Background: an optimization exercise with open tools, aiming at small area. Do not read the settings as production practice.
At most, simulation tests tie the RTL to the original design; equivalence was not proved.
Some runs may be left out. An edit can pass the tests and still lose a function that they never use.
The RTL of run 5 was laid out without a check of its function.

`run.sh`:
```
#!/bin/bash
# synth_recipe.tcl (not shown) runs the flow's synth.tcl, then flattens the netlist and writes it again
# the make line also repeats each setting of config.mk as NAME=value (left out here)
make -C /OpenROAD-flow-scripts/flow DESIGN_CONFIG=/design/flow/config.mk WORK_HOME=/design/flow/orfs CLKGATE_MAP_FILE= SYNTH_SCRIPT=/design/flow/synth_recipe.tcl finish
```
`config.mk`:
```
export PLATFORM = sky130hd
export DESIGN_NAME = QuadCopter
export DESIGN_NICKNAME = QuadCopter
export VERILOG_FILES = /design/flow/design.v
export SDC_FILE = /design/flow/constraint.sdc
export NUM_CORES = 4
export LEC_CHECK = 0
export CAP_MARGIN = 20
export CORE_MARGIN = 2
export CORE_UTILIZATION = 40
export SLEW_MARGIN = 20
```
`constraint.sdc`:
```
create_clock -name core_clock -period 10.0 [get_ports {clk}]
set_input_delay 2.0000 -clock core_clock [delete_from_list [all_inputs] [get_ports {clk}]]
set_output_delay 2.0000 -clock core_clock [all_outputs]
set_load 0.01 [all_outputs]
```
`design.v`:
```
module UART_tx (
  input logic clk,
  input logic rst_n,          
  input logic trmt,           
  input logic [7:0] tx_data,  
  output reg tx_done,         
  output logic TX             
);
	logic [8:0] tx_shft_reg;
	logic [11:0] baud_cnt;
	logic [3:0] bit_cnt;
	logic init, transmitting, shift, set_done;
	typedef enum reg {IDLE, TRANS} state_t;
	state_t state, nxt_state;
	always_ff @(posedge clk, negedge rst_n) begin
		if (!rst_n)
			state <= IDLE;
		else
			state <= nxt_state;
	end
	always_comb begin
		init = 0;
		transmitting = 0;
		set_done = 0;
		case(state)
			TRANS: if (bit_cnt == 10) begin
				set_done = 1'b1;
				nxt_state = IDLE;
			end else begin
				transmitting = 1'b1;
				nxt_state = TRANS;
			end
			default: if (trmt) begin
				init = 1'b1;
				nxt_state = TRANS;
			end else begin
				nxt_state = IDLE;
			end
		endcase
	end
	always_ff @(posedge clk, negedge rst_n) begin
		if (!rst_n)
			tx_shft_reg <= 9'h1FF;
		else if (init)
			tx_shft_reg <= {tx_data, 1'b0};
		else if (shift)
			tx_shft_reg <= {1'b1,tx_shft_reg[8:1]};
	end
	assign TX = tx_shft_reg[0];
	always_ff @(posedge clk) begin
		if (init || shift)
			baud_cnt <= 12'h000;
		else if (transmitting)
			baud_cnt <= baud_cnt + 1;
	end
	assign shift = (baud_cnt == 12'hA2C) ? 1'b1 : 1'b0;
	always_ff @(posedge clk) begin
		if (init)
			bit_cnt <= 4'h0;
		else if (shift)
			bit_cnt <= bit_cnt + 1;
	end
	always_ff @(posedge clk, negedge rst_n) begin
		if (!rst_n)
			tx_done <= 1'b0;
		else if (set_done)
			tx_done <= 1'b1;
		else if (init)
			tx_done <= 1'b0;
	end
endmodule
module UART_rcv (
  input logic clk,
  input logic rst_n,    
  input logic RX,       
  input logic clr_rdy,  
  output logic rdy,     
  output logic [7:0] rx_data  
);
	logic init, receiving, shift, set_rdy;
	logic [8:0] rx_shift_reg;
	logic [11:0] baud_cnt;
	logic [3:0] bit_cnt;
	logic RX_q1, RX_q2;
	typedef enum reg {IDLE, REC} state_t;
	state_t state, nxt_state;
	always_ff @(posedge clk, negedge rst_n) begin
		if (!rst_n)
			state <= IDLE;
		else
			state <= nxt_state;
	end
	always_comb begin
		init = 0;
		receiving = 0;
		set_rdy = 0;
		nxt_state = state;
		case(state)
			REC: if (bit_cnt == 10) begin
				set_rdy = 1'b1;
				nxt_state = IDLE;
			end else begin
				receiving = 1'b1;
				nxt_state = REC;
			end
			default: if (RX_q2 == 0) begin
				init = 1'b1;
				nxt_state = REC;
			end else begin
				nxt_state = IDLE;
			end
		endcase
	end
	always_ff @(posedge clk, negedge rst_n) begin
		if (!rst_n) begin
			RX_q1 <= 1'b1;
			RX_q2 <= 1'b1;
		end else begin
			RX_q1 <= RX;
			RX_q2 <= RX_q1;
		end
	end;
	always_ff @(posedge clk, negedge rst_n) begin
		if (!rst_n) begin
			rx_shift_reg <= 8'hFF;
		end else if (shift) begin
			rx_shift_reg <= {RX_q2, rx_shift_reg[8:1]};
		end
	end
	assign rx_data = rx_shift_reg[7:0];
	always_ff @(posedge clk) begin
		if (init) begin
			baud_cnt <= 12'h516;
		end else if (shift) begin
			baud_cnt <= 12'hA2C;
		end else if (receiving) begin
			baud_cnt <= baud_cnt - 1;
		end
	end
	assign shift = (|baud_cnt == 0) ? 1'b1 : 1'b0;
	always_ff @(posedge clk) begin
		if (init) begin
			bit_cnt <= 4'h0;
		end else if (shift) begin
			bit_cnt <= bit_cnt + 1;
		end
	end
	always_ff @(posedge clk, negedge rst_n) begin
		if (!rst_n)
			rdy <= 1'b0;
		else if (set_rdy)
			rdy <= 1'b1;
		else if (init)
			rdy <= 1'b0;
		else if (clr_rdy)
			rdy <= 1'b0;
	end
endmodule
module UART(
  input wire clk,rst_n,           
  input wire RX,trmt,             
  input wire clr_rx_rdy,          
  input wire [7:0] tx_data,       
  output wire TX,rx_rdy,tx_done,  
  output wire [7:0] rx_data       
);
  UART_tx iTX(.clk(clk), .rst_n(rst_n), .TX(TX), .trmt(trmt),
          .tx_data(tx_data), .tx_done(tx_done));
  UART_rcv iRX(.clk(clk), .rst_n(rst_n), .RX(RX), .rdy(rx_rdy),
              .clr_rdy(clr_rx_rdy), .rx_data(rx_data));
endmodule
`default_nettype none
module UART_comm (
  input wire logic clk, rst_n,   
  input wire logic RX,           
  input wire logic send_resp,    
  input wire logic [7:0] resp,   
  input wire logic clr_cmd_rdy,  
  output wire logic TX,         
  output wire logic resp_sent,  
  output reg cmd_rdy,      
  output reg [7:0] cmd,    
  output reg [15:0] data   
);
  wire [7:0] rx_data;  
  wire rx_rdy;  
  reg clr_rx_rdy;  
  logic capture_high, capture_mid;
  logic clr_cmd_rdy_i, set_cmd_rdy;
  typedef enum reg [1:0] {HIGH, MID, LOW} state_t;
  state_t state, nxt_state;
  UART iUART(.clk(clk), .rst_n(rst_n), .RX(RX), .TX(TX), .tx_data(resp), .trmt(send_resp),
            .tx_done(resp_sent), .rx_data(rx_data), .rx_rdy(rx_rdy), .clr_rx_rdy(clr_rx_rdy));
  always_ff @(posedge clk, negedge rst_n) begin
    if (!rst_n)
      cmd <= 8'h00;
    else if (capture_high)
      cmd <= rx_data;
  end
  always_ff @(posedge clk, negedge rst_n) begin
    if (!rst_n)
      data[15:8] <= 8'h00;
    else if (capture_mid)
      data[15:8] <= rx_data;
  end
  assign data[7:0] = rx_data;
  always_ff @(posedge clk, negedge rst_n) begin
    if (!rst_n)
      cmd_rdy <= 1'b0;
    else if (clr_cmd_rdy)
      cmd_rdy <= 1'b0;
    else if (clr_cmd_rdy_i)
      cmd_rdy <= 1'b0;
    else if (set_cmd_rdy)
      cmd_rdy <= 1'b1;
  end
  always_ff @(posedge clk, negedge rst_n) begin
    if (!rst_n)
      state <= HIGH;
    else
      state <= nxt_state;
  end
  always_comb begin
    nxt_state = state;
    clr_cmd_rdy_i = 1'b0;
    set_cmd_rdy = 1'b0;
    capture_high = 1'b0;
    capture_mid = 1'b0;
    clr_rx_rdy = 1'b0;
    case (state)
      MID: if (rx_rdy) begin
        capture_mid = 1'b1;
        clr_rx_rdy = 1'b1;
        nxt_state = LOW;
      end else begin
        nxt_state = MID;
      end
      LOW: if (rx_rdy) begin
        set_cmd_rdy = 1'b1;
        clr_rx_rdy = 1'b1;
        nxt_state = HIGH;
      end else begin
        nxt_state = LOW;
      end
      default: if (rx_rdy) begin
        capture_high = 1'b1;
        clr_cmd_rdy_i = 1'b1;
        clr_rx_rdy = 1'b1;
        nxt_state = MID;
      end else begin
        nxt_state = HIGH;
      end
    endcase
  end
endmodule
module cmd_cfg
#(parameter FAST_SIM = 1)
(
  input wire clk, rst_n,   
  input wire cmd_rdy,      
  input wire [7:0] cmd,    
  input wire [15:0] data,  
  input wire cal_done,     
  output reg clr_cmd_rdy,                   
  output wire [7:0] resp,                   
  output reg send_resp,                     
  output reg [15:0] d_ptch, d_roll, d_yaw,  
  output reg [8:0] thrst,                   
  output reg strt_cal,                      
  output reg inertial_cal,                  
  output reg motors_off                     
);
  logic wptch, wroll, wyaw, wthrst, clr_tmr;
  logic tmr_full, mtrs_off, emer_cntrl;
  logic [25:0] tmr;
  localparam pos_ack = 8'hA5;
  localparam SET_PTCH = 8'h02;
  localparam SET_ROLL = 8'h03;
  localparam SET_YAW = 8'h04;
  localparam SET_THRST = 8'h05;
  localparam CALIBRATE = 8'h06;
  localparam EMER_LAND = 8'h07;
  localparam MTRS_OFF = 8'h08;
  typedef enum reg[1:0] {INTERP, WAIT_MTR_RAMP, WAIT_CAL_DONE, RESP} state_t;
  state_t state, nxt_state;
  always_ff @(posedge clk, negedge rst_n) begin
    if (!rst_n)
      d_ptch <= 16'h0000;
    else if (emer_cntrl)
      d_ptch <= 16'h0000;
    else if (wptch)
      d_ptch <= data;
  end
  always_ff @(posedge clk, negedge rst_n) begin
    if (!rst_n)
      d_roll <= 16'h0000;
    else if (emer_cntrl)
      d_roll <= 16'h0000;
    else if (wroll)
      d_roll <= data;
  end
  always_ff @(posedge clk, negedge rst_n) begin
    if (!rst_n)
      d_yaw <= 16'h0000;
    else if (emer_cntrl)
      d_yaw <= 16'h0000;
    else if (wyaw)
      d_yaw <= data;
  end
  always_ff @(posedge clk, negedge rst_n) begin
    if (!rst_n)
      thrst <= 9'h000;
    else if (emer_cntrl)
      thrst <= 9'h000;
    else if (wthrst)
      thrst <= data[8:0];
  end
  always_ff @(posedge clk, negedge rst_n) begin
    if (!rst_n)
      tmr <= 26'h0000000;
    else if (clr_tmr)
      tmr <= 26'h0000000;
    else
      tmr <= tmr + 1;
  end
  generate
    if (FAST_SIM) begin
      assign tmr_full = (tmr == 26'h00001FF) ? 1'b1 : 1'b0;
    end else begin
      assign tmr_full = (&tmr) ? 1'b1 : 1'b0;
    end
  endgenerate
  always_ff @(posedge clk, negedge rst_n) begin
    if (!rst_n)
      motors_off <= 1'b1;
    else if (mtrs_off)
      motors_off <= 1'b1;
    else if (inertial_cal)
      motors_off <= 1'b0;
  end
  assign resp = pos_ack;
  always_ff @(posedge clk, negedge rst_n) begin
    if (!rst_n)
      state <= INTERP;
    else
      state <= nxt_state;
  end
  always_comb begin
    wptch = 1'b0;
    wroll = 1'b0;
    wyaw = 1'b0;
    wthrst = 1'b0;
    inertial_cal = 1'b0;
    strt_cal = 1'b0;
    clr_tmr = 1'b0;
    send_resp = 1'b0;
    emer_cntrl = 1'b0;
    mtrs_off = 1'b0;
    clr_cmd_rdy = 1'b0;
    nxt_state = state;
    case(state)
      WAIT_MTR_RAMP: begin
        inertial_cal = 1'b1;
        if (tmr_full) begin
          inertial_cal = 1'b1;
          strt_cal = 1'b1;
          nxt_state = WAIT_CAL_DONE;
        end
      end
      WAIT_CAL_DONE: begin
        if (cal_done) begin
          nxt_state = RESP;
        end else begin
          inertial_cal = 1'b1;
        end
      end
      RESP: begin
        send_resp = 1'b1;
        nxt_state = INTERP;
      end
      default: begin
        if (cmd_rdy) begin
          case(cmd)
            SET_PTCH: begin
              wptch = 1'b1;
              clr_cmd_rdy = 1'b1;
              nxt_state = RESP;
            end
            SET_ROLL: begin
              wroll = 1'b1;
              clr_cmd_rdy = 1'b1;
              nxt_state = RESP;
            end
            SET_YAW: begin
              wyaw = 1'b1;
              clr_cmd_rdy = 1'b1;
              nxt_state = RESP;
            end
            SET_THRST: begin
              wthrst = 1'b1;
              clr_cmd_rdy = 1'b1;
              nxt_state = RESP;
            end
            CALIBRATE: begin
              inertial_cal = 1'b1;
              clr_tmr = 1'b1;
              clr_cmd_rdy = 1'b1;
              nxt_state = WAIT_MTR_RAMP;
            end
            EMER_LAND: begin
              emer_cntrl = 1'b1;
              clr_cmd_rdy = 1'b1;
              nxt_state = RESP;
            end
            default: begin
              mtrs_off = 1'b1;
              clr_cmd_rdy = 1'b1;
              nxt_state = RESP;
            end
          endcase
        end
      end
    endcase
  end
endmodule
module ESC_interface_pipeline (
  input wire clk,           
  input wire rst_n,         
  input wire wrt,           
  input wire [10:0] SPEED,  
  output reg PWM            
);
  wire [12:0] mult_rslt;
  wire [13:0] num_ticks;
  wire Rst, Set;
  reg [13:0] q1;
  logic [10:0] SPEED_ff;
  logic wrt_ff;
  always_ff @(posedge clk, negedge rst_n) begin
    if (!rst_n)
      SPEED_ff <= 11'h000;
    else
      SPEED_ff <= SPEED;
  end
  always_ff @(posedge clk, negedge rst_n) begin
    if (!rst_n)
      wrt_ff <= 1'b0;
    else
      wrt_ff <= wrt;
  end
  assign mult_rslt = SPEED_ff * 2'b11;
  assign num_ticks = mult_rslt + 13'h186a;
  always @(posedge clk, negedge rst_n) begin
    if (!rst_n)
      q1 <= 14'h0000;
    else if (wrt_ff)
      q1 <= num_ticks;
    else
      q1 <= q1 - 1'b1;
  end
  assign Rst = (~|(q1)) ? 1'b1 : 1'b0;
  assign Set = (wrt_ff) ? 1'b1 : 1'b0;
  always @(posedge clk, negedge rst_n) begin
    if (!rst_n)
      PWM <= 1'b0;
    else if (Rst)
      PWM <= 1'b0;
    else if (Set)
      PWM <= 1'b1;
  end
endmodule
module ESCs (
  input wire clk, rst_n,
  input wire [10:0] frnt_spd,  
  input wire [10:0] bck_spd,   
  input wire [10:0] lft_spd,   
  input wire [10:0] rght_spd,  
  input wire motors_off,  
  input wire wrt,         
  output wire frnt,  
  output wire bck,   
  output wire lft,   
  output wire rght   
);
  logic [10:0] frnt_cmd, bck_cmd, lft_cmd, rght_cmd;
  ESC_interface_pipeline frntESC(.clk(clk), .rst_n(rst_n), .wrt(wrt),
              .SPEED(frnt_cmd), .PWM(frnt));
  ESC_interface_pipeline bckESC(.clk(clk), .rst_n(rst_n), .wrt(wrt),
              .SPEED(bck_cmd), .PWM(bck));
  ESC_interface_pipeline lftESC(.clk(clk), .rst_n(rst_n), .wrt(wrt),
              .SPEED(lft_cmd), .PWM(lft));
  ESC_interface_pipeline rghtESC(.clk(clk), .rst_n(rst_n), .wrt(wrt),
              .SPEED(rght_cmd), .PWM(rght));
  assign frnt_cmd = (motors_off) ? 11'h000 : frnt_spd;
  assign bck_cmd = (motors_off) ? 11'h000 : bck_spd;
  assign lft_cmd = (motors_off) ? 11'h000 : lft_spd;
  assign rght_cmd = (motors_off) ? 11'h000 : rght_spd;
endmodule
module PD_math_pipeline (
  input wire clk,             
  input wire rst_n,           
  input wire vld,             
  input wire [15:0] desired,  
  input wire [15:0] actual,   
  output reg signed [11:0] dterm,  
  output reg signed [9 :0] pterm   
);
  localparam DTERM = 5'b00111;
  localparam D_QUEUE_DEPTH = 12;
  logic [16:0] err;
  logic [9:0] err_sat, D_diff;
  logic [6:0] D_diff_sat;
  reg [9:0] prev_err[0:D_QUEUE_DEPTH-1];
  logic [9:0] err_sat_half, err_sat_eighth;
  logic [6:0] D_diff_sat_ff;
  logic signed [9:0] pterm_ff;
  logic [9:0] err_sat_ff;
  genvar i;
  assign err = {actual[15],actual} - {desired[15],desired};
  assign err_sat = (err[16]) ?
            ((&err[15:9] == 0) ? 10'h200 : err[9:0]) :
            ((|err[15:9]) ? 10'h1ff : err[9:0]);
  always_ff @(posedge clk, negedge rst_n) begin
    if (!rst_n)
      err_sat_ff <= 10'h000;
    else
      err_sat_ff <= err_sat;
  end
  generate
    for (i = 0; i < D_QUEUE_DEPTH; i = i + 1) begin
      always_ff @(posedge clk, negedge rst_n) begin
        if (!rst_n)
          prev_err[i] <= 10'h000;
        else if (vld)
          if (i == 0) begin
            prev_err[0] <= err_sat;
          end else begin
            prev_err[i] <= prev_err[i-1];
          end
      end
    end
  endgenerate
  assign D_diff = err_sat_ff - prev_err[D_QUEUE_DEPTH-1];
  assign D_diff_sat = (D_diff[9]) ?
              ((&D_diff[8:6] == 0) ? 7'h40 : D_diff[6:0]) :
              ((|D_diff[8:6]) ? 7'h3f : D_diff[6:0]);
  always_ff @(posedge clk, negedge rst_n) begin
    if (!rst_n)
      D_diff_sat_ff <= 7'h00;
    else
      D_diff_sat_ff <= D_diff_sat;
  end
  assign dterm = $signed(D_diff_sat_ff) * $signed(DTERM);
  assign err_sat_half = {err_sat[9], err_sat[9:1]};
  assign err_sat_eighth = {err_sat[9], err_sat[9], err_sat[9], err_sat[9:3]};
  assign pterm_ff = err_sat_half + err_sat_eighth;
  always_ff @(posedge clk, negedge rst_n) begin
    if (!rst_n)
      pterm <= 10'h000;
    else
      pterm <= pterm_ff;
  end
endmodule
`default_nettype none
module flght_cntrl_pipeline(
  input wire clk,
  input wire rst_n,
  input wire vld,                                   
  input wire inertial_cal,                          
  input wire signed [15:0] d_ptch, d_roll, d_yaw,   
  input wire signed [15:0] ptch, roll, yaw,         
  input wire [8:0] thrst,                           
  output wire [10:0] frnt_spd,                      
  output wire [10:0] bck_spd,                       
  output wire [10:0] lft_spd,                       
  output wire [10:0] rght_spd                       
);
  wire [9:0] ptch_pterm, roll_pterm, yaw_pterm;
  wire [11:0] ptch_dterm, roll_dterm, yaw_dterm;
  wire [12:0] ptch_13_dterm, ptch_13_pterm, yaw_13_dterm, yaw_13_pterm;
  wire [12:0] roll_13_dterm, roll_13_pterm, thrst_13;
  wire [12:0] frnt_sum,bck_sum,lft_sum,rght_sum;
  wire [10:0] frnt_sat,bck_sat,lft_sat,rght_sat;
  localparam CAL_SPEED = 11'h290;		 
  localparam MIN_RUN_SPEED = 13'h2C0;	 
  localparam D_COEFF = 5'b00111;		 
  logic [12:0] frnt_sum_ff, bck_sum_ff, lft_sum_ff, rght_sum_ff;
  PD_math_pipeline iPTCH(.clk(clk),.rst_n(rst_n),.vld(vld),.desired(d_ptch),.actual(ptch),.pterm(ptch_pterm),.dterm(ptch_dterm));
  PD_math_pipeline iROLL(.clk(clk),.rst_n(rst_n),.vld(vld),.desired(d_roll),.actual(roll),.pterm(roll_pterm),.dterm(roll_dterm));
  PD_math_pipeline iYAW(.clk(clk),.rst_n(rst_n),.vld(vld),.desired(d_yaw),.actual(yaw),.pterm(yaw_pterm),.dterm(yaw_dterm));
  assign ptch_13_dterm = {ptch_dterm[11],ptch_dterm[11:0]};
  assign ptch_13_pterm = {{3{ptch_pterm[9]}},ptch_pterm[9:0]};
  assign roll_13_dterm = {roll_dterm[11],roll_dterm[11:0]};
  assign roll_13_pterm = {{3{roll_pterm[9]}},roll_pterm[9:0]};
  assign yaw_13_dterm = {yaw_dterm[11],yaw_dterm[11:0]};
  assign yaw_13_pterm = {{3{yaw_pterm[9]}},yaw_pterm[9:0]};
  assign thrst_13 = {4'b0000,thrst[8:0]};
  assign frnt_sum = MIN_RUN_SPEED + thrst_13 - ptch_13_pterm - ptch_13_dterm - yaw_13_pterm - yaw_13_dterm;
  assign bck_sum = MIN_RUN_SPEED + thrst_13 + ptch_13_pterm + ptch_13_dterm - yaw_13_pterm - yaw_13_dterm;
  assign lft_sum = MIN_RUN_SPEED + thrst_13 - roll_13_pterm - roll_13_dterm + yaw_13_pterm + yaw_13_dterm;
  assign rght_sum = MIN_RUN_SPEED + thrst_13 + roll_13_pterm + roll_13_dterm + yaw_13_pterm + yaw_13_dterm;
  always_ff @(posedge clk, negedge rst_n) begin
	if (!rst_n)
		frnt_sum_ff <= 11'h000;
	else
		frnt_sum_ff <= frnt_sum;
  end
  always_ff @(posedge clk, negedge rst_n) begin
	if (!rst_n)
		bck_sum_ff <= 11'h000;
	else
		bck_sum_ff <= bck_sum;
  end
  always_ff @(posedge clk, negedge rst_n) begin
	if (!rst_n)
		lft_sum_ff <= 11'h000;
	else
		lft_sum_ff <= lft_sum;
  end
  always_ff @(posedge clk, negedge rst_n) begin
	if (!rst_n)
		rght_sum_ff <= 11'h000;
	else
		rght_sum_ff <= rght_sum;
  end
  assign frnt_sat = (|frnt_sum_ff[12:11]) ? 11'h7ff : frnt_sum_ff[10:0];
  assign bck_sat = (|bck_sum_ff[12:11]) ? 11'h7ff : bck_sum_ff[10:0];
  assign lft_sat = (|lft_sum_ff[12:11]) ? 11'h7ff : lft_sum_ff[10:0];
  assign rght_sat = (|rght_sum_ff[12:11]) ? 11'h7ff : rght_sum_ff[10:0];
  assign frnt_spd = (inertial_cal) ? CAL_SPEED : frnt_sat;
  assign bck_spd = (inertial_cal) ? CAL_SPEED : bck_sat;
  assign lft_spd = (inertial_cal) ? CAL_SPEED : lft_sat;
  assign rght_spd = (inertial_cal) ? CAL_SPEED : rght_sat;
endmodule
`default_nettype none
module SPI_mnrch (
  input wire logic clk,     
  input wire logic rst_n,   
  output      logic SS_n,  
  output      logic SCLK,  
  output      logic MOSI,  
  input  wire logic MISO,  
  input  wire logic wrt,  
  input  wire logic [15:0] wt_data,  
  output      reg done,  
  output      logic [15:0] rd_data  
);
  logic [4:0] bit_cntr;
  logic init, ld_SCLK, shft, set_done, done16;
  logic [3:0] SCLK_div;
  logic [15:0] shft_reg;
  typedef enum reg[1:0] {IDLE, TRANS, TEARDOWN} state_t;
  state_t state, nxt_state;
  always_ff @(posedge clk) begin
    if (init) begin
      bit_cntr <= 5'b00000;
    end else if (shft) begin
      bit_cntr <= bit_cntr + 1;
    end
  end
  assign done16 = (bit_cntr[4]) ? 1'b1 : 1'b0;
  always_ff @(posedge clk, negedge rst_n) begin
    if (!rst_n) begin
      SCLK_div <= 4'b1011;
    end else if (ld_SCLK) begin
      SCLK_div <= 4'b1011;
    end else begin
      SCLK_div <= SCLK_div + 1;
    end
  end
  assign SCLK = SCLK_div[3];
  assign shft = (SCLK_div == 4'h9) ? 1'b1 : 1'b0;
  always_ff @(posedge clk) begin
    if (init) begin
      shft_reg <= wt_data;
    end else if (shft) begin
      shft_reg <= {shft_reg[14:0], MISO};
    end
  end
  assign MOSI = shft_reg[15];
  assign rd_data = shft_reg;
  always_ff @(posedge clk, negedge rst_n) begin
    if (!rst_n)
      state <= IDLE;
    else
      state <= nxt_state;
  end
  always_comb begin
    init = 1'b0;
    set_done = 1'b0;
    SS_n = 1'b0;
    ld_SCLK = 1'b0;
    nxt_state = state;
    case(state)
      TRANS: if (done16) begin
          nxt_state = TEARDOWN;
        end else begin
          nxt_state = TRANS;
        end
      TEARDOWN: if (&SCLK_div[3:1]) begin
          nxt_state = IDLE;
          SS_n = 1'b1;
          set_done = 1'b1;
        end else begin
          nxt_state = TEARDOWN;
        end
      default: begin
        SS_n = 1'b1;
        ld_SCLK = 1'b1;
        if (wrt) begin
          init = 1'b1;
          nxt_state = TRANS;
        end else begin
          nxt_state = IDLE;
        end
        end
    endcase
  end
  always_ff @(posedge clk, negedge rst_n) begin
    if (!rst_n) begin
      done <= 1'b0;
    end else if (init) begin
      done <= 1'b0;
    end else if (set_done) begin
      done <= 1'b1;
    end
  end
endmodule
module inertial_integrator(clk,rst_n,strt_cal,cal_done,vld,ptch_rt,roll_rt,yaw_rt,
                           ax,ay,ptch,roll,yaw);
parameter FAST_SIM = 1;		 
input wire clk, rst_n;
input wire strt_cal;						 
input wire vld;							 
input wire signed [15:0] ptch_rt, roll_rt, yaw_rt;		 
input wire signed [15:0] ax,ay;							 
output reg cal_done;				 
output reg signed [15:0] ptch, roll, yaw;
  reg [24:0] ptch_g_product, roll_g_product;	 
  reg [26:0] ptch_int_part1, roll_int_part1;
  reg signed [15:0] ptch_comp,roll_comp,yaw_comp;	 
  reg vld_ff1,vld_ff2;							 
  wire signed [15:0] ptch_g, roll_g;			 
  wire signed [26:0] fusion_ptch;				 
  wire signed [26:0] fusion_roll;				 
  logic clr_integrators;
  logic clr_smpl_cntr;
  logic en_smpl_cntr;
  logic compensate_offset;
  typedef enum reg[1:0] {IDLE,CALIBRATING,RUNNING} state_t;
  state_t state,nstate;
  reg signed [26:0] ptch_int,roll_int,yaw_int;		 
  reg signed [15:0] ptch_off,roll_off,yaw_off;		 
  reg [11:0] smpl_cntr;								 
  reg signed [19:0] ax_accum, ay_accum;				 
  reg signed [15:0] ax_avg, ay_avg;					 
  reg [3:0] avg_cntr;								 
  wire enough_smpls;		 
  always_ff @(posedge clk, negedge rst_n)
    if (!rst_n)
	   state <= IDLE;
	 else
	   state <= nstate;
  always_comb begin
	 cal_done = 0;
	 clr_integrators = 0;
	 clr_smpl_cntr = 0;
	 en_smpl_cntr = 0;
	 compensate_offset = 0;
	 nstate = IDLE;
	 case (state)
	   IDLE : begin
		  if (strt_cal) begin				 
		    clr_integrators = 1;			 
			clr_smpl_cntr = 1;				 
		    nstate = CALIBRATING;			 
		  end else
		    nstate = IDLE;
		end
		CALIBRATING : begin
		  en_smpl_cntr = vld;				 
		  if (enough_smpls) begin			 
		    cal_done = 1;
			clr_integrators = 1;
			nstate = RUNNING;
		  end else
			nstate = CALIBRATING;
		end
		default : begin		 
		  compensate_offset = 1;
		  if (strt_cal) begin				 
			 clr_smpl_cntr = 1;
			 nstate = CALIBRATING;
		  end else
		    nstate = RUNNING;
		end
	 endcase
  end
  always_ff @(posedge clk) begin
    ptch_comp <= (compensate_offset) ? ptch_rt-ptch_off : ptch_rt;
    roll_comp <= (compensate_offset) ? roll_rt-roll_off : roll_rt;
    yaw_comp <= (compensate_offset) ? yaw_rt-yaw_off : yaw_rt;
  end
  always @(posedge clk, negedge rst_n)
    if (!rst_n)
	  smpl_cntr <= 0;
	else if (clr_smpl_cntr)
	  smpl_cntr <= 0;
	else if (en_smpl_cntr)
	  smpl_cntr <= smpl_cntr + 1;
  generate if (FAST_SIM)
    assign enough_smpls = (smpl_cntr==12'h008) ? 1'b1 : 1'b0;
  else
    assign enough_smpls = (smpl_cntr==12'h800) ? 1'b1 : 1'b0;
  endgenerate	
  always_ff @(posedge clk) begin
    ptch_int_part1 <= ptch_int + fusion_ptch;
	roll_int_part1 <= roll_int + fusion_roll;
  end
  always_ff @(posedge clk, negedge rst_n)
    if (!rst_n) begin
	  vld_ff1 <= 1'b0;
	  vld_ff2 <= 1'b0;
	end else begin
      vld_ff1 <= vld;
	  vld_ff2 <= vld_ff1;
	end
  always @(posedge clk, negedge rst_n)
    if (!rst_n) begin
	  ptch_int <= 0;
	  roll_int <= 0;
	  yaw_int <= 0;
	end else if (clr_integrators) begin
	  ptch_int <= 0;
	  roll_int <= 0;
	  yaw_int <= 0;
	end else if (vld_ff2) begin
	  ptch_int <= ptch_int_part1 + {{11{ptch_comp[15]}},ptch_comp};
	  roll_int <= roll_int_part1 + {{11{roll_comp[15]}},roll_comp};
	  yaw_int  <= yaw_int + {{11{yaw_comp[15]}},yaw_comp};
	end
  always @(posedge clk, negedge rst_n)
    if (!rst_n) begin
	  ptch_off <= 16'h0000;
	  roll_off <= 16'h0000;
	  yaw_off <= 16'h0000;
	end else if (cal_done) begin
	  if (FAST_SIM) begin
		ptch_off <= ptch_int[18:3];
		roll_off <= roll_int[18:3];
		yaw_off <= yaw_int[18:3];
      end else begin
		ptch_off <= ptch_int[26:11];
		roll_off <= roll_int[26:11];
		yaw_off <= yaw_int[26:11];
	  end
	end
	always @(posedge clk, negedge rst_n)
	  if (!rst_n) begin
	    ax_accum <= 20'h00000;
		ay_accum <= 20'h00000;
	  end else if ((vld) && (&avg_cntr)) begin
	    ax_accum <= 20'h00000;
		ay_accum <= 20'h00000;
	  end else if (vld) begin
	    ax_accum <= ax_accum + {{4{ax[15]}},ax};
		ay_accum <= ay_accum + {{4{ay[15]}},ay};	  
	  end
	always @(posedge clk, negedge rst_n)
	  if (!rst_n)
	    avg_cntr <= 4'h0;
	  else if (vld)
	    avg_cntr <= avg_cntr + 1;
	always @(posedge clk, negedge rst_n)
	  if (!rst_n) begin 
	    ax_avg <= 16'h0000;
		ay_avg <= 16'h0000;
	  end else if ((vld) && (&avg_cntr)) begin
	    ax_avg <= ax_accum[19:4];
		ay_avg <= ay_accum[19:4];
	  end	 
	assign ptch = {{2{ptch_int[26]}},ptch_int[26:13]};
	assign roll = {{2{roll_int[26]}},roll_int[26:13]};
	assign yaw = {{2{yaw_int[26]}},yaw_int[26:13]};
	always_ff @(posedge clk) begin
	  ptch_g_product <= ay_avg*$signed(327);
	  roll_g_product <= -ax_avg*$signed(327);
	end
	assign ptch_g = {{4{ptch_g_product[24]}},ptch_g_product[24:13]};
	assign roll_g = {{4{roll_g_product[24]}},roll_g_product[24:13]};
	assign fusion_ptch = (!compensate_offset) ? 27'h0000000 :
	                     (ptch_g>$signed(ptch)) ? 27'h0000800 : 27'h7FFF800;
	assign fusion_roll = (!compensate_offset) ? 27'h0000000 :
	                     (roll_g>$signed(roll)) ? 27'h0000800 : 27'h7FFF800;
endmodule
module inert_intf
#(parameter FAST_SIM = 1)
(
  input wire clk, rst_n,  
  input wire MISO,        
  input wire INT,         
  input wire strt_cal,    
  output wire signed [15:0] ptch,roll,yaw,  
  output wire cal_done,                     
  output reg vld,                           
  output wire SS_n,SCLK,MOSI                
);
  logic INT_1, INT_2;
  logic done;
  logic [15:0] cnt;
  reg[15:0] ptch_reg, roll_reg, yaw_reg, ax_reg, ay_reg;
  logic cpt_ax_h, cpt_ax_l;
  logic cpt_ay_h, cpt_ay_l;
  logic cpt_ptch_h, cpt_ptch_l;
  logic cpt_roll_h, cpt_roll_l;
  logic cpt_yaw_h, cpt_yaw_l;
  logic wrt;
  logic [15:0] cmd, inert_data;
  wire signed [15:0] ptch_rt,roll_rt,yaw_rt;  
  wire signed [15:0] ax,ay;  
  SPI_mnrch iSPI(.clk(clk),.rst_n(rst_n),.SS_n(SS_n),.SCLK(SCLK),.MISO(MISO),.MOSI(MOSI),
                 .wrt(wrt),.done(done),.rd_data(inert_data),.wt_data(cmd));
  inertial_integrator #(FAST_SIM) iINT(.clk(clk), .rst_n(rst_n), .strt_cal(strt_cal), .cal_done(cal_done),
                                       .vld(vld), .ptch_rt(ptch_rt), .roll_rt(roll_rt), .yaw_rt(yaw_rt), .ax(ax),
                           .ay(ay), .ptch(ptch), .roll(roll), .yaw(yaw));
  always_ff @(posedge clk, negedge rst_n) begin
    if (!rst_n) begin
      INT_1 <= 1'b0;
      INT_2 <= 1'b0;
    end else begin
      INT_1 <= INT;
      INT_2 <= INT_1;
    end
  end
  always_ff @(posedge clk, negedge rst_n) begin
    if (!rst_n) begin
      cnt <= 16'h0000;
    end else begin
      cnt <= cnt + 1;
    end
  end
  always_ff @(posedge clk, negedge rst_n) begin
    if (!rst_n)
      ptch_reg <= 16'h00;
    else if (cpt_ptch_h)
      ptch_reg[15:8] <= inert_data[7:0];
    else if (cpt_ptch_l)
      ptch_reg[7:0] <= inert_data[7:0];
  end
  assign ptch_rt = ptch_reg;
  always_ff @(posedge clk, negedge rst_n) begin
    if (!rst_n)
      roll_reg <= 16'h00;
    else if (cpt_roll_h)
      roll_reg[15:8] <= inert_data[7:0];
    else if (cpt_roll_l)
      roll_reg[7:0] <= inert_data[7:0];
  end
  assign roll_rt = roll_reg;
  always_ff @(posedge clk, negedge rst_n) begin
    if (!rst_n)
      yaw_reg <= 16'h00;
    else if (cpt_yaw_h)
      yaw_reg[15:8] <= inert_data[7:0];
    else if (cpt_yaw_l)
      yaw_reg[7:0] <= inert_data[7:0];
  end
  assign yaw_rt = yaw_reg;
  always_ff @(posedge clk, negedge rst_n) begin
    if (!rst_n)
      ax_reg <= 16'h00;
    else if (cpt_ax_h)
      ax_reg[15:8] <= inert_data[7:0];
    else if (cpt_ax_l)
      ax_reg[7:0] <= inert_data[7:0];
  end
  assign ax = ax_reg;
  always_ff @(posedge clk, negedge rst_n) begin
    if (!rst_n)
      ay_reg <= 16'h00;
    else if (cpt_ay_h)
      ay_reg[15:8] <= inert_data[7:0];
    else if (cpt_ay_l)
      ay_reg[7:0] <= inert_data[7:0];
  end
  assign ay = ay_reg;
  typedef enum reg[3:0] {INIT1, INIT2, INIT3, INIT4, WAIT_DATA, PTCH_L, PTCH_H,
              ROLL_L, ROLL_H, YAW_L, YAW_H, AX_L, AX_H, AY_L, AY_H} state_t;
  state_t state, nxt_state;
  always_ff @(posedge clk, negedge rst_n) begin
    if (!rst_n)
      state <= INIT1;
    else
      state <= nxt_state;
  end
  always_comb begin
    cmd = 16'h0000;
    wrt = 1'b0;
    vld = 1'b0;
    cpt_ax_h = 1'b0;
    cpt_ax_l = 1'b0;
    cpt_ay_h = 1'b0;
    cpt_ay_l = 1'b0;
    cpt_ptch_h = 1'b0;
    cpt_ptch_l = 1'b0;
    cpt_roll_h = 1'b0;
    cpt_roll_l = 1'b0;
    cpt_yaw_h = 1'b0;
    cpt_yaw_l = 1'b0;
    nxt_state = state;
    case (state)
      INIT2: begin
        cmd = 16'h1062;
        if (done) begin
          wrt = 1'b1;
          nxt_state = INIT3;
        end
      end
      INIT3: begin
        cmd = 16'h1162;
        if (done) begin
          wrt = 1'b1;
          nxt_state = INIT4;
        end
      end
      INIT4: begin
        cmd = 16'h1460;
        if (done) begin
          wrt = 1'b1;
          nxt_state = WAIT_DATA;
        end
      end
      WAIT_DATA: begin
        if (INT_2) begin
          cmd = 16'hA200;
          wrt = 1'b1;
          nxt_state = PTCH_L;
        end
      end
      PTCH_L: begin
        cmd = 16'hA200;
        cpt_ptch_l = 1'b1;
        if (done) begin
          cmd = 16'hA300;
          wrt = 1'b1;
          nxt_state = PTCH_H;
        end
      end
      PTCH_H: begin
        cmd = 16'hA300;
        cpt_ptch_h = 1'b1;
        if (done) begin
          cmd = 16'hA400;
          wrt = 1'b1;
          nxt_state = ROLL_L;
        end
      end
      ROLL_L: begin
        cmd = 16'hA400;
        cpt_roll_l = 1'b1;
        if (done) begin
          cpt_roll_h = 1'b1;
          cmd = 16'hA500;
          wrt = 1'b1;
          nxt_state = ROLL_H;
        end
      end
      ROLL_H: begin
        cmd = 16'hA500;
        cpt_roll_h = 1'b1;
        if (done) begin
          cpt_yaw_l = 1'b1;
          cmd = 16'hA600;
          wrt = 1'b1;
          nxt_state = YAW_L;
        end
      end
      YAW_L: begin
        cmd = 16'hA600;
        cpt_yaw_l = 1'b1;
        if (done) begin
          cpt_yaw_h = 1'b1;
          cmd = 16'hA700;
          wrt = 1'b1;
          nxt_state = YAW_H;
        end
      end
      YAW_H: begin
        cmd = 16'hA700;
        cpt_yaw_h = 1'b1;
        if (done) begin
          cpt_ax_l = 1'b1;
          cmd = 16'hA800;
          wrt = 1'b1;
          nxt_state = AX_L;
        end
      end
      AX_L: begin
        cmd = 16'hA800;
        cpt_ax_l = 1'b1;
        if (done) begin
          cpt_ax_h = 1'b1;
          cmd = 16'hA900;
          wrt = 1'b1;
          nxt_state = AX_H;
        end
      end
      AX_H: begin
        cmd = 16'hA900;
        cpt_ax_h = 1'b1;
        if (done) begin
          cpt_ay_l = 1'b1;
          cmd = 16'hAA00;
          wrt = 1'b1;
          nxt_state = AY_L;
        end
      end
      AY_L: begin
        cmd = 16'hAA00;
        cpt_ay_l = 1'b1;
        if (done) begin
          cpt_ay_h = 1'b1;
          cmd = 16'hAB00;
          wrt = 1'b1;
          nxt_state = AY_H;
        end
      end
      AY_H: begin
        cmd = 16'hAB00;
        cpt_ay_h = 1'b1;
        if (done) begin
          vld = 1'b1;
          nxt_state = WAIT_DATA;
        end
      end
      default: begin
        cmd = 16'h0D02;
        if (&cnt) begin
          wrt = 1'b1;
          nxt_state = INIT2;
        end
      end
    endcase
  end
endmodule
module reset_synch (
  input logic RST_n,  
  input logic clk,    
  output reg rst_n    
);
	logic q1;
	always_ff @(negedge clk, negedge RST_n) begin
		if (!RST_n) begin
			q1 <= 1'b0;
			rst_n <= 1'b0;
		end else begin
			q1 <= 1'b1;
			rst_n <= q1;
		end
	end
endmodule
`default_nettype none
module QuadCopter(
  input wire clk,    
  input wire RST_n,  
  input wire RX,     
  input wire MISO,   
  input wire INT,    
  output wire SS_n,  
  output wire SCLK,  
  output wire MOSI,  
  output wire TX,    
  output wire FRNT,  
  output wire BCK,   
  output wire LFT,   
  output wire RGHT   
);
  wire cmd_rdy;          
  wire [7:0] cmd;        
  wire [15:0] data;      
  wire clr_cmd_rdy;      
  wire [7:0] resp;       
  wire send_resp;        
  wire resp_sent;        
  wire vld;                   
  wire signed [15:0] ptch;    
  wire signed [15:0] roll;    
  wire signed [15:0] yaw;     
  wire signed [15:0] d_ptch;  
  wire signed [15:0] d_roll;  
  wire signed [15:0] d_yaw;   
  wire [8:0] thrst;   
  wire rst_n;         
  wire strt_cal;      
  wire inertial_cal;  
  wire motors_off;    
  wire cal_done;      
  wire [10:0] frnt_spd;  
  wire [10:0] bck_spd;   
  wire [10:0] lft_spd;   
  wire [10:0] rght_spd;  
    localparam FAST_SIM = 1;  
  UART_comm iCOMM(
    .clk(clk),
    .rst_n(rst_n),
    .RX(RX),
    .TX(TX),
    .resp(resp),
    .send_resp(send_resp),
    .resp_sent(),
    .cmd_rdy(cmd_rdy),
    .cmd(cmd),
    .data(data),
    .clr_cmd_rdy(clr_cmd_rdy)
  );
  cmd_cfg #(FAST_SIM) iCMD(
    .clk(clk),
    .rst_n(rst_n),
    .cmd_rdy(cmd_rdy),
    .cmd(cmd),
    .data(data),
    .clr_cmd_rdy(clr_cmd_rdy),
    .resp(resp),
    .send_resp(send_resp),
    .d_ptch(d_ptch),
    .d_roll(d_roll),
    .d_yaw(d_yaw),
    .thrst(thrst),
    .strt_cal(strt_cal),
    .inertial_cal(inertial_cal),
    .motors_off(motors_off),
    .cal_done(cal_done)
  );
  inert_intf #(FAST_SIM) iNEMO(
    .clk(clk),
    .rst_n(rst_n),
    .ptch(ptch),
    .roll(roll),
    .yaw(yaw),
    .strt_cal(strt_cal),
    .cal_done(cal_done),
    .vld(vld),
    .SS_n(SS_n),
    .SCLK(SCLK),
    .MOSI(MOSI),
    .MISO(MISO),
    .INT(INT)
  );
  flght_cntrl_pipeline ifly(
    .clk(clk),
    .rst_n(rst_n),
    .vld(vld),
    .d_ptch(d_ptch),
    .d_roll(d_roll),
    .d_yaw(d_yaw),
    .ptch(ptch),
    .roll(roll),
    .yaw(yaw),
    .thrst(thrst),
    .inertial_cal(inertial_cal),
    .frnt_spd(frnt_spd),
    .bck_spd(bck_spd),
    .lft_spd(lft_spd),
    .rght_spd(rght_spd)
  );
  ESCs iESC (
    .clk(clk),
    .rst_n(rst_n),
    .frnt_spd(frnt_spd),
    .bck_spd(bck_spd),
    .lft_spd(lft_spd),
    .rght_spd(rght_spd),
    .wrt(vld),
    .motors_off(motors_off),
    .frnt(FRNT),
    .bck(BCK),
    .lft(LFT),
    .rght(RGHT)
  );
  reset_synch iRST (.clk(clk), .RST_n(RST_n), .rst_n(rst_n));
endmodule
```
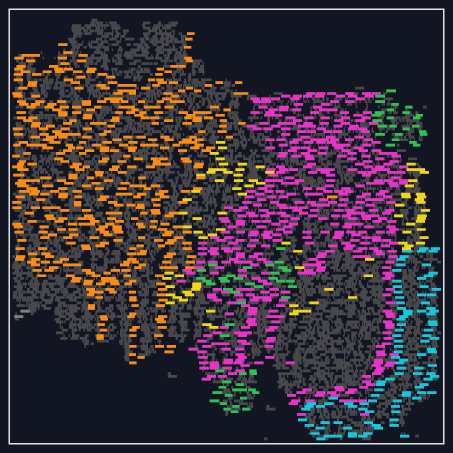
Figure 1: run 1, hierarchy map of the flops.
Drawn at 1 px/um.
- orange: iNEMO (placed flops 476)
- magenta: ifly (placed flops 490)
- yellow: iCMD (placed flops 86)
- green: iCOMM (placed flops 73)
- cyan: iESC (placed flops 105; where south-east)
final std cells w/o fill: 10200
die area: 0.188 sq mm
post-layout util: 44.3%

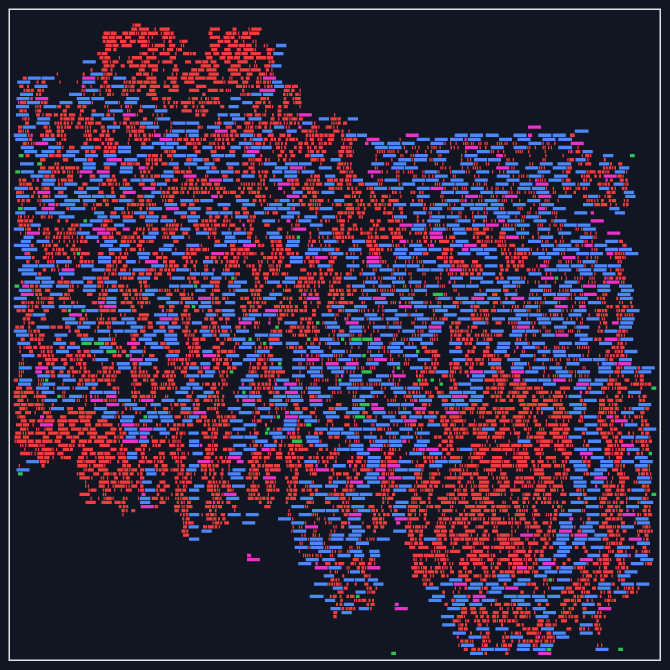
Figure 2: run 1, cell classes on the final placement.
Drawn at 1.5 px/um.
- blue: registers (cells 1232; share of their area 39%)
- magenta: clock drivers and dummy loads (cells 257; share of their area 5.8%)
- green: remaining buffers and delay cells (cells 58; share of their area 0.76%)
- red: remaining logic cells (cells 6190; share of their area 55%)
Finished Cell Area: 0.0811 sq mm
core outline area: 0.183 sq mm
sequential share of cell area: 37.2%

==> impl_metrics.env, run 1 <==
export IMPL_status="finished clean"
export IMPL_synth_nets=8601
export IMPL_drive_above_1_share_pct=6.77
export IMPL_r2r_setup_slack_ps=3140
export IMPL_synth_xor_area_share_pct=5.93
export IMPL_grt_ovfl_total=0
export IMPL_path_clk_slew_ps=50
export IMPL_post_cts_resized=0
export IMPL_synth_top_flop_cell="dfrtp_1"
export IMPL_startpoint_type="flop"
export IMPL_grt_setup_unrepaired="false"
export IMPL_top_usage_layer="met2"
export IMPL_gr_usage_met1_pct=23.3
export IMPL_first_iter_violations=2694
export IMPL_dpl_hpwl_um=114000
export IMPL_synth_edff_count=16
export IMPL_port_buffers=12
export IMPL_die_width_um=433
export IMPL_syn_area_sq_mm=0.0736
export IMPL_reg2reg_depth=2
export IMPL_place_congestion=0.883
export IMPL_worstMarginPinSlew_ps=1080
export IMPL_placed_area_sq_mm=0.0766
export IMPL_hp_start="iRST.q1$_DFF_NN0_"
export IMPL_dr_wl_met3_um=4580
export IMPL_cp_end_kind="asynchronous set/reset pin"
export IMPL_area_growth_pct=10.1
export IMPL_critical_path_class="flop to asynchronous set/reset pin"
export IMPL_cts_hold_buffers=0
export IMPL_preCtsSetupSlack_ps=2770
export IMPL_grt_pass1_wl_um=263000
export IMPL_clock_sinks=1232
export IMPL_synth_seq_cells=1232
export IMPL_hold_slack_ps=300
export IMPL_final_common_cell="nand2_1"
export IMPL_cpPeakStageDelay_ps=830
export IMPL_postCtsSetupBuffers=0
export IMPL_setup_viol=0
export IMPL_met3_usage_pct=2.38
export IMPL_crit_family="flip-flops"
export IMPL_hold_class="flop to flop"
export IMPL_cp_required_ps=10700
export IMPL_final_hold_violation_count=0
export IMPL_hold_path_cell_count=0
export IMPL_chipHeight_um=433
export IMPL_yosys_area_top_type_share_pct=35.0
export IMPL_start_util_pct=40.2
export IMPL_synthAdderAreaFrac_pct=19.0
export IMPL_cts_tree="built"
export IMPL_cts_root_buf="clkbuf_16"
export IMPL_grt_max_degree=235
export IMPL_final_nets=8591
export IMPL_drc=0
export IMPL_antenna_left=0
export IMPL_clk_latency_ps=790
export IMPL_antenna_found_initial=3
export IMPL_fillerInstances=17600
export IMPL_clk_path_buf_depth=3
export IMPL_slew_limit_headroom_pct=28.0
export IMPL_io_pin_count=13
export IMPL_netlist_instances=7632
export IMPL_mostFrequentLayoutCells="nand2_1 (1364), dfrtp_1 (1026), inv_1 (799)"
export IMPL_yosys_area_share_simple_pct=13.9
export IMPL_ys_seq_area_share_pct=40.9
export IMPL_viasPerCell=4.98
export IMPL_use_met2_pct=28.2
export IMPL_regToRegStartpoint="iRST.rst_n$_DFF_NN0_"
export IMPL_worstPathBufferInverterCount=2
export IMPL_yosysWarnings=17
export IMPL_synth_compound_area_share_pct=11.3
export IMPL_slew_violations=0
export IMPL_synth_mux_area_share_pct=3.73
export IMPL_reg_top3="ifly.iPTCH.prev_err (120), ifly.iROLL.prev_err (120), ifly.iYAW.prev_err (120)"
export IMPL_place_inst=9944
export IMPL_cp_slowest_cell="dfrtn_1"
export IMPL_syn_area_per_cell_sq_um=9.65
export IMPL_cp_arrival_ps=7560
export IMPL_synth_top_family_by_area="adder cells"
export IMPL_timing_rr_end="iESC.rghtESC.wrt_ff$_DFF_PN0_"
export IMPL_drt_met1_wl_um=75700
export IMPL_first_pass_iters=8
export IMPL_grt_pass1_vias=51300
export IMPL_worstPathCellList="buf_4, buf_12"
export IMPL_min_to="iRST.rst_n$_DFF_NN0_"
export IMPL_timing_final_ws_setup_ps=3140
export IMPL_crit_start="iRST.rst_n$_DFF_NN0_"
export IMPL_routed_wl_met2_um=73600
export IMPL_tritoncts_num_buffers=140
export IMPL_tns_ps=0
export IMPL_cp_num_cells=2
export IMPL_fin_skew_ps=107
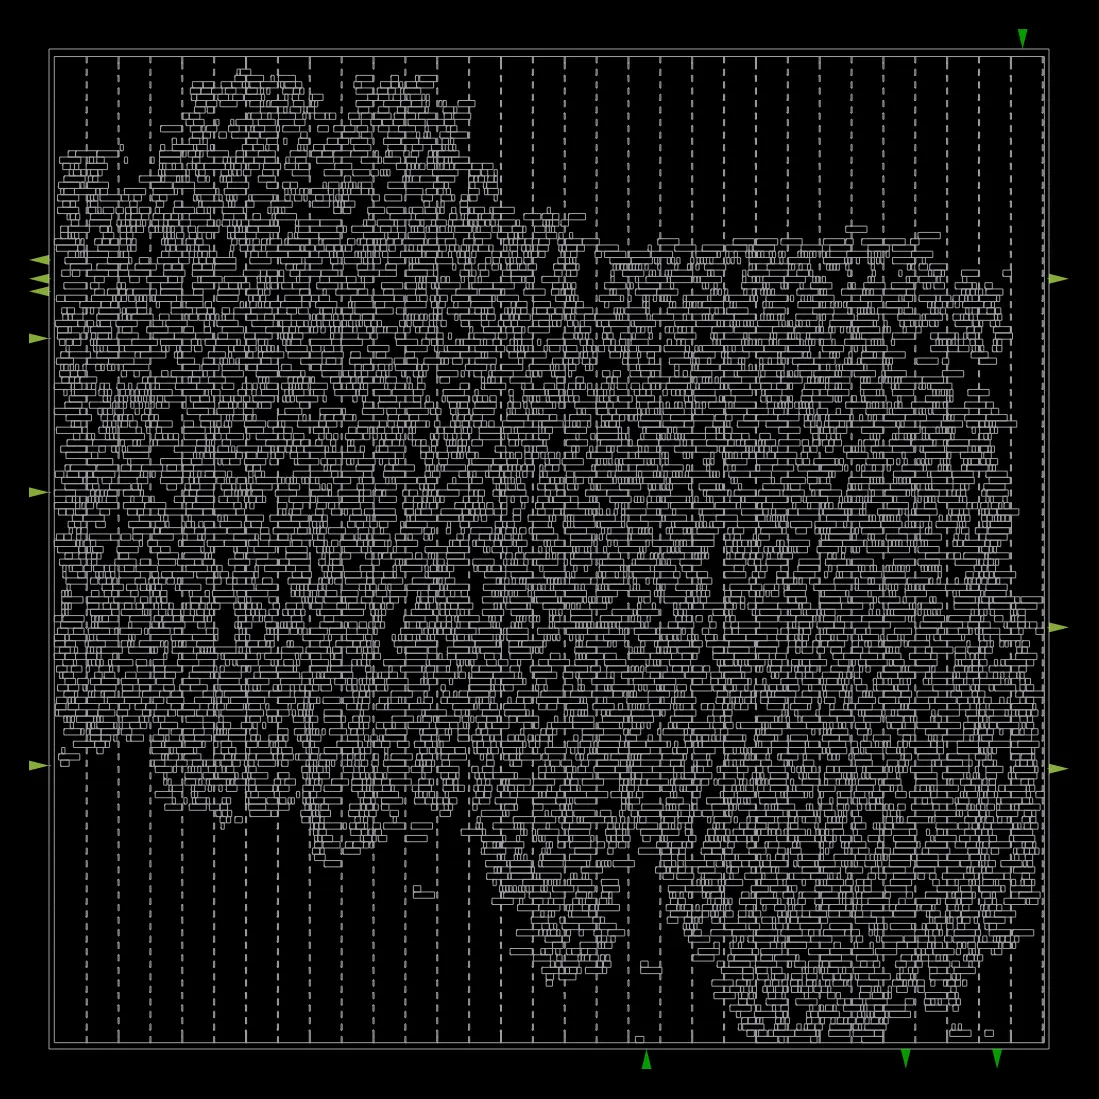
Figure 3: run 1, placed standard cells.
tap cells: 2464
num rows: 157
Seq cells: 1232

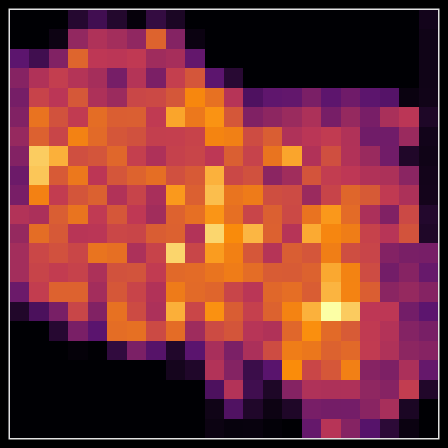
Figure 4: run 1, wire density map.
The die is cut into 22 by 22 equal tiles; black is low, pale yellow is high, scaled to the fullest tile. Values are wire area over tile area, all layers added.
- densest ninth of the die: center
- mean over tiles: 0.13
- fullest tile: 0.34
- tiles over half the peak: 41%
- nearly empty tiles: 20%
Vias: 50800
detailed-route wire length: 158000 um
DR WL/cell: 15.5 um
Global Route Usage Sum: 17.1%

## run 1: synth_stat cells, drive strengths merged, types with 16 or more instances
library cell  count
a21oi           344
edfxtp           16
or2              28
fa              255
nor3             99
mux2i            98
nor4             38
nor2b            66
and2             21
o21a             99
dfrtp          1029
buf              30
dfxtp           163
a22o             36
nand2b           45
dfstp            22
nand4            34
o21bai           55
inv             802
nand3            90
nor2            447
clkbuf          180
and3             34
ha              709
o211ai           19
a21boi           30
a211oi           41
xnor2           335
xor2            161
o21ai           337
mux2            157
o31ai            48
or3              56
a31oi            30
a21o            131
nand2          1365
## run 1: area by class of cell
| type | instances | area, sq um | share of cell area [%] |
|---|---|---|---|
| Inverter | 804 | 3030 | 3.73 |
| Sequential cell | 1232 | 30100 | 37.2 |
| Clock inverter | 41 | 404 | 0.498 |
| Antenna cell | 1 | 2.50 | 0.00309 |
| Clock buffer | 216 | 4120 | 5.08 |
| Multi-Input combinational cell | 5386 | 39700 | 49.0 |
| Timing Repair Buffer | 58 | 594 | 0.733 |
| Tap cell | 2464 | 3080 | 3.80 |
==> run 1 -> run 2 <==
--- a/config.mk
+++ b/config.mk
@@ -5,6 +5,7 @@
 export SDC_FILE = /design/flow/constraint.sdc
 export NUM_CORES = 4
 export LEC_CHECK = 0
+export ABC_AREA = 1
 export CAP_MARGIN = 20
 export CORE_MARGIN = 2
 export CORE_UTILIZATION = 40
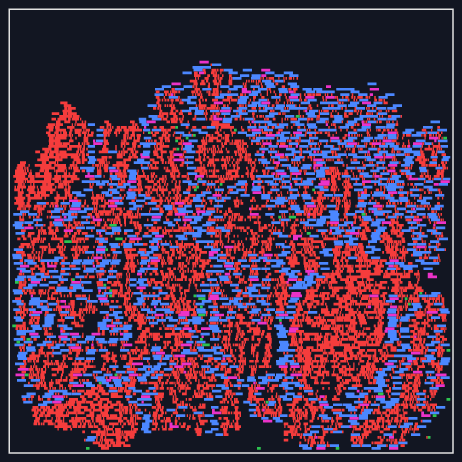
Figure 5: run 2, cell classes on the final placement.
Drawn at 1 px/um.
- green: remaining buffers and delay cells (cells 52; share of their area 0.65%)
- red: remaining logic cells (cells 7960; share of their area 57%)
- blue: registers (cells 1232; share of their area 37%)
- magenta: clock drivers and dummy loads (cells 254; share of their area 5.8%)
post-layout util: 44.3%
core outline area: 0.191 sq mm
num rows: 160
Finished Cell Area: 0.0845 sq mm
sequential share of cell area: 35.7%

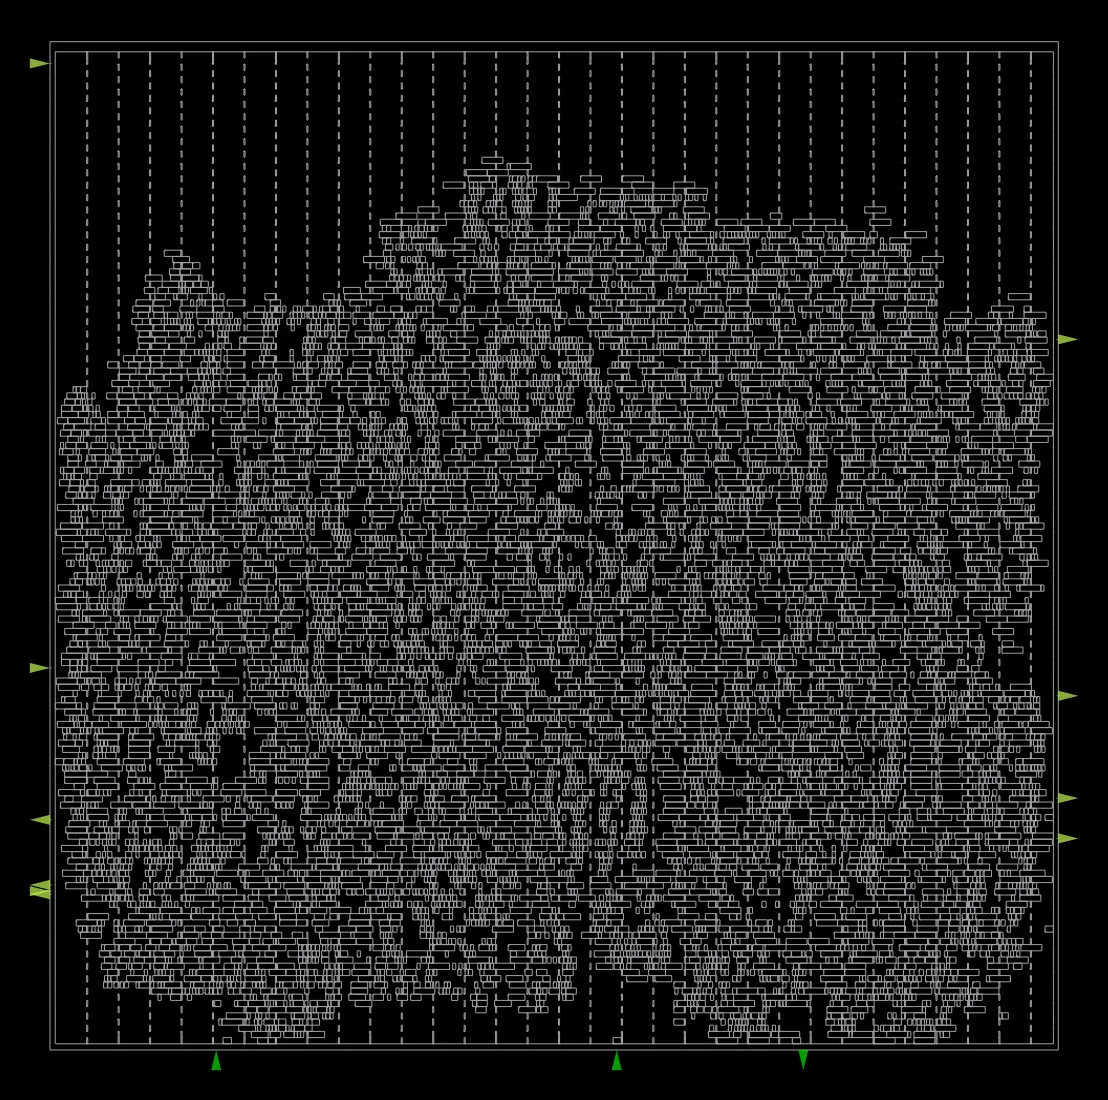
Figure 6: run 2, placed standard cells.
fill count: 18900
final std cells w/o fill: 12000

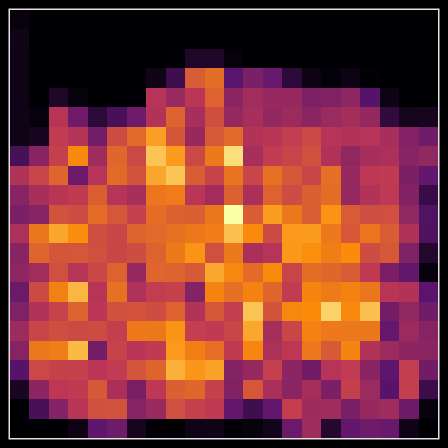
Figure 7: run 2, wire density map.
The die is cut into 22 by 22 equal tiles; black is low, pale yellow is high, scaled to the fullest tile. Values are wire area over tile area, all layers added.
- emptiest ninth of the die: north-west
- tiles over half the peak: 43%
- densest ninth of the die: center
DR WL/cell: 15.2 um
Global Route Usage Sum: 18.6%
detailed-route wire length: 182000 um

==> run 2 against run 1 <==
  * Global-route usage rose by 1.5 points
  * Die area rose by 4.4%
  * Setup slack lost 140 ps
  * Sequential share of layout area fell by 1.5 points
  * Utilization about the same
  * Routed wire length increased by 15%
  * Area after synthesis is 4.4% higher
  * Register-to-register slack worse by 140 ps
  * Synthesized cell count up 23%
  * Worst hold slack about the same
  * Critical endpoint is now ifly.iROLL.pterm[3]$_DFF_PN0_
==> impl_metrics.env, run 2 <==
export IMPL_status="finished clean"
export IMPL_postCtsSetupBuffers=0
export IMPL_start_util_pct=40.3
export IMPL_dieArea_sq_mm=0.196
export IMPL_critical_path_class="flop to asynchronous set/reset pin"
export IMPL_antenna_found_initial=2
export IMPL_clk_path_buf_depth=3
export IMPL_drive_above_1_share_pct=3.46
export IMPL_synth_nets=10400
export IMPL_hold_path_cell_count=0
export IMPL_grt_ovfl_total=0
export IMPL_reg_top3="ifly.iPTCH.prev_err (120), ifly.iROLL.prev_err (120), ifly.iYAW.prev_err (120)"
export IMPL_mostFrequentLayoutCells="nand2_1 (2367), inv_1 (1418), dfrtp_1 (1028)"
export IMPL_timing_final_ws_setup_ps=3010
export IMPL_synthTopCellsByCount="nand2_1 (2368), inv_1 (1420), dfrtp_1 (1029), o21ai_0 (782), ha_1 (709)"
export IMPL_chipHeight_um=442
export IMPL_place_congestion=0.918
export IMPL_startpoint_type="flop"
export IMPL_grt_setup_unrepaired="false"
export IMPL_timing_rr_end="ifly.iROLL.pterm[3]$_DFF_PN0_"
export IMPL_cp_end_kind="asynchronous set/reset pin"
export IMPL_tns_ps=0
export IMPL_grt_pass1_wl_um=301000
export IMPL_met3_usage_pct=2.14
export IMPL_preCtsSetupSlack_ps=2770
export IMPL_yosysMostFrequentCell="nand2_1"
export IMPL_reg2reg_depth=2
export IMPL_io_pin_count=13
export IMPL_drc=0
export IMPL_path_clk_slew_ps=60
export IMPL_yosys_area_top_type_share_pct=33.5
export IMPL_netlist_instances=9384
export IMPL_area_growth_pct=9.92
export IMPL_final_hold_violation_count=0
export IMPL_port_buffers=12
export IMPL_antenna_left=0
export IMPL_worstMarginPinSlew_ps=1060
## run 2: cell types whose count changed after synthesis, sizes merged, moves of 62 or more
cell / previous run / this run
xnor2: 335 / 124
nand4: 34 / 122
a21oi: 344 / 581
o21ai: 337 / 787
mux2: 157 / 1
inv: 802 / 1428
nor2: 447 / 510
nor2b: 66 / 0
nand2: 1365 / 2371
o21a: 99 / 23
mux2i: 98 / 4
a21o: 131 / 49
nand3: 90 / 319
xor2: 161 / 223
## run 2: layout make-up
| type | count | area, sq um |
|---|---|---|
| clock buffers | 195 | 3840 |
| inverters | 1431 | 5380 |
| multi-input cells | 6529 | 40600 |
| flip-flops and latches | 1232 | 30100 |
| repair buffers | 52 | 527 |
| diodes | 1 | 2.50 |
| fillers | 18900 | 106000 |
| well taps | 2511 | 3140 |
| clock inverters | 59 | 865 |
## run 2: cell families after synthesis
kind of cell,count (synthesis),share of synthesized area [%]
buf+inv,1623,8.01
fa+ha+maj,964,18.2
other cells,1,0.00488
simple gates,3553,18.9
xor+xnor,347,3.95
compound gates,1659,11.7
flops,1232,39.2
mux,5,0.0667
## run 2: worst max-delay path: stages (launching register included)
cell and delay, ps:
dfrtn_1 800, buf_12 340, buf_12 600
Figure 8. Hierarchy map of the flops (run 2).
Drawn at 1 px/um.
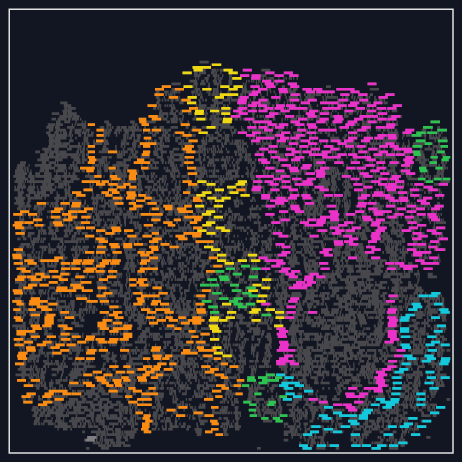

## Run 3: files that changed since run 2, shown whole
==> design.v <==
module UART_tx (
  input logic clk,
  input logic rst_n,          
  input logic trmt,           
  input logic [7:0] tx_data,  
  output logic tx_done,       
  output logic TX             
);
	logic [11:0] baud_cnt;
	logic [3:0] bit_cnt;
	logic trans, shift, init;
	assign init = ~trans & trmt;
	assign shift = (baud_cnt == 12'hA2C);
	always_ff @(posedge clk, negedge rst_n)
		if (!rst_n)
			trans <= 1'b0;
		else if (init)
			trans <= 1'b1;
		else if (bit_cnt == 4'd10)
			trans <= 1'b0;
	always_ff @(posedge clk) begin
		if (init || shift)
			baud_cnt <= 12'h000;
		else if (trans && bit_cnt != 4'd10)
			baud_cnt <= baud_cnt + 1;
	end
	always_ff @(posedge clk) begin
		if (init)
			bit_cnt <= 4'h0;
		else if (shift)
			bit_cnt <= bit_cnt + 1;
	end
	always_comb begin
		TX = 1'b1;
		if (trans)
			case (bit_cnt)
				4'd0: TX = 1'b0;
				4'd1: TX = tx_data[0];
				4'd2: TX = tx_data[1];
				4'd3: TX = tx_data[2];
				4'd4: TX = tx_data[3];
				4'd5: TX = tx_data[4];
				4'd6: TX = tx_data[5];
				4'd7: TX = tx_data[6];
				4'd8: TX = tx_data[7];
				default: TX = 1'b1;
			endcase
	end
	assign tx_done = 1'b0;
endmodule
module UART_rcv (
  input logic clk,
  input logic rst_n,    
  input logic RX,       
  input logic clr_rdy,  
  output logic rdy,     
  output logic [7:0] rx_data  
);
	logic init, receiving, shift, set_rdy;
	logic [8:0] rx_shift_reg;
	logic [11:0] baud_cnt;
	logic [3:0] bit_cnt;
	logic RX_q1, RX_q2;
	logic rec;
	assign init = ~rec & ~RX_q2;
	assign set_rdy = rec & (bit_cnt == 4'd10);
	assign receiving = rec & (bit_cnt != 4'd10);
	always_ff @(posedge clk, negedge rst_n)
		if (!rst_n)
			rec <= 1'b0;
		else if (init)
			rec <= 1'b1;
		else if (set_rdy)
			rec <= 1'b0;
	always_ff @(posedge clk, negedge rst_n) begin
		if (!rst_n) begin
			RX_q1 <= 1'b1;
			RX_q2 <= 1'b1;
		end else begin
			RX_q1 <= RX;
			RX_q2 <= RX_q1;
		end
	end
	always_ff @(posedge clk)
		if (shift)
			rx_shift_reg <= {RX_q2, rx_shift_reg[8:1]};
	assign rx_data = rx_shift_reg[7:0];
	always_ff @(posedge clk) begin
		if (init)
			baud_cnt <= 12'h516;
		else if (shift)
			baud_cnt <= 12'hA2C;
		else if (receiving)
			baud_cnt <= baud_cnt - 1;
	end
	assign shift = ~|baud_cnt;
	always_ff @(posedge clk) begin
		if (init)
			bit_cnt <= 4'h0;
		else if (shift)
			bit_cnt <= bit_cnt + 1;
	end
	always_ff @(posedge clk, negedge rst_n)
		if (!rst_n)
			rdy <= 1'b0;
		else if (set_rdy)
			rdy <= 1'b1;
		else if (init | clr_rdy)
			rdy <= 1'b0;
endmodule
module UART(
  input wire clk,rst_n,
  input wire RX,trmt,
  input wire clr_rx_rdy,
  input wire [7:0] tx_data,
  output wire TX,rx_rdy,tx_done,
  output wire [7:0] rx_data
);
  UART_tx iTX(.clk(clk), .rst_n(rst_n), .TX(TX), .trmt(trmt),
          .tx_data(tx_data), .tx_done(tx_done));
  UART_rcv iRX(.clk(clk), .rst_n(rst_n), .RX(RX), .rdy(rx_rdy),
              .clr_rdy(clr_rx_rdy), .rx_data(rx_data));
endmodule
`default_nettype none
module UART_comm (
  input wire logic clk, rst_n,   
  input wire logic RX,           
  input wire logic send_resp,    
  input wire logic [7:0] resp,   
  input wire logic clr_cmd_rdy,  
  output wire logic TX,         
  output wire logic resp_sent,  
  output reg cmd_rdy,           
  output reg [2:0] op,          
  output wire [15:0] data       
);
  wire [7:0] rx_data;
  wire rx_rdy;
  reg [7:0] data_hi;
  reg [1:0] state;
  UART iUART(.clk(clk), .rst_n(rst_n), .RX(RX), .TX(TX), .tx_data(resp), .trmt(send_resp),
            .tx_done(resp_sent), .rx_data(rx_data), .rx_rdy(rx_rdy), .clr_rx_rdy(rx_rdy));
  wire capture_high = rx_rdy & ~state[0] & ~state[1];
  wire capture_mid  = rx_rdy & state[0];
  wire set_cmd_rdy  = rx_rdy & state[1];
  always_ff @(posedge clk)
    if (capture_high)
      case (rx_data)
        8'h02: op <= 3'd1;
        8'h03: op <= 3'd2;
        8'h04: op <= 3'd3;
        8'h05: op <= 3'd4;
        8'h06: op <= 3'd5;
        8'h07: op <= 3'd6;
        default: op <= 3'd0;
      endcase
  always_ff @(posedge clk)
    if (capture_mid)
      data_hi <= rx_data;
  assign data = {data_hi, rx_data};
  always_ff @(posedge clk, negedge rst_n) begin
    if (!rst_n)
      cmd_rdy <= 1'b0;
    else if (clr_cmd_rdy | capture_high)
      cmd_rdy <= 1'b0;
    else if (set_cmd_rdy)
      cmd_rdy <= 1'b1;
  end
  always_ff @(posedge clk, negedge rst_n) begin
    if (!rst_n)
      state <= 2'd0;
    else if (rx_rdy)
      state <= {state[0], ~state[0] & ~state[1]};
  end
endmodule
module cmd_cfg
#(parameter FAST_SIM = 1)
(
  input wire clk, rst_n,
  input wire cmd_rdy,
  input wire [2:0] op,
  input wire [15:0] data,
  input wire cal_done,
  output wire clr_cmd_rdy,
  output wire [7:0] resp,
  output wire send_resp,
  output reg [15:0] d_ptch, d_roll, d_yaw,
  output reg [8:0] thrst,
  output wire strt_cal,
  output wire inertial_cal,
  output reg motors_off
);
  localparam INTERP = 2'd0, WAIT_MTR_RAMP = 2'd1, WAIT_CAL_DONE = 2'd2, RESP = 2'd3;
  reg [1:0] state;
  reg [8:0] tmr;
  wire go = (state == INTERP) & cmd_rdy;
  wire emer = go & (op == 3'd6);
  wire cal = go & (op == 3'd5);
  wire tmr_full = &tmr;
  assign clr_cmd_rdy = go;
  assign resp = 8'hA5;
  assign send_resp = (state == RESP);
  assign strt_cal = (state == WAIT_MTR_RAMP) & tmr_full;
  assign inertial_cal = (state == WAIT_MTR_RAMP) | ((state == WAIT_CAL_DONE) & ~cal_done) | cal;
  always_ff @(posedge clk, negedge rst_n)
    if (!rst_n)
      d_ptch <= 16'h0000;
    else if (emer)
      d_ptch <= 16'h0000;
    else if (go & (op == 3'd1))
      d_ptch <= data;
  always_ff @(posedge clk, negedge rst_n)
    if (!rst_n)
      d_roll <= 16'h0000;
    else if (emer)
      d_roll <= 16'h0000;
    else if (go & (op == 3'd2))
      d_roll <= data;
  always_ff @(posedge clk, negedge rst_n)
    if (!rst_n)
      d_yaw <= 16'h0000;
    else if (emer)
      d_yaw <= 16'h0000;
    else if (go & (op == 3'd3))
      d_yaw <= data;
  always_ff @(posedge clk, negedge rst_n)
    if (!rst_n)
      thrst <= 9'h000;
    else if (emer)
      thrst <= 9'h000;
    else if (go & (op == 3'd4))
      thrst <= data[8:0];
  always_ff @(posedge clk)
    if (cal)
      tmr <= 9'h000;
    else
      tmr <= tmr + 1;
  always_ff @(posedge clk, negedge rst_n)
    if (!rst_n)
      motors_off <= 1'b1;
    else if (go & (op == 3'd0))
      motors_off <= 1'b1;
    else if (inertial_cal)
      motors_off <= 1'b0;
  always_ff @(posedge clk, negedge rst_n)
    if (!rst_n)
      state <= INTERP;
    else case (state)
      INTERP: if (cmd_rdy) state <= (op == 3'd5) ? WAIT_MTR_RAMP : RESP;
      WAIT_MTR_RAMP: if (tmr_full) state <= WAIT_CAL_DONE;
      WAIT_CAL_DONE: if (cal_done) state <= RESP;
      default: state <= INTERP;
    endcase
endmodule
module ESC_interface_pipeline (
  input wire clk,
  input wire rst_n,
  input wire wrt,           
  input wire wrt_ff,
  input wire [12:0] kq,
  input wire kr0,
  input wire [10:0] SPEED,
  output reg PWM
);
  reg [11:0] spd;
  reg zero;    
  always_ff @(posedge clk, negedge rst_n)
    if (!rst_n)
      spd <= 12'd3378;
    else if (wrt)
      spd <= {1'b0, SPEED};
  always_ff @(posedge clk)
    zero <= ~wrt_ff & kr0 & (kq == {1'b0, spd});
  always_ff @(posedge clk, negedge rst_n) begin
    if (!rst_n)
      PWM <= 1'b0;
    else if (zero)
      PWM <= 1'b0;
    else if (wrt_ff)
      PWM <= 1'b1;
  end
endmodule
module ESCs (
  input wire clk, rst_n,
  input wire [10:0] frnt_spd,
  input wire [10:0] bck_spd,
  input wire [10:0] lft_spd,
  input wire [10:0] rght_spd,
  input wire motors_off,
  input wire wrt,
  output wire frnt,
  output wire bck,
  output wire lft,
  output wire rght
);
  reg wrt_ff;
  reg [12:0] kq;
  reg [1:0] kr;
  always_ff @(posedge clk, negedge rst_n)
    if (!rst_n)
      wrt_ff <= 1'b0;
    else
      wrt_ff <= wrt;
  always_ff @(posedge clk, negedge rst_n)
    if (!rst_n) begin
      kq <= 13'd3378;
      kr <= 2'd1;
    end else if (wrt_ff) begin
      kq <= 13'd3378;
      kr <= 2'd1;
    end else if (kr == 2'd2) begin
      kq <= kq + 13'd1;
      kr <= 2'd0;
    end else if (kr == 2'd0 && kq == 13'd5461) begin
      kq <= 13'd0;
      kr <= 2'd0;
    end else
      kr <= kr + 2'd1;
  ESC_interface_pipeline frntESC(.clk(clk), .rst_n(rst_n), .wrt(wrt), .wrt_ff(wrt_ff), .kq(kq), .kr0(kr == 2'd0),
              .SPEED(motors_off ? 11'h000 : frnt_spd), .PWM(frnt));
  ESC_interface_pipeline bckESC(.clk(clk), .rst_n(rst_n), .wrt(wrt), .wrt_ff(wrt_ff), .kq(kq), .kr0(kr == 2'd0),
              .SPEED(motors_off ? 11'h000 : bck_spd), .PWM(bck));
  ESC_interface_pipeline lftESC(.clk(clk), .rst_n(rst_n), .wrt(wrt), .wrt_ff(wrt_ff), .kq(kq), .kr0(kr == 2'd0),
              .SPEED(motors_off ? 11'h000 : lft_spd), .PWM(lft));
  ESC_interface_pipeline rghtESC(.clk(clk), .rst_n(rst_n), .wrt(wrt), .wrt_ff(wrt_ff), .kq(kq), .kr0(kr == 2'd0),
              .SPEED(motors_off ? 11'h000 : rght_spd), .PWM(rght));
endmodule
module PD_math_pipeline (
  input wire clk,
  input wire init,            
  input wire hold,            
  input wire wr,              
  input wire [15:0] desired,
  input wire [15:0] actual,
  output wire signed [11:0] dterm,
  output wire signed [9:0] pterm
);
  wire [16:0] err = {actual[15],actual} - {desired[15],desired};
  wire [9:0] err_sat = (err[16]) ?
            ((&err[15:9] == 0) ? 10'h200 : err[9:0]) :
            ((|err[15:9]) ? 10'h1ff : err[9:0]);
  reg [9:0] err_sat_ff;
  reg [6:0] D_diff_sat_ff;
  reg [109:0] ring;
  reg [9:0] prev11;
  always_ff @(posedge clk)
    if (!hold)
      err_sat_ff <= err_sat;
  always_ff @(posedge clk)
    ring <= {init ? 10'h000 : wr ? err_sat_ff : ring[9:0], ring[109:10]};
  always_ff @(posedge clk)
    if (init)
      prev11 <= 10'h000;
    else if (wr)
      prev11 <= ring[9:0];
  wire [9:0] D_diff = err_sat_ff - prev11;
  wire [6:0] D_diff_sat = (D_diff[9]) ?
              ((&D_diff[8:6] == 0) ? 7'h40 : D_diff[6:0]) :
              ((|D_diff[8:6]) ? 7'h3f : D_diff[6:0]);
  always_ff @(posedge clk)
    D_diff_sat_ff <= D_diff_sat;
  assign dterm = $signed(D_diff_sat_ff) * $signed(5'b00111);
  assign pterm = {err_sat_ff[9], err_sat_ff[9:1]} + {{3{err_sat_ff[9]}}, err_sat_ff[9:3]};
endmodule
`default_nettype none
module flght_cntrl_pipeline(
  input wire clk,
  input wire rst_n,
  input wire init,
  input wire vld,
  input wire inertial_cal,
  input wire signed [15:0] d_ptch, d_roll, d_yaw,
  input wire signed [15:0] ptch, roll, yaw,
  input wire [8:0] thrst,
  output wire [10:0] frnt_spd,
  output wire [10:0] bck_spd,
  output wire [10:0] lft_spd,
  output wire [10:0] rght_spd
);
  localparam CAL_SPEED = 11'h290;
  localparam MIN_RUN_SPEED = 13'h2C0;
  wire [9:0] ptch_pterm, roll_pterm, yaw_pterm;
  wire [11:0] ptch_dterm, roll_dterm, yaw_dterm;
  reg [3:0] rot, oldest;
  reg pend;
  wire wr = pend & (rot == oldest);
  always_ff @(posedge clk)
    rot <= (rot >= 4'd10) ? 4'd0 : rot + 4'd1;
  always_ff @(posedge clk)
    if (init)
      oldest <= 4'd0;
    else if (wr)
      oldest <= (oldest == 4'd10) ? 4'd0 : oldest + 4'd1;
  always_ff @(posedge clk)
    if (init)
      pend <= 1'b0;
    else if (vld)
      pend <= 1'b1;
    else if (wr)
      pend <= 1'b0;
  PD_math_pipeline iPTCH(.clk(clk),.init(init),.hold(pend),.wr(wr),.desired(d_ptch),.actual(ptch),.pterm(ptch_pterm),.dterm(ptch_dterm));
  PD_math_pipeline iROLL(.clk(clk),.init(init),.hold(pend),.wr(wr),.desired(d_roll),.actual(roll),.pterm(roll_pterm),.dterm(roll_dterm));
  PD_math_pipeline iYAW(.clk(clk),.init(init),.hold(pend),.wr(wr),.desired(d_yaw),.actual(yaw),.pterm(yaw_pterm),.dterm(yaw_dterm));
  wire [12:0] tp = {{3{ptch_pterm[9]}},ptch_pterm} + {ptch_dterm[11],ptch_dterm};
  wire [12:0] tr = {{3{roll_pterm[9]}},roll_pterm} + {roll_dterm[11],roll_dterm};
  wire [12:0] ty = {{3{yaw_pterm[9]}},yaw_pterm} + {yaw_dterm[11],yaw_dterm};
  wire [12:0] base = MIN_RUN_SPEED + {4'b0000,thrst};
  wire [12:0] bx = base - ty;
  wire [12:0] by = base + ty;
  wire [12:0] frnt_sum = bx - tp;
  wire [12:0] bck_sum = bx + tp;
  wire [12:0] lft_sum = by - tr;
  wire [12:0] rght_sum = by + tr;
  reg [10:0] frnt_sat, bck_sat, lft_sat, rght_sat;
  always_ff @(posedge clk) begin
    frnt_sat <= (|frnt_sum[12:11]) ? 11'h7ff : frnt_sum[10:0];
    bck_sat <= (|bck_sum[12:11]) ? 11'h7ff : bck_sum[10:0];
    lft_sat <= (|lft_sum[12:11]) ? 11'h7ff : lft_sum[10:0];
    rght_sat <= (|rght_sum[12:11]) ? 11'h7ff : rght_sum[10:0];
  end
  assign frnt_spd = (inertial_cal) ? CAL_SPEED : frnt_sat;
  assign bck_spd = (inertial_cal) ? CAL_SPEED : bck_sat;
  assign lft_spd = (inertial_cal) ? CAL_SPEED : lft_sat;
  assign rght_spd = (inertial_cal) ? CAL_SPEED : rght_sat;
endmodule
`default_nettype none
module SPI_mnrch (
  input wire logic clk,     
  input wire logic rst_n,   
  output      logic SS_n,  
  output      logic SCLK,  
  output      logic MOSI,  
  input  wire logic MISO,  
  input  wire logic wrt,  
  input  wire logic [15:0] wt_data,  
  output      reg done,  
  output      logic [15:0] rd_data  
);
  logic [4:0] bit_cntr;
  logic init, ld_SCLK, shft, set_done, done16;
  logic [3:0] SCLK_div;
  logic [15:0] shft_reg;
  typedef enum reg[1:0] {IDLE, TRANS, TEARDOWN} state_t;
  state_t state, nxt_state;
  always_ff @(posedge clk) begin
    if (init) begin
      bit_cntr <= 5'b00000;
    end else if (shft) begin
      bit_cntr <= bit_cntr + 1;
    end
  end
  assign done16 = (bit_cntr[4]) ? 1'b1 : 1'b0;
  always_ff @(posedge clk, negedge rst_n) begin
    if (!rst_n) begin
      SCLK_div <= 4'b1011;
    end else if (ld_SCLK) begin
      SCLK_div <= 4'b1011;
    end else begin
      SCLK_div <= SCLK_div + 1;
    end
  end
  assign SCLK = SCLK_div[3];
  assign shft = (SCLK_div == 4'h9) ? 1'b1 : 1'b0;
  always_ff @(posedge clk) begin
    if (init) begin
      shft_reg <= wt_data;
    end else if (shft) begin
      shft_reg <= {shft_reg[14:0], MISO};
    end
  end
  assign MOSI = shft_reg[15];
  assign rd_data = shft_reg;
  always_ff @(posedge clk, negedge rst_n) begin
    if (!rst_n)
      state <= IDLE;
    else
      state <= nxt_state;
  end
  always_comb begin
    init = 1'b0;
    set_done = 1'b0;
    SS_n = 1'b0;
    ld_SCLK = 1'b0;
    nxt_state = state;
    case(state)
      TRANS: if (done16) begin
          nxt_state = TEARDOWN;
        end else begin
          nxt_state = TRANS;
        end
      TEARDOWN: if (&SCLK_div[3:1]) begin
          nxt_state = IDLE;
          SS_n = 1'b1;
          set_done = 1'b1;
        end else begin
          nxt_state = TEARDOWN;
        end
      default: begin
        SS_n = 1'b1;
        ld_SCLK = 1'b1;
        if (wrt) begin
          init = 1'b1;
          nxt_state = TRANS;
        end else begin
          nxt_state = IDLE;
        end
        end
    endcase
  end
  always_ff @(posedge clk, negedge rst_n) begin
    if (!rst_n) begin
      done <= 1'b0;
    end else if (init) begin
      done <= 1'b0;
    end else if (set_done) begin
      done <= 1'b1;
    end
  end
endmodule
module inertial_integrator(clk,rst_n,init,strt_cal,cal_done,vld,ptch_rt,roll_rt,yaw_rt,
                           acc_byte,axl,axh,ayl,ptch,roll,yaw);
parameter FAST_SIM = 1;
input wire clk, rst_n;
input wire init;                  
input wire strt_cal;
input wire vld;                   
input wire [15:0] ptch_rt, roll_rt, yaw_rt;
input wire [7:0] acc_byte;        
input wire axl, axh, ayl;         
output wire cal_done;
output wire signed [15:0] ptch, roll, yaw;
  localparam IDLE = 2'd0, CALIBRATING = 2'd1, RUNNING = 2'd2;
  reg [1:0] state;
  reg [3:0] smpl_cntr;
  reg signed [26:0] ptch_int, roll_int, yaw_int;
  reg [15:0] ptch_off, roll_off, yaw_off;
  reg [19:0] ax_acc, ay_acc;
  reg [11:0] ptch_g, roll_g;
  reg [3:0] avg_cntr;
  reg v1, v2, v2c;
  wire calibrating = (state == CALIBRATING);
  wire running = state[1];
  assign cal_done = calibrating & (smpl_cntr == 4'd8);
  wire clr = (strt_cal & (state == IDLE)) | cal_done;
  always_ff @(posedge clk, negedge rst_n)
    if (!rst_n)
      state <= IDLE;
    else if (strt_cal & ~calibrating)
      state <= CALIBRATING;
    else if (cal_done)
      state <= RUNNING;
  always_ff @(posedge clk)
    if (strt_cal & ~calibrating)
      smpl_cntr <= 4'd0;
    else if (calibrating & vld)
      smpl_cntr <= smpl_cntr + 1;
  always_ff @(posedge clk) begin
    v1 <= vld;
    v2 <= v1;
    v2c <= v1 & running;
  end
  wire gt_p = $signed(ptch_g) > $signed(ptch_int[26:13]);
  wire gt_r = $signed(roll_g) > $signed(roll_int[26:13]);
  wire [15:0] fus_p = running ? (gt_p ? 16'h0800 : 16'hF800) : 16'h0000;
  wire [15:0] fus_r = running ? (gt_r ? 16'h0800 : 16'hF800) : 16'h0000;
  wire [15:0] comp_p = ptch_rt - (v2c ? ptch_off : 16'h0000);
  wire [15:0] comp_r = roll_rt - (v2c ? roll_off : 16'h0000);
  wire [15:0] comp_y = yaw_rt - (v2c ? yaw_off : 16'h0000);
  wire [15:0] b_p = v1 ? fus_p : comp_p;
  wire [15:0] b_r = v1 ? fus_r : comp_r;
  wire [26:0] sum_p = ptch_int + {{11{b_p[15]}}, b_p};
  wire [26:0] sum_r = roll_int + {{11{b_r[15]}}, b_r};
  wire [26:0] sum_y = yaw_int + {{11{comp_y[15]}}, comp_y};
  always_ff @(posedge clk) begin
    if (init) begin
      ptch_int <= 27'd0;
      roll_int <= 27'd0;
    end else if (v1) begin
      ptch_int <= sum_p;
      roll_int <= sum_r;
    end else if (clr) begin
      ptch_int <= 27'd0;
      roll_int <= 27'd0;
    end else if (v2) begin
      ptch_int <= sum_p;
      roll_int <= sum_r;
    end
  end
  always_ff @(posedge clk)
    if (init | clr)
      yaw_int <= 27'd0;
    else if (v2)
      yaw_int <= sum_y;
  always_ff @(posedge clk)
    if (cal_done) begin
      ptch_off <= ptch_int[18:3];
      roll_off <= roll_int[18:3];
      yaw_off <= yaw_int[18:3];
    end
  wire c15 = &avg_cntr;
  wire cap = (avg_cntr == 4'd0);
  always_ff @(posedge clk)
    if (init)
      avg_cntr <= 4'd0;
    else if (vld)
      avg_cntr <= avg_cntr + 1;
  wire [19:0] acc_add = axl | ayl ? {12'h000, acc_byte} : {{4{acc_byte[7]}}, acc_byte, 8'h00};
  always_ff @(posedge clk)
    if (init | (v1 & cap))
      ax_acc <= 20'd0;
    else if ((axl | axh) & ~c15)
      ax_acc <= ax_acc + acc_add;
  always_ff @(posedge clk)
    if (init | (v2 & cap))
      ay_acc <= 20'd0;
    else if ((ayl | vld) & ~c15)
      ay_acc <= ay_acc + acc_add;
  wire signed [15:0] m = v1 ? ax_acc[19:4] : ay_acc[19:4];
  wire signed [16:0] mn = v1 ? -m : m;
  wire signed [25:0] q = mn * $signed(10'sd327);
  always_ff @(posedge clk)
    if (init) begin
      ptch_g <= 12'd0;
      roll_g <= 12'd0;
    end else if (cap) begin
      if (v1) roll_g <= q[24:13];
      if (v2) ptch_g <= q[24:13];
    end
  assign ptch = {{2{ptch_int[26]}},ptch_int[26:13]};
  assign roll = {{2{roll_int[26]}},roll_int[26:13]};
  assign yaw = {{2{yaw_int[26]}},yaw_int[26:13]};
endmodule
module inert_intf
#(parameter FAST_SIM = 1)
(
  input wire clk, rst_n,
  input wire MISO,
  input wire INT,
  input wire strt_cal,
  output wire signed [15:0] ptch,roll,yaw,
  output wire cal_done,
  output wire vld,
  output wire init,                         
  output wire SS_n,SCLK,MOSI
);
  logic INT_1, INT_2;
  logic done;
  logic [15:0] cnt;
  reg [15:0] ptch_reg, roll_reg, yaw_reg;
  logic wrt;
  logic [15:0] cmd, inert_data;
  localparam [3:0] INIT1 = 4'd0, INIT2 = 4'd1, INIT3 = 4'd2, INIT4 = 4'd3, WAIT_DATA = 4'd4,
                   PTCH_L = 4'd5, PTCH_H = 4'd6, ROLL_L = 4'd7, ROLL_H = 4'd8, YAW_L = 4'd9,
                   YAW_H = 4'd10, AX_L = 4'd11, AX_H = 4'd12, AY_L = 4'd13, AY_H = 4'd14;
  reg [3:0] state;
  SPI_mnrch iSPI(.clk(clk),.rst_n(rst_n),.SS_n(SS_n),.SCLK(SCLK),.MISO(MISO),.MOSI(MOSI),
                 .wrt(wrt),.done(done),.rd_data(inert_data),.wt_data(cmd));
  inertial_integrator #(FAST_SIM) iINT(.clk(clk), .rst_n(rst_n), .init(init), .strt_cal(strt_cal),
                       .cal_done(cal_done), .vld(vld), .ptch_rt(ptch_reg), .roll_rt(roll_reg),
                       .yaw_rt(yaw_reg), .acc_byte(inert_data[7:0]),
                       .axl(state == AX_L && done), .axh(state == AX_H && done),
                       .ayl(state == AY_L && done),
                       .ptch(ptch), .roll(roll), .yaw(yaw));
  assign init = (state == INIT1);
  assign vld = (state == AY_H) && done;
  always_ff @(posedge clk, negedge rst_n) begin
    if (!rst_n) begin
      INT_1 <= 1'b0;
      INT_2 <= 1'b0;
    end else begin
      INT_1 <= INT;
      INT_2 <= INT_1;
    end
  end
  always_ff @(posedge clk, negedge rst_n)
    if (!rst_n)
      cnt <= 16'h0000;
    else
      cnt <= cnt + 1;
  always_ff @(posedge clk) begin
    if (done) begin
      if (state == PTCH_L) ptch_reg[7:0] <= inert_data[7:0];
      if (state == PTCH_H) ptch_reg[15:8] <= inert_data[7:0];
      if (state == ROLL_L) roll_reg[7:0] <= inert_data[7:0];
      if (state == ROLL_H) roll_reg[15:8] <= inert_data[7:0];
      if (state == YAW_L) yaw_reg[7:0] <= inert_data[7:0];
      if (state == YAW_H) yaw_reg[15:8] <= inert_data[7:0];
    end
  end
  always_comb begin
    case (state)
      INIT1: cmd = 16'h0D02;
      INIT2: cmd = 16'h1062;
      INIT3: cmd = 16'h1162;
      INIT4: cmd = 16'h1460;
      WAIT_DATA: cmd = 16'hA200;
      PTCH_L: cmd = 16'hA300;
      PTCH_H: cmd = 16'hA400;
      ROLL_L: cmd = 16'hA500;
      ROLL_H: cmd = 16'hA600;
      YAW_L: cmd = 16'hA700;
      YAW_H: cmd = 16'hA800;
      AX_L: cmd = 16'hA900;
      AX_H: cmd = 16'hAA00;
      AY_L: cmd = 16'hAB00;
      default: cmd = 16'h0000;
    endcase
  end
  assign wrt = (state == INIT1) ? &cnt :
               (state == WAIT_DATA) ? INT_2 :
               (state == AY_H) ? 1'b0 : done;
  always_ff @(posedge clk, negedge rst_n)
    if (!rst_n)
      state <= INIT1;
    else case (state)
      INIT1: if (&cnt) state <= INIT2;
      WAIT_DATA: if (INT_2) state <= PTCH_L;
      AY_H: if (done) state <= WAIT_DATA;
      default: if (done) state <= state + 4'd1;
    endcase
endmodule
module reset_synch (
  input logic RST_n,  
  input logic clk,    
  output reg rst_n    
);
	logic q1;
	always_ff @(negedge clk, negedge RST_n) begin
		if (!RST_n) begin
			q1 <= 1'b0;
			rst_n <= 1'b0;
		end else begin
			q1 <= 1'b1;
			rst_n <= q1;
		end
	end
endmodule
`default_nettype none
module QuadCopter(
  input wire clk,    
  input wire RST_n,  
  input wire RX,     
  input wire MISO,   
  input wire INT,    
  output wire SS_n,  
  output wire SCLK,  
  output wire MOSI,  
  output wire TX,    
  output wire FRNT,  
  output wire BCK,   
  output wire LFT,   
  output wire RGHT   
);
  wire cmd_rdy;
  wire [2:0] op;
  wire [15:0] data;
  wire clr_cmd_rdy;
  wire [7:0] resp;
  wire send_resp;
  wire vld;
  wire init;
  wire signed [15:0] ptch, roll, yaw;
  wire signed [15:0] d_ptch, d_roll, d_yaw;
  wire [8:0] thrst;
  wire rst_n;
  wire strt_cal;
  wire inertial_cal;
  wire motors_off;
  wire cal_done;
  wire [10:0] frnt_spd, bck_spd, lft_spd, rght_spd;
  localparam FAST_SIM = 1;
  UART_comm iCOMM(
    .clk(clk), .rst_n(rst_n),
    .RX(RX), .TX(TX),
    .resp(resp), .send_resp(send_resp), .resp_sent(),
    .cmd_rdy(cmd_rdy), .op(op), .data(data), .clr_cmd_rdy(clr_cmd_rdy)
  );
  cmd_cfg #(FAST_SIM) iCMD(
    .clk(clk), .rst_n(rst_n),
    .cmd_rdy(cmd_rdy), .op(op), .data(data), .clr_cmd_rdy(clr_cmd_rdy),
    .resp(resp), .send_resp(send_resp),
    .d_ptch(d_ptch), .d_roll(d_roll), .d_yaw(d_yaw), .thrst(thrst),
    .strt_cal(strt_cal), .inertial_cal(inertial_cal), .motors_off(motors_off),
    .cal_done(cal_done)
  );
  inert_intf #(FAST_SIM) iNEMO(
    .clk(clk), .rst_n(rst_n),
    .ptch(ptch), .roll(roll), .yaw(yaw),
    .strt_cal(strt_cal), .cal_done(cal_done), .vld(vld), .init(init),
    .SS_n(SS_n), .SCLK(SCLK), .MOSI(MOSI), .MISO(MISO), .INT(INT)
  );
  flght_cntrl_pipeline ifly(
    .clk(clk), .rst_n(rst_n), .init(init),
    .vld(vld),
    .d_ptch(d_ptch), .d_roll(d_roll), .d_yaw(d_yaw),
    .ptch(ptch), .roll(roll), .yaw(yaw),
    .thrst(thrst), .inertial_cal(inertial_cal),
    .frnt_spd(frnt_spd), .bck_spd(bck_spd), .lft_spd(lft_spd), .rght_spd(rght_spd)
  );
  ESCs iESC (
    .clk(clk), .rst_n(rst_n),
    .frnt_spd(frnt_spd), .bck_spd(bck_spd), .lft_spd(lft_spd), .rght_spd(rght_spd),
    .wrt(vld), .motors_off(motors_off),
    .frnt(FRNT), .bck(BCK), .lft(LFT), .rght(RGHT)
  );
  reset_synch iRST (.clk(clk), .RST_n(RST_n), .rst_n(rst_n));
endmodule
==> config.mk <==
export PLATFORM = sky130hd
export DESIGN_NAME = QuadCopter
export DESIGN_NICKNAME = QuadCopter
export VERILOG_FILES = /design/flow/design.v
export SDC_FILE = /design/flow/constraint.sdc
export NUM_CORES = 4
export LEC_CHECK = 0
export CAP_MARGIN = 20
export CORE_MARGIN = 2
export CORE_UTILIZATION = 40
export SLEW_MARGIN = 20
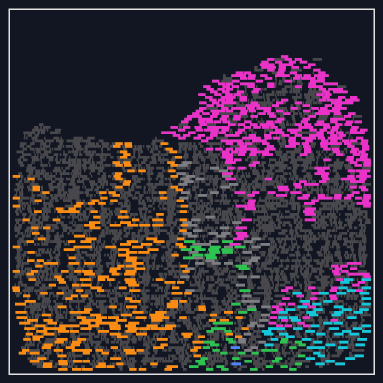
Figure 9: run 3, hierarchy map of the flops.
Drawn at 1 px/um.
- cyan: iESC (placed flops 69; where south-east)
- orange: iNEMO (placed flops 304)
- blue: iRST (placed flops 2)
- magenta: ifly (placed flops 464)
- green: iCOMM (placed flops 60)
- not colored: 69
post-layout util: 44.7%
final std cells w/o fill: 7046

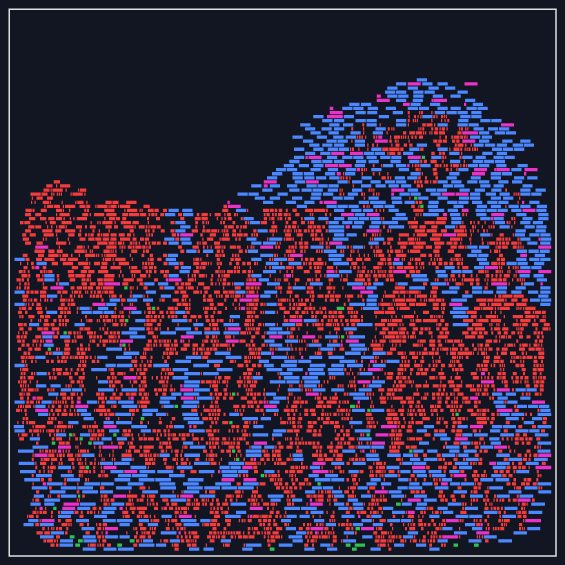
Figure 10: run 3, cell classes on the final placement.
Drawn at 1.5 px/um.
- magenta: clock drivers and dummy loads (cells 186; share of their area 6.3%)
- blue: registers (cells 968; share of their area 40%)
- red: remaining logic cells (cells 4185; share of their area 53%)
- green: remaining buffers and delay cells (cells 45; share of their area 0.71%)
core outline area: 0.128 sq mm
sequential share of cell area: 38.3%
num rows: 131
Finished Cell Area: 0.0571 sq mm

==> run 3 against run 2 <==
  * Flip-flop and latch count decreased by 264
  * Die area decreased by 32%
  * Routed wire length decreased by 38%
  * Register-to-register slack about the same
  * Critical path depth increased by 23
  * First-iteration DRC count decreased by 50%
  * Sequential share of layout area increased by 2.7 points
  * Synthesized cell count decreased by 44%
==> impl_metrics.env, run 3 <==
export IMPL_status="finished clean"
export IMPL_slew_violations=0
export IMPL_n_all_inverters=508
export IMPL_antenna_left=0
export IMPL_cts_hold_buffers=0
export IMPL_start_util_pct=40.4
export IMPL_ff_latch_area_sq_mm=0.0219
export IMPL_clock_sinks=968
export IMPL_multi_input_area_share_pct=47.9
export IMPL_clock_cell_area_share_pct=6.07
export IMPL_post_cts_resized=0
export IMPL_chipHeight_um=363
export IMPL_synth_edff_count=162
export IMPL_grt_max_degree=165
export IMPL_hold_class="flop to flop"
export IMPL_dieArea_sq_mm=0.132
export IMPL_first_pass_iters=7
export IMPL_yosysMostFrequentCell="dfxtp_1"
export IMPL_seq_cell_count=968
export IMPL_cp_slowest_cell="buf_4"
export IMPL_cts_root_buf="clkbuf_16"
export IMPL_met3_usage_pct=2.43
export IMPL_synthTopCellsByCount="dfxtp_1 (640), ha_1 (521), inv_1 (505), nand2_1 (480), nor2_1 (376)"
export IMPL_routed_wl_met2_um=54100
export IMPL_synth_seq_cells=968
export IMPL_syn_area_sq_mm=0.0517
export IMPL_cts_tree="built"
export IMPL_fin_skew_ps=80.3
export IMPL_cp_arrival_ps=7550
export IMPL_nWellTaps=1662
export IMPL_clk_latency_ps=730
export IMPL_grt_pass1_vias=35600
export IMPL_largest_cell_class="multi-input combinational cells"
export IMPL_port_buffers=12
export IMPL_cp_required_ps=10570
export IMPL_final_hold_violation_count=0
export IMPL_tns_ps=0
export IMPL_viasPerCell=5.14
export IMPL_gr_usage_met1_pct=22.5
export IMPL_dr_wl_met3_um=3530
export IMPL_num_nonclk_buffers=45
export IMPL_place_congestion=0.846
export IMPL_yosys_area_share_simple_pct=12.4
export IMPL_synth_top_flop_cell="dfxtp_1"
export IMPL_multi_input_area_sq_mm=0.0274
export IMPL_syn_area_per_cell_sq_um=9.76
export IMPL_fillerInstances=12300
export IMPL_cp_end_kind="flop"
export IMPL_placed_area_sq_mm=0.0536
export IMPL_slew_limit_headroom_pct=30.6
export IMPL_nClkBuffers=130
export IMPL_synth_compound_area_share_pct=15.1
export IMPL_path_clk_slew_ps=60
export IMPL_clk_path_buf_depth=3
export IMPL_n_antenna_cell=0
export IMPL_synth_nets=5950
export IMPL_yosys_area_top_type_share_pct=24.8
export IMPL_multi_input_gates=3677
export IMPL_netlist_instances=5297
export IMPL_critical_path_class="flop to flop"
export IMPL_antenna_found_initial=0
export IMPL_drive_above_1_share_pct=6.11
export IMPL_drc=0
export IMPL_cpPeakStageDelay_ps=600
export IMPL_timing_final_ws_setup_ps=3020
export IMPL_startpoint_type="flop"
export IMPL_hold_slack_ps=284
export IMPL_worstMarginPinSlew_ps=1030
export IMPL_place_inst=6858
export IMPL_synth_mux_area_share_pct=1.12
export IMPL_grt_pass1_wl_um=185000
export IMPL_ys_seq_area_share_pct=42.3
export IMPL_use_met2_pct=29.7
export IMPL_postCtsSetupBuffers=0
export IMPL_die_width_um=363
export IMPL_synthAdderAreaFrac_pct=17.5
export IMPL_synth_top_family_by_area="adder cells"
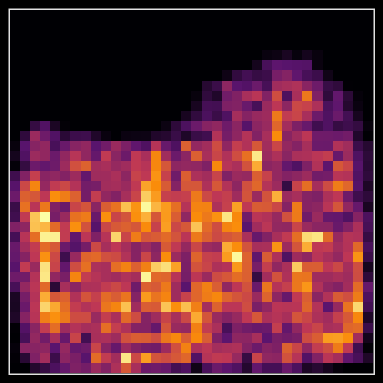
Figure 11: run 3, wire density map.
Drawn at 1 px/um. The die is cut into 36 by 36 equal tiles; black is low, pale yellow is high, scaled to the fullest tile. Values are wire area over tile area, all layers added.
- emptiest ninth of the die: north-west
- mean over tiles: 0.13
- nearly empty tiles: 26%
- fullest tile: 0.40
- tiles over half the peak: 28%
DR WL/cell: 16.1 um
detailed-route wire length: 113000 um
Global Route Usage Sum: 17.2%
Vias: 36200

-- run 3: worst max-delay path: cells and delay by family (launching register included) --
| kind | cells | cell delay (ps) |
|---|---|---|
| simple gates | 4 | 1030 |
| flops | 1 | 490 |
| compound gates | 8 | 1370 |
| xor+xnor | 2 | 320 |
| fa+ha+maj | 6 | 2400 |
| mux | 2 | 570 |
| buf+inv | 3 | 690 |
-- run 3: path summary, 6_finish.rpt --
kind / slack, ps / to / cells past startpoint / start
min: 280 / ifly.iYAW.ring[72]$_DFF_P_ / 0 / ifly.iYAW.ring[82]$_DFF_P_
min in group asynchronous: 5470 / iCOMM.iUART.iRX.rec$_DFFE_PN0P_ / 1 / iRST.rst_n$_DFF_NN0_
max reg2reg: 3020 / iNEMO.iINT.ptch_g[10]$_SDFFE_PP0P_ / 25 / iNEMO.iINT.v1$_DFF_P_
max in group asynchronous: 3430 / iRST.q1$_DFF_NN0_ / 1 / RST_n
min reg2reg: 280 / ifly.iYAW.ring[72]$_DFF_P_ / 0 / ifly.iYAW.ring[82]$_DFF_P_
max: 3020 / iNEMO.iINT.ptch_g[10]$_SDFFE_PP0P_ / 25 / iNEMO.iINT.v1$_DFF_P_
Figure 12. Placed standard cells (run 3).
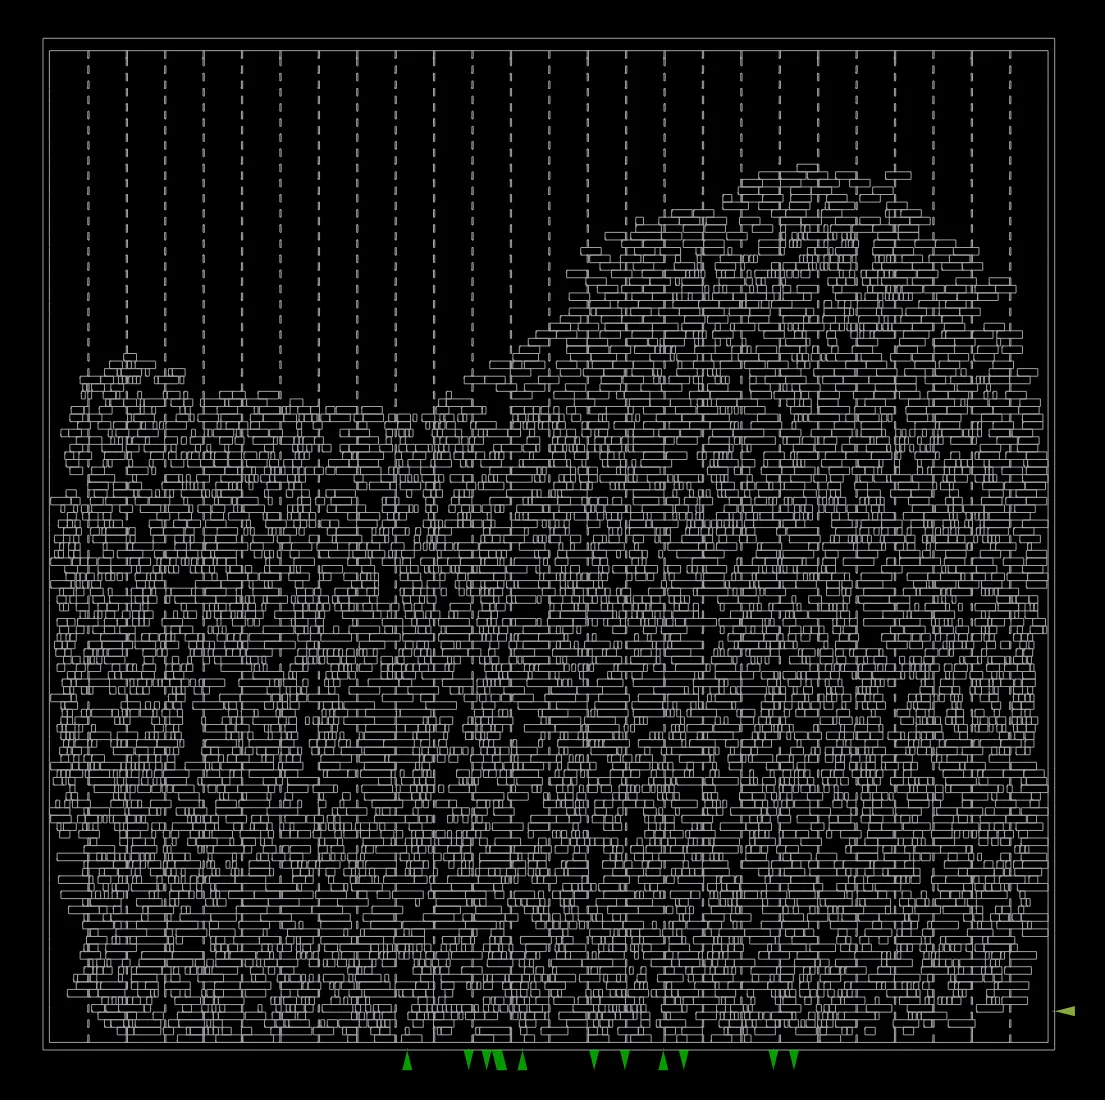

--- run 4 (changed files replaced; the others as in run 3) ---
==> design.v <==
module UART_tx (
  input logic clk,
  input logic rst_n,          
  input logic trmt,           
  input logic [7:0] tx_data,  
  output logic tx_done,       
  output logic TX             
);
	logic [11:0] baud_cnt;
	logic [3:0] bit_cnt;
	logic trans, shift, init;
	wire [11:0] baud_inc;
	wire [3:0] bit_inc;
	rca #(12) iBI(.a(baud_cnt), .b(12'h000), .ci(1'b1), .s(baud_inc), .co());
	rca #(4) iCI(.a(bit_cnt), .b(4'h0), .ci(1'b1), .s(bit_inc), .co());
	assign init = ~trans & trmt;
	assign shift = (baud_cnt == 12'hA2C);
	always_ff @(posedge clk, negedge rst_n)
		if (!rst_n)
			trans <= 1'b0;
		else if (init)
			trans <= 1'b1;
		else if (bit_cnt == 4'd10)
			trans <= 1'b0;
	always_ff @(posedge clk) begin
		if (init || shift)
			baud_cnt <= 12'h000;
		else if (trans && bit_cnt != 4'd10)
			baud_cnt <= baud_inc;
	end
	always_ff @(posedge clk) begin
		if (init)
			bit_cnt <= 4'h0;
		else if (shift)
			bit_cnt <= bit_inc;
	end
	always_comb begin
		TX = 1'b1;
		if (trans)
			case (bit_cnt)
				4'd0: TX = 1'b0;
				4'd1: TX = tx_data[0];
				4'd2: TX = tx_data[1];
				4'd3: TX = tx_data[2];
				4'd4: TX = tx_data[3];
				4'd5: TX = tx_data[4];
				4'd6: TX = tx_data[5];
				4'd7: TX = tx_data[6];
				4'd8: TX = tx_data[7];
				default: TX = 1'b1;
			endcase
	end
	assign tx_done = 1'b0;
endmodule
module UART_rcv (
  input logic clk,
  input logic rst_n,    
  input logic RX,       
  input logic clr_rdy,  
  output logic rdy,     
  output logic [7:0] rx_data  
);
	logic init, receiving, shift, set_rdy;
	logic [8:0] rx_shift_reg;
	logic [11:0] baud_cnt;
	logic [3:0] bit_cnt;
	logic RX_q1, RX_q2;
	logic rec;
	wire [11:0] baud_dec;
	wire [3:0] bit_inc;
	rca #(12) iBD(.a(baud_cnt), .b(12'hFFF), .ci(1'b0), .s(baud_dec), .co());
	rca #(4) iCI(.a(bit_cnt), .b(4'h0), .ci(1'b1), .s(bit_inc), .co());
	assign init = ~rec & ~RX_q2;
	assign set_rdy = rec & (bit_cnt == 4'd10);
	assign receiving = rec & (bit_cnt != 4'd10);
	always_ff @(posedge clk, negedge rst_n)
		if (!rst_n)
			rec <= 1'b0;
		else if (init)
			rec <= 1'b1;
		else if (set_rdy)
			rec <= 1'b0;
	always_ff @(posedge clk, negedge rst_n) begin
		if (!rst_n) begin
			RX_q1 <= 1'b1;
			RX_q2 <= 1'b1;
		end else begin
			RX_q1 <= RX;
			RX_q2 <= RX_q1;
		end
	end
	always_ff @(posedge clk)
		if (shift)
			rx_shift_reg <= {RX_q2, rx_shift_reg[8:1]};
	assign rx_data = rx_shift_reg[7:0];
	always_ff @(posedge clk) begin
		if (init)
			baud_cnt <= 12'h516;
		else if (shift)
			baud_cnt <= 12'hA2C;
		else if (receiving)
			baud_cnt <= baud_dec;
	end
	assign shift = ~|baud_cnt;
	always_ff @(posedge clk) begin
		if (init)
			bit_cnt <= 4'h0;
		else if (shift)
			bit_cnt <= bit_inc;
	end
	always_ff @(posedge clk, negedge rst_n)
		if (!rst_n)
			rdy <= 1'b0;
		else if (set_rdy)
			rdy <= 1'b1;
		else if (init | clr_rdy)
			rdy <= 1'b0;
endmodule
module UART(
  input wire clk,rst_n,
  input wire RX,trmt,
  input wire clr_rx_rdy,
  input wire [7:0] tx_data,
  output wire TX,rx_rdy,tx_done,
  output wire [7:0] rx_data
);
  UART_tx iTX(.clk(clk), .rst_n(rst_n), .TX(TX), .trmt(trmt),
          .tx_data(tx_data), .tx_done(tx_done));
  UART_rcv iRX(.clk(clk), .rst_n(rst_n), .RX(RX), .rdy(rx_rdy),
              .clr_rdy(clr_rx_rdy), .rx_data(rx_data));
endmodule
`default_nettype none
module UART_comm (
  input wire logic clk, rst_n,   
  input wire logic RX,           
  input wire logic send_resp,    
  input wire logic [7:0] resp,   
  input wire logic clr_cmd_rdy,  
  output wire logic TX,         
  output wire logic resp_sent,  
  output reg cmd_rdy,           
  output reg [2:0] op,          
  output wire [15:0] data       
);
  wire [7:0] rx_data;
  wire rx_rdy;
  reg [7:0] data_hi;
  reg [1:0] state;
  UART iUART(.clk(clk), .rst_n(rst_n), .RX(RX), .TX(TX), .tx_data(resp), .trmt(send_resp),
            .tx_done(resp_sent), .rx_data(rx_data), .rx_rdy(rx_rdy), .clr_rx_rdy(rx_rdy));
  wire capture_high = rx_rdy & ~state[0] & ~state[1];
  wire capture_mid  = rx_rdy & state[0];
  wire set_cmd_rdy  = rx_rdy & state[1];
  always_ff @(posedge clk)
    if (capture_high)
      case (rx_data)
        8'h02: op <= 3'd1;
        8'h03: op <= 3'd2;
        8'h04: op <= 3'd3;
        8'h05: op <= 3'd4;
        8'h06: op <= 3'd5;
        8'h07: op <= 3'd6;
        default: op <= 3'd0;
      endcase
  always_ff @(posedge clk)
    if (capture_mid)
      data_hi <= rx_data;
  assign data = {data_hi, rx_data};
  always_ff @(posedge clk, negedge rst_n) begin
    if (!rst_n)
      cmd_rdy <= 1'b0;
    else if (clr_cmd_rdy | capture_high)
      cmd_rdy <= 1'b0;
    else if (set_cmd_rdy)
      cmd_rdy <= 1'b1;
  end
  always_ff @(posedge clk, negedge rst_n) begin
    if (!rst_n)
      state <= 2'd0;
    else if (rx_rdy)
      state <= {state[0], ~state[0] & ~state[1]};
  end
endmodule
module cmd_cfg
#(parameter FAST_SIM = 1)
(
  input wire clk, rst_n,
  input wire cmd_rdy,
  input wire [2:0] op,
  input wire [15:0] data,
  input wire cal_done,
  input wire init,         
  output wire clr_cmd_rdy,
  output wire [7:0] resp,
  output wire send_resp,
  output reg [15:0] d_ptch, d_roll, d_yaw,
  output reg [8:0] thrst,
  output wire strt_cal,
  output wire inertial_cal,
  output reg motors_off
);
  localparam INTERP = 2'd0, WAIT_MTR_RAMP = 2'd1, WAIT_CAL_DONE = 2'd2, RESP = 2'd3;
  reg [1:0] state;
  reg [8:0] tmr;
  wire [8:0] tmr_inc;
  rca #(9) iTI(.a(tmr), .b(9'h000), .ci(1'b1), .s(tmr_inc), .co());
  wire go = (state == INTERP) & cmd_rdy;
  wire emer = go & (op == 3'd6);
  wire cal = go & (op == 3'd5);
  wire tmr_full = &tmr;
  assign clr_cmd_rdy = go;
  assign resp = 8'hA5;
  assign send_resp = (state == RESP);
  assign strt_cal = (state == WAIT_MTR_RAMP) & tmr_full;
  assign inertial_cal = (state == WAIT_MTR_RAMP) | ((state == WAIT_CAL_DONE) & ~cal_done) | cal;
  always_ff @(posedge clk)
    if (init | emer)
      d_ptch <= 16'h0000;
    else if (go & (op == 3'd1))
      d_ptch <= data;
  always_ff @(posedge clk)
    if (init | emer)
      d_roll <= 16'h0000;
    else if (go & (op == 3'd2))
      d_roll <= data;
  always_ff @(posedge clk)
    if (init | emer)
      d_yaw <= 16'h0000;
    else if (go & (op == 3'd3))
      d_yaw <= data;
  always_ff @(posedge clk)
    if (init | emer)
      thrst <= 9'h000;
    else if (go & (op == 3'd4))
      thrst <= data[8:0];
  always_ff @(posedge clk)
    if (cal)
      tmr <= 9'h000;
    else
      tmr <= tmr_inc;
  always_ff @(posedge clk, negedge rst_n)
    if (!rst_n)
      motors_off <= 1'b1;
    else if (go & (op == 3'd0))
      motors_off <= 1'b1;
    else if (inertial_cal)
      motors_off <= 1'b0;
  always_ff @(posedge clk, negedge rst_n)
    if (!rst_n)
      state <= INTERP;
    else case (state)
      INTERP: if (cmd_rdy) state <= (op == 3'd5) ? WAIT_MTR_RAMP : RESP;
      WAIT_MTR_RAMP: if (tmr_full) state <= WAIT_CAL_DONE;
      WAIT_CAL_DONE: if (cal_done) state <= RESP;
      default: state <= INTERP;
    endcase
endmodule
module ESC_interface_pipeline (
  input wire clk,
  input wire rst_n,
  input wire wrt,           
  input wire wrt_ff,
  input wire [12:0] kq,
  input wire kr0,
  input wire [10:0] SPEED,
  output reg PWM
);
  reg [11:0] spd;
  reg zero;    
  always_ff @(posedge clk, negedge rst_n)
    if (!rst_n)
      spd <= 12'd3378;
    else if (wrt)
      spd <= {1'b0, SPEED};
  always_ff @(posedge clk)
    zero <= ~wrt_ff & kr0 & (kq == {1'b0, spd});
  always_ff @(posedge clk, negedge rst_n) begin
    if (!rst_n)
      PWM <= 1'b0;
    else if (zero)
      PWM <= 1'b0;
    else if (wrt_ff)
      PWM <= 1'b1;
  end
endmodule
module ESCs (
  input wire clk, rst_n,
  input wire [10:0] frnt_spd,
  input wire [10:0] bck_spd,
  input wire [10:0] lft_spd,
  input wire [10:0] rght_spd,
  input wire motors_off,
  input wire wrt,
  output wire frnt,
  output wire bck,
  output wire lft,
  output wire rght,
  output wire kmatch
);
  reg wrt_ff;
  reg [12:0] kq;
  reg [1:0] kr;
  always_ff @(posedge clk, negedge rst_n)
    if (!rst_n)
      wrt_ff <= 1'b0;
    else
      wrt_ff <= wrt;
  wire [12:0] kq_inc;
  rca #(13) iKI(.a(kq), .b(13'h0000), .ci(1'b1), .s(kq_inc), .co());
  assign kmatch = (kr == 2'd0) && (kq == 13'd3378);
  always_ff @(posedge clk, negedge rst_n)
    if (!rst_n) begin
      kq <= 13'd3378;
      kr <= 2'd1;
    end else if (wrt_ff) begin
      kq <= 13'd3378;
      kr <= 2'd1;
    end else if (kr == 2'd2) begin
      kq <= kq_inc;
      kr <= 2'd0;
    end else if (kr == 2'd0 && kq == 13'd5461) begin
      kq <= 13'd0;
      kr <= 2'd0;
    end else
      kr <= kr + 2'd1;
  ESC_interface_pipeline frntESC(.clk(clk), .rst_n(rst_n), .wrt(wrt), .wrt_ff(wrt_ff), .kq(kq), .kr0(kr == 2'd0),
              .SPEED(motors_off ? 11'h000 : frnt_spd), .PWM(frnt));
  ESC_interface_pipeline bckESC(.clk(clk), .rst_n(rst_n), .wrt(wrt), .wrt_ff(wrt_ff), .kq(kq), .kr0(kr == 2'd0),
              .SPEED(motors_off ? 11'h000 : bck_spd), .PWM(bck));
  ESC_interface_pipeline lftESC(.clk(clk), .rst_n(rst_n), .wrt(wrt), .wrt_ff(wrt_ff), .kq(kq), .kr0(kr == 2'd0),
              .SPEED(motors_off ? 11'h000 : lft_spd), .PWM(lft));
  ESC_interface_pipeline rghtESC(.clk(clk), .rst_n(rst_n), .wrt(wrt), .wrt_ff(wrt_ff), .kq(kq), .kr0(kr == 2'd0),
              .SPEED(motors_off ? 11'h000 : rght_spd), .PWM(rght));
endmodule
module PD_math_pipeline (
  input wire clk,
  input wire init,            
  input wire hold,            
  input wire wr,              
  input wire [15:0] desired,
  input wire [15:0] actual,
  output wire signed [11:0] dterm,
  output wire signed [9:0] pterm
);
  wire [16:0] err;
  rca #(17) iE(.a({actual[15],actual}), .b(~{desired[15],desired}), .ci(1'b1), .s(err), .co());
  wire [9:0] err_sat = (err[16]) ?
            ((&err[15:9] == 0) ? 10'h200 : err[9:0]) :
            ((|err[15:9]) ? 10'h1ff : err[9:0]);
  reg [9:0] err_sat_ff;
  reg [6:0] D_diff_sat_ff;
  reg [109:0] ring;
  reg [9:0] prev11;
  always_ff @(posedge clk)
    if (!hold)
      err_sat_ff <= err_sat;
  always_ff @(posedge clk)
    ring <= {init ? 10'h000 : wr ? err_sat_ff : ring[9:0], ring[109:10]};
  always_ff @(posedge clk)
    if (init)
      prev11 <= 10'h000;
    else if (wr)
      prev11 <= ring[9:0];
  wire [9:0] D_diff;
  rca #(10) iD(.a(err_sat_ff), .b(~prev11), .ci(1'b1), .s(D_diff), .co());
  wire [6:0] D_diff_sat = (D_diff[9]) ?
              ((&D_diff[8:6] == 0) ? 7'h40 : D_diff[6:0]) :
              ((|D_diff[8:6]) ? 7'h3f : D_diff[6:0]);
  always_ff @(posedge clk)
    D_diff_sat_ff <= D_diff_sat;
  wire [11:0] d12 = {{5{D_diff_sat_ff[6]}}, D_diff_sat_ff};
  rca #(12) iDT(.a({d12[8:0], 3'b000}), .b(~d12), .ci(1'b1), .s(dterm), .co());
  rca #(10) iPT(.a({err_sat_ff[9], err_sat_ff[9:1]}), .b({{3{err_sat_ff[9]}}, err_sat_ff[9:3]}), .ci(1'b0), .s(pterm), .co());
endmodule
`default_nettype none
module flght_cntrl_pipeline(
  input wire clk,
  input wire rst_n,
  input wire init,
  input wire vld,
  input wire inertial_cal,
  input wire signed [15:0] d_ptch, d_roll, d_yaw,
  input wire signed [15:0] ptch, roll, yaw,
  input wire [8:0] thrst,
  output wire [10:0] frnt_spd,
  output wire [10:0] bck_spd,
  output wire [10:0] lft_spd,
  output wire [10:0] rght_spd
);
  localparam CAL_SPEED = 11'h290;
  localparam MIN_RUN_SPEED = 13'h2C0;
  wire [9:0] ptch_pterm, roll_pterm, yaw_pterm;
  wire [11:0] ptch_dterm, roll_dterm, yaw_dterm;
  reg [3:0] rot, oldest;
  reg pend;
  wire wr = pend & (rot == oldest);
  wire [3:0] rot_inc, oldest_inc;
  rca #(4) iRI(.a(rot), .b(4'h0), .ci(1'b1), .s(rot_inc), .co());
  rca #(4) iOI(.a(oldest), .b(4'h0), .ci(1'b1), .s(oldest_inc), .co());
  always_ff @(posedge clk)
    rot <= (rot[3] & rot[1]) ? 4'd0 : rot_inc;
  always_ff @(posedge clk)
    if (init)
      oldest <= 4'd0;
    else if (wr)
      oldest <= (oldest[3] & oldest[1]) ? 4'd0 : oldest_inc;
  always_ff @(posedge clk)
    if (init)
      pend <= 1'b0;
    else if (vld)
      pend <= 1'b1;
    else if (wr)
      pend <= 1'b0;
  PD_math_pipeline iPTCH(.clk(clk),.init(init),.hold(pend),.wr(wr),.desired(d_ptch),.actual(ptch),.pterm(ptch_pterm),.dterm(ptch_dterm));
  PD_math_pipeline iROLL(.clk(clk),.init(init),.hold(pend),.wr(wr),.desired(d_roll),.actual(roll),.pterm(roll_pterm),.dterm(roll_dterm));
  PD_math_pipeline iYAW(.clk(clk),.init(init),.hold(pend),.wr(wr),.desired(d_yaw),.actual(yaw),.pterm(yaw_pterm),.dterm(yaw_dterm));
  wire [12:0] tp, tr, ty, base, bx, by, frnt_sum, bck_sum, lft_sum, rght_sum;
  rca #(13) iTP(.a({{3{ptch_pterm[9]}},ptch_pterm}), .b({ptch_dterm[11],ptch_dterm}), .ci(1'b0), .s(tp), .co());
  rca #(13) iTR(.a({{3{roll_pterm[9]}},roll_pterm}), .b({roll_dterm[11],roll_dterm}), .ci(1'b0), .s(tr), .co());
  rca #(13) iTY(.a({{3{yaw_pterm[9]}},yaw_pterm}), .b({yaw_dterm[11],yaw_dterm}), .ci(1'b0), .s(ty), .co());
  rca #(13) iBA(.a(MIN_RUN_SPEED), .b({4'b0000,thrst}), .ci(1'b0), .s(base), .co());
  rca #(13) iBX(.a(base), .b(~ty), .ci(1'b1), .s(bx), .co());
  rca #(13) iBY(.a(base), .b(ty), .ci(1'b0), .s(by), .co());
  rca #(13) iSF(.a(bx), .b(~tp), .ci(1'b1), .s(frnt_sum), .co());
  rca #(13) iSB(.a(bx), .b(tp), .ci(1'b0), .s(bck_sum), .co());
  rca #(13) iSL(.a(by), .b(~tr), .ci(1'b1), .s(lft_sum), .co());
  rca #(13) iSR(.a(by), .b(tr), .ci(1'b0), .s(rght_sum), .co());
  reg [10:0] frnt_sat, bck_sat, lft_sat, rght_sat;
  always_ff @(posedge clk) begin
    frnt_sat <= (|frnt_sum[12:11]) ? 11'h7ff : frnt_sum[10:0];
    bck_sat <= (|bck_sum[12:11]) ? 11'h7ff : bck_sum[10:0];
    lft_sat <= (|lft_sum[12:11]) ? 11'h7ff : lft_sum[10:0];
    rght_sat <= (|rght_sum[12:11]) ? 11'h7ff : rght_sum[10:0];
  end
  assign frnt_spd = (inertial_cal) ? CAL_SPEED : frnt_sat;
  assign bck_spd = (inertial_cal) ? CAL_SPEED : bck_sat;
  assign lft_spd = (inertial_cal) ? CAL_SPEED : lft_sat;
  assign rght_spd = (inertial_cal) ? CAL_SPEED : rght_sat;
endmodule
`default_nettype none
module SPI_mnrch (
  input wire logic clk,     
  input wire logic rst_n,   
  output      logic SS_n,  
  output      logic SCLK,  
  output      logic MOSI,  
  input  wire logic MISO,  
  input  wire logic wrt,  
  input  wire logic [15:0] wt_data,  
  output      reg done,  
  output      logic [15:0] rd_data  
);
  logic [4:0] bit_cntr;
  logic init, ld_SCLK, shft, set_done, done16;
  logic [3:0] SCLK_div;
  logic [15:0] shft_reg;
  typedef enum reg[1:0] {IDLE, TRANS, TEARDOWN} state_t;
  state_t state, nxt_state;
  wire [4:0] bit_inc;
  wire [3:0] div_inc;
  rca #(5) iBI(.a(bit_cntr), .b(5'h00), .ci(1'b1), .s(bit_inc), .co());
  rca #(4) iDI(.a(SCLK_div), .b(4'h0), .ci(1'b1), .s(div_inc), .co());
  always_ff @(posedge clk) begin
    if (init) begin
      bit_cntr <= 5'b00000;
    end else if (shft) begin
      bit_cntr <= bit_inc;
    end
  end
  assign done16 = (bit_cntr[4]) ? 1'b1 : 1'b0;
  always_ff @(posedge clk, negedge rst_n) begin
    if (!rst_n) begin
      SCLK_div <= 4'b1011;
    end else if (ld_SCLK) begin
      SCLK_div <= 4'b1011;
    end else begin
      SCLK_div <= div_inc;
    end
  end
  assign SCLK = SCLK_div[3];
  assign shft = (SCLK_div == 4'h9) ? 1'b1 : 1'b0;
  always_ff @(posedge clk) begin
    if (init) begin
      shft_reg <= wt_data;
    end else if (shft) begin
      shft_reg <= {shft_reg[14:0], MISO};
    end
  end
  assign MOSI = shft_reg[15];
  assign rd_data = shft_reg;
  always_ff @(posedge clk, negedge rst_n) begin
    if (!rst_n)
      state <= IDLE;
    else
      state <= nxt_state;
  end
  always_comb begin
    init = 1'b0;
    set_done = 1'b0;
    SS_n = 1'b0;
    ld_SCLK = 1'b0;
    nxt_state = state;
    case(state)
      TRANS: if (done16) begin
          nxt_state = TEARDOWN;
        end else begin
          nxt_state = TRANS;
        end
      TEARDOWN: if (&SCLK_div[3:1]) begin
          nxt_state = IDLE;
          SS_n = 1'b1;
          set_done = 1'b1;
        end else begin
          nxt_state = TEARDOWN;
        end
      default: begin
        SS_n = 1'b1;
        ld_SCLK = 1'b1;
        if (wrt) begin
          init = 1'b1;
          nxt_state = TRANS;
        end else begin
          nxt_state = IDLE;
        end
        end
    endcase
  end
  always_ff @(posedge clk, negedge rst_n) begin
    if (!rst_n) begin
      done <= 1'b0;
    end else if (init) begin
      done <= 1'b0;
    end else if (set_done) begin
      done <= 1'b1;
    end
  end
endmodule
module inertial_integrator(clk,rst_n,init,strt_cal,cal_done,vld,ptch_rt,roll_rt,yaw_rt,
                           acc_byte,axl,axh,ayl,ptch,roll,yaw);
parameter FAST_SIM = 1;
input wire clk, rst_n;
input wire init;                  
input wire strt_cal;
input wire vld;                   
input wire [15:0] ptch_rt, roll_rt, yaw_rt;
input wire [7:0] acc_byte;        
input wire axl, axh, ayl;         
output wire cal_done;
output wire signed [15:0] ptch, roll, yaw;
  localparam IDLE = 2'd0, CALIBRATING = 2'd1, RUNNING = 2'd2;
  reg [1:0] state;
  reg [3:0] smpl_cntr;
  reg v1, v2, v3, v4, c2, c3;
  reg gp, gr;
  reg [16:0] ptch_g, roll_g;        
  reg [19:0] ax_acc, ay_acc;
  reg [3:0] avg_cntr;
  reg [3:0] mcnt;
  wire [26:0] ptch_int, roll_int, yaw_int;
  wire calibrating = (state == CALIBRATING);
  wire running = state[1];
  assign cal_done = calibrating & (smpl_cntr == 4'd8);
  wire clr = (strt_cal & (state == IDLE)) | cal_done;
  always_ff @(posedge clk, negedge rst_n)
    if (!rst_n)
      state <= IDLE;
    else if (strt_cal & ~calibrating)
      state <= CALIBRATING;
    else if (cal_done)
      state <= RUNNING;
  wire [3:0] smpl_inc;
  rca #(4) iSI(.a(smpl_cntr), .b(4'h0), .ci(1'b1), .s(smpl_inc), .co());
  always_ff @(posedge clk)
    if (strt_cal & ~calibrating)
      smpl_cntr <= 4'd0;
    else if (calibrating & vld)
      smpl_cntr <= smpl_inc;
  wire [14:0] dp, dr;
  rca #(15) iCP(.a({ptch_int[26],ptch_int[26:13]}), .b(~{{3{ptch_g[11]}},ptch_g[11:0]}), .ci(1'b1), .s(dp), .co());
  rca #(15) iCR(.a({roll_int[26],roll_int[26:13]}), .b(~{{3{roll_g[11]}},roll_g[11:0]}), .ci(1'b1), .s(dr), .co());
  always_ff @(posedge clk) begin
    v1 <= vld;
    v2 <= v1;
    c2 <= v1 & running;
    gp <= dp[14];
    gr <= dr[14];
    v3 <= v2 & ~clr;
    c3 <= c2;
    v4 <= v3 & ~clr;
  end
  integ_axis #(1) iP(.clk(clk), .init(init), .clr(clr), .v1(v1), .v2(v2), .v3(v3), .v4(v4),
                     .fus_en(c2), .gt(gp), .comp_en(c3), .rt(ptch_rt), .cal_done(cal_done), .int_q(ptch_int));
  integ_axis #(1) iR(.clk(clk), .init(init), .clr(clr), .v1(v1), .v2(v2), .v3(v3), .v4(v4),
                     .fus_en(c2), .gt(gr), .comp_en(c3), .rt(roll_rt), .cal_done(cal_done), .int_q(roll_int));
  integ_axis #(0) iY(.clk(clk), .init(init), .clr(clr), .v1(v1), .v2(v2), .v3(v3), .v4(v4),
                     .fus_en(1'b0), .gt(1'b0), .comp_en(c3), .rt(yaw_rt), .cal_done(cal_done), .int_q(yaw_int));
  wire c15 = &avg_cntr;
  wire cap = (avg_cntr == 4'd0);
  wire [3:0] avg_inc;
  rca #(4) iAI(.a(avg_cntr), .b(4'h0), .ci(1'b1), .s(avg_inc), .co());
  always_ff @(posedge clk)
    if (init)
      avg_cntr <= 4'd0;
    else if (vld)
      avg_cntr <= avg_inc;
  wire [19:0] acc_add = axl | ayl ? {12'h000, acc_byte} : {{4{acc_byte[7]}}, acc_byte, 8'h00};
  wire [19:0] ax_sum, ay_sum;
  rca #(20) iAX(.a(ax_acc), .b(acc_add), .ci(1'b0), .s(ax_sum), .co());
  rca #(20) iAY(.a(ay_acc), .b(acc_add), .ci(1'b0), .s(ay_sum), .co());
  wire mlast = (mcnt == 4'd13);
  always_ff @(posedge clk)
    if (init | mlast)
      ax_acc <= 20'd0;
    else if ((axl | axh) & ~c15)
      ax_acc <= ax_sum;
  always_ff @(posedge clk)
    if (init | mlast)
      ay_acc <= 20'd0;
    else if ((ayl | vld) & ~c15)
      ay_acc <= ay_sum;
  wire [3:0] mcnt_inc;
  rca #(4) iMI(.a(mcnt), .b(4'h0), .ci(1'b1), .s(mcnt_inc), .co());
  always_ff @(posedge clk)
    if (init | mlast)
      mcnt <= 4'd0;
    else if (v2 & cap)
      mcnt <= 4'd1;
    else if (mcnt != 4'd0)
      mcnt <= mcnt_inc;
  reg mbit;
  always_comb
    case (mcnt)
      4'd1, 4'd2, 4'd3, 4'd7, 4'd9: mbit = 1'b1;
      default: mbit = 1'b0;
    endcase
  wire mfirst = (mcnt == 4'd1);
  wire [17:0] gp_in = mfirst ? 18'd0 : {ptch_g[16], ptch_g};
  wire [17:0] gr_in = mfirst ? 18'd0 : {roll_g[16], roll_g};
  wire [17:0] ay_m = mbit ? {{2{ay_acc[19]}}, ay_acc[19:4]} : 18'd0;
  wire [17:0] ax_m = mbit ? ~{{2{ax_acc[19]}}, ax_acc[19:4]} : 18'd0;
  wire [17:0] gp_sum, gr_sum;
  rca #(18) iGP(.a(gp_in), .b(ay_m), .ci(1'b0), .s(gp_sum), .co());
  rca #(18) iGR(.a(gr_in), .b(ax_m), .ci(mbit), .s(gr_sum), .co());
  always_ff @(posedge clk)
    if (init) begin
      ptch_g <= 17'd0;
      roll_g <= 17'd0;
    end else if (mcnt != 4'd0) begin
      ptch_g <= gp_sum[17:1];
      roll_g <= gr_sum[17:1];
    end
  assign ptch = {{2{ptch_int[26]}},ptch_int[26:13]};
  assign roll = {{2{roll_int[26]}},roll_int[26:13]};
  assign yaw = {{2{yaw_int[26]}},yaw_int[26:13]};
endmodule
module integ_axis #(parameter FUSION = 1) (
  input wire clk,
  input wire init,
  input wire clr,
  input wire v1, v2, v3, v4,
  input wire fus_en,         
  input wire gt,             
  input wire comp_en,        
  input wire [15:0] rt,
  input wire cal_done,
  output reg [26:0] int_q
);
  reg [15:0] off;
  reg cy, hs;
  wire [15:0] off_m = comp_en ? ~off : 16'hFFFF;
  wire [15:0] comp;
  rca #(16) iC(.a(rt), .b(off_m), .ci(1'b1), .s(comp), .co());
  wire [15:0] fus = fus_en ? (gt ? 16'h0800 : 16'hF800) : 16'h0000;
  wire [15:0] op = v2 ? fus : comp;
  wire [15:0] lo;
  wire [10:0] hi;
  wire lo_c;
  rca #(16) iL(.a(int_q[15:0]), .b(op), .ci(1'b0), .s(lo), .co(lo_c));
  rca #(11) iH(.a(int_q[26:16]), .b({11{hs}}), .ci(cy), .s(hi), .co());
  always_ff @(posedge clk)
    if (init | (clr & ~(FUSION & v1)))
      int_q <= 27'd0;
    else begin
      if (v2 | v3)
        int_q[15:0] <= lo;
      if (v3 | v4)
        int_q[26:16] <= hi;
    end
  always_ff @(posedge clk) begin
    cy <= lo_c;
    hs <= op[15];
  end
  always_ff @(posedge clk)
    if (cal_done)
      off <= int_q[18:3];
endmodule
module inert_intf
#(parameter FAST_SIM = 1)
(
  input wire clk, rst_n,
  input wire MISO,
  input wire INT,
  input wire strt_cal,
  input wire kmatch,      
  output wire signed [15:0] ptch,roll,yaw,
  output wire cal_done,
  output wire vld,
  output wire init,                         
  output wire SS_n,SCLK,MOSI
);
  logic INT_1, INT_2;
  logic done;
  logic [1:0] nmatch;
  reg [15:0] ptch_reg, roll_reg, yaw_reg;
  logic wrt;
  logic [15:0] cmd, inert_data;
  localparam [3:0] INIT1 = 4'd0, INIT2 = 4'd1, INIT3 = 4'd2, INIT4 = 4'd3, WAIT_DATA = 4'd4,
                   PTCH_L = 4'd5, PTCH_H = 4'd6, ROLL_L = 4'd7, ROLL_H = 4'd8, YAW_L = 4'd9,
                   YAW_H = 4'd10, AX_L = 4'd11, AX_H = 4'd12, AY_L = 4'd13, AY_H = 4'd14;
  reg [3:0] state;
  SPI_mnrch iSPI(.clk(clk),.rst_n(rst_n),.SS_n(SS_n),.SCLK(SCLK),.MISO(MISO),.MOSI(MOSI),
                 .wrt(wrt),.done(done),.rd_data(inert_data),.wt_data(cmd));
  inertial_integrator #(FAST_SIM) iINT(.clk(clk), .rst_n(rst_n), .init(init), .strt_cal(strt_cal),
                       .cal_done(cal_done), .vld(vld), .ptch_rt(ptch_reg), .roll_rt(roll_reg),
                       .yaw_rt(yaw_reg), .acc_byte(inert_data[7:0]),
                       .axl(state == AX_L && done), .axh(state == AX_H && done),
                       .ayl(state == AY_L && done),
                       .ptch(ptch), .roll(roll), .yaw(yaw));
  assign init = (state == INIT1);
  assign vld = (state == AY_H) && done;
  always_ff @(posedge clk, negedge rst_n) begin
    if (!rst_n) begin
      INT_1 <= 1'b0;
      INT_2 <= 1'b0;
    end else begin
      INT_1 <= INT;
      INT_2 <= INT_1;
    end
  end
  wire wait_done = kmatch & (&nmatch);
  always_ff @(posedge clk, negedge rst_n)
    if (!rst_n)
      nmatch <= 2'd0;
    else if (kmatch)
      nmatch <= nmatch + 2'd1;
  wire [3:0] state_inc;
  rca #(4) iSI(.a(state), .b(4'h0), .ci(1'b1), .s(state_inc), .co());
  always_ff @(posedge clk) begin
    if (done) begin
      if (state == PTCH_L) ptch_reg[7:0] <= inert_data[7:0];
      if (state == PTCH_H) ptch_reg[15:8] <= inert_data[7:0];
      if (state == ROLL_L) roll_reg[7:0] <= inert_data[7:0];
      if (state == ROLL_H) roll_reg[15:8] <= inert_data[7:0];
      if (state == YAW_L) yaw_reg[7:0] <= inert_data[7:0];
      if (state == YAW_H) yaw_reg[15:8] <= inert_data[7:0];
    end
  end
  always_comb begin
    case (state)
      INIT1: cmd = 16'h0D02;
      INIT2: cmd = 16'h1062;
      INIT3: cmd = 16'h1162;
      INIT4: cmd = 16'h1460;
      WAIT_DATA: cmd = 16'hA200;
      PTCH_L: cmd = 16'hA300;
      PTCH_H: cmd = 16'hA400;
      ROLL_L: cmd = 16'hA500;
      ROLL_H: cmd = 16'hA600;
      YAW_L: cmd = 16'hA700;
      YAW_H: cmd = 16'hA800;
      AX_L: cmd = 16'hA900;
      AX_H: cmd = 16'hAA00;
      AY_L: cmd = 16'hAB00;
      default: cmd = 16'h0000;
    endcase
  end
  assign wrt = (state == INIT1) ? wait_done :
               (state == WAIT_DATA) ? INT_2 :
               (state == AY_H) ? 1'b0 : done;
  always_ff @(posedge clk, negedge rst_n)
    if (!rst_n)
      state <= INIT1;
    else case (state)
      INIT1: if (wait_done) state <= INIT2;
      WAIT_DATA: if (INT_2) state <= PTCH_L;
      AY_H: if (done) state <= WAIT_DATA;
      default: if (done) state <= state_inc;
    endcase
endmodule
module reset_synch (
  input logic RST_n,  
  input logic clk,    
  output reg rst_n    
);
	logic q1;
	always_ff @(negedge clk, negedge RST_n) begin
		if (!RST_n) begin
			q1 <= 1'b0;
			rst_n <= 1'b0;
		end else begin
			q1 <= 1'b1;
			rst_n <= q1;
		end
	end
endmodule
`default_nettype none
module QuadCopter(
  input wire clk,    
  input wire RST_n,  
  input wire RX,     
  input wire MISO,   
  input wire INT,    
  output wire SS_n,  
  output wire SCLK,  
  output wire MOSI,  
  output wire TX,    
  output wire FRNT,  
  output wire BCK,   
  output wire LFT,   
  output wire RGHT   
);
  wire cmd_rdy;
  wire [2:0] op;
  wire [15:0] data;
  wire clr_cmd_rdy;
  wire [7:0] resp;
  wire send_resp;
  wire vld;
  wire init;
  wire kmatch;
  wire signed [15:0] ptch, roll, yaw;
  wire signed [15:0] d_ptch, d_roll, d_yaw;
  wire [8:0] thrst;
  wire rst_n;
  wire strt_cal;
  wire inertial_cal;
  wire motors_off;
  wire cal_done;
  wire [10:0] frnt_spd, bck_spd, lft_spd, rght_spd;
  localparam FAST_SIM = 1;
  UART_comm iCOMM(
    .clk(clk), .rst_n(rst_n),
    .RX(RX), .TX(TX),
    .resp(resp), .send_resp(send_resp), .resp_sent(),
    .cmd_rdy(cmd_rdy), .op(op), .data(data), .clr_cmd_rdy(clr_cmd_rdy)
  );
  cmd_cfg #(FAST_SIM) iCMD(
    .clk(clk), .rst_n(rst_n),
    .cmd_rdy(cmd_rdy), .op(op), .data(data), .clr_cmd_rdy(clr_cmd_rdy),
    .resp(resp), .send_resp(send_resp),
    .d_ptch(d_ptch), .d_roll(d_roll), .d_yaw(d_yaw), .thrst(thrst),
    .strt_cal(strt_cal), .inertial_cal(inertial_cal), .motors_off(motors_off),
    .cal_done(cal_done), .init(init)
  );
  inert_intf #(FAST_SIM) iNEMO(
    .clk(clk), .rst_n(rst_n),
    .ptch(ptch), .roll(roll), .yaw(yaw),
    .strt_cal(strt_cal), .kmatch(kmatch), .cal_done(cal_done), .vld(vld), .init(init),
    .SS_n(SS_n), .SCLK(SCLK), .MOSI(MOSI), .MISO(MISO), .INT(INT)
  );
  flght_cntrl_pipeline ifly(
    .clk(clk), .rst_n(rst_n), .init(init),
    .vld(vld),
    .d_ptch(d_ptch), .d_roll(d_roll), .d_yaw(d_yaw),
    .ptch(ptch), .roll(roll), .yaw(yaw),
    .thrst(thrst), .inertial_cal(inertial_cal),
    .frnt_spd(frnt_spd), .bck_spd(bck_spd), .lft_spd(lft_spd), .rght_spd(rght_spd)
  );
  ESCs iESC (
    .clk(clk), .rst_n(rst_n),
    .frnt_spd(frnt_spd), .bck_spd(bck_spd), .lft_spd(lft_spd), .rght_spd(rght_spd),
    .wrt(vld), .motors_off(motors_off),
    .frnt(FRNT), .bck(BCK), .lft(LFT), .rght(RGHT), .kmatch(kmatch)
  );
  reset_synch iRST (.clk(clk), .RST_n(RST_n), .rst_n(rst_n));
endmodule
module rca #(parameter N = 8) (
  input wire [N-1:0] a,
  input wire [N-1:0] b,
  input wire ci,
  output wire [N-1:0] s,
  output wire co
);
  wire [N:0] c;
  assign c[0] = ci;
  genvar i;
  generate for (i = 0; i < N; i = i + 1) begin : bit_
    assign s[i] = a[i] ^ b[i] ^ c[i];
    assign c[i+1] = (a[i] & b[i]) | (c[i] & (a[i] ^ b[i]));
  end endgenerate
  assign co = c[N];
endmodule
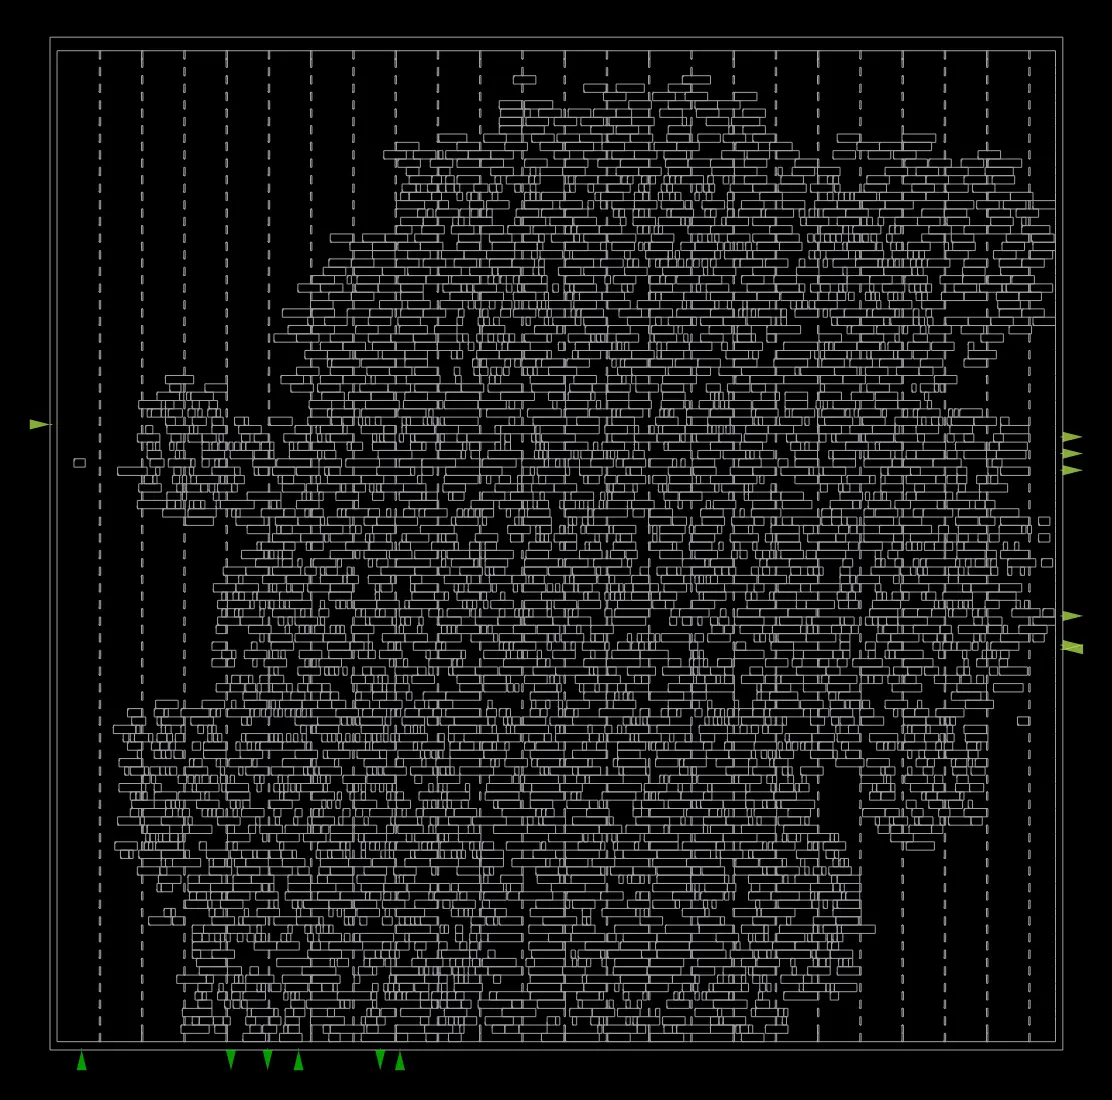
Figure 13: run 4, placed standard cells.
tap cells: 1391
num rows: 119
core outline area: 0.106 sq mm
post-layout util: 45.2%
fill count: 9551

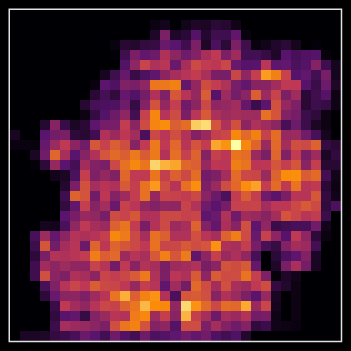
Figure 14: run 4, wire density map.
Drawn at 1 px/um. The die is cut into 33 by 33 equal tiles; black is low, pale yellow is high, scaled to the fullest tile. Values are wire area over tile area, all layers added.
- tiles over half the peak: 25%
- mean over tiles: 0.12
- fullest tile: 0.40
- emptiest ninth of the die: north-west
Global Route Usage Sum: 15.7%
detailed-route wire length: 82700 um
DR WL/cell: 16.1 um

==> run 4 against run 3 <==
  * Highest routed layer unchanged
  * First-iteration DRC count down 30%
  * Synthesized cell count down 31%
  * Global-route usage down 1.5 points
==> impl_metrics.env, run 4 <==
export IMPL_cts_tree="built"
export IMPL_regToRegStartpoint="iNEMO.state[0]$_DFFE_PN0P_"
export IMPL_synth_nets=4213
export IMPL_crit_family="adder cells"
export IMPL_cts_root_buf="clkbuf_16"
export IMPL_first_pass_iters=5
export IMPL_cpPeakStageDelay_ps=430
export IMPL_cp_required_ps=10620
export IMPL_r2r_setup_slack_ps=470
export IMPL_worstMarginPinSlew_ps=1040
export IMPL_multi_input_area_sq_mm=0.0190
export IMPL_place_inst=4934
export IMPL_netlist_instances=3660
export IMPL_endpoint="iNEMO.iINT.ax_acc[19]$_SDFFE_PP0P_"
export IMPL_io_pin_count=13
export IMPL_chipHeight_um=331
export IMPL_crit_start="iNEMO.state[0]$_DFFE_PN0P_"
export IMPL_syn_area_per_cell_sq_um=11.7
export IMPL_tritoncts_num_buffers=101
export IMPL_hp_start="iRST.q1$_DFF_NN0_"
export IMPL_syn_area_sq_mm=0.0427
export IMPL_clk_path_buf_depth=3
export IMPL_reg_top3="ifly.iPTCH.ring (110), ifly.iROLL.ring (110), ifly.iYAW.ring (110)"
export IMPL_final_common_cell="dfxtp_1"
export IMPL_synthTopCellsByCount="dfxtp_1 (722), fa_1 (398), nand2_1 (367), inv_1 (352), nor2_1 (259)"
export IMPL_dr_wl_met3_um=3450
export IMPL_timing_rr_end="iNEMO.iINT.ax_acc[19]$_SDFFE_PP0P_"
export IMPL_critical_path_class="flop to flop"
export IMPL_placed_area_sq_mm=0.0442
export IMPL_cp_common_cell="fa_1"
export IMPL_n_antenna_cell=0
export IMPL_slew_violations=0
export IMPL_cp_num_cells=25
export IMPL_cp_arrival_ps=10150
export IMPL_area_growth_pct=11.7
export IMPL_fin_cells=5126
export IMPL_ys_top_cells_by_area="dfxtp_1 (34%), fa_1 (19%), edfxtp_1 (11%)"
export IMPL_place_congestion=0.807
export IMPL_grt_pass1_vias=25000
export IMPL_grt_ovfl_total=0
export IMPL_synth_edff_count=162
export IMPL_viasPerCell=4.80
export IMPL_clk_latency_ps=700
export IMPL_grt_pass1_wl_um=136000
export IMPL_yosys_area_top_type="dfxtp_1"
export IMPL_port_buffers=12
export IMPL_yosys_area_top_type_share_pct=33.8
export IMPL_cp_slowest_cell="fa_1"
export IMPL_grt_max_degree=94
export IMPL_fin_skew_ps=69.6
export IMPL_hold_slack_ps=296
export IMPL_drc=0
export IMPL_worstPathBufferInverterCount=0
export IMPL_preCtsSetupSlack_ps=162
export IMPL_antenna_found_initial=2
export IMPL_status="finished clean"
export IMPL_start_util_pct=40.5
export IMPL_yosysMostFrequentCell="dfxtp_1"
export IMPL_synth_seq_cells=979
export IMPL_tns_ps=0
export IMPL_antenna_left=0
export IMPL_cts_hold_buffers=0
export IMPL_setup_viol=0
export IMPL_timing_final_ws_setup_ps=473
export IMPL_min_to="iRST.rst_n$_DFF_NN0_"
export IMPL_ys_seq_area_share_pct=50.9
export IMPL_die_width_um=331
export IMPL_yosysWarnings=14
export IMPL_cp_end_kind="flop"
export IMPL_mostFrequentLayoutCells="dfxtp_1 (721), fa_1 (391), nand2_1 (367)"
export IMPL_drt_met1_wl_um=39000
export IMPL_vias=24600
export IMPL_hold_path_cell_count=0
export IMPL_path_clk_slew_ps=60
export IMPL_synth_top_flop_cell="dfxtp_1"
export IMPL_hold_class="flop to flop"
export IMPL_dpl_hpwl_um=58300
export IMPL_clock_sinks=979
export IMPL_drv_cap=0
export IMPL_slew_limit_headroom_pct=30.2
export IMPL_reg2reg_depth=25
export IMPL_dieArea_sq_mm=0.109
export IMPL_routed_wl_met2_um=38500
export IMPL_final_hold_violation_count=0
export IMPL_final_nets=4201
export IMPL_first_iter_violations=1349
export IMPL_ff_latch_area_sq_mm=0.0217
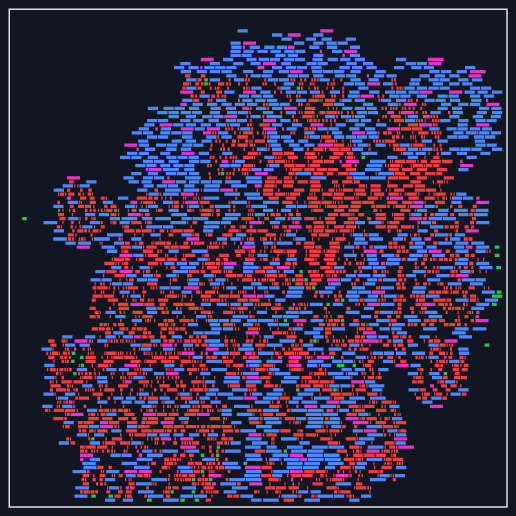
Figure 15: run 4, cell classes on the final placement.
Drawn at 1.5 px/um.
- red: remaining logic cells (cells 2517; share of their area 44%)
- blue: registers (cells 979; share of their area 47%)
- magenta: clock drivers and dummy loads (cells 190; share of their area 7.6%)
- green: remaining buffers and delay cells (cells 49; share of their area 0.91%)
sequential share of cell area: 45.5%
Finished Cell Area: 0.0477 sq mm

-- run 4: cell count changes in the layout (fill, tap and decap cells not counted), sizes merged, moves of 63 or more --
cell   delta
a21o     -81
a21oi   -160
dfrtp    -71
dfxtp    +82
fa      +271
ha      -371
inv     -153
mux2i    +63
nand2   -113
nor2    -118
o21ai   -168
xnor2   -156
xor2    -153
-- run 4: logic make-up after synthesis --
family	count (synthesis)	synth area share [%]
other cells	1	0.00878
mux	118	2.80
xor+xnor	90	1.91
simple gates	929	9.89
compound gates	476	6.75
fa+ha+maj	548	23.0
flops	979	50.9
buf+inv	519	4.73
-- run 4: metal layers --
metal	up-vias	track usage, %
met5	-	0
met3	118	2.71
met4	0	4.76
li1	11900	-
met2	351	24.9
met1	12300	22.0
-- run 4: what timing repair did --
action | in CTS | in global routing
setup buffers | 0 | 1
resized for setup | 0 | 10
setup endpoints to repair | 0 | 2
-- run 4: area by class of cell --
class,count,area share (%)
flip-flops and latches,979,45.5
multi-input cells,2162,39.9
clock buffers,143,6.16
well taps,1391,3.65
inverters,355,2.79
clock inverters,47,1.12
repair buffers,49,0.875
Figure 16. Gate-type map (run 4).
Drawn at 1.5 px/um.
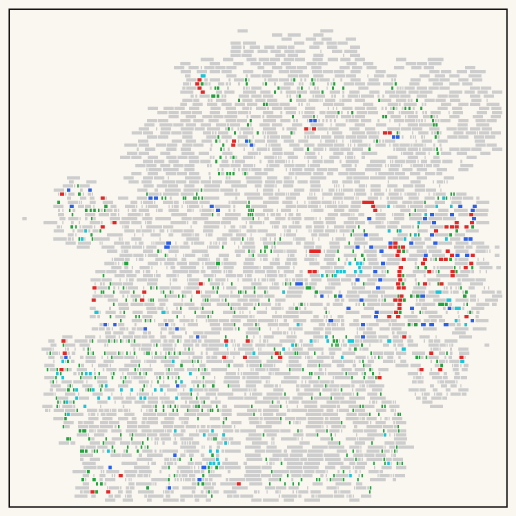

==> run 4 -> run 5 <==
--- a/design.v
+++ b/design.v
@@ -258,22 +258,25 @@
 module ESC_interface_pipeline (
   input wire clk,
   input wire rst_n,
-  input wire wrt,           
-  input wire wrt_ff,
+  input wire pre_wrt,       
+  input wire wrt_ff,        
   input wire [12:0] kq,
-  input wire kr0,
+  input wire en,            
+  input wire m_const,       
   input wire [10:0] SPEED,
   output reg PWM
 );
   reg [11:0] spd;
-  reg zero;    
+  reg z2, zero;    
   always_ff @(posedge clk, negedge rst_n)
     if (!rst_n)
       spd <= 12'd3378;
-    else if (wrt)
+    else if (pre_wrt)
       spd <= {1'b0, SPEED};
-  always_ff @(posedge clk)
-    zero <= ~wrt_ff & kr0 & (kq == {1'b0, spd});
+  always_ff @(posedge clk) begin
+    z2 <= m_const | (en & (kq == {1'b0, spd}));
+    zero <= z2;
+  end
   always_ff @(posedge clk, negedge rst_n) begin
     if (!rst_n)
       PWM <= 1'b0;
@@ -290,6 +293,8 @@
   input wire [10:0] lft_spd,
   input wire [10:0] rght_spd,
   input wire motors_off,
+  input wire inertial_cal,
+  input wire pre_wrt,
   input wire wrt,
   output wire frnt,
   output wire bck,
@@ -300,37 +305,48 @@
   reg wrt_ff;
   reg [12:0] kq;
   reg [1:0] kr;
+  reg mo, ic;
   always_ff @(posedge clk, negedge rst_n)
     if (!rst_n)
       wrt_ff <= 1'b0;
     else
       wrt_ff <= wrt;
+  always_ff @(posedge clk, negedge rst_n)
+    if (!rst_n) begin
+      mo <= 1'b0;
+      ic <= 1'b0;
+    end else if (wrt) begin
+      mo <= motors_off;
+      ic <= inertial_cal;
+    end
   wire [12:0] kq_inc;
   rca #(13) iKI(.a(kq), .b(13'h0000), .ci(1'b1), .s(kq_inc), .co());
-  assign kmatch = (kr == 2'd0) && (kq == 13'd3378);
+  wire kr0 = (kr == 2'd0);
+  assign kmatch = (kr == 2'd1) && (kq == 13'd3378);
   always_ff @(posedge clk, negedge rst_n)
     if (!rst_n) begin
       kq <= 13'd3378;
-      kr <= 2'd1;
+      kr <= 2'd2;
     end else if (wrt_ff) begin
       kq <= 13'd3378;
-      kr <= 2'd1;
+      kr <= 2'd2;
     end else if (kr == 2'd2) begin
       kq <= kq_inc;
       kr <= 2'd0;
-    end else if (kr == 2'd0 && kq == 13'd5461) begin
+    end else if (kr0 && kq == 13'd5461) begin
       kq <= 13'd0;
       kr <= 2'd0;
     end else
       kr <= kr + 2'd1;
-  ESC_interface_pipeline frntESC(.clk(clk), .rst_n(rst_n), .wrt(wrt), .wrt_ff(wrt_ff), .kq(kq), .kr0(kr == 2'd0),
-              .SPEED(motors_off ? 11'h000 : frnt_spd), .PWM(frnt));
-  ESC_interface_pipeline bckESC(.clk(clk), .rst_n(rst_n), .wrt(wrt), .wrt_ff(wrt_ff), .kq(kq), .kr0(kr == 2'd0),
-              .SPEED(motors_off ? 11'h000 : bck_spd), .PWM(bck));
-  ESC_interface_pipeline lftESC(.clk(clk), .rst_n(rst_n), .wrt(wrt), .wrt_ff(wrt_ff), .kq(kq), .kr0(kr == 2'd0),
-              .SPEED(motors_off ? 11'h000 : lft_spd), .PWM(lft));
-  ESC_interface_pipeline rghtESC(.clk(clk), .rst_n(rst_n), .wrt(wrt), .wrt_ff(wrt_ff), .kq(kq), .kr0(kr == 2'd0),
-              .SPEED(motors_off ? 11'h000 : rght_spd), .PWM(rght));
+  wire m_const = kr0 & ~wrt & ~wrt_ff & (mo ? (kq == 13'd0) : ic & (kq == 13'h290));
+  ESC_interface_pipeline frntESC(.clk(clk), .rst_n(rst_n), .pre_wrt(pre_wrt), .wrt_ff(wrt_ff), .kq(kq),
+              .en(kr0 & ~wrt & ~wrt_ff & ~mo & ~ic), .m_const(m_const), .SPEED(frnt_spd), .PWM(frnt));
+  ESC_interface_pipeline bckESC(.clk(clk), .rst_n(rst_n), .pre_wrt(pre_wrt), .wrt_ff(wrt_ff), .kq(kq),
+              .en(kr0 & ~wrt & ~wrt_ff & ~mo & ~ic), .m_const(m_const), .SPEED(bck_spd), .PWM(bck));
+  ESC_interface_pipeline lftESC(.clk(clk), .rst_n(rst_n), .pre_wrt(pre_wrt), .wrt_ff(wrt_ff), .kq(kq),
+              .en(kr0 & ~wrt & ~wrt_ff & ~mo & ~ic), .m_const(m_const), .SPEED(lft_spd), .PWM(lft));
+  ESC_interface_pipeline rghtESC(.clk(clk), .rst_n(rst_n), .pre_wrt(pre_wrt), .wrt_ff(wrt_ff), .kq(kq),
+              .en(kr0 & ~wrt & ~wrt_ff & ~mo & ~ic), .m_const(m_const), .SPEED(rght_spd), .PWM(rght));
 endmodule
 module PD_math_pipeline (
   input wire clk,
@@ -387,7 +403,6 @@
   output wire [10:0] lft_spd,
   output wire [10:0] rght_spd
 );
-  localparam CAL_SPEED = 11'h290;
   localparam MIN_RUN_SPEED = 13'h2C0;
   wire [9:0] ptch_pterm, roll_pterm, yaw_pterm;
   wire [11:0] ptch_dterm, roll_dterm, yaw_dterm;
@@ -425,17 +440,10 @@
   rca #(13) iSB(.a(bx), .b(tp), .ci(1'b0), .s(bck_sum), .co());
   rca #(13) iSL(.a(by), .b(~tr), .ci(1'b1), .s(lft_sum), .co());
   rca #(13) iSR(.a(by), .b(tr), .ci(1'b0), .s(rght_sum), .co());
-  reg [10:0] frnt_sat, bck_sat, lft_sat, rght_sat;
-  always_ff @(posedge clk) begin
-    frnt_sat <= (|frnt_sum[12:11]) ? 11'h7ff : frnt_sum[10:0];
-    bck_sat <= (|bck_sum[12:11]) ? 11'h7ff : bck_sum[10:0];
-    lft_sat <= (|lft_sum[12:11]) ? 11'h7ff : lft_sum[10:0];
-    rght_sat <= (|rght_sum[12:11]) ? 11'h7ff : rght_sum[10:0];
-  end
-  assign frnt_spd = (inertial_cal) ? CAL_SPEED : frnt_sat;
-  assign bck_spd = (inertial_cal) ? CAL_SPEED : bck_sat;
-  assign lft_spd = (inertial_cal) ? CAL_SPEED : lft_sat;
-  assign rght_spd = (inertial_cal) ? CAL_SPEED : rght_sat;
+  assign frnt_spd = (|frnt_sum[12:11]) ? 11'h7ff : frnt_sum[10:0];
+  assign bck_spd = (|bck_sum[12:11]) ? 11'h7ff : bck_sum[10:0];
+  assign lft_spd = (|lft_sum[12:11]) ? 11'h7ff : lft_sum[10:0];
+  assign rght_spd = (|rght_sum[12:11]) ? 11'h7ff : rght_sum[10:0];
 endmodule
 `default_nettype none
 module SPI_mnrch (
@@ -448,10 +456,11 @@
   input  wire logic wrt,  
   input  wire logic [15:0] wt_data,  
   output      reg done,  
+  output      logic set_done,  
   output      logic [15:0] rd_data  
 );
   logic [4:0] bit_cntr;
-  logic init, ld_SCLK, shft, set_done, done16;
+  logic init, ld_SCLK, shft, done16;
   logic [3:0] SCLK_div;
   logic [15:0] shft_reg;
   typedef enum reg[1:0] {IDLE, TRANS, TEARDOWN} state_t;
@@ -705,11 +714,12 @@
   output wire signed [15:0] ptch,roll,yaw,
   output wire cal_done,
   output wire vld,
+  output wire pre_vld,                      
   output wire init,                         
   output wire SS_n,SCLK,MOSI
 );
   logic INT_1, INT_2;
-  logic done;
+  logic done, set_done;
   logic [1:0] nmatch;
   reg [15:0] ptch_reg, roll_reg, yaw_reg;
   logic wrt;
@@ -719,7 +729,7 @@
                    YAW_H = 4'd10, AX_L = 4'd11, AX_H = 4'd12, AY_L = 4'd13, AY_H = 4'd14;
   reg [3:0] state;
   SPI_mnrch iSPI(.clk(clk),.rst_n(rst_n),.SS_n(SS_n),.SCLK(SCLK),.MISO(MISO),.MOSI(MOSI),
-                 .wrt(wrt),.done(done),.rd_data(inert_data),.wt_data(cmd));
+                 .wrt(wrt),.done(done),.set_done(set_done),.rd_data(inert_data),.wt_data(cmd));
   inertial_integrator #(FAST_SIM) iINT(.clk(clk), .rst_n(rst_n), .init(init), .strt_cal(strt_cal),
                        .cal_done(cal_done), .vld(vld), .ptch_rt(ptch_reg), .roll_rt(roll_reg),
                        .yaw_rt(yaw_reg), .acc_byte(inert_data[7:0]),
@@ -728,6 +738,7 @@
                        .ptch(ptch), .roll(roll), .yaw(yaw));
   assign init = (state == INIT1);
   assign vld = (state == AY_H) && done;
+  assign pre_vld = (state == AY_H) && set_done;
   always_ff @(posedge clk, negedge rst_n) begin
     if (!rst_n) begin
       INT_1 <= 1'b0;
@@ -825,7 +836,7 @@
   wire clr_cmd_rdy;
   wire [7:0] resp;
   wire send_resp;
-  wire vld;
+  wire vld, pre_vld;
   wire init;
   wire kmatch;
   wire signed [15:0] ptch, roll, yaw;
@@ -855,7 +866,7 @@
   inert_intf #(FAST_SIM) iNEMO(
     .clk(clk), .rst_n(rst_n),
     .ptch(ptch), .roll(roll), .yaw(yaw),
-    .strt_cal(strt_cal), .kmatch(kmatch), .cal_done(cal_done), .vld(vld), .init(init),
+    .strt_cal(strt_cal), .kmatch(kmatch), .cal_done(cal_done), .vld(vld), .pre_vld(pre_vld), .init(init),
     .SS_n(SS_n), .SCLK(SCLK), .MOSI(MOSI), .MISO(MISO), .INT(INT)
   );
   flght_cntrl_pipeline ifly(
@@ -869,7 +880,7 @@
   ESCs iESC (
     .clk(clk), .rst_n(rst_n),
     .frnt_spd(frnt_spd), .bck_spd(bck_spd), .lft_spd(lft_spd), .rght_spd(rght_spd),
-    .wrt(vld), .motors_off(motors_off),
+    .pre_wrt(pre_vld), .wrt(vld), .motors_off(motors_off), .inertial_cal(inertial_cal),
     .frnt(FRNT), .bck(BCK), .lft(LFT), .rght(RGHT), .kmatch(kmatch)
   );
   reset_synch iRST (.clk(clk), .RST_n(RST_n), .rst_n(rst_n));
--- a/config.mk
+++ b/config.mk
@@ -8,4 +8,7 @@
 export CAP_MARGIN = 20
 export CORE_MARGIN = 2
 export CORE_UTILIZATION = 40
+export CTS_BUF_LIST = sky130_fd_sc_hd__clkbuf_8
+export CTS_CLUSTER_DIAMETER = 60
+export CTS_CLUSTER_SIZE = 18
 export SLEW_MARGIN = 20
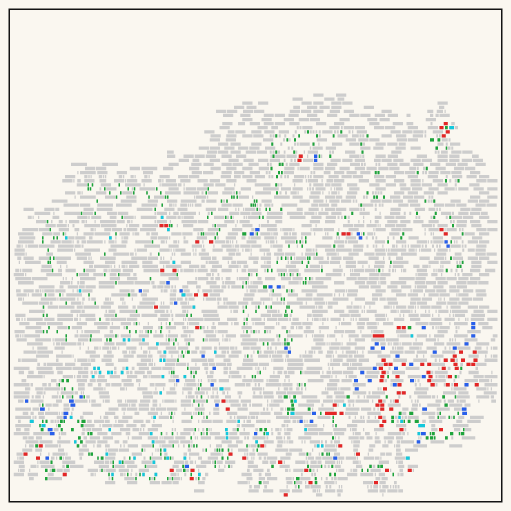
Figure 17: run 5, gate-type map.
Drawn at 1.5 px/um.
- blue: non-inverting ao/oa cells (cells 64; most used o22a_1)
- cyan: and/or cells (cells 66; most used and2_1)
- green: nand cells (cells 438; most used nand2_1)
- red: xor and xnor cells (cells 93; most used xor2_1)
fraction of area in multi-input gates: 42.1%
commonest non-fill, non-tap cell in the layout: dfxtp_1
final std cells w/o fill: 4976

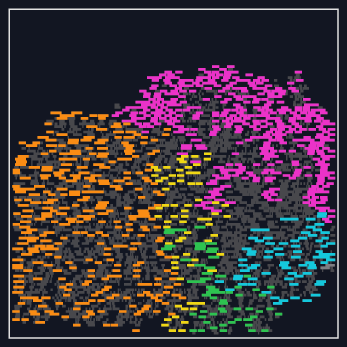
Figure 18: run 5, hierarchy map of the flops.
Drawn at 1 px/um.
- orange: iNEMO (placed flops 315)
- magenta: ifly (placed flops 420)
- yellow: iCMD (placed flops 69)
- cyan: iESC (placed flops 75; where south-east)
- green: iCOMM (placed flops 60)
die area: 0.107 sq mm
post-layout util: 43.3%

==> run 5 against run 4 <==
  * Still clean on timing, DRC and antenna
  * Critical path depth grew 3
  * Die area shrank 2.1%
  * Final area shrank 6.1%
  * Utilization shrank 2.0 points
  * Critical path type unchanged
==> impl_metrics.env, run 5 <==
export IMPL_hold_class="flop to flop"
export IMPL_reg2reg_depth=28
export IMPL_cp_num_cells=28
export IMPL_drive_above_1_share_pct=5.87
export IMPL_reg_top3="ifly.iPTCH.ring (110), ifly.iROLL.ring (110), ifly.iYAW.ring (110)"
export IMPL_antenna_found_initial=1
export IMPL_status="finished clean"
export IMPL_cp_common_cell="fa_1"
export IMPL_tns_ps=0
export IMPL_grt_pass1_vias=24600
export IMPL_met3_usage_pct=2.43
export IMPL_grt_pass1_wl_um=136000
export IMPL_viasPerCell=4.79
export IMPL_max_freq_ghz=0.107
export IMPL_fin_skew_ps=97.5
export IMPL_drv_cap=0
export IMPL_preCtsSetupSlack_ps=630
export IMPL_cts_root_buf="clkbuf_8"
export IMPL_top_usage_layer="met2"
export IMPL_worstPathBufferInverterCount=2
export IMPL_post_cts_resized=0
export IMPL_gr_usage_met1_pct=22.5
export IMPL_clk_path_buf_depth=3
export IMPL_final_nets=4100
export IMPL_dpl_hpwl_um=57200
export IMPL_wl_per_cell_um=16.6
export IMPL_cp_end_kind="flop"
export IMPL_placed_area_sq_mm=0.0433
export IMPL_synth_edff_count=162
export IMPL_antenna_left=0
export IMPL_async_flop_share_pct=10.3
export IMPL_startpoint_type="flop"
export IMPL_drc=0
export IMPL_path_clk_slew_ps=110
export IMPL_cp_required_ps=10680
export IMPL_cts_tree="built"
export IMPL_clk_latency_ps=750
export IMPL_clock_sinks=941
export IMPL_cp_arrival_ps=10030
export IMPL_crit_start="iNEMO.state[1]$_DFFE_PN0P_"
export IMPL_cp_slowest_cell="dfrtp_1"
export IMPL_synth_top_flop_cell="dfxtp_1"
export IMPL_syn_area_per_cell_sq_um=11.7
export IMPL_area_growth_pct=7.24
export IMPL_chipHeight_um=327
export IMPL_use_met2_pct=25.8
export IMPL_r2r_setup_slack_ps=640
export IMPL_tritoncts_num_buffers=73
export IMPL_yosys_area_top_type_share_pct=32.6
export IMPL_timing_final_ws_setup_ps=643
export IMPL_endpoint="iNEMO.iINT.ax_acc[19]$_SDFFE_PP0P_"
export IMPL_hp_start="ifly.iYAW.ring[35]$_DFF_P_"
export IMPL_synthTopCellsByCount="dfxtp_1 (682), fa_1 (398), inv_1 (359), nand2_1 (292), nor2_1 (279)"
export IMPL_grt_ovfl_total=0
export IMPL_final_period_utilization_pct=93.6
export IMPL_ys_seq_area_share_pct=50.2
export IMPL_syn_area_sq_mm=0.0418
export IMPL_final_hold_violation_count=0
export IMPL_yosysMostFrequentCell="dfxtp_1"
export IMPL_grt_max_degree=89
export IMPL_crit_family="adder cells"
export IMPL_regToRegStartpoint="iNEMO.state[1]$_DFFE_PN0P_"
export IMPL_slew_limit_headroom_pct=25.9
export IMPL_hold_slack_ps=293
export IMPL_synth_nets=4137
export IMPL_critical_path_class="flop to flop"
export IMPL_yosysWarnings=14
export IMPL_place_congestion=0.799
export IMPL_netlist_instances=3583
export IMPL_grt_setup_unrepaired="false"
export IMPL_port_buffers=12
export IMPL_postCtsSetupBuffers=0
export IMPL_start_util_pct=40.4
export IMPL_core_area_sq_mm=0.104
export IMPL_ys_top_cells_by_area="dfxtp_1 (33%), fa_1 (19%), edfxtp_1 (12%)"
export IMPL_setup_viol=0
export IMPL_synth_seq_cells=941
export IMPL_first_iter_violations=1301
export IMPL_first_pass_iters=5
export IMPL_place_inst=4851
export IMPL_timing_rr_end="iNEMO.iINT.ax_acc[19]$_SDFFE_PP0P_"
export IMPL_ys_types=73
export IMPL_min_to="ifly.iYAW.ring[25]$_DFF_P_"
export IMPL_fin_area_sq_mm=0.0448
export IMPL_cts_hold_buffers=0
export IMPL_num_rows=118
export IMPL_cpPeakStageDelay_ps=480
export IMPL_io_pin_count=13
export IMPL_hold_path_cell_count=0
export IMPL_worstMarginPinSlew_ps=1110
export IMPL_yosys_area_top_type="dfxtp_1"
export IMPL_mostFrequentLayoutCells="dfxtp_1 (681), fa_1 (398), inv_1 (371)"
export IMPL_die_width_um=327
export IMPL_slew_violations=0
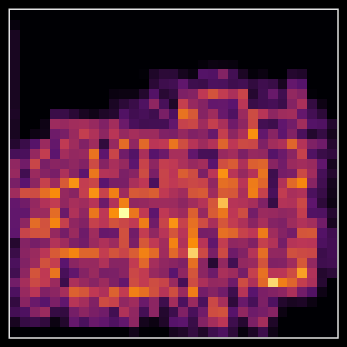
Figure 19: run 5, wire density map.
Drawn at 1 px/um. The die is cut into 33 by 33 equal tiles; black is low, pale yellow is high, scaled to the fullest tile. Values are wire area over tile area, all layers added.
- mean over tiles: 0.12
- fullest tile: 0.44
- emptiest ninth of the die: north-west
- tiles over half the peak: 18%
- densest ninth of the die: center
- nearly empty tiles: 27%
detailed-route wire length: 82600 um
Global Route Usage Sum: 16.0%
Vias: 23900

## run 5: changes by cell type in the layout (fill, tap and decap cells not counted), moves of 33 or more
cell,delta
clkbuf_16,-105
nand2_1,-75
clkbuf_8,+61
xor2_1,+47
xnor2_1,-44
dfxtp_1,-40
a22o_1,-33
## run 5: cells by family after synthesis
| logic type | count (synthesis) | share of synthesized area (%) |
|---|---|---|
| muxes | 130 | 3.15 |
| buffers and inverters | 520 | 4.76 |
| xor gates and xnor gates | 93 | 2.01 |
| AOI/OAI and AO/OA | 469 | 6.73 |
| and+or+nand+nor | 880 | 9.58 |
| adders and majority gates | 549 | 23.6 |
| DFF | 941 | 50.2 |
| other | 1 | 0.00897 |
## run 5: metal layers
metal / share of wire (%) / up-vias
met5: 0 / -
met4: 2.5 / 0
met3: 3.4 / 112
met2: 47 / 317
met1: 47 / 11900
li1: - / 11600
## run 5: layout make-up
class | count | area [sq um]
multi-input combinational | 2122 | 18900
fill | 9711 | 58800
timing repair buffer | 46 | 375
sequential | 941 | 21000
clock buffer | 78 | 1070
clock inverter | 46 | 448
inverter | 362 | 1360
tap | 1380 | 1730
antenna | 1 | 2.50
Figure 20. Cell classes on the final placement (run 5).
Drawn at 1.5 px/um.
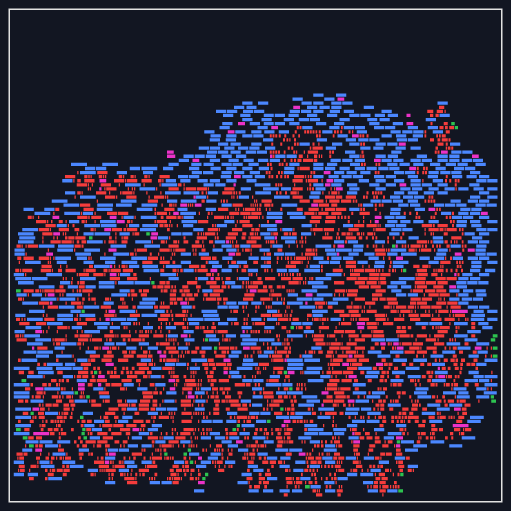

==> run 5 -> run 6 <==
--- a/design.v
+++ b/design.v
@@ -266,15 +266,13 @@
   input wire [10:0] SPEED,
   output reg PWM
 );
-  reg [11:0] spd;
+  reg [10:0] spd;
   reg z2, zero;    
-  always_ff @(posedge clk, negedge rst_n)
-    if (!rst_n)
-      spd <= 12'd3378;
-    else if (pre_wrt)
-      spd <= {1'b0, SPEED};
+  always_ff @(posedge clk)
+    if (pre_wrt)
+      spd <= SPEED;
   always_ff @(posedge clk) begin
-    z2 <= m_const | (en & (kq == {1'b0, spd}));
+    z2 <= m_const | (en & (kq == {2'b00, spd}));
     zero <= z2;
   end
   always_ff @(posedge clk, negedge rst_n) begin
@@ -305,20 +303,22 @@
   reg wrt_ff;
   reg [12:0] kq;
   reg [1:0] kr;
-  reg mo, ic;
+  reg mo, ic, nl;
   always_ff @(posedge clk, negedge rst_n)
     if (!rst_n)
       wrt_ff <= 1'b0;
     else
       wrt_ff <= wrt;
-  always_ff @(posedge clk, negedge rst_n)
-    if (!rst_n) begin
-      mo <= 1'b0;
-      ic <= 1'b0;
-    end else if (wrt) begin
+  always_ff @(posedge clk)
+    if (wrt) begin
       mo <= motors_off;
       ic <= inertial_cal;
     end
+  always_ff @(posedge clk, negedge rst_n)
+    if (!rst_n)
+      nl <= 1'b1;
+    else if (wrt)
+      nl <= 1'b0;
   wire [12:0] kq_inc;
   rca #(13) iKI(.a(kq), .b(13'h0000), .ci(1'b1), .s(kq_inc), .co());
   wire kr0 = (kr == 2'd0);
@@ -338,15 +338,15 @@
       kr <= 2'd0;
     end else
       kr <= kr + 2'd1;
-  wire m_const = kr0 & ~wrt & ~wrt_ff & (mo ? (kq == 13'd0) : ic & (kq == 13'h290));
+  wire m_const = kr0 & ~wrt & ~wrt_ff & (nl ? (kq == 13'd3378) : mo ? (kq == 13'd0) : ic & (kq == 13'h290));
   ESC_interface_pipeline frntESC(.clk(clk), .rst_n(rst_n), .pre_wrt(pre_wrt), .wrt_ff(wrt_ff), .kq(kq),
-              .en(kr0 & ~wrt & ~wrt_ff & ~mo & ~ic), .m_const(m_const), .SPEED(frnt_spd), .PWM(frnt));
+              .en(kr0 & ~wrt & ~wrt_ff & ~nl & ~mo & ~ic), .m_const(m_const), .SPEED(frnt_spd), .PWM(frnt));
   ESC_interface_pipeline bckESC(.clk(clk), .rst_n(rst_n), .pre_wrt(pre_wrt), .wrt_ff(wrt_ff), .kq(kq),
-              .en(kr0 & ~wrt & ~wrt_ff & ~mo & ~ic), .m_const(m_const), .SPEED(bck_spd), .PWM(bck));
+              .en(kr0 & ~wrt & ~wrt_ff & ~nl & ~mo & ~ic), .m_const(m_const), .SPEED(bck_spd), .PWM(bck));
   ESC_interface_pipeline lftESC(.clk(clk), .rst_n(rst_n), .pre_wrt(pre_wrt), .wrt_ff(wrt_ff), .kq(kq),
-              .en(kr0 & ~wrt & ~wrt_ff & ~mo & ~ic), .m_const(m_const), .SPEED(lft_spd), .PWM(lft));
+              .en(kr0 & ~wrt & ~wrt_ff & ~nl & ~mo & ~ic), .m_const(m_const), .SPEED(lft_spd), .PWM(lft));
   ESC_interface_pipeline rghtESC(.clk(clk), .rst_n(rst_n), .pre_wrt(pre_wrt), .wrt_ff(wrt_ff), .kq(kq),
-              .en(kr0 & ~wrt & ~wrt_ff & ~mo & ~ic), .m_const(m_const), .SPEED(rght_spd), .PWM(rght));
+              .en(kr0 & ~wrt & ~wrt_ff & ~nl & ~mo & ~ic), .m_const(m_const), .SPEED(rght_spd), .PWM(rght));
 endmodule
 module PD_math_pipeline (
   input wire clk,
@@ -559,7 +559,7 @@
   localparam IDLE = 2'd0, CALIBRATING = 2'd1, RUNNING = 2'd2;
   reg [1:0] state;
   reg [3:0] smpl_cntr;
-  reg v1, v2, v3, v4, c2, c3;
+  reg v1, v2, v3, c2, c3;
   reg gp, gr;
   reg [16:0] ptch_g, roll_g;        
   reg [19:0] ax_acc, ay_acc;
@@ -578,11 +578,11 @@
     else if (cal_done)
       state <= RUNNING;
   wire [3:0] smpl_inc;
-  rca #(4) iSI(.a(smpl_cntr), .b(4'h0), .ci(1'b1), .s(smpl_inc), .co());
+  rca #(4) iSI(.a(smpl_cntr), .b(4'h0), .ci(calibrating & vld), .s(smpl_inc), .co());
   always_ff @(posedge clk)
     if (strt_cal & ~calibrating)
       smpl_cntr <= 4'd0;
-    else if (calibrating & vld)
+    else
       smpl_cntr <= smpl_inc;
   wire [14:0] dp, dr;
   rca #(15) iCP(.a({ptch_int[26],ptch_int[26:13]}), .b(~{{3{ptch_g[11]}},ptch_g[11:0]}), .ci(1'b1), .s(dp), .co());
@@ -595,37 +595,39 @@
     gr <= dr[14];
     v3 <= v2 & ~clr;
     c3 <= c2;
-    v4 <= v3 & ~clr;
   end
-  integ_axis #(1) iP(.clk(clk), .init(init), .clr(clr), .v1(v1), .v2(v2), .v3(v3), .v4(v4),
+  integ_axis #(1) iP(.clk(clk), .init(init), .clr(clr), .v1(v1), .v2(v2), .v3(v3),
                      .fus_en(c2), .gt(gp), .comp_en(c3), .rt(ptch_rt), .cal_done(cal_done), .int_q(ptch_int));
-  integ_axis #(1) iR(.clk(clk), .init(init), .clr(clr), .v1(v1), .v2(v2), .v3(v3), .v4(v4),
+  integ_axis #(1) iR(.clk(clk), .init(init), .clr(clr), .v1(v1), .v2(v2), .v3(v3),
                      .fus_en(c2), .gt(gr), .comp_en(c3), .rt(roll_rt), .cal_done(cal_done), .int_q(roll_int));
-  integ_axis #(0) iY(.clk(clk), .init(init), .clr(clr), .v1(v1), .v2(v2), .v3(v3), .v4(v4),
+  integ_axis #(0) iY(.clk(clk), .init(init), .clr(clr), .v1(v1), .v2(v2), .v3(v3),
                      .fus_en(1'b0), .gt(1'b0), .comp_en(c3), .rt(yaw_rt), .cal_done(cal_done), .int_q(yaw_int));
   wire c15 = &avg_cntr;
   wire cap = (avg_cntr == 4'd0);
   wire [3:0] avg_inc;
-  rca #(4) iAI(.a(avg_cntr), .b(4'h0), .ci(1'b1), .s(avg_inc), .co());
+  rca #(4) iAI(.a(avg_cntr), .b(4'h0), .ci(vld), .s(avg_inc), .co());
   always_ff @(posedge clk)
     if (init)
       avg_cntr <= 4'd0;
-    else if (vld)
+    else
       avg_cntr <= avg_inc;
-  wire [19:0] acc_add = axl | ayl ? {12'h000, acc_byte} : {{4{acc_byte[7]}}, acc_byte, 8'h00};
+  wire add_x = (axl | axh) & ~c15;
+  wire add_y = (ayl | vld) & ~c15;
+  wire lo_byte = axl | ayl;
+  wire [19:0] acc_add = {{4{acc_byte[7] & ~lo_byte}}, lo_byte ? 8'h00 : acc_byte, lo_byte ? acc_byte : 8'h00};
   wire [19:0] ax_sum, ay_sum;
-  rca #(20) iAX(.a(ax_acc), .b(acc_add), .ci(1'b0), .s(ax_sum), .co());
-  rca #(20) iAY(.a(ay_acc), .b(acc_add), .ci(1'b0), .s(ay_sum), .co());
+  rca #(20) iAX(.a(ax_acc), .b(add_x ? acc_add : 20'd0), .ci(1'b0), .s(ax_sum), .co());
+  rca #(20) iAY(.a(ay_acc), .b(add_y ? acc_add : 20'd0), .ci(1'b0), .s(ay_sum), .co());
   wire mlast = (mcnt == 4'd13);
   always_ff @(posedge clk)
     if (init | mlast)
       ax_acc <= 20'd0;
-    else if ((axl | axh) & ~c15)
+    else
       ax_acc <= ax_sum;
   always_ff @(posedge clk)
     if (init | mlast)
       ay_acc <= 20'd0;
-    else if ((ayl | vld) & ~c15)
+    else
       ay_acc <= ay_sum;
   wire [3:0] mcnt_inc;
   rca #(4) iMI(.a(mcnt), .b(4'h0), .ci(1'b1), .s(mcnt_inc), .co());
@@ -666,7 +668,7 @@
   input wire clk,
   input wire init,
   input wire clr,
-  input wire v1, v2, v3, v4,
+  input wire v1, v2, v3,
   input wire fus_en,         
   input wire gt,             
   input wire comp_en,        
@@ -679,25 +681,22 @@
   wire [15:0] off_m = comp_en ? ~off : 16'hFFFF;
   wire [15:0] comp;
   rca #(16) iC(.a(rt), .b(off_m), .ci(1'b1), .s(comp), .co());
-  wire [15:0] fus = fus_en ? (gt ? 16'h0800 : 16'hF800) : 16'h0000;
-  wire [15:0] op = v2 ? fus : comp;
+  wire [15:0] fus = (v2 & fus_en) ? (gt ? 16'h0800 : 16'hF800) : 16'h0000;
+  wire [15:0] op = fus | (v3 ? comp : 16'h0000);
   wire [15:0] lo;
   wire [10:0] hi;
   wire lo_c;
   rca #(16) iL(.a(int_q[15:0]), .b(op), .ci(1'b0), .s(lo), .co(lo_c));
   rca #(11) iH(.a(int_q[26:16]), .b({11{hs}}), .ci(cy), .s(hi), .co());
+  wire clear = init | (clr & ~(FUSION & v1));
   always_ff @(posedge clk)
-    if (init | (clr & ~(FUSION & v1)))
+    if (clear)
       int_q <= 27'd0;
-    else begin
-      if (v2 | v3)
-        int_q[15:0] <= lo;
-      if (v3 | v4)
-        int_q[26:16] <= hi;
-    end
+    else
+      int_q <= {hi, lo};
   always_ff @(posedge clk) begin
-    cy <= lo_c;
-    hs <= op[15];
+    cy <= lo_c & ~clear;
+    hs <= op[15] & ~clear;
   end
   always_ff @(posedge clk)
     if (cal_done)
--- a/config.mk
+++ b/config.mk
@@ -8,7 +8,7 @@
 export CAP_MARGIN = 20
 export CORE_MARGIN = 2
 export CORE_UTILIZATION = 40
-export CTS_BUF_LIST = sky130_fd_sc_hd__clkbuf_8
-export CTS_CLUSTER_DIAMETER = 60
-export CTS_CLUSTER_SIZE = 18
+export CTS_BUF_LIST = sky130_fd_sc_hd__clkbuf_16
+export CTS_CLUSTER_DIAMETER = 80
+export CTS_CLUSTER_SIZE = 30
 export SLEW_MARGIN = 20
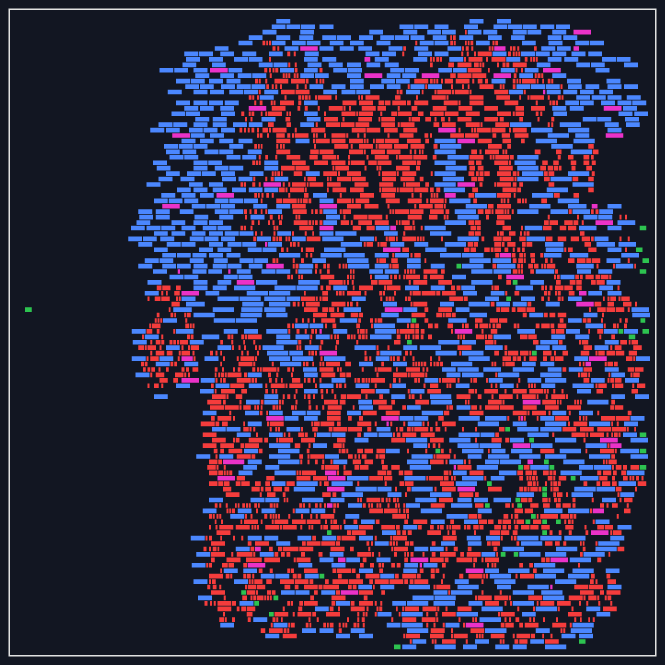
Figure 21: run 6, cell classes on the final placement.
Drawn at 2 px/um.
- green: remaining buffers and delay cells (cells 46; share of their area 0.89%)
- red: remaining logic cells (cells 2355; share of their area 45%)
- magenta: clock drivers and dummy loads (cells 75; share of their area 3.4%)
- blue: registers (cells 940; share of their area 50%)
num rows: 116
post-layout util: 43.5%
sequential share of cell area: 48.5%
Finished Cell Area: 0.0437 sq mm

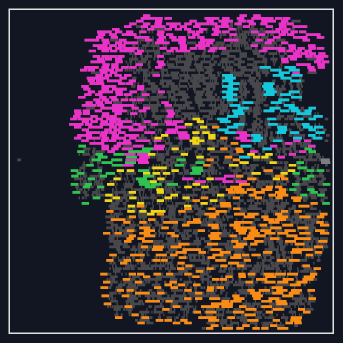
Figure 22: run 6, hierarchy map of the flops.
Drawn at 1 px/um.
- green: iCOMM (placed flops 60; where a band across the middle)
- magenta: ifly (placed flops 420)
- orange: iNEMO (placed flops 314)
- cyan: iESC (placed flops 75)
- yellow: iCMD (placed flops 69)
final std cells w/o fill: 4773
die area: 0.104 sq mm

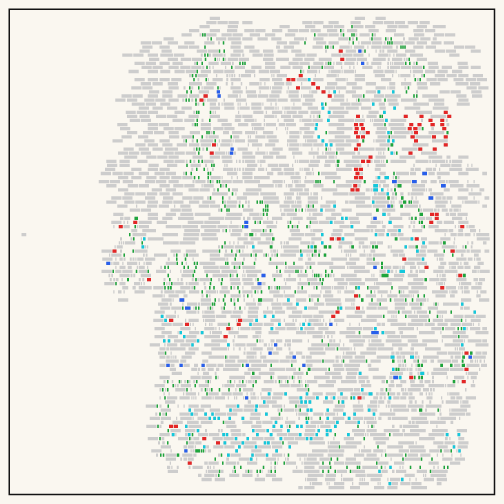
Figure 23: run 6, gate-type map.
Drawn at 1.5 px/um.
- green: nand cells (cells 522; most used nand2_1)
- cyan: and/or cells (cells 185; most used and2_1)
- blue: non-inverting ao/oa cells (cells 35; most used a21o_1)
- red: xor and xnor cells (cells 95; most used xor2_1)
fraction of area in multi-input gates: 40.4%

==> run 6 against run 5 <==
  * Still clean
  * Setup slack worse by 96 ps
  * Clock-buffer cell count down 32
  * Utilization increased by 0.27 points
  * First-iteration DRC count up 8.8%
  * Cell count is 4.1% lower
  * Final area down 2.6%
  * Flip-flop and latch count fell by 1
  * Maximum frequency fell by 1.0%
  * Critical path type unchanged
  * Critical endpoint is now iNEMO.iINT.ay_acc[19]$_SDFF_PP0_
  * Highest routed layer unchanged
==> impl_metrics.env, run 6 <==
export IMPL_synthTopCellsByCount="dfxtp_1 (681), nand2_1 (464), fa_1 (398), inv_1 (353), edfxtp_1 (208)"
export IMPL_critical_path_class="flop to flop"
export IMPL_timing_final_ws_setup_ps=547
export IMPL_top_usage_layer="met2"
export IMPL_grt_max_degree=66
export IMPL_drt_wl_total_um=74700
export IMPL_tns_ps=0
export IMPL_fin_skew_ps=35.6
export IMPL_drive_above_1_share_pct=4.65
export IMPL_synth_top_family_by_area="adder cells"
export IMPL_cp_num_cells=30
export IMPL_status="finished clean"
export IMPL_worstMarginPinSlew_ps=1140
export IMPL_yosys_area_top_type_share_pct=33.6
export IMPL_worstPathBufferInverterCount=3
export IMPL_hold_class="flop to flop"
export IMPL_max_freq_ghz=0.106
export IMPL_synth_compound_area_share_pct=4.70
export IMPL_core_area_sq_mm=0.100
export IMPL_drc=0
export IMPL_first_iter_violations=1416
export IMPL_viasPerCell=4.62
export IMPL_placed_area_sq_mm=0.0421
export IMPL_min_to="iRST.rst_n$_DFF_NN0_"
export IMPL_antenna_found_initial=0
export IMPL_yosysMostFrequentCell="dfxtp_1"
export IMPL_cp_slowest_cell="dfrtp_2"
export IMPL_synth_xor_area_share_pct=2.05
export IMPL_grt_ovfl_total=0
export IMPL_die_width_um=323
export IMPL_ys_seq_area_share_pct=52.2
export IMPL_final_hold_violation_count=0
export IMPL_area_growth_pct=7.60
export IMPL_vias=22100
export IMPL_clk_latency_ps=640
export IMPL_synth_top_flop_cell="dfxtp_1"
export IMPL_cp_end_kind="flop"
export IMPL_chipHeight_um=323
export IMPL_wl_per_cell_um=15.7
export IMPL_clock_sinks=940
export IMPL_final_nets=3941
export IMPL_cp_arrival_ps=10010
export IMPL_met3_usage_pct=1.80
export IMPL_synthAdderAreaFrac_pct=24.3
export IMPL_timing_rr_end="iNEMO.iINT.ay_acc[19]$_SDFF_PP0_"
export IMPL_yosysWarnings=14
export IMPL_path_clk_slew_ps=110
export IMPL_postCtsSetupBuffers=0
export IMPL_syn_area_sq_mm=0.0406
export IMPL_slew_limit_headroom_pct=23.6
export IMPL_antenna_left=0
export IMPL_gr_usage_met1_pct=21.4
export IMPL_hold_slack_ps=308
export IMPL_start_util_pct=40.5
export IMPL_grt_pass1_wl_um=123000
export IMPL_cts_root_buf="clkbuf_16"
export IMPL_place_congestion=0.829
export IMPL_use_met2_pct=24.3
export IMPL_syn_area_per_cell_sq_um=11.9
export IMPL_cts_hold_buffers=0
export IMPL_r2r_setup_slack_ps=550
export IMPL_n_antenna_cell=0
export IMPL_endpoint="iNEMO.iINT.ay_acc[19]$_SDFF_PP0_"
export IMPL_synth_seq_cells=940
export IMPL_preCtsSetupSlack_ps=94.5
export IMPL_crit_family="adder cells"
export IMPL_post_cts_resized=0
export IMPL_io_pin_count=13
export IMPL_port_buffers=12
export IMPL_yosys_area_top_type="dfxtp_1"
export IMPL_yosys_area_share_simple_pct=11.3
export IMPL_reg2reg_depth=30
export IMPL_mostFrequentLayoutCells="dfxtp_1 (681), nand2_1 (463), fa_1 (390)"
export IMPL_startpoint_type="flop"
export IMPL_clk_path_buf_depth=3
-- run 6: cell types whose count changed in the layout (fill, tap and decap cells not counted), moves of 46 or more --
cell | before | now
clkbuf_16 | 0 | 46
nand2_1 | 292 | 463
nand3_1 | 84 | 18
and2_1 | 42 | 109
edfxtp_1 | 162 | 208
clkbuf_8 | 78 | 0
nor2_1 | 278 | 203
o21ai_0 | 116 | 41
mux2i_1 | 117 | 26
-- run 6: metrics by stage --
| stage | std cells | utilization [%] |
|---|---|---|
| floorplan | 3413 | - |
| global placement | 4693 | 42.0 |
| detailed placement | 4693 | 42.0 |
| CTS | 4768 | 43.4 |
| global route | 4773 | 43.5 |
| finish | 4773 | 43.5 |
-- run 6: layer usage --
metal	part of all wire, %	routed length (um)
met3	3.4	2540
met5	0	0
met2	47	34900
met4	1.8	1370
met1	48	36000
-- run 6: layout make-up --
type | instances | area, sq um | area share (%)
Clock inverter | 29 | 294 | 0.673
Clock buffer | 46 | 1150 | 2.64
Multi-Input combinational cell | 2000 | 17600 | 40.4
Sequential cell | 940 | 21200 | 48.5
Timing Repair Buffer | 46 | 375 | 0.860
Inverter | 355 | 1340 | 3.06
Tap cell | 1357 | 1700 | 3.89
Figure 24. Wire density map (run 6).
Drawn at 1 px/um. The die is cut into 32 by 32 equal tiles; black is low, pale yellow is high, scaled to the fullest tile. Values are wire area over tile area, all layers added.
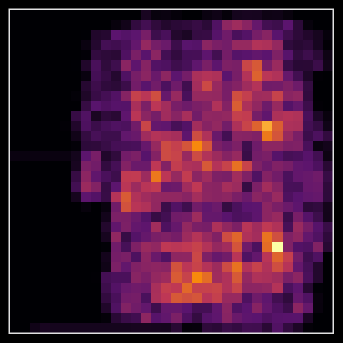

==> run 6 -> run 7 <==
--- a/config.mk
+++ b/config.mk
@@ -8,7 +8,7 @@
 export CAP_MARGIN = 20
 export CORE_MARGIN = 2
 export CORE_UTILIZATION = 40
-export CTS_BUF_LIST = sky130_fd_sc_hd__clkbuf_16
-export CTS_CLUSTER_DIAMETER = 80
-export CTS_CLUSTER_SIZE = 30
+export CTS_BUF_LIST = sky130_fd_sc_hd__clkbuf_8
+export CTS_CLUSTER_DIAMETER = 60
+export CTS_CLUSTER_SIZE = 16
 export SLEW_MARGIN = 20
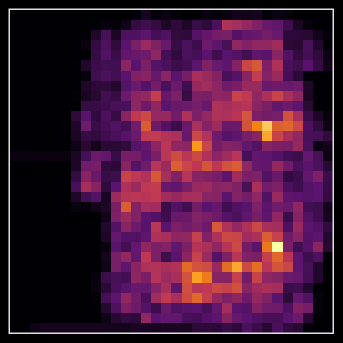
Figure 25: run 7, wire density map.
Drawn at 1 px/um. The die is cut into 32 by 32 equal tiles; black is low, pale yellow is high, scaled to the fullest tile. Values are wire area over tile area, all layers added.
- mean over tiles: 0.11
- densest ninth of the die: center
- fullest tile: 0.52
- nearly empty tiles: 27%
- tiles over half the peak: 7.2%
- emptiest ninth of the die: south-west
Vias: 22400
DR WL/cell: 15.6 um
Global Route Usage Sum: 15.1%

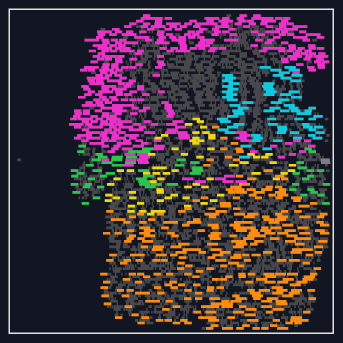
Figure 26: run 7, hierarchy map of the flops.
Drawn at 1 px/um.
- green: iCOMM (placed flops 60; where a band across the middle)
- orange: iNEMO (placed flops 314)
- yellow: iCMD (placed flops 69)
- cyan: iESC (placed flops 75)
- magenta: ifly (placed flops 420)
- not colored: 2
final std cells w/o fill: 4823
post-layout util: 43.6%

==> run 7 against run 6 <==
  * Highest routed layer unchanged
  * Utilization barely moved
  * Area after synthesis is the same
  * Flip-flop and latch count unchanged
  * Worst hold slack got worse by 2.4 ps
  * Routed wire length is 0.91% higher
  * Largest cell class unchanged
  * Critical path depth decreased by 1
  * Maximum frequency about the same
  * First-iteration DRC count fell by 8.7%
  * Via count is 1.3% higher
==> impl_metrics.env, run 7 <==
export IMPL_status="finished clean"
export IMPL_fin_skew_ps=92.1
export IMPL_final_hold_violation_count=0
export IMPL_dieArea_sq_mm=0.104
export IMPL_start_util_pct=40.5
export IMPL_drv_cap=0
export IMPL_synthTopCellsByCount="dfxtp_1 (681), nand2_1 (464), fa_1 (398), inv_1 (353), edfxtp_1 (208)"
export IMPL_first_iter_violations=1293
export IMPL_drt_wl_total_um=75400
export IMPL_drive_above_1_share_pct=5.60
export IMPL_multi_input_area_sq_mm=0.0176
export IMPL_gr_usage_met1_pct=21.4
export IMPL_n_antenna_cell=3
export IMPL_final_common_cell="dfxtp_1"
export IMPL_slew_limit_headroom_pct=25.0
export IMPL_critical_path_class="flop to flop"
export IMPL_preCtsSetupSlack_ps=94.5
export IMPL_synth_seq_cells=940
export IMPL_clk_path_buf_depth=3
export IMPL_cp_common_cell="fa_1"
export IMPL_async_flop_share_pct=5.43
export IMPL_nClkBuffers=78
export IMPL_drc=0
export IMPL_worstPathBufferInverterCount=2
export IMPL_path_clk_slew_ps=100
export IMPL_final_nets=3972
export IMPL_grt_ovfl_total=0
export IMPL_ff_latch_area_sq_mm=0.0212
export IMPL_cp_required_ps=10620
export IMPL_mostFrequentLayoutCells="dfxtp_1 (681), nand2_1 (463), fa_1 (389)"
export IMPL_num_nonclk_buffers=46
export IMPL_yosys_area_share_simple_pct=11.3
export IMPL_clock_cell_area_share_pct=3.35
export IMPL_die_width_um=323
export IMPL_yosysMostFrequentCell="dfxtp_1"
export IMPL_synthAdderAreaFrac_pct=24.3
export IMPL_slew_violations=0
export IMPL_reg_top3="ifly.iPTCH.ring (110), ifly.iROLL.ring (110), ifly.iYAW.ring (110)"
export IMPL_cts_root_buf="clkbuf_8"
export IMPL_met3_usage_pct=2.26
export IMPL_seq_cell_count=940
export IMPL_clk_latency_ps=740
export IMPL_timing_final_ws_setup_ps=541
export IMPL_synth_compound_area_share_pct=4.70
export IMPL_grt_pass1_vias=22900
export IMPL_synth_top_family_by_area="adder cells"
export IMPL_cts_hold_buffers=0
export IMPL_syn_area_per_cell_sq_um=11.9
export IMPL_synth_mux_area_share_pct=0.808
export IMPL_cp_slowest_cell="dfrtp_2"
export IMPL_setup_viol=0
export IMPL_viasPerCell=4.63
export IMPL_use_met2_pct=24.4
export IMPL_layout_nonclk_buf_share_pct=0.859
export IMPL_antenna_found_initial=2
export IMPL_antenna_left=0
export IMPL_n_all_inverters=355
export IMPL_cp_end_kind="flop"
export IMPL_clock_sinks=940
export IMPL_cpPeakStageDelay_ps=460
export IMPL_io_pin_count=13
export IMPL_final_period_utilization_pct=94.6
export IMPL_synth_nets=3968
export IMPL_tns_ps=0
export IMPL_syn_area_sq_mm=0.0406
export IMPL_routed_top_layer="met4"
export IMPL_netlist_instances=3413
export IMPL_hold_class="flop to flop"
export IMPL_place_inst=4693
export IMPL_worstMarginPinSlew_ps=1120
export IMPL_port_buffers=12
export IMPL_area_growth_pct=7.68
export IMPL_dr_wl_met3_um=3030
export IMPL_synth_edff_count=208
export IMPL_yosysWarnings=14
export IMPL_grt_pass1_wl_um=124000
export IMPL_cts_tree="built"
export IMPL_fillerInstances=9344
export IMPL_drt_met1_wl_um=36000
export IMPL_ys_seq_area_share_pct=52.2
export IMPL_top_usage_layer="met2"
export IMPL_tritoncts_num_buffers=74
export IMPL_synth_xor_area_share_pct=2.05
export IMPL_multi_input_gates=2000
export IMPL_grt_setup_unrepaired="false"
export IMPL_max_freq_ghz=0.106
export IMPL_yosys_area_top_type="dfxtp_1"
export IMPL_chipHeight_um=323
export IMPL_synth_top_flop_cell="dfxtp_1"
export IMPL_startpoint_type="flop"
export IMPL_largest_cell_class="registers"
export IMPL_core_area_sq_mm=0.100
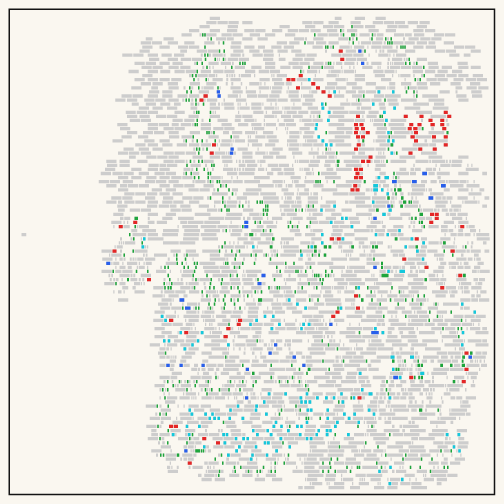
Figure 27: run 7, gate-type map.
Drawn at 1.5 px/um.
- cyan: and/or cells (cells 185; most used and2_1)
- blue: non-inverting ao/oa cells (cells 35; most used a21o_1)
- red: xor and xnor cells (cells 95; most used xor2_1)
- green: nand cells (cells 522; most used nand2_1)
fraction of area in multi-input gates: 40.4%

[run 7: metrics by stage]
step / instance area, sq um / hold WS [ps]
after global routing: 43700 / 313
after global placement: 42100 / 305
after CTS: 43600 / 307
after floorplan: 40600 / 292
final: 43700 / 306
after detailed placement: 42100 / 298
[run 7: final timing paths]
kind                                                 start                               end  slack, ps  depth (start not counted)
worst max-delay path            iNEMO.state[0]$_DFFE_PN0P_  iNEMO.iINT.ax_acc[19]$_SDFF_PP0_        540                         29
worst min-delay path                     iRST.q1$_DFF_NN0_              iRST.rst_n$_DFF_NN0_        310                          0
worst max register to register  iNEMO.state[0]$_DFFE_PN0P_  iNEMO.iINT.ax_acc[19]$_SDFF_PP0_        540                         29
worst min register to register           iRST.q1$_DFF_NN0_              iRST.rst_n$_DFF_NN0_        310                          0
max in group asynchronous                            RST_n                 iRST.q1$_DFF_NN0_       3460                          1
min in group asynchronous             iRST.rst_n$_DFF_NN0_           iESC.kq[12]$_DFFE_PN0P_       5390                          1
[run 7: what timing repair did]
item,4_1_cts,5_1_grt
resized for setup,0,17
setup buffers,0,5
setup endpoints to repair,0,4
Figure 28. Placed standard cells (run 7).
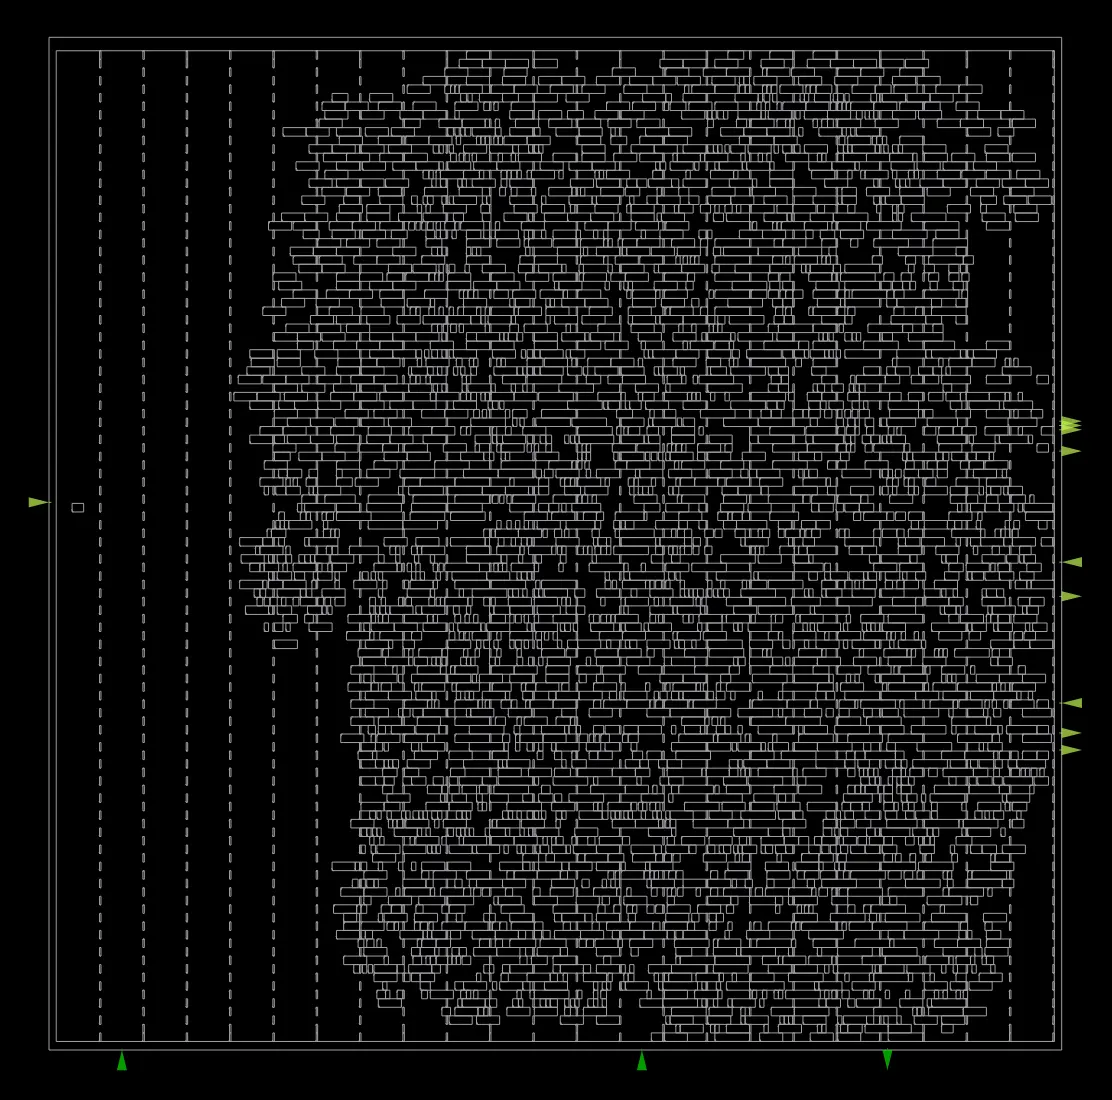

==> run 7 -> run 8 <==
--- a/design.v
+++ b/design.v
@@ -11,8 +11,8 @@
 	logic trans, shift, init;
 	wire [11:0] baud_inc;
 	wire [3:0] bit_inc;
-	rca #(12) iBI(.a(baud_cnt), .b(12'h000), .ci(1'b1), .s(baud_inc), .co());
-	rca #(4) iCI(.a(bit_cnt), .b(4'h0), .ci(1'b1), .s(bit_inc), .co());
+	rca #(12) iBI(.a(baud_cnt), .b(12'h000), .ci(trans && bit_cnt != 4'd10), .s(baud_inc), .co());
+	rca #(4) iCI(.a(bit_cnt), .b(4'h0), .ci(shift), .s(bit_inc), .co());
 	assign init = ~trans & trmt;
 	assign shift = (baud_cnt == 12'hA2C);
 	always_ff @(posedge clk, negedge rst_n)
@@ -25,13 +25,13 @@
 	always_ff @(posedge clk) begin
 		if (init || shift)
 			baud_cnt <= 12'h000;
-		else if (trans && bit_cnt != 4'd10)
+		else
 			baud_cnt <= baud_inc;
 	end
 	always_ff @(posedge clk) begin
 		if (init)
 			bit_cnt <= 4'h0;
-		else if (shift)
+		else
 			bit_cnt <= bit_inc;
 	end
 	always_comb begin
@@ -68,8 +68,8 @@
 	logic rec;
 	wire [11:0] baud_dec;
 	wire [3:0] bit_inc;
-	rca #(12) iBD(.a(baud_cnt), .b(12'hFFF), .ci(1'b0), .s(baud_dec), .co());
-	rca #(4) iCI(.a(bit_cnt), .b(4'h0), .ci(1'b1), .s(bit_inc), .co());
+	rca #(12) iBD(.a(baud_cnt), .b({12{receiving}}), .ci(1'b0), .s(baud_dec), .co());
+	rca #(4) iCI(.a(bit_cnt), .b(4'h0), .ci(shift), .s(bit_inc), .co());
 	assign init = ~rec & ~RX_q2;
 	assign set_rdy = rec & (bit_cnt == 4'd10);
 	assign receiving = rec & (bit_cnt != 4'd10);
@@ -98,14 +98,14 @@
 			baud_cnt <= 12'h516;
 		else if (shift)
 			baud_cnt <= 12'hA2C;
-		else if (receiving)
+		else
 			baud_cnt <= baud_dec;
 	end
 	assign shift = ~|baud_cnt;
 	always_ff @(posedge clk) begin
 		if (init)
 			bit_cnt <= 4'h0;
-		else if (shift)
+		else
 			bit_cnt <= bit_inc;
 	end
 	always_ff @(posedge clk, negedge rst_n)
@@ -193,7 +193,7 @@
   output wire clr_cmd_rdy,
   output wire [7:0] resp,
   output wire send_resp,
-  output reg [15:0] d_ptch, d_roll, d_yaw,
+  output reg [15:0] nd_ptch, nd_roll, nd_yaw,    
   output reg [8:0] thrst,
   output wire strt_cal,
   output wire inertial_cal,
@@ -215,19 +215,19 @@
   assign inertial_cal = (state == WAIT_MTR_RAMP) | ((state == WAIT_CAL_DONE) & ~cal_done) | cal;
   always_ff @(posedge clk)
     if (init | emer)
-      d_ptch <= 16'h0000;
+      nd_ptch <= 16'hFFFF;
     else if (go & (op == 3'd1))
-      d_ptch <= data;
+      nd_ptch <= ~data;
   always_ff @(posedge clk)
     if (init | emer)
-      d_roll <= 16'h0000;
+      nd_roll <= 16'hFFFF;
     else if (go & (op == 3'd2))
-      d_roll <= data;
+      nd_roll <= ~data;
   always_ff @(posedge clk)
     if (init | emer)
-      d_yaw <= 16'h0000;
+      nd_yaw <= 16'hFFFF;
     else if (go & (op == 3'd3))
-      d_yaw <= data;
+      nd_yaw <= ~data;
   always_ff @(posedge clk)
     if (init | emer)
       thrst <= 9'h000;
@@ -320,7 +320,7 @@
     else if (wrt)
       nl <= 1'b0;
   wire [12:0] kq_inc;
-  rca #(13) iKI(.a(kq), .b(13'h0000), .ci(1'b1), .s(kq_inc), .co());
+  rca #(13) iKI(.a(kq), .b(13'h0000), .ci(kr == 2'd2), .s(kq_inc), .co());
   wire kr0 = (kr == 2'd0);
   assign kmatch = (kr == 2'd1) && (kq == 13'd3378);
   always_ff @(posedge clk, negedge rst_n)
@@ -330,14 +330,10 @@
     end else if (wrt_ff) begin
       kq <= 13'd3378;
       kr <= 2'd2;
-    end else if (kr == 2'd2) begin
-      kq <= kq_inc;
-      kr <= 2'd0;
-    end else if (kr0 && kq == 13'd5461) begin
-      kq <= 13'd0;
-      kr <= 2'd0;
-    end else
-      kr <= kr + 2'd1;
+    end else begin
+      kq <= (kr0 && kq == 13'd5461) ? 13'd0 : kq_inc;
+      kr <= (kr == 2'd2 || (kr0 && kq == 13'd5461)) ? 2'd0 : kr + 2'd1;
+    end
   wire m_const = kr0 & ~wrt & ~wrt_ff & (nl ? (kq == 13'd3378) : mo ? (kq == 13'd0) : ic & (kq == 13'h290));
   ESC_interface_pipeline frntESC(.clk(clk), .rst_n(rst_n), .pre_wrt(pre_wrt), .wrt_ff(wrt_ff), .kq(kq),
               .en(kr0 & ~wrt & ~wrt_ff & ~nl & ~mo & ~ic), .m_const(m_const), .SPEED(frnt_spd), .PWM(frnt));
@@ -353,32 +349,32 @@
   input wire init,            
   input wire hold,            
   input wire wr,              
-  input wire [15:0] desired,
+  input wire [15:0] ndesired,   
   input wire [15:0] actual,
   output wire signed [11:0] dterm,
   output wire signed [9:0] pterm
 );
   wire [16:0] err;
-  rca #(17) iE(.a({actual[15],actual}), .b(~{desired[15],desired}), .ci(1'b1), .s(err), .co());
+  rca #(17) iE(.a({actual[15],actual}), .b({ndesired[15],ndesired}), .ci(1'b1), .s(err), .co());
   wire [9:0] err_sat = (err[16]) ?
             ((&err[15:9] == 0) ? 10'h200 : err[9:0]) :
             ((|err[15:9]) ? 10'h1ff : err[9:0]);
   reg [9:0] err_sat_ff;
   reg [6:0] D_diff_sat_ff;
   reg [109:0] ring;
-  reg [9:0] prev11;
+  reg [9:0] nprev11;
   always_ff @(posedge clk)
     if (!hold)
       err_sat_ff <= err_sat;
   always_ff @(posedge clk)
-    ring <= {init ? 10'h000 : wr ? err_sat_ff : ring[9:0], ring[109:10]};
+    ring <= {init ? 10'h3FF : wr ? ~err_sat_ff : ring[9:0], ring[109:10]};
   always_ff @(posedge clk)
     if (init)
-      prev11 <= 10'h000;
+      nprev11 <= 10'h3FF;
     else if (wr)
-      prev11 <= ring[9:0];
+      nprev11 <= ring[9:0];
   wire [9:0] D_diff;
-  rca #(10) iD(.a(err_sat_ff), .b(~prev11), .ci(1'b1), .s(D_diff), .co());
+  rca #(10) iD(.a(err_sat_ff), .b(nprev11), .ci(1'b1), .s(D_diff), .co());
   wire [6:0] D_diff_sat = (D_diff[9]) ?
               ((&D_diff[8:6] == 0) ? 7'h40 : D_diff[6:0]) :
               ((|D_diff[8:6]) ? 7'h3f : D_diff[6:0]);
@@ -395,7 +391,7 @@
   input wire init,
   input wire vld,
   input wire inertial_cal,
-  input wire signed [15:0] d_ptch, d_roll, d_yaw,
+  input wire [15:0] nd_ptch, nd_roll, nd_yaw,        
   input wire signed [15:0] ptch, roll, yaw,
   input wire [8:0] thrst,
   output wire [10:0] frnt_spd,
@@ -411,14 +407,14 @@
   wire wr = pend & (rot == oldest);
   wire [3:0] rot_inc, oldest_inc;
   rca #(4) iRI(.a(rot), .b(4'h0), .ci(1'b1), .s(rot_inc), .co());
-  rca #(4) iOI(.a(oldest), .b(4'h0), .ci(1'b1), .s(oldest_inc), .co());
+  rca #(4) iOI(.a(oldest), .b(4'h0), .ci(wr), .s(oldest_inc), .co());
   always_ff @(posedge clk)
     rot <= (rot[3] & rot[1]) ? 4'd0 : rot_inc;
   always_ff @(posedge clk)
     if (init)
       oldest <= 4'd0;
-    else if (wr)
-      oldest <= (oldest[3] & oldest[1]) ? 4'd0 : oldest_inc;
+    else
+      oldest <= (wr & oldest[3] & oldest[1]) ? 4'd0 : oldest_inc;
   always_ff @(posedge clk)
     if (init)
       pend <= 1'b0;
@@ -426,9 +422,9 @@
       pend <= 1'b1;
     else if (wr)
       pend <= 1'b0;
-  PD_math_pipeline iPTCH(.clk(clk),.init(init),.hold(pend),.wr(wr),.desired(d_ptch),.actual(ptch),.pterm(ptch_pterm),.dterm(ptch_dterm));
-  PD_math_pipeline iROLL(.clk(clk),.init(init),.hold(pend),.wr(wr),.desired(d_roll),.actual(roll),.pterm(roll_pterm),.dterm(roll_dterm));
-  PD_math_pipeline iYAW(.clk(clk),.init(init),.hold(pend),.wr(wr),.desired(d_yaw),.actual(yaw),.pterm(yaw_pterm),.dterm(yaw_dterm));
+  PD_math_pipeline iPTCH(.clk(clk),.init(init),.hold(pend),.wr(wr),.ndesired(nd_ptch),.actual(ptch),.pterm(ptch_pterm),.dterm(ptch_dterm));
+  PD_math_pipeline iROLL(.clk(clk),.init(init),.hold(pend),.wr(wr),.ndesired(nd_roll),.actual(roll),.pterm(roll_pterm),.dterm(roll_dterm));
+  PD_math_pipeline iYAW(.clk(clk),.init(init),.hold(pend),.wr(wr),.ndesired(nd_yaw),.actual(yaw),.pterm(yaw_pterm),.dterm(yaw_dterm));
   wire [12:0] tp, tr, ty, base, bx, by, frnt_sum, bck_sum, lft_sum, rght_sum;
   rca #(13) iTP(.a({{3{ptch_pterm[9]}},ptch_pterm}), .b({ptch_dterm[11],ptch_dterm}), .ci(1'b0), .s(tp), .co());
   rca #(13) iTR(.a({{3{roll_pterm[9]}},roll_pterm}), .b({roll_dterm[11],roll_dterm}), .ci(1'b0), .s(tr), .co());
@@ -467,12 +463,12 @@
   state_t state, nxt_state;
   wire [4:0] bit_inc;
   wire [3:0] div_inc;
-  rca #(5) iBI(.a(bit_cntr), .b(5'h00), .ci(1'b1), .s(bit_inc), .co());
+  rca #(5) iBI(.a(bit_cntr), .b(5'h00), .ci(shft), .s(bit_inc), .co());
   rca #(4) iDI(.a(SCLK_div), .b(4'h0), .ci(1'b1), .s(div_inc), .co());
   always_ff @(posedge clk) begin
     if (init) begin
       bit_cntr <= 5'b00000;
-    end else if (shft) begin
+    end else begin
       bit_cntr <= bit_inc;
     end
   end
@@ -561,10 +557,10 @@
   reg [3:0] smpl_cntr;
   reg v1, v2, v3, c2, c3;
   reg gp, gr;
-  reg [16:0] ptch_g, roll_g;        
+  reg [11:0] ptch_h, roll_h;        
   reg [19:0] ax_acc, ay_acc;
   reg [3:0] avg_cntr;
-  reg [3:0] mcnt;
+  reg [4:0] mcnt;
   wire [26:0] ptch_int, roll_int, yaw_int;
   wire calibrating = (state == CALIBRATING);
   wire running = state[1];
@@ -585,8 +581,8 @@
     else
       smpl_cntr <= smpl_inc;
   wire [14:0] dp, dr;
-  rca #(15) iCP(.a({ptch_int[26],ptch_int[26:13]}), .b(~{{3{ptch_g[11]}},ptch_g[11:0]}), .ci(1'b1), .s(dp), .co());
-  rca #(15) iCR(.a({roll_int[26],roll_int[26:13]}), .b(~{{3{roll_g[11]}},roll_g[11:0]}), .ci(1'b1), .s(dr), .co());
+  rca #(15) iCP(.a({ptch_int[26],ptch_int[26:13]}), .b({{3{ptch_h[11]}},ptch_h}), .ci(1'b0), .s(dp), .co());
+  rca #(15) iCR(.a({roll_int[26],roll_int[26:13]}), .b({{3{roll_h[11]}},roll_h}), .ci(1'b0), .s(dr), .co());
   always_ff @(posedge clk) begin
     v1 <= vld;
     v2 <= v1;
@@ -618,47 +614,47 @@
   wire [19:0] ax_sum, ay_sum;
   rca #(20) iAX(.a(ax_acc), .b(add_x ? acc_add : 20'd0), .ci(1'b0), .s(ax_sum), .co());
   rca #(20) iAY(.a(ay_acc), .b(add_y ? acc_add : 20'd0), .ci(1'b0), .s(ay_sum), .co());
-  wire mlast = (mcnt == 4'd13);
+  wire mbusy = (mcnt != 5'd0);
+  wire mlast = (mcnt == 5'd16);
+  wire [4:0] mcnt_inc;
+  rca #(5) iMI(.a(mcnt), .b(5'h00), .ci(mbusy), .s(mcnt_inc), .co());
+  always_ff @(posedge clk)
+    if (init | mlast)
+      mcnt <= 5'd0;
+    else if (v2 & cap)
+      mcnt <= 5'd1;
+    else
+      mcnt <= mcnt_inc;
   always_ff @(posedge clk)
     if (init | mlast)
       ax_acc <= 20'd0;
+    else if (mbusy)
+      ax_acc <= {1'b0, ax_acc[19:5], 4'h0};
     else
       ax_acc <= ax_sum;
   always_ff @(posedge clk)
     if (init | mlast)
       ay_acc <= 20'd0;
+    else if (mbusy)
+      ay_acc <= {1'b0, ay_acc[19:5], 4'h0};
     else
       ay_acc <= ay_sum;
-  wire [3:0] mcnt_inc;
-  rca #(4) iMI(.a(mcnt), .b(4'h0), .ci(1'b1), .s(mcnt_inc), .co());
-  always_ff @(posedge clk)
-    if (init | mlast)
-      mcnt <= 4'd0;
-    else if (v2 & cap)
-      mcnt <= 4'd1;
-    else if (mcnt != 4'd0)
-      mcnt <= mcnt_inc;
-  reg mbit;
-  always_comb
-    case (mcnt)
-      4'd1, 4'd2, 4'd3, 4'd7, 4'd9: mbit = 1'b1;
-      default: mbit = 1'b0;
-    endcase
-  wire mfirst = (mcnt == 4'd1);
-  wire [17:0] gp_in = mfirst ? 18'd0 : {ptch_g[16], ptch_g};
-  wire [17:0] gr_in = mfirst ? 18'd0 : {roll_g[16], roll_g};
-  wire [17:0] ay_m = mbit ? {{2{ay_acc[19]}}, ay_acc[19:4]} : 18'd0;
-  wire [17:0] ax_m = mbit ? ~{{2{ax_acc[19]}}, ax_acc[19:4]} : 18'd0;
-  wire [17:0] gp_sum, gr_sum;
-  rca #(18) iGP(.a(gp_in), .b(ay_m), .ci(1'b0), .s(gp_sum), .co());
-  rca #(18) iGR(.a(gr_in), .b(ax_m), .ci(mbit), .s(gr_sum), .co());
+  wire mshift = mbusy & ~mcnt[4] & ~(mcnt[3] & mcnt[2] & mcnt[1]);    
+  wire mfirst = (mcnt == 5'd1);
+  wire [11:0] mp = (mcnt == 5'd15) ? 12'hD72 : (mcnt == 5'd16) ? 12'h51C : 12'hEB9;
+  wire [11:0] mr = (mcnt == 5'd15) ? 12'h28E : (mcnt == 5'd16) ? 12'hAE4 : 12'h147;
+  wire [11:0] hp_in = mfirst ? 12'd0 : ptch_h;
+  wire [11:0] hr_in = mfirst ? 12'd0 : roll_h;
+  wire [11:0] hp_sum, hr_sum;
+  rca #(12) iGP(.a(hp_in), .b(ay_acc[4] ? mp : 12'd0), .ci(mshift), .s(hp_sum), .co());
+  rca #(12) iGR(.a(hr_in), .b(ax_acc[4] ? mr : 12'd0), .ci(mshift), .s(hr_sum), .co());
   always_ff @(posedge clk)
     if (init) begin
-      ptch_g <= 17'd0;
-      roll_g <= 17'd0;
-    end else if (mcnt != 4'd0) begin
-      ptch_g <= gp_sum[17:1];
-      roll_g <= gr_sum[17:1];
+      ptch_h <= 12'd0;
+      roll_h <= 12'd0;
+    end else if (mbusy) begin
+      ptch_h <= mshift ? {hp_sum[11], hp_sum[11:1]} : hp_sum;
+      roll_h <= mshift ? {hr_sum[11], hr_sum[11:1]} : hr_sum;
     end
   assign ptch = {{2{ptch_int[26]}},ptch_int[26:13]};
   assign roll = {{2{roll_int[26]}},roll_int[26:13]};
@@ -839,7 +835,7 @@
   wire init;
   wire kmatch;
   wire signed [15:0] ptch, roll, yaw;
-  wire signed [15:0] d_ptch, d_roll, d_yaw;
+  wire [15:0] nd_ptch, nd_roll, nd_yaw;
   wire [8:0] thrst;
   wire rst_n;
   wire strt_cal;
@@ -858,7 +854,7 @@
     .clk(clk), .rst_n(rst_n),
     .cmd_rdy(cmd_rdy), .op(op), .data(data), .clr_cmd_rdy(clr_cmd_rdy),
     .resp(resp), .send_resp(send_resp),
-    .d_ptch(d_ptch), .d_roll(d_roll), .d_yaw(d_yaw), .thrst(thrst),
+    .nd_ptch(nd_ptch), .nd_roll(nd_roll), .nd_yaw(nd_yaw), .thrst(thrst),
     .strt_cal(strt_cal), .inertial_cal(inertial_cal), .motors_off(motors_off),
     .cal_done(cal_done), .init(init)
   );
@@ -871,7 +867,7 @@
   flght_cntrl_pipeline ifly(
     .clk(clk), .rst_n(rst_n), .init(init),
     .vld(vld),
-    .d_ptch(d_ptch), .d_roll(d_roll), .d_yaw(d_yaw),
+    .nd_ptch(nd_ptch), .nd_roll(nd_roll), .nd_yaw(nd_yaw),
     .ptch(ptch), .roll(roll), .yaw(yaw),
     .thrst(thrst), .inertial_cal(inertial_cal),
     .frnt_spd(frnt_spd), .bck_spd(bck_spd), .lft_spd(lft_spd), .rght_spd(rght_spd)
--- a/config.mk
+++ b/config.mk
@@ -7,8 +7,9 @@
 export LEC_CHECK = 0
 export CAP_MARGIN = 20
 export CORE_MARGIN = 2
-export CORE_UTILIZATION = 40
+export CORE_UTILIZATION = 65
 export CTS_BUF_LIST = sky130_fd_sc_hd__clkbuf_8
 export CTS_CLUSTER_DIAMETER = 60
 export CTS_CLUSTER_SIZE = 16
+export PLACE_DENSITY = 0.75
 export SLEW_MARGIN = 20
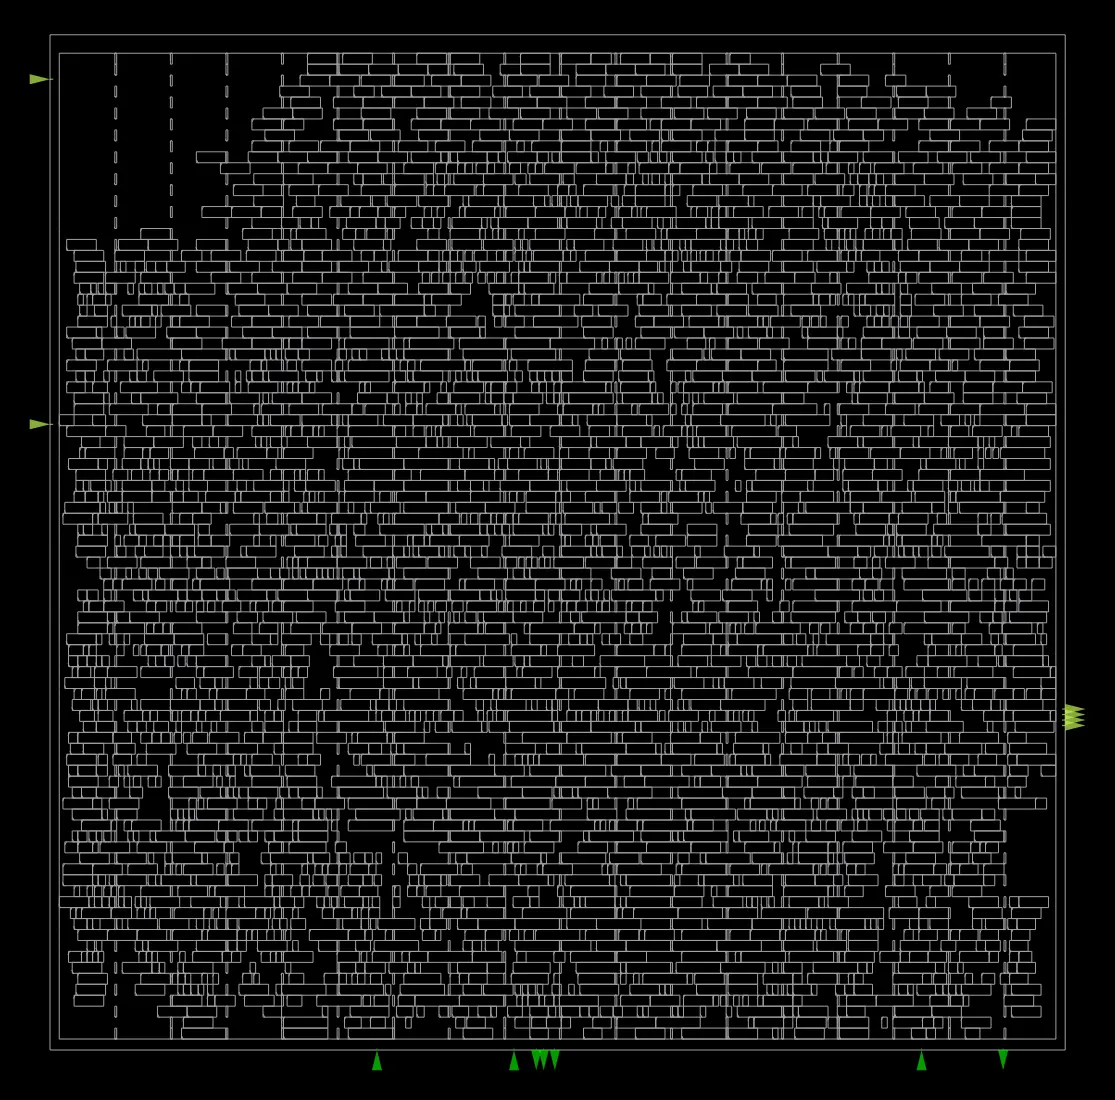
Figure 29: run 8, placed standard cells.
core outline area: 0.0606 sq mm
post-layout util: 69.6%

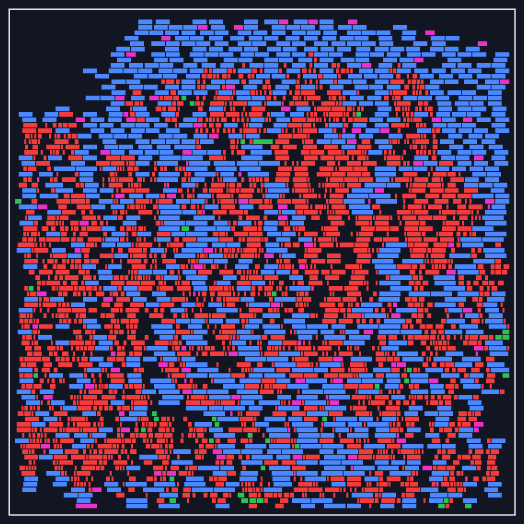
Figure 30: run 8, cell classes on the final placement.
Drawn at 2 px/um.
- green: remaining buffers and delay cells (cells 37; share of their area 0.80%)
- magenta: clock drivers and dummy loads (cells 111; share of their area 3.1%)
- blue: registers (cells 931; share of their area 51%)
- red: remaining logic cells (cells 2202; share of their area 45%)
Finished Cell Area: 0.0422 sq mm
sequential share of cell area: 49.8%

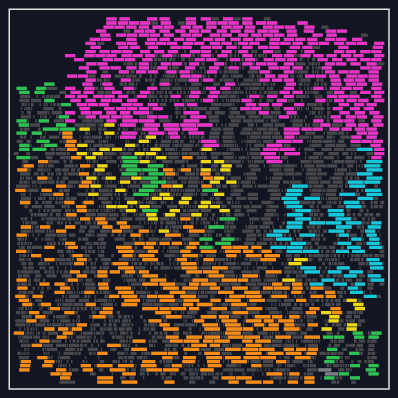
Figure 31: run 8, hierarchy map of the flops.
Drawn at 1.5 px/um.
- cyan: iESC (placed flops 75; where east)
- yellow: iCMD (placed flops 69)
- magenta: ifly (placed flops 420; where a band across the top)
- green: iCOMM (placed flops 60; where all over the die)
- orange: iNEMO (placed flops 305)
- not colored: 2
final std cells w/o fill: 4064
die area: 0.0636 sq mm

==> run 8 against run 7 <==
  * Still clean on timing, DRC and antenna
  * Critical path depth up 3
  * Final area down 3.5%
  * Synthesized cell count decreased by 4.9%
  * Largest cell class unchanged
==> impl_metrics.env, run 8 <==
export IMPL_slew_violations=0
export IMPL_final_nets=3785
export IMPL_top_usage_layer="met2"
export IMPL_timing_rr_end="iNEMO.iINT.ay_acc[19]$_SDFF_PP0_"
export IMPL_tns_ps=0
export IMPL_final_period_utilization_pct=95.2
export IMPL_synth_top_family_by_area="adder cells"
export IMPL_final_hold_violation_count=0
export IMPL_drt_met1_wl_um=32400
export IMPL_path_clk_slew_ps=100
export IMPL_routed_wl_met2_um=36800
export IMPL_drc=0
export IMPL_io_pin_count=13
export IMPL_clk_latency_ps=670
export IMPL_timing_final_ws_setup_ps=481
export IMPL_grt_ovfl_total=0
export IMPL_start_util_pct=66.0
export IMPL_chipHeight_um=252
export IMPL_cp_arrival_ps=10130
export IMPL_setup_viol=0
export IMPL_synth_mux_area_share_pct=1.07
export IMPL_cp_slowest_cell="fa_1"
export IMPL_r2r_setup_slack_ps=480
export IMPL_startpoint_type="flop"
export IMPL_reg_top3="ifly.iPTCH.ring (110), ifly.iROLL.ring (110), ifly.iYAW.ring (110)"
export IMPL_fin_skew_ps=71.3
export IMPL_critical_path_class="flop to flop"
export IMPL_netlist_instances=3245
export IMPL_place_inst=3950
export IMPL_first_iter_violations=1381
export IMPL_grt_max_degree=88
export IMPL_postCtsSetupBuffers=0
export IMPL_post_cts_resized=0
export IMPL_die_width_um=252
export IMPL_routed_top_layer="met4"
export IMPL_synth_xor_area_share_pct=2.10
export IMPL_gr_usage_met1_pct=33.8
export IMPL_dr_wl_met3_um=4220
export IMPL_status="finished clean"
export IMPL_drv_cap=0
export IMPL_yosysWarnings=14
export IMPL_met3_usage_pct=4.49
export IMPL_cp_required_ps=10610
export IMPL_crit_start="iNEMO.state[1]$_DFFE_PN0P_"
export IMPL_synthTopCellsByCount="dfxtp_1 (672), fa_1 (392), inv_1 (389), nand2_1 (258), edfxtp_1 (208)"
export IMPL_use_met2_pct=41.1
export IMPL_synthAdderAreaFrac_pct=24.1
export IMPL_first_pass_iters=5
export IMPL_grt_setup_unrepaired="false"
export IMPL_worstPathBufferInverterCount=5
export IMPL_min_to="iRST.rst_n$_DFF_NN0_"
[run 8: cell types whose count changed in the layout (fill, tap and decap cells not counted), sizes merged, moves of 26 or more]
cell,delta
o211ai,+96
o21ai,+46
inv,+32
nand2,-206
a21oi,-87
and3,-26
nor2,-71
nand3,+42
[run 8: cells by family after synthesis]
kind of cell	after synthesis
muxes	41
DFF	931
other	1
xor gates and xnor gates	91
AOI/OAI and AO/OA	373
buffers and inverters	502
and+or+nand+nor	770
adders and majority gates	536
[run 8: layout make-up]
class / instances / area (sq um)
multi-input combinational: 1812 / 17200
clock buffer: 76 / 1050
inverter: 390 / 1460
timing repair buffer: 37 / 332
tap: 782 / 978
clock inverter: 35 / 216
antenna: 1 / 2.50
fill: 4343 / 18400
sequential: 931 / 21000
Figure 32. Gate-type map (run 8).
Drawn at 2 px/um.
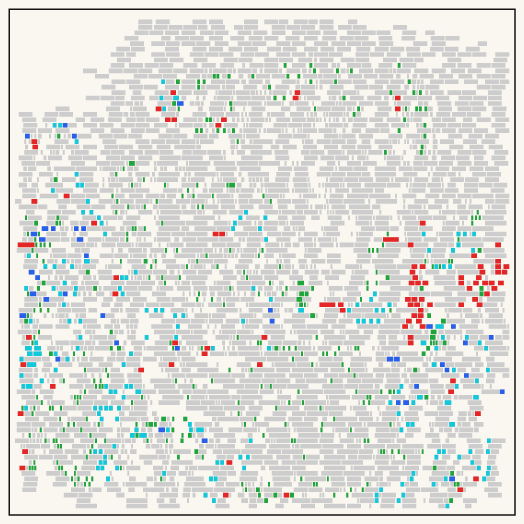

==> run 8 -> run 9 <==
--- a/config.mk
+++ b/config.mk
@@ -7,9 +7,8 @@
 export LEC_CHECK = 0
 export CAP_MARGIN = 20
 export CORE_MARGIN = 2
-export CORE_UTILIZATION = 65
+export CORE_UTILIZATION = 40
 export CTS_BUF_LIST = sky130_fd_sc_hd__clkbuf_8
 export CTS_CLUSTER_DIAMETER = 60
 export CTS_CLUSTER_SIZE = 16
-export PLACE_DENSITY = 0.75
 export SLEW_MARGIN = 20
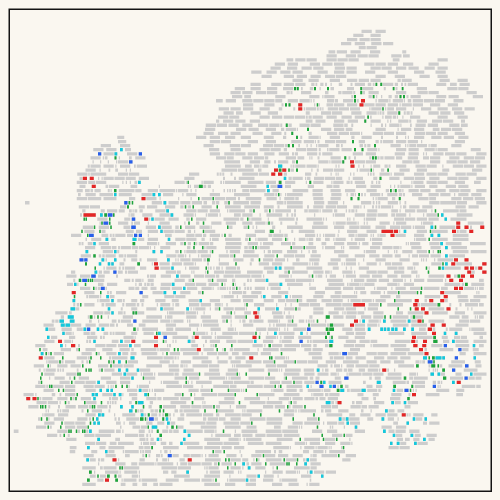
Figure 33: run 9, gate-type map.
Drawn at 1.5 px/um.
- green: nand cells (cells 364; most used nand2_1)
- cyan: and/or cells (cells 190; most used and2_1)
- blue: non-inverting ao/oa cells (cells 40; most used a21o_1)
- red: xor and xnor cells (cells 91; most used xor2_1)
fraction of area in multi-input gates: 39.5%
final std cells w/o fill: 4627

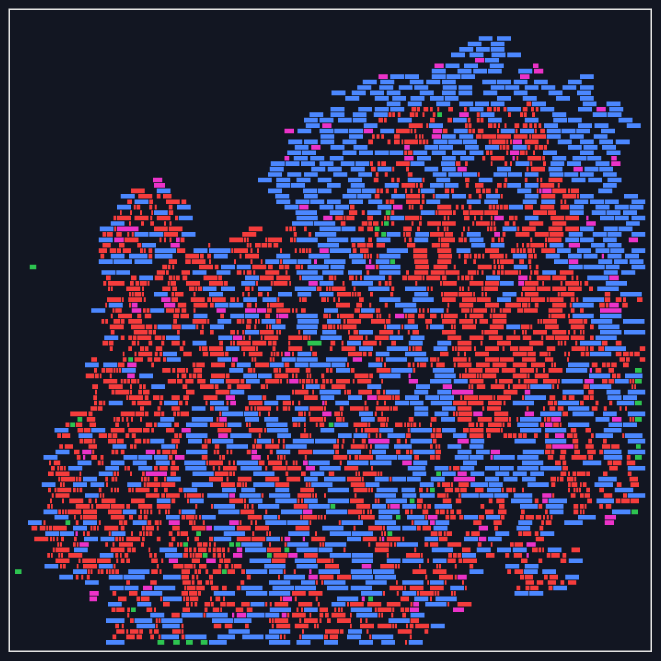
Figure 34: run 9, cell classes on the final placement.
Drawn at 2 px/um.
- magenta: clock drivers and dummy loads (cells 149; share of their area 4.5%)
- green: remaining buffers and delay cells (cells 41; share of their area 0.84%)
- red: remaining logic cells (cells 2202; share of their area 45%)
- blue: registers (cells 931; share of their area 50%)
Finished Cell Area: 0.0435 sq mm
core outline area: 0.0996 sq mm
sequential share of cell area: 48.3%
post-layout util: 43.7%

==> run 9 against run 8 <==
  * Maximum frequency up 0.81%
  * Area after synthesis did not move
  * Clock skew increased by 25 ps
  * Still clean on timing, DRC and antenna
  * First-iteration DRC count shrank 10%
  * Routed wire length up 1.2%
==> impl_metrics.env, run 9 <==
export IMPL_status="finished clean"
export IMPL_met3_usage_pct=2.20
export IMPL_hold_slack_ps=299
export IMPL_drv_cap=0
export IMPL_cts_hold_buffers=0
export IMPL_timing_rr_end="iNEMO.iINT.ay_acc[19]$_SDFF_PP0_"
export IMPL_placed_area_sq_mm=0.0415
export IMPL_r2r_setup_slack_ps=560
export IMPL_multi_input_area_sq_mm=0.0171
export IMPL_fillerInstances=9184
export IMPL_cp_end_kind="flop"
export IMPL_final_nets=3802
export IMPL_cts_root_buf="clkbuf_8"
export IMPL_routed_top_layer="met4"
export IMPL_tns_ps=0
export IMPL_yosys_area_top_type_share_pct=33.6
export IMPL_synth_edff_count=208
export IMPL_first_pass_iters=5
export IMPL_synthTopCellsByCount="dfxtp_1 (672), fa_1 (392), inv_1 (389), nand2_1 (258), edfxtp_1 (208)"
export IMPL_syn_area_per_cell_sq_um=12.3
export IMPL_worstMarginPinSlew_ps=1010
export IMPL_max_freq_ghz=0.106
export IMPL_syn_area_sq_mm=0.0400
export IMPL_num_rows=116
export IMPL_area_growth_pct=8.63
export IMPL_drc=0
export IMPL_cp_common_cell="fa_1"
export IMPL_tritoncts_num_buffers=85
export IMPL_crit_start="iNEMO.state[1]$_DFFE_PN0P_"
export IMPL_netlist_instances=3245
export IMPL_cp_required_ps=10680
export IMPL_antenna_found_initial=2
export IMPL_ys_top_cells_by_area="dfxtp_1 (34%), fa_1 (20%), edfxtp_1 (16%)"
export IMPL_first_iter_violations=1241
export IMPL_final_common_cell="dfxtp_1"
export IMPL_cp_num_cells=32
export IMPL_io_pin_count=13
export IMPL_wl_per_cell_um=16.5
export IMPL_antenna_left=0
export IMPL_worstPathBufferInverterCount=5
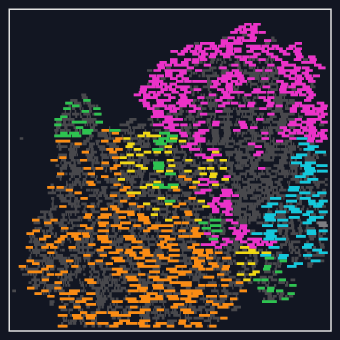
Figure 35: run 9, hierarchy map of the flops.
Drawn at 1 px/um.
- magenta: ifly (placed flops 420)
- orange: iNEMO (placed flops 305)
- green: iCOMM (placed flops 60)
- cyan: iESC (placed flops 75)
- yellow: iCMD (placed flops 69; where center)
- not colored: 2
die area: 0.103 sq mm

## run 9: cell counts after synthesis
No cell type changed its count.
## run 9: cell type report
cell class              count  share of cell area (%)
repair buffers             41                   0.806
diodes                      6                  0.0345
well taps                1298                    3.74
flip-flops and latches    931                    48.3
clock inverters            61                    1.51
clock buffers              88                    2.79
multi-input cells        1812                    39.5
inverters                 390                    3.37
## run 9: repair_timing
action	in CTS	in global routing
setup endpoints to repair	0	1
setup buffers	0	0
resized for setup	0	3
## run 9: cell families (layout without fill, tap and decap cells)
| family | count (synthesis) | after routing | share of synthesized area [%] |
|---|---|---|---|
| xor gates and xnor gates | 91 | 91 | 2.10 |
| buffers and inverters | 502 | 580 | 4.81 |
| adders and majority gates | 536 | 536 | 24.1 |
| AOI/OAI and AO/OA | 373 | 373 | 5.78 |
| other | 1 | 7 | 0.00937 |
| muxes | 41 | 41 | 1.07 |
| and+or+nand+nor | 770 | 770 | 9.65 |
| DFF | 931 | 931 | 52.5 |
Figure 36. Wire density map (run 9).
Drawn at 1 px/um. The die is cut into 32 by 32 equal tiles; black is low, pale yellow is high, scaled to the fullest tile. Values are wire area over tile area, all layers added.
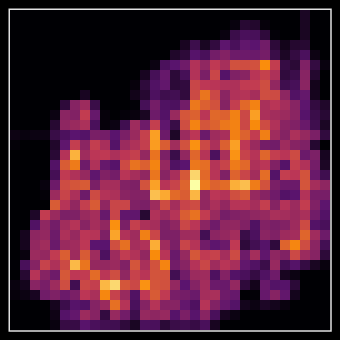

==> run 9 -> run 10 <==
--- a/design.v
+++ b/design.v
@@ -339,28 +339,27 @@
               .en(kr0 & ~wrt & ~wrt_ff & ~nl & ~mo & ~ic), .m_const(m_const), .SPEED(frnt_spd), .PWM(frnt));
   ESC_interface_pipeline bckESC(.clk(clk), .rst_n(rst_n), .pre_wrt(pre_wrt), .wrt_ff(wrt_ff), .kq(kq),
               .en(kr0 & ~wrt & ~wrt_ff & ~nl & ~mo & ~ic), .m_const(m_const), .SPEED(bck_spd), .PWM(bck));
-  ESC_interface_pipeline lftESC(.clk(clk), .rst_n(rst_n), .pre_wrt(pre_wrt), .wrt_ff(wrt_ff), .kq(kq),
+  ESC_interface_pipeline lftESC(.clk(clk), .rst_n(rst_n), .pre_wrt(wrt), .wrt_ff(wrt_ff), .kq(kq),
               .en(kr0 & ~wrt & ~wrt_ff & ~nl & ~mo & ~ic), .m_const(m_const), .SPEED(lft_spd), .PWM(lft));
-  ESC_interface_pipeline rghtESC(.clk(clk), .rst_n(rst_n), .pre_wrt(pre_wrt), .wrt_ff(wrt_ff), .kq(kq),
+  ESC_interface_pipeline rghtESC(.clk(clk), .rst_n(rst_n), .pre_wrt(wrt), .wrt_ff(wrt_ff), .kq(kq),
               .en(kr0 & ~wrt & ~wrt_ff & ~nl & ~mo & ~ic), .m_const(m_const), .SPEED(rght_spd), .PWM(rght));
 endmodule
 module PD_math_pipeline (
   input wire clk,
   input wire init,            
   input wire hold,            
+  input wire hold_d,          
   input wire wr,              
   input wire [15:0] ndesired,   
   input wire [15:0] actual,
-  output wire signed [11:0] dterm,
-  output wire signed [9:0] pterm
+  output reg [9:0] err_sat_ff,
+  output reg [6:0] D_diff_sat_ff
 );
   wire [16:0] err;
   rca #(17) iE(.a({actual[15],actual}), .b({ndesired[15],ndesired}), .ci(1'b1), .s(err), .co());
   wire [9:0] err_sat = (err[16]) ?
             ((&err[15:9] == 0) ? 10'h200 : err[9:0]) :
             ((|err[15:9]) ? 10'h1ff : err[9:0]);
-  reg [9:0] err_sat_ff;
-  reg [6:0] D_diff_sat_ff;
   reg [109:0] ring;
   reg [9:0] nprev11;
   always_ff @(posedge clk)
@@ -379,10 +378,8 @@
               ((&D_diff[8:6] == 0) ? 7'h40 : D_diff[6:0]) :
               ((|D_diff[8:6]) ? 7'h3f : D_diff[6:0]);
   always_ff @(posedge clk)
-    D_diff_sat_ff <= D_diff_sat;
-  wire [11:0] d12 = {{5{D_diff_sat_ff[6]}}, D_diff_sat_ff};
-  rca #(12) iDT(.a({d12[8:0], 3'b000}), .b(~d12), .ci(1'b1), .s(dterm), .co());
-  rca #(10) iPT(.a({err_sat_ff[9], err_sat_ff[9:1]}), .b({{3{err_sat_ff[9]}}, err_sat_ff[9:3]}), .ci(1'b0), .s(pterm), .co());
+    if (!hold_d)
+      D_diff_sat_ff <= D_diff_sat;
 endmodule
 `default_nettype none
 module flght_cntrl_pipeline(
@@ -390,6 +387,7 @@
   input wire rst_n,
   input wire init,
   input wire vld,
+  input wire pre_vld,
   input wire inertial_cal,
   input wire [15:0] nd_ptch, nd_roll, nd_yaw,        
   input wire signed [15:0] ptch, roll, yaw,
@@ -400,8 +398,6 @@
   output wire [10:0] rght_spd
 );
   localparam MIN_RUN_SPEED = 13'h2C0;
-  wire [9:0] ptch_pterm, roll_pterm, yaw_pterm;
-  wire [11:0] ptch_dterm, roll_dterm, yaw_dterm;
   reg [3:0] rot, oldest;
   reg pend;
   wire wr = pend & (rot == oldest);
@@ -422,24 +418,39 @@
       pend <= 1'b1;
     else if (wr)
       pend <= 1'b0;
-  PD_math_pipeline iPTCH(.clk(clk),.init(init),.hold(pend),.wr(wr),.ndesired(nd_ptch),.actual(ptch),.pterm(ptch_pterm),.dterm(ptch_dterm));
-  PD_math_pipeline iROLL(.clk(clk),.init(init),.hold(pend),.wr(wr),.ndesired(nd_roll),.actual(roll),.pterm(roll_pterm),.dterm(roll_dterm));
-  PD_math_pipeline iYAW(.clk(clk),.init(init),.hold(pend),.wr(wr),.ndesired(nd_yaw),.actual(yaw),.pterm(yaw_pterm),.dterm(yaw_dterm));
-  wire [12:0] tp, tr, ty, base, bx, by, frnt_sum, bck_sum, lft_sum, rght_sum;
-  rca #(13) iTP(.a({{3{ptch_pterm[9]}},ptch_pterm}), .b({ptch_dterm[11],ptch_dterm}), .ci(1'b0), .s(tp), .co());
-  rca #(13) iTR(.a({{3{roll_pterm[9]}},roll_pterm}), .b({roll_dterm[11],roll_dterm}), .ci(1'b0), .s(tr), .co());
-  rca #(13) iTY(.a({{3{yaw_pterm[9]}},yaw_pterm}), .b({yaw_dterm[11],yaw_dterm}), .ci(1'b0), .s(ty), .co());
-  rca #(13) iBA(.a(MIN_RUN_SPEED), .b({4'b0000,thrst}), .ci(1'b0), .s(base), .co());
-  rca #(13) iBX(.a(base), .b(~ty), .ci(1'b1), .s(bx), .co());
-  rca #(13) iBY(.a(base), .b(ty), .ci(1'b0), .s(by), .co());
-  rca #(13) iSF(.a(bx), .b(~tp), .ci(1'b1), .s(frnt_sum), .co());
-  rca #(13) iSB(.a(bx), .b(tp), .ci(1'b0), .s(bck_sum), .co());
-  rca #(13) iSL(.a(by), .b(~tr), .ci(1'b1), .s(lft_sum), .co());
-  rca #(13) iSR(.a(by), .b(tr), .ci(1'b0), .s(rght_sum), .co());
-  assign frnt_spd = (|frnt_sum[12:11]) ? 11'h7ff : frnt_sum[10:0];
-  assign bck_spd = (|bck_sum[12:11]) ? 11'h7ff : bck_sum[10:0];
-  assign lft_spd = (|lft_sum[12:11]) ? 11'h7ff : lft_sum[10:0];
-  assign rght_spd = (|rght_sum[12:11]) ? 11'h7ff : rght_sum[10:0];
+  wire [9:0] e_p, e_r, e_y;
+  wire [6:0] d_p, d_r, d_y;
+  wire hold = pend | pre_vld;
+  PD_math_pipeline iPTCH(.clk(clk),.init(init),.hold(hold),.hold_d(pre_vld),.wr(wr),.ndesired(nd_ptch),.actual(ptch),.err_sat_ff(e_p),.D_diff_sat_ff(d_p));
+  PD_math_pipeline iROLL(.clk(clk),.init(init),.hold(hold),.hold_d(pre_vld),.wr(wr),.ndesired(nd_roll),.actual(roll),.err_sat_ff(e_r),.D_diff_sat_ff(d_r));
+  PD_math_pipeline iYAW(.clk(clk),.init(init),.hold(hold),.hold_d(pre_vld),.wr(wr),.ndesired(nd_yaw),.actual(yaw),.err_sat_ff(e_y),.D_diff_sat_ff(d_y));
+  reg [8:0] thrst_h;
+  always_ff @(posedge clk)
+    if (pre_vld)
+      thrst_h <= thrst;
+  wire sel_r = ~pre_vld;
+  wire [9:0] e_s = sel_r ? e_r : e_p;
+  wire [6:0] d_s = sel_r ? d_r : d_p;
+  wire [8:0] th = sel_r ? thrst_h : thrst;
+  wire [9:0] pt_s, pt_y;
+  wire [11:0] dt_s, dt_y;
+  wire [11:0] d12_s = {{5{d_s[6]}}, d_s};
+  wire [11:0] d12_y = {{5{d_y[6]}}, d_y};
+  rca #(10) iPS(.a({e_s[9], e_s[9:1]}), .b({{3{e_s[9]}}, e_s[9:3]}), .ci(1'b0), .s(pt_s), .co());
+  rca #(10) iPY(.a({e_y[9], e_y[9:1]}), .b({{3{e_y[9]}}, e_y[9:3]}), .ci(1'b0), .s(pt_y), .co());
+  rca #(12) iDS(.a({d12_s[8:0], 3'b000}), .b(~d12_s), .ci(1'b1), .s(dt_s), .co());
+  rca #(12) iDY(.a({d12_y[8:0], 3'b000}), .b(~d12_y), .ci(1'b1), .s(dt_y), .co());
+  wire [12:0] ts, ty, base, bxy, s1, s2;
+  rca #(13) iTS(.a({{3{pt_s[9]}},pt_s}), .b({dt_s[11],dt_s}), .ci(1'b0), .s(ts), .co());
+  rca #(13) iTY(.a({{3{pt_y[9]}},pt_y}), .b({dt_y[11],dt_y}), .ci(1'b0), .s(ty), .co());
+  rca #(13) iBA(.a(MIN_RUN_SPEED), .b({4'b0000,th}), .ci(1'b0), .s(base), .co());
+  rca #(13) iBX(.a(base), .b(ty ^ {13{~sel_r}}), .ci(~sel_r), .s(bxy), .co());
+  rca #(13) iS1(.a(bxy), .b(~ts), .ci(1'b1), .s(s1), .co());
+  rca #(13) iS2(.a(bxy), .b(ts), .ci(1'b0), .s(s2), .co());
+  assign frnt_spd = (|s1[12:11]) ? 11'h7ff : s1[10:0];
+  assign bck_spd = (|s2[12:11]) ? 11'h7ff : s2[10:0];
+  assign lft_spd = frnt_spd;
+  assign rght_spd = bck_spd;
 endmodule
 `default_nettype none
 module SPI_mnrch (
@@ -866,7 +877,7 @@
   );
   flght_cntrl_pipeline ifly(
     .clk(clk), .rst_n(rst_n), .init(init),
-    .vld(vld),
+    .vld(vld), .pre_vld(pre_vld),
     .nd_ptch(nd_ptch), .nd_roll(nd_roll), .nd_yaw(nd_yaw),
     .ptch(ptch), .roll(roll), .yaw(yaw),
     .thrst(thrst), .inertial_cal(inertial_cal),
--- a/config.mk
+++ b/config.mk
@@ -5,6 +5,7 @@
 export SDC_FILE = /design/flow/constraint.sdc
 export NUM_CORES = 4
 export LEC_CHECK = 0
+export ABC_AREA = 1
 export CAP_MARGIN = 20
 export CORE_MARGIN = 2
 export CORE_UTILIZATION = 40
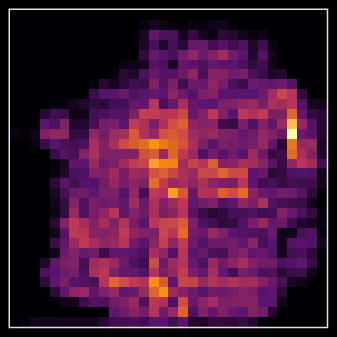
Figure 37: run 10, wire density map.
Drawn at 1 px/um. The die is cut into 32 by 32 equal tiles; black is low, pale yellow is high, scaled to the fullest tile. Values are wire area over tile area, all layers added.
- emptiest ninth of the die: north-west
- mean over tiles: 0.11
- tiles over half the peak: 7.4%
- nearly empty tiles: 27%
Vias: 22500
Global Route Usage Sum: 15.2%
DR WL/cell: 15.0 um

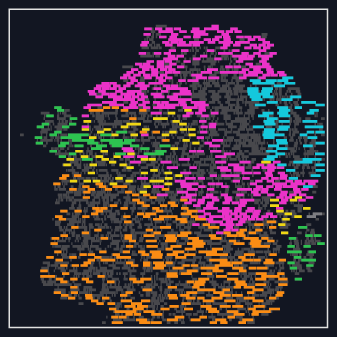
Figure 38: run 10, hierarchy map of the flops.
Drawn at 1 px/um.
- magenta: ifly (placed flops 429)
- cyan: iESC (placed flops 75)
- yellow: iCMD (placed flops 69)
- orange: iNEMO (placed flops 305)
- green: iCOMM (placed flops 60)
- not colored: 2
die area: 0.100 sq mm
final std cells w/o fill: 4867
post-layout util: 43.7%

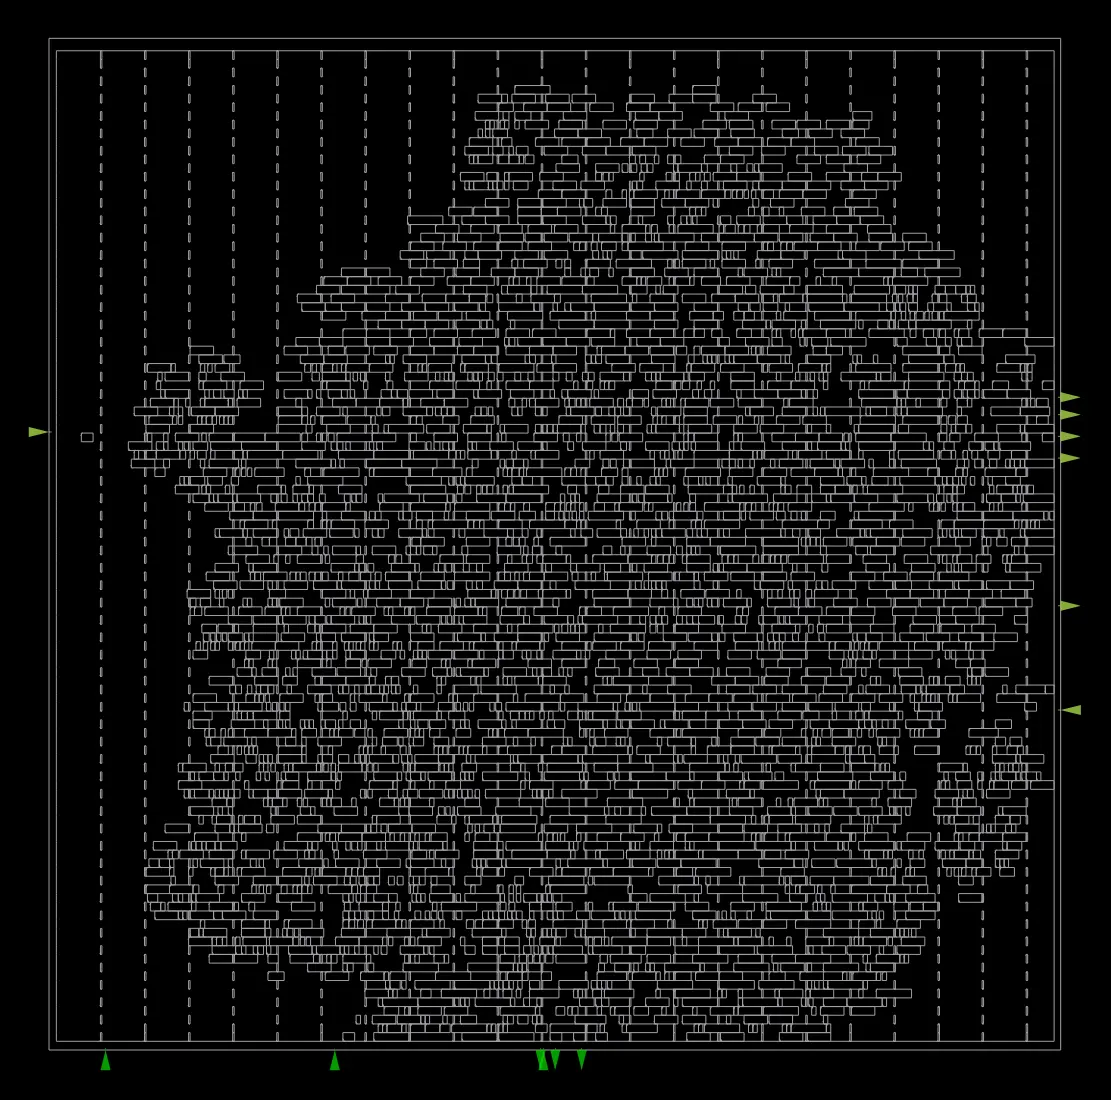
Figure 39: run 10, placed standard cells.
tap cells: 1276
sequential share of cell area: 50.6%
Seq cells: 940
num rows: 114

==> run 10 against run 9 <==
  * Largest cell class unchanged
  * Non-clock buffer count is 5 lower
  * Clock-buffer cell count down 5
  * First-iteration DRC count grew 11%
  * Maximum frequency grew 0.31%
  * Area after synthesis fell by 2.2%
  * Via count up 2.3%
  * Global-route usage is 0.34 points lower
  * Final area shrank 2.7%
==> impl_metrics.env, run 10 <==
export IMPL_regToRegStartpoint="iNEMO.state[1]$_DFFE_PN0P_"
export IMPL_viasPerCell=4.62
export IMPL_syn_area_per_cell_sq_um=11.2
export IMPL_grt_ovfl_total=0
export IMPL_cts_tree="built"
export IMPL_reg2reg_depth=34
export IMPL_tritoncts_num_buffers=81
export IMPL_cts_root_buf="clkbuf_8"
export IMPL_slew_limit_headroom_pct=28.2
export IMPL_hold_class="flop to flop"
export IMPL_synth_top_flop_cell="dfxtp_1"
export IMPL_slew_violations=0
export IMPL_use_met2_pct=23.7
export IMPL_first_iter_violations=1373
export IMPL_die_width_um=317
export IMPL_fin_skew_ps=101
export IMPL_cp_slowest_cell="dfrtp_1"
export IMPL_endpoint="iNEMO.iINT.ay_acc[19]$_SDFF_PP0_"
export IMPL_grt_pass1_vias=22600
export IMPL_cp_common_cell="fa_1"
export IMPL_min_to="ifly.iPTCH.ring[15]$_DFF_P_"
export IMPL_async_flop_share_pct=5.43
export IMPL_post_cts_resized=0
export IMPL_hold_slack_ps=275
export IMPL_crit_start="iNEMO.state[1]$_DFFE_PN0P_"
export IMPL_grt_pass1_wl_um=120000
export IMPL_status="finished clean"
export IMPL_cpPeakStageDelay_ps=460
export IMPL_start_util_pct=40.4
export IMPL_ys_top_cells_by_area="dfxtp_1 (34%), edfxtp_1 (18%), fa_1 (17%)"
export IMPL_final_hold_violation_count=0
export IMPL_synth_top_family_by_area="adder cells"
export IMPL_dpl_hpwl_um=52100
export IMPL_synth_compound_area_share_pct=5.99
export IMPL_ys_seq_area_share_pct=54.7
export IMPL_ff_latch_area_sq_mm=0.0214
export IMPL_cp_arrival_ps=9980
export IMPL_drt_wl_total_um=72900
export IMPL_final_common_cell="dfxtp_1"
export IMPL_cts_hold_buffers=0
export IMPL_hp_start="ifly.iPTCH.ring[25]$_DFF_P_"
export IMPL_yosys_area_top_type_share_pct=33.8
export IMPL_core_area_sq_mm=0.0969
export IMPL_gr_usage_met1_pct=21.8
export IMPL_path_clk_slew_ps=100
export IMPL_antenna_left=0
export IMPL_antenna_found_initial=3
export IMPL_ys_types=60
export IMPL_synth_nets=3975
export IMPL_synth_seq_cells=940
export IMPL_critical_path_class="flop to flop"
export IMPL_final_nets=4004
export IMPL_met3_usage_pct=2.39
export IMPL_tns_ps=0
export IMPL_critPathMaxFanout=13
export IMPL_drc=0
export IMPL_synth_mux_area_share_pct=0.0800
export IMPL_cp_end_kind="flop"
export IMPL_cp_required_ps=10570
export IMPL_hold_path_cell_count=0
export IMPL_drv_cap=0
export IMPL_yosysWarnings=14
export IMPL_place_congestion=0.821
export IMPL_grt_setup_unrepaired="false"
export IMPL_syn_area_sq_mm=0.0391
export IMPL_postCtsSetupBuffers=0
export IMPL_clk_latency_ps=740
export IMPL_grt_max_degree=76
export IMPL_mostFrequentLayoutCells="dfxtp_1 (659), inv_1 (609), nand2_1 (431)"
export IMPL_preCtsSetupSlack_ps=555
export IMPL_timing_final_ws_setup_ps=586
export IMPL_startpoint_type="flop"
export IMPL_area_growth_pct=8.16
export IMPL_io_pin_count=13
export IMPL_multi_input_area_sq_mm=0.0151
export IMPL_chipHeight_um=317
export IMPL_drive_above_1_share_pct=6.05
export IMPL_synth_edff_count=229
export IMPL_top_usage_layer="met2"
export IMPL_final_period_utilization_pct=94.1
export IMPL_first_pass_iters=5
export IMPL_fillerInstances=9086
export IMPL_reg_top3="ifly.iPTCH.ring (110), ifly.iROLL.ring (110), ifly.iYAW.ring (110)"
export IMPL_netlist_instances=3501
export IMPL_placed_area_sq_mm=0.0407
export IMPL_synthTopCellsByCount="dfxtp_1 (660), inv_1 (589), nand2_1 (432), fa_1 (334), nor2_1 (311)"
export IMPL_timing_rr_end="iNEMO.iINT.ay_acc[19]$_SDFF_PP0_"
## run 10: cell count changes in the layout (fill, tap and decap cells not counted), moves of 24 or more
cell / change
inv_1: +205
nor2_1: +178
nand2_1: +173
and2_1: -128
o211ai_1: -91
o21ai_0: +79
a21oi_1: +68
fa_1: -58
mux2i_1: -29
nor2b_1: -26
or3_1: -24
## run 10: per-layer routing
layer	part of all wire [%]	vias to the layer above
met5	0	-
met1	48	11000
li1	-	11000
met2	45	385
met3	4.3	112
met4	2.4	0
## run 10: area by class of cell
type	instances	area share (%)
antenna	2	0.0118
clock buffer	83	2.70
clock inverter	59	1.12
inverter	605	5.38
multi-input combinational	1866	35.8
sequential	940	50.6
tap	1276	3.77
timing repair buffer	36	0.710
## run 10: cells by family (layout without fill, tap and decap cells)
logic type,after synthesis,in the layout
AOI/OAI and AO/OA,426,426
xor gates and xnor gates,73,73
adders and majority gates,469,469
buffers and inverters,695,783
DFF,940,940
muxes,3,3
other,1,3
and+or+nand+nor,894,894
## run 10: worst max-delay path, delay by kind of cell, from the launching register on
kind	cells	cell delay (ps)
xor+xnor	2	330
fa+ha+maj	20	7230
simple gates	6	510
flops	1	460
buf+inv	6	700
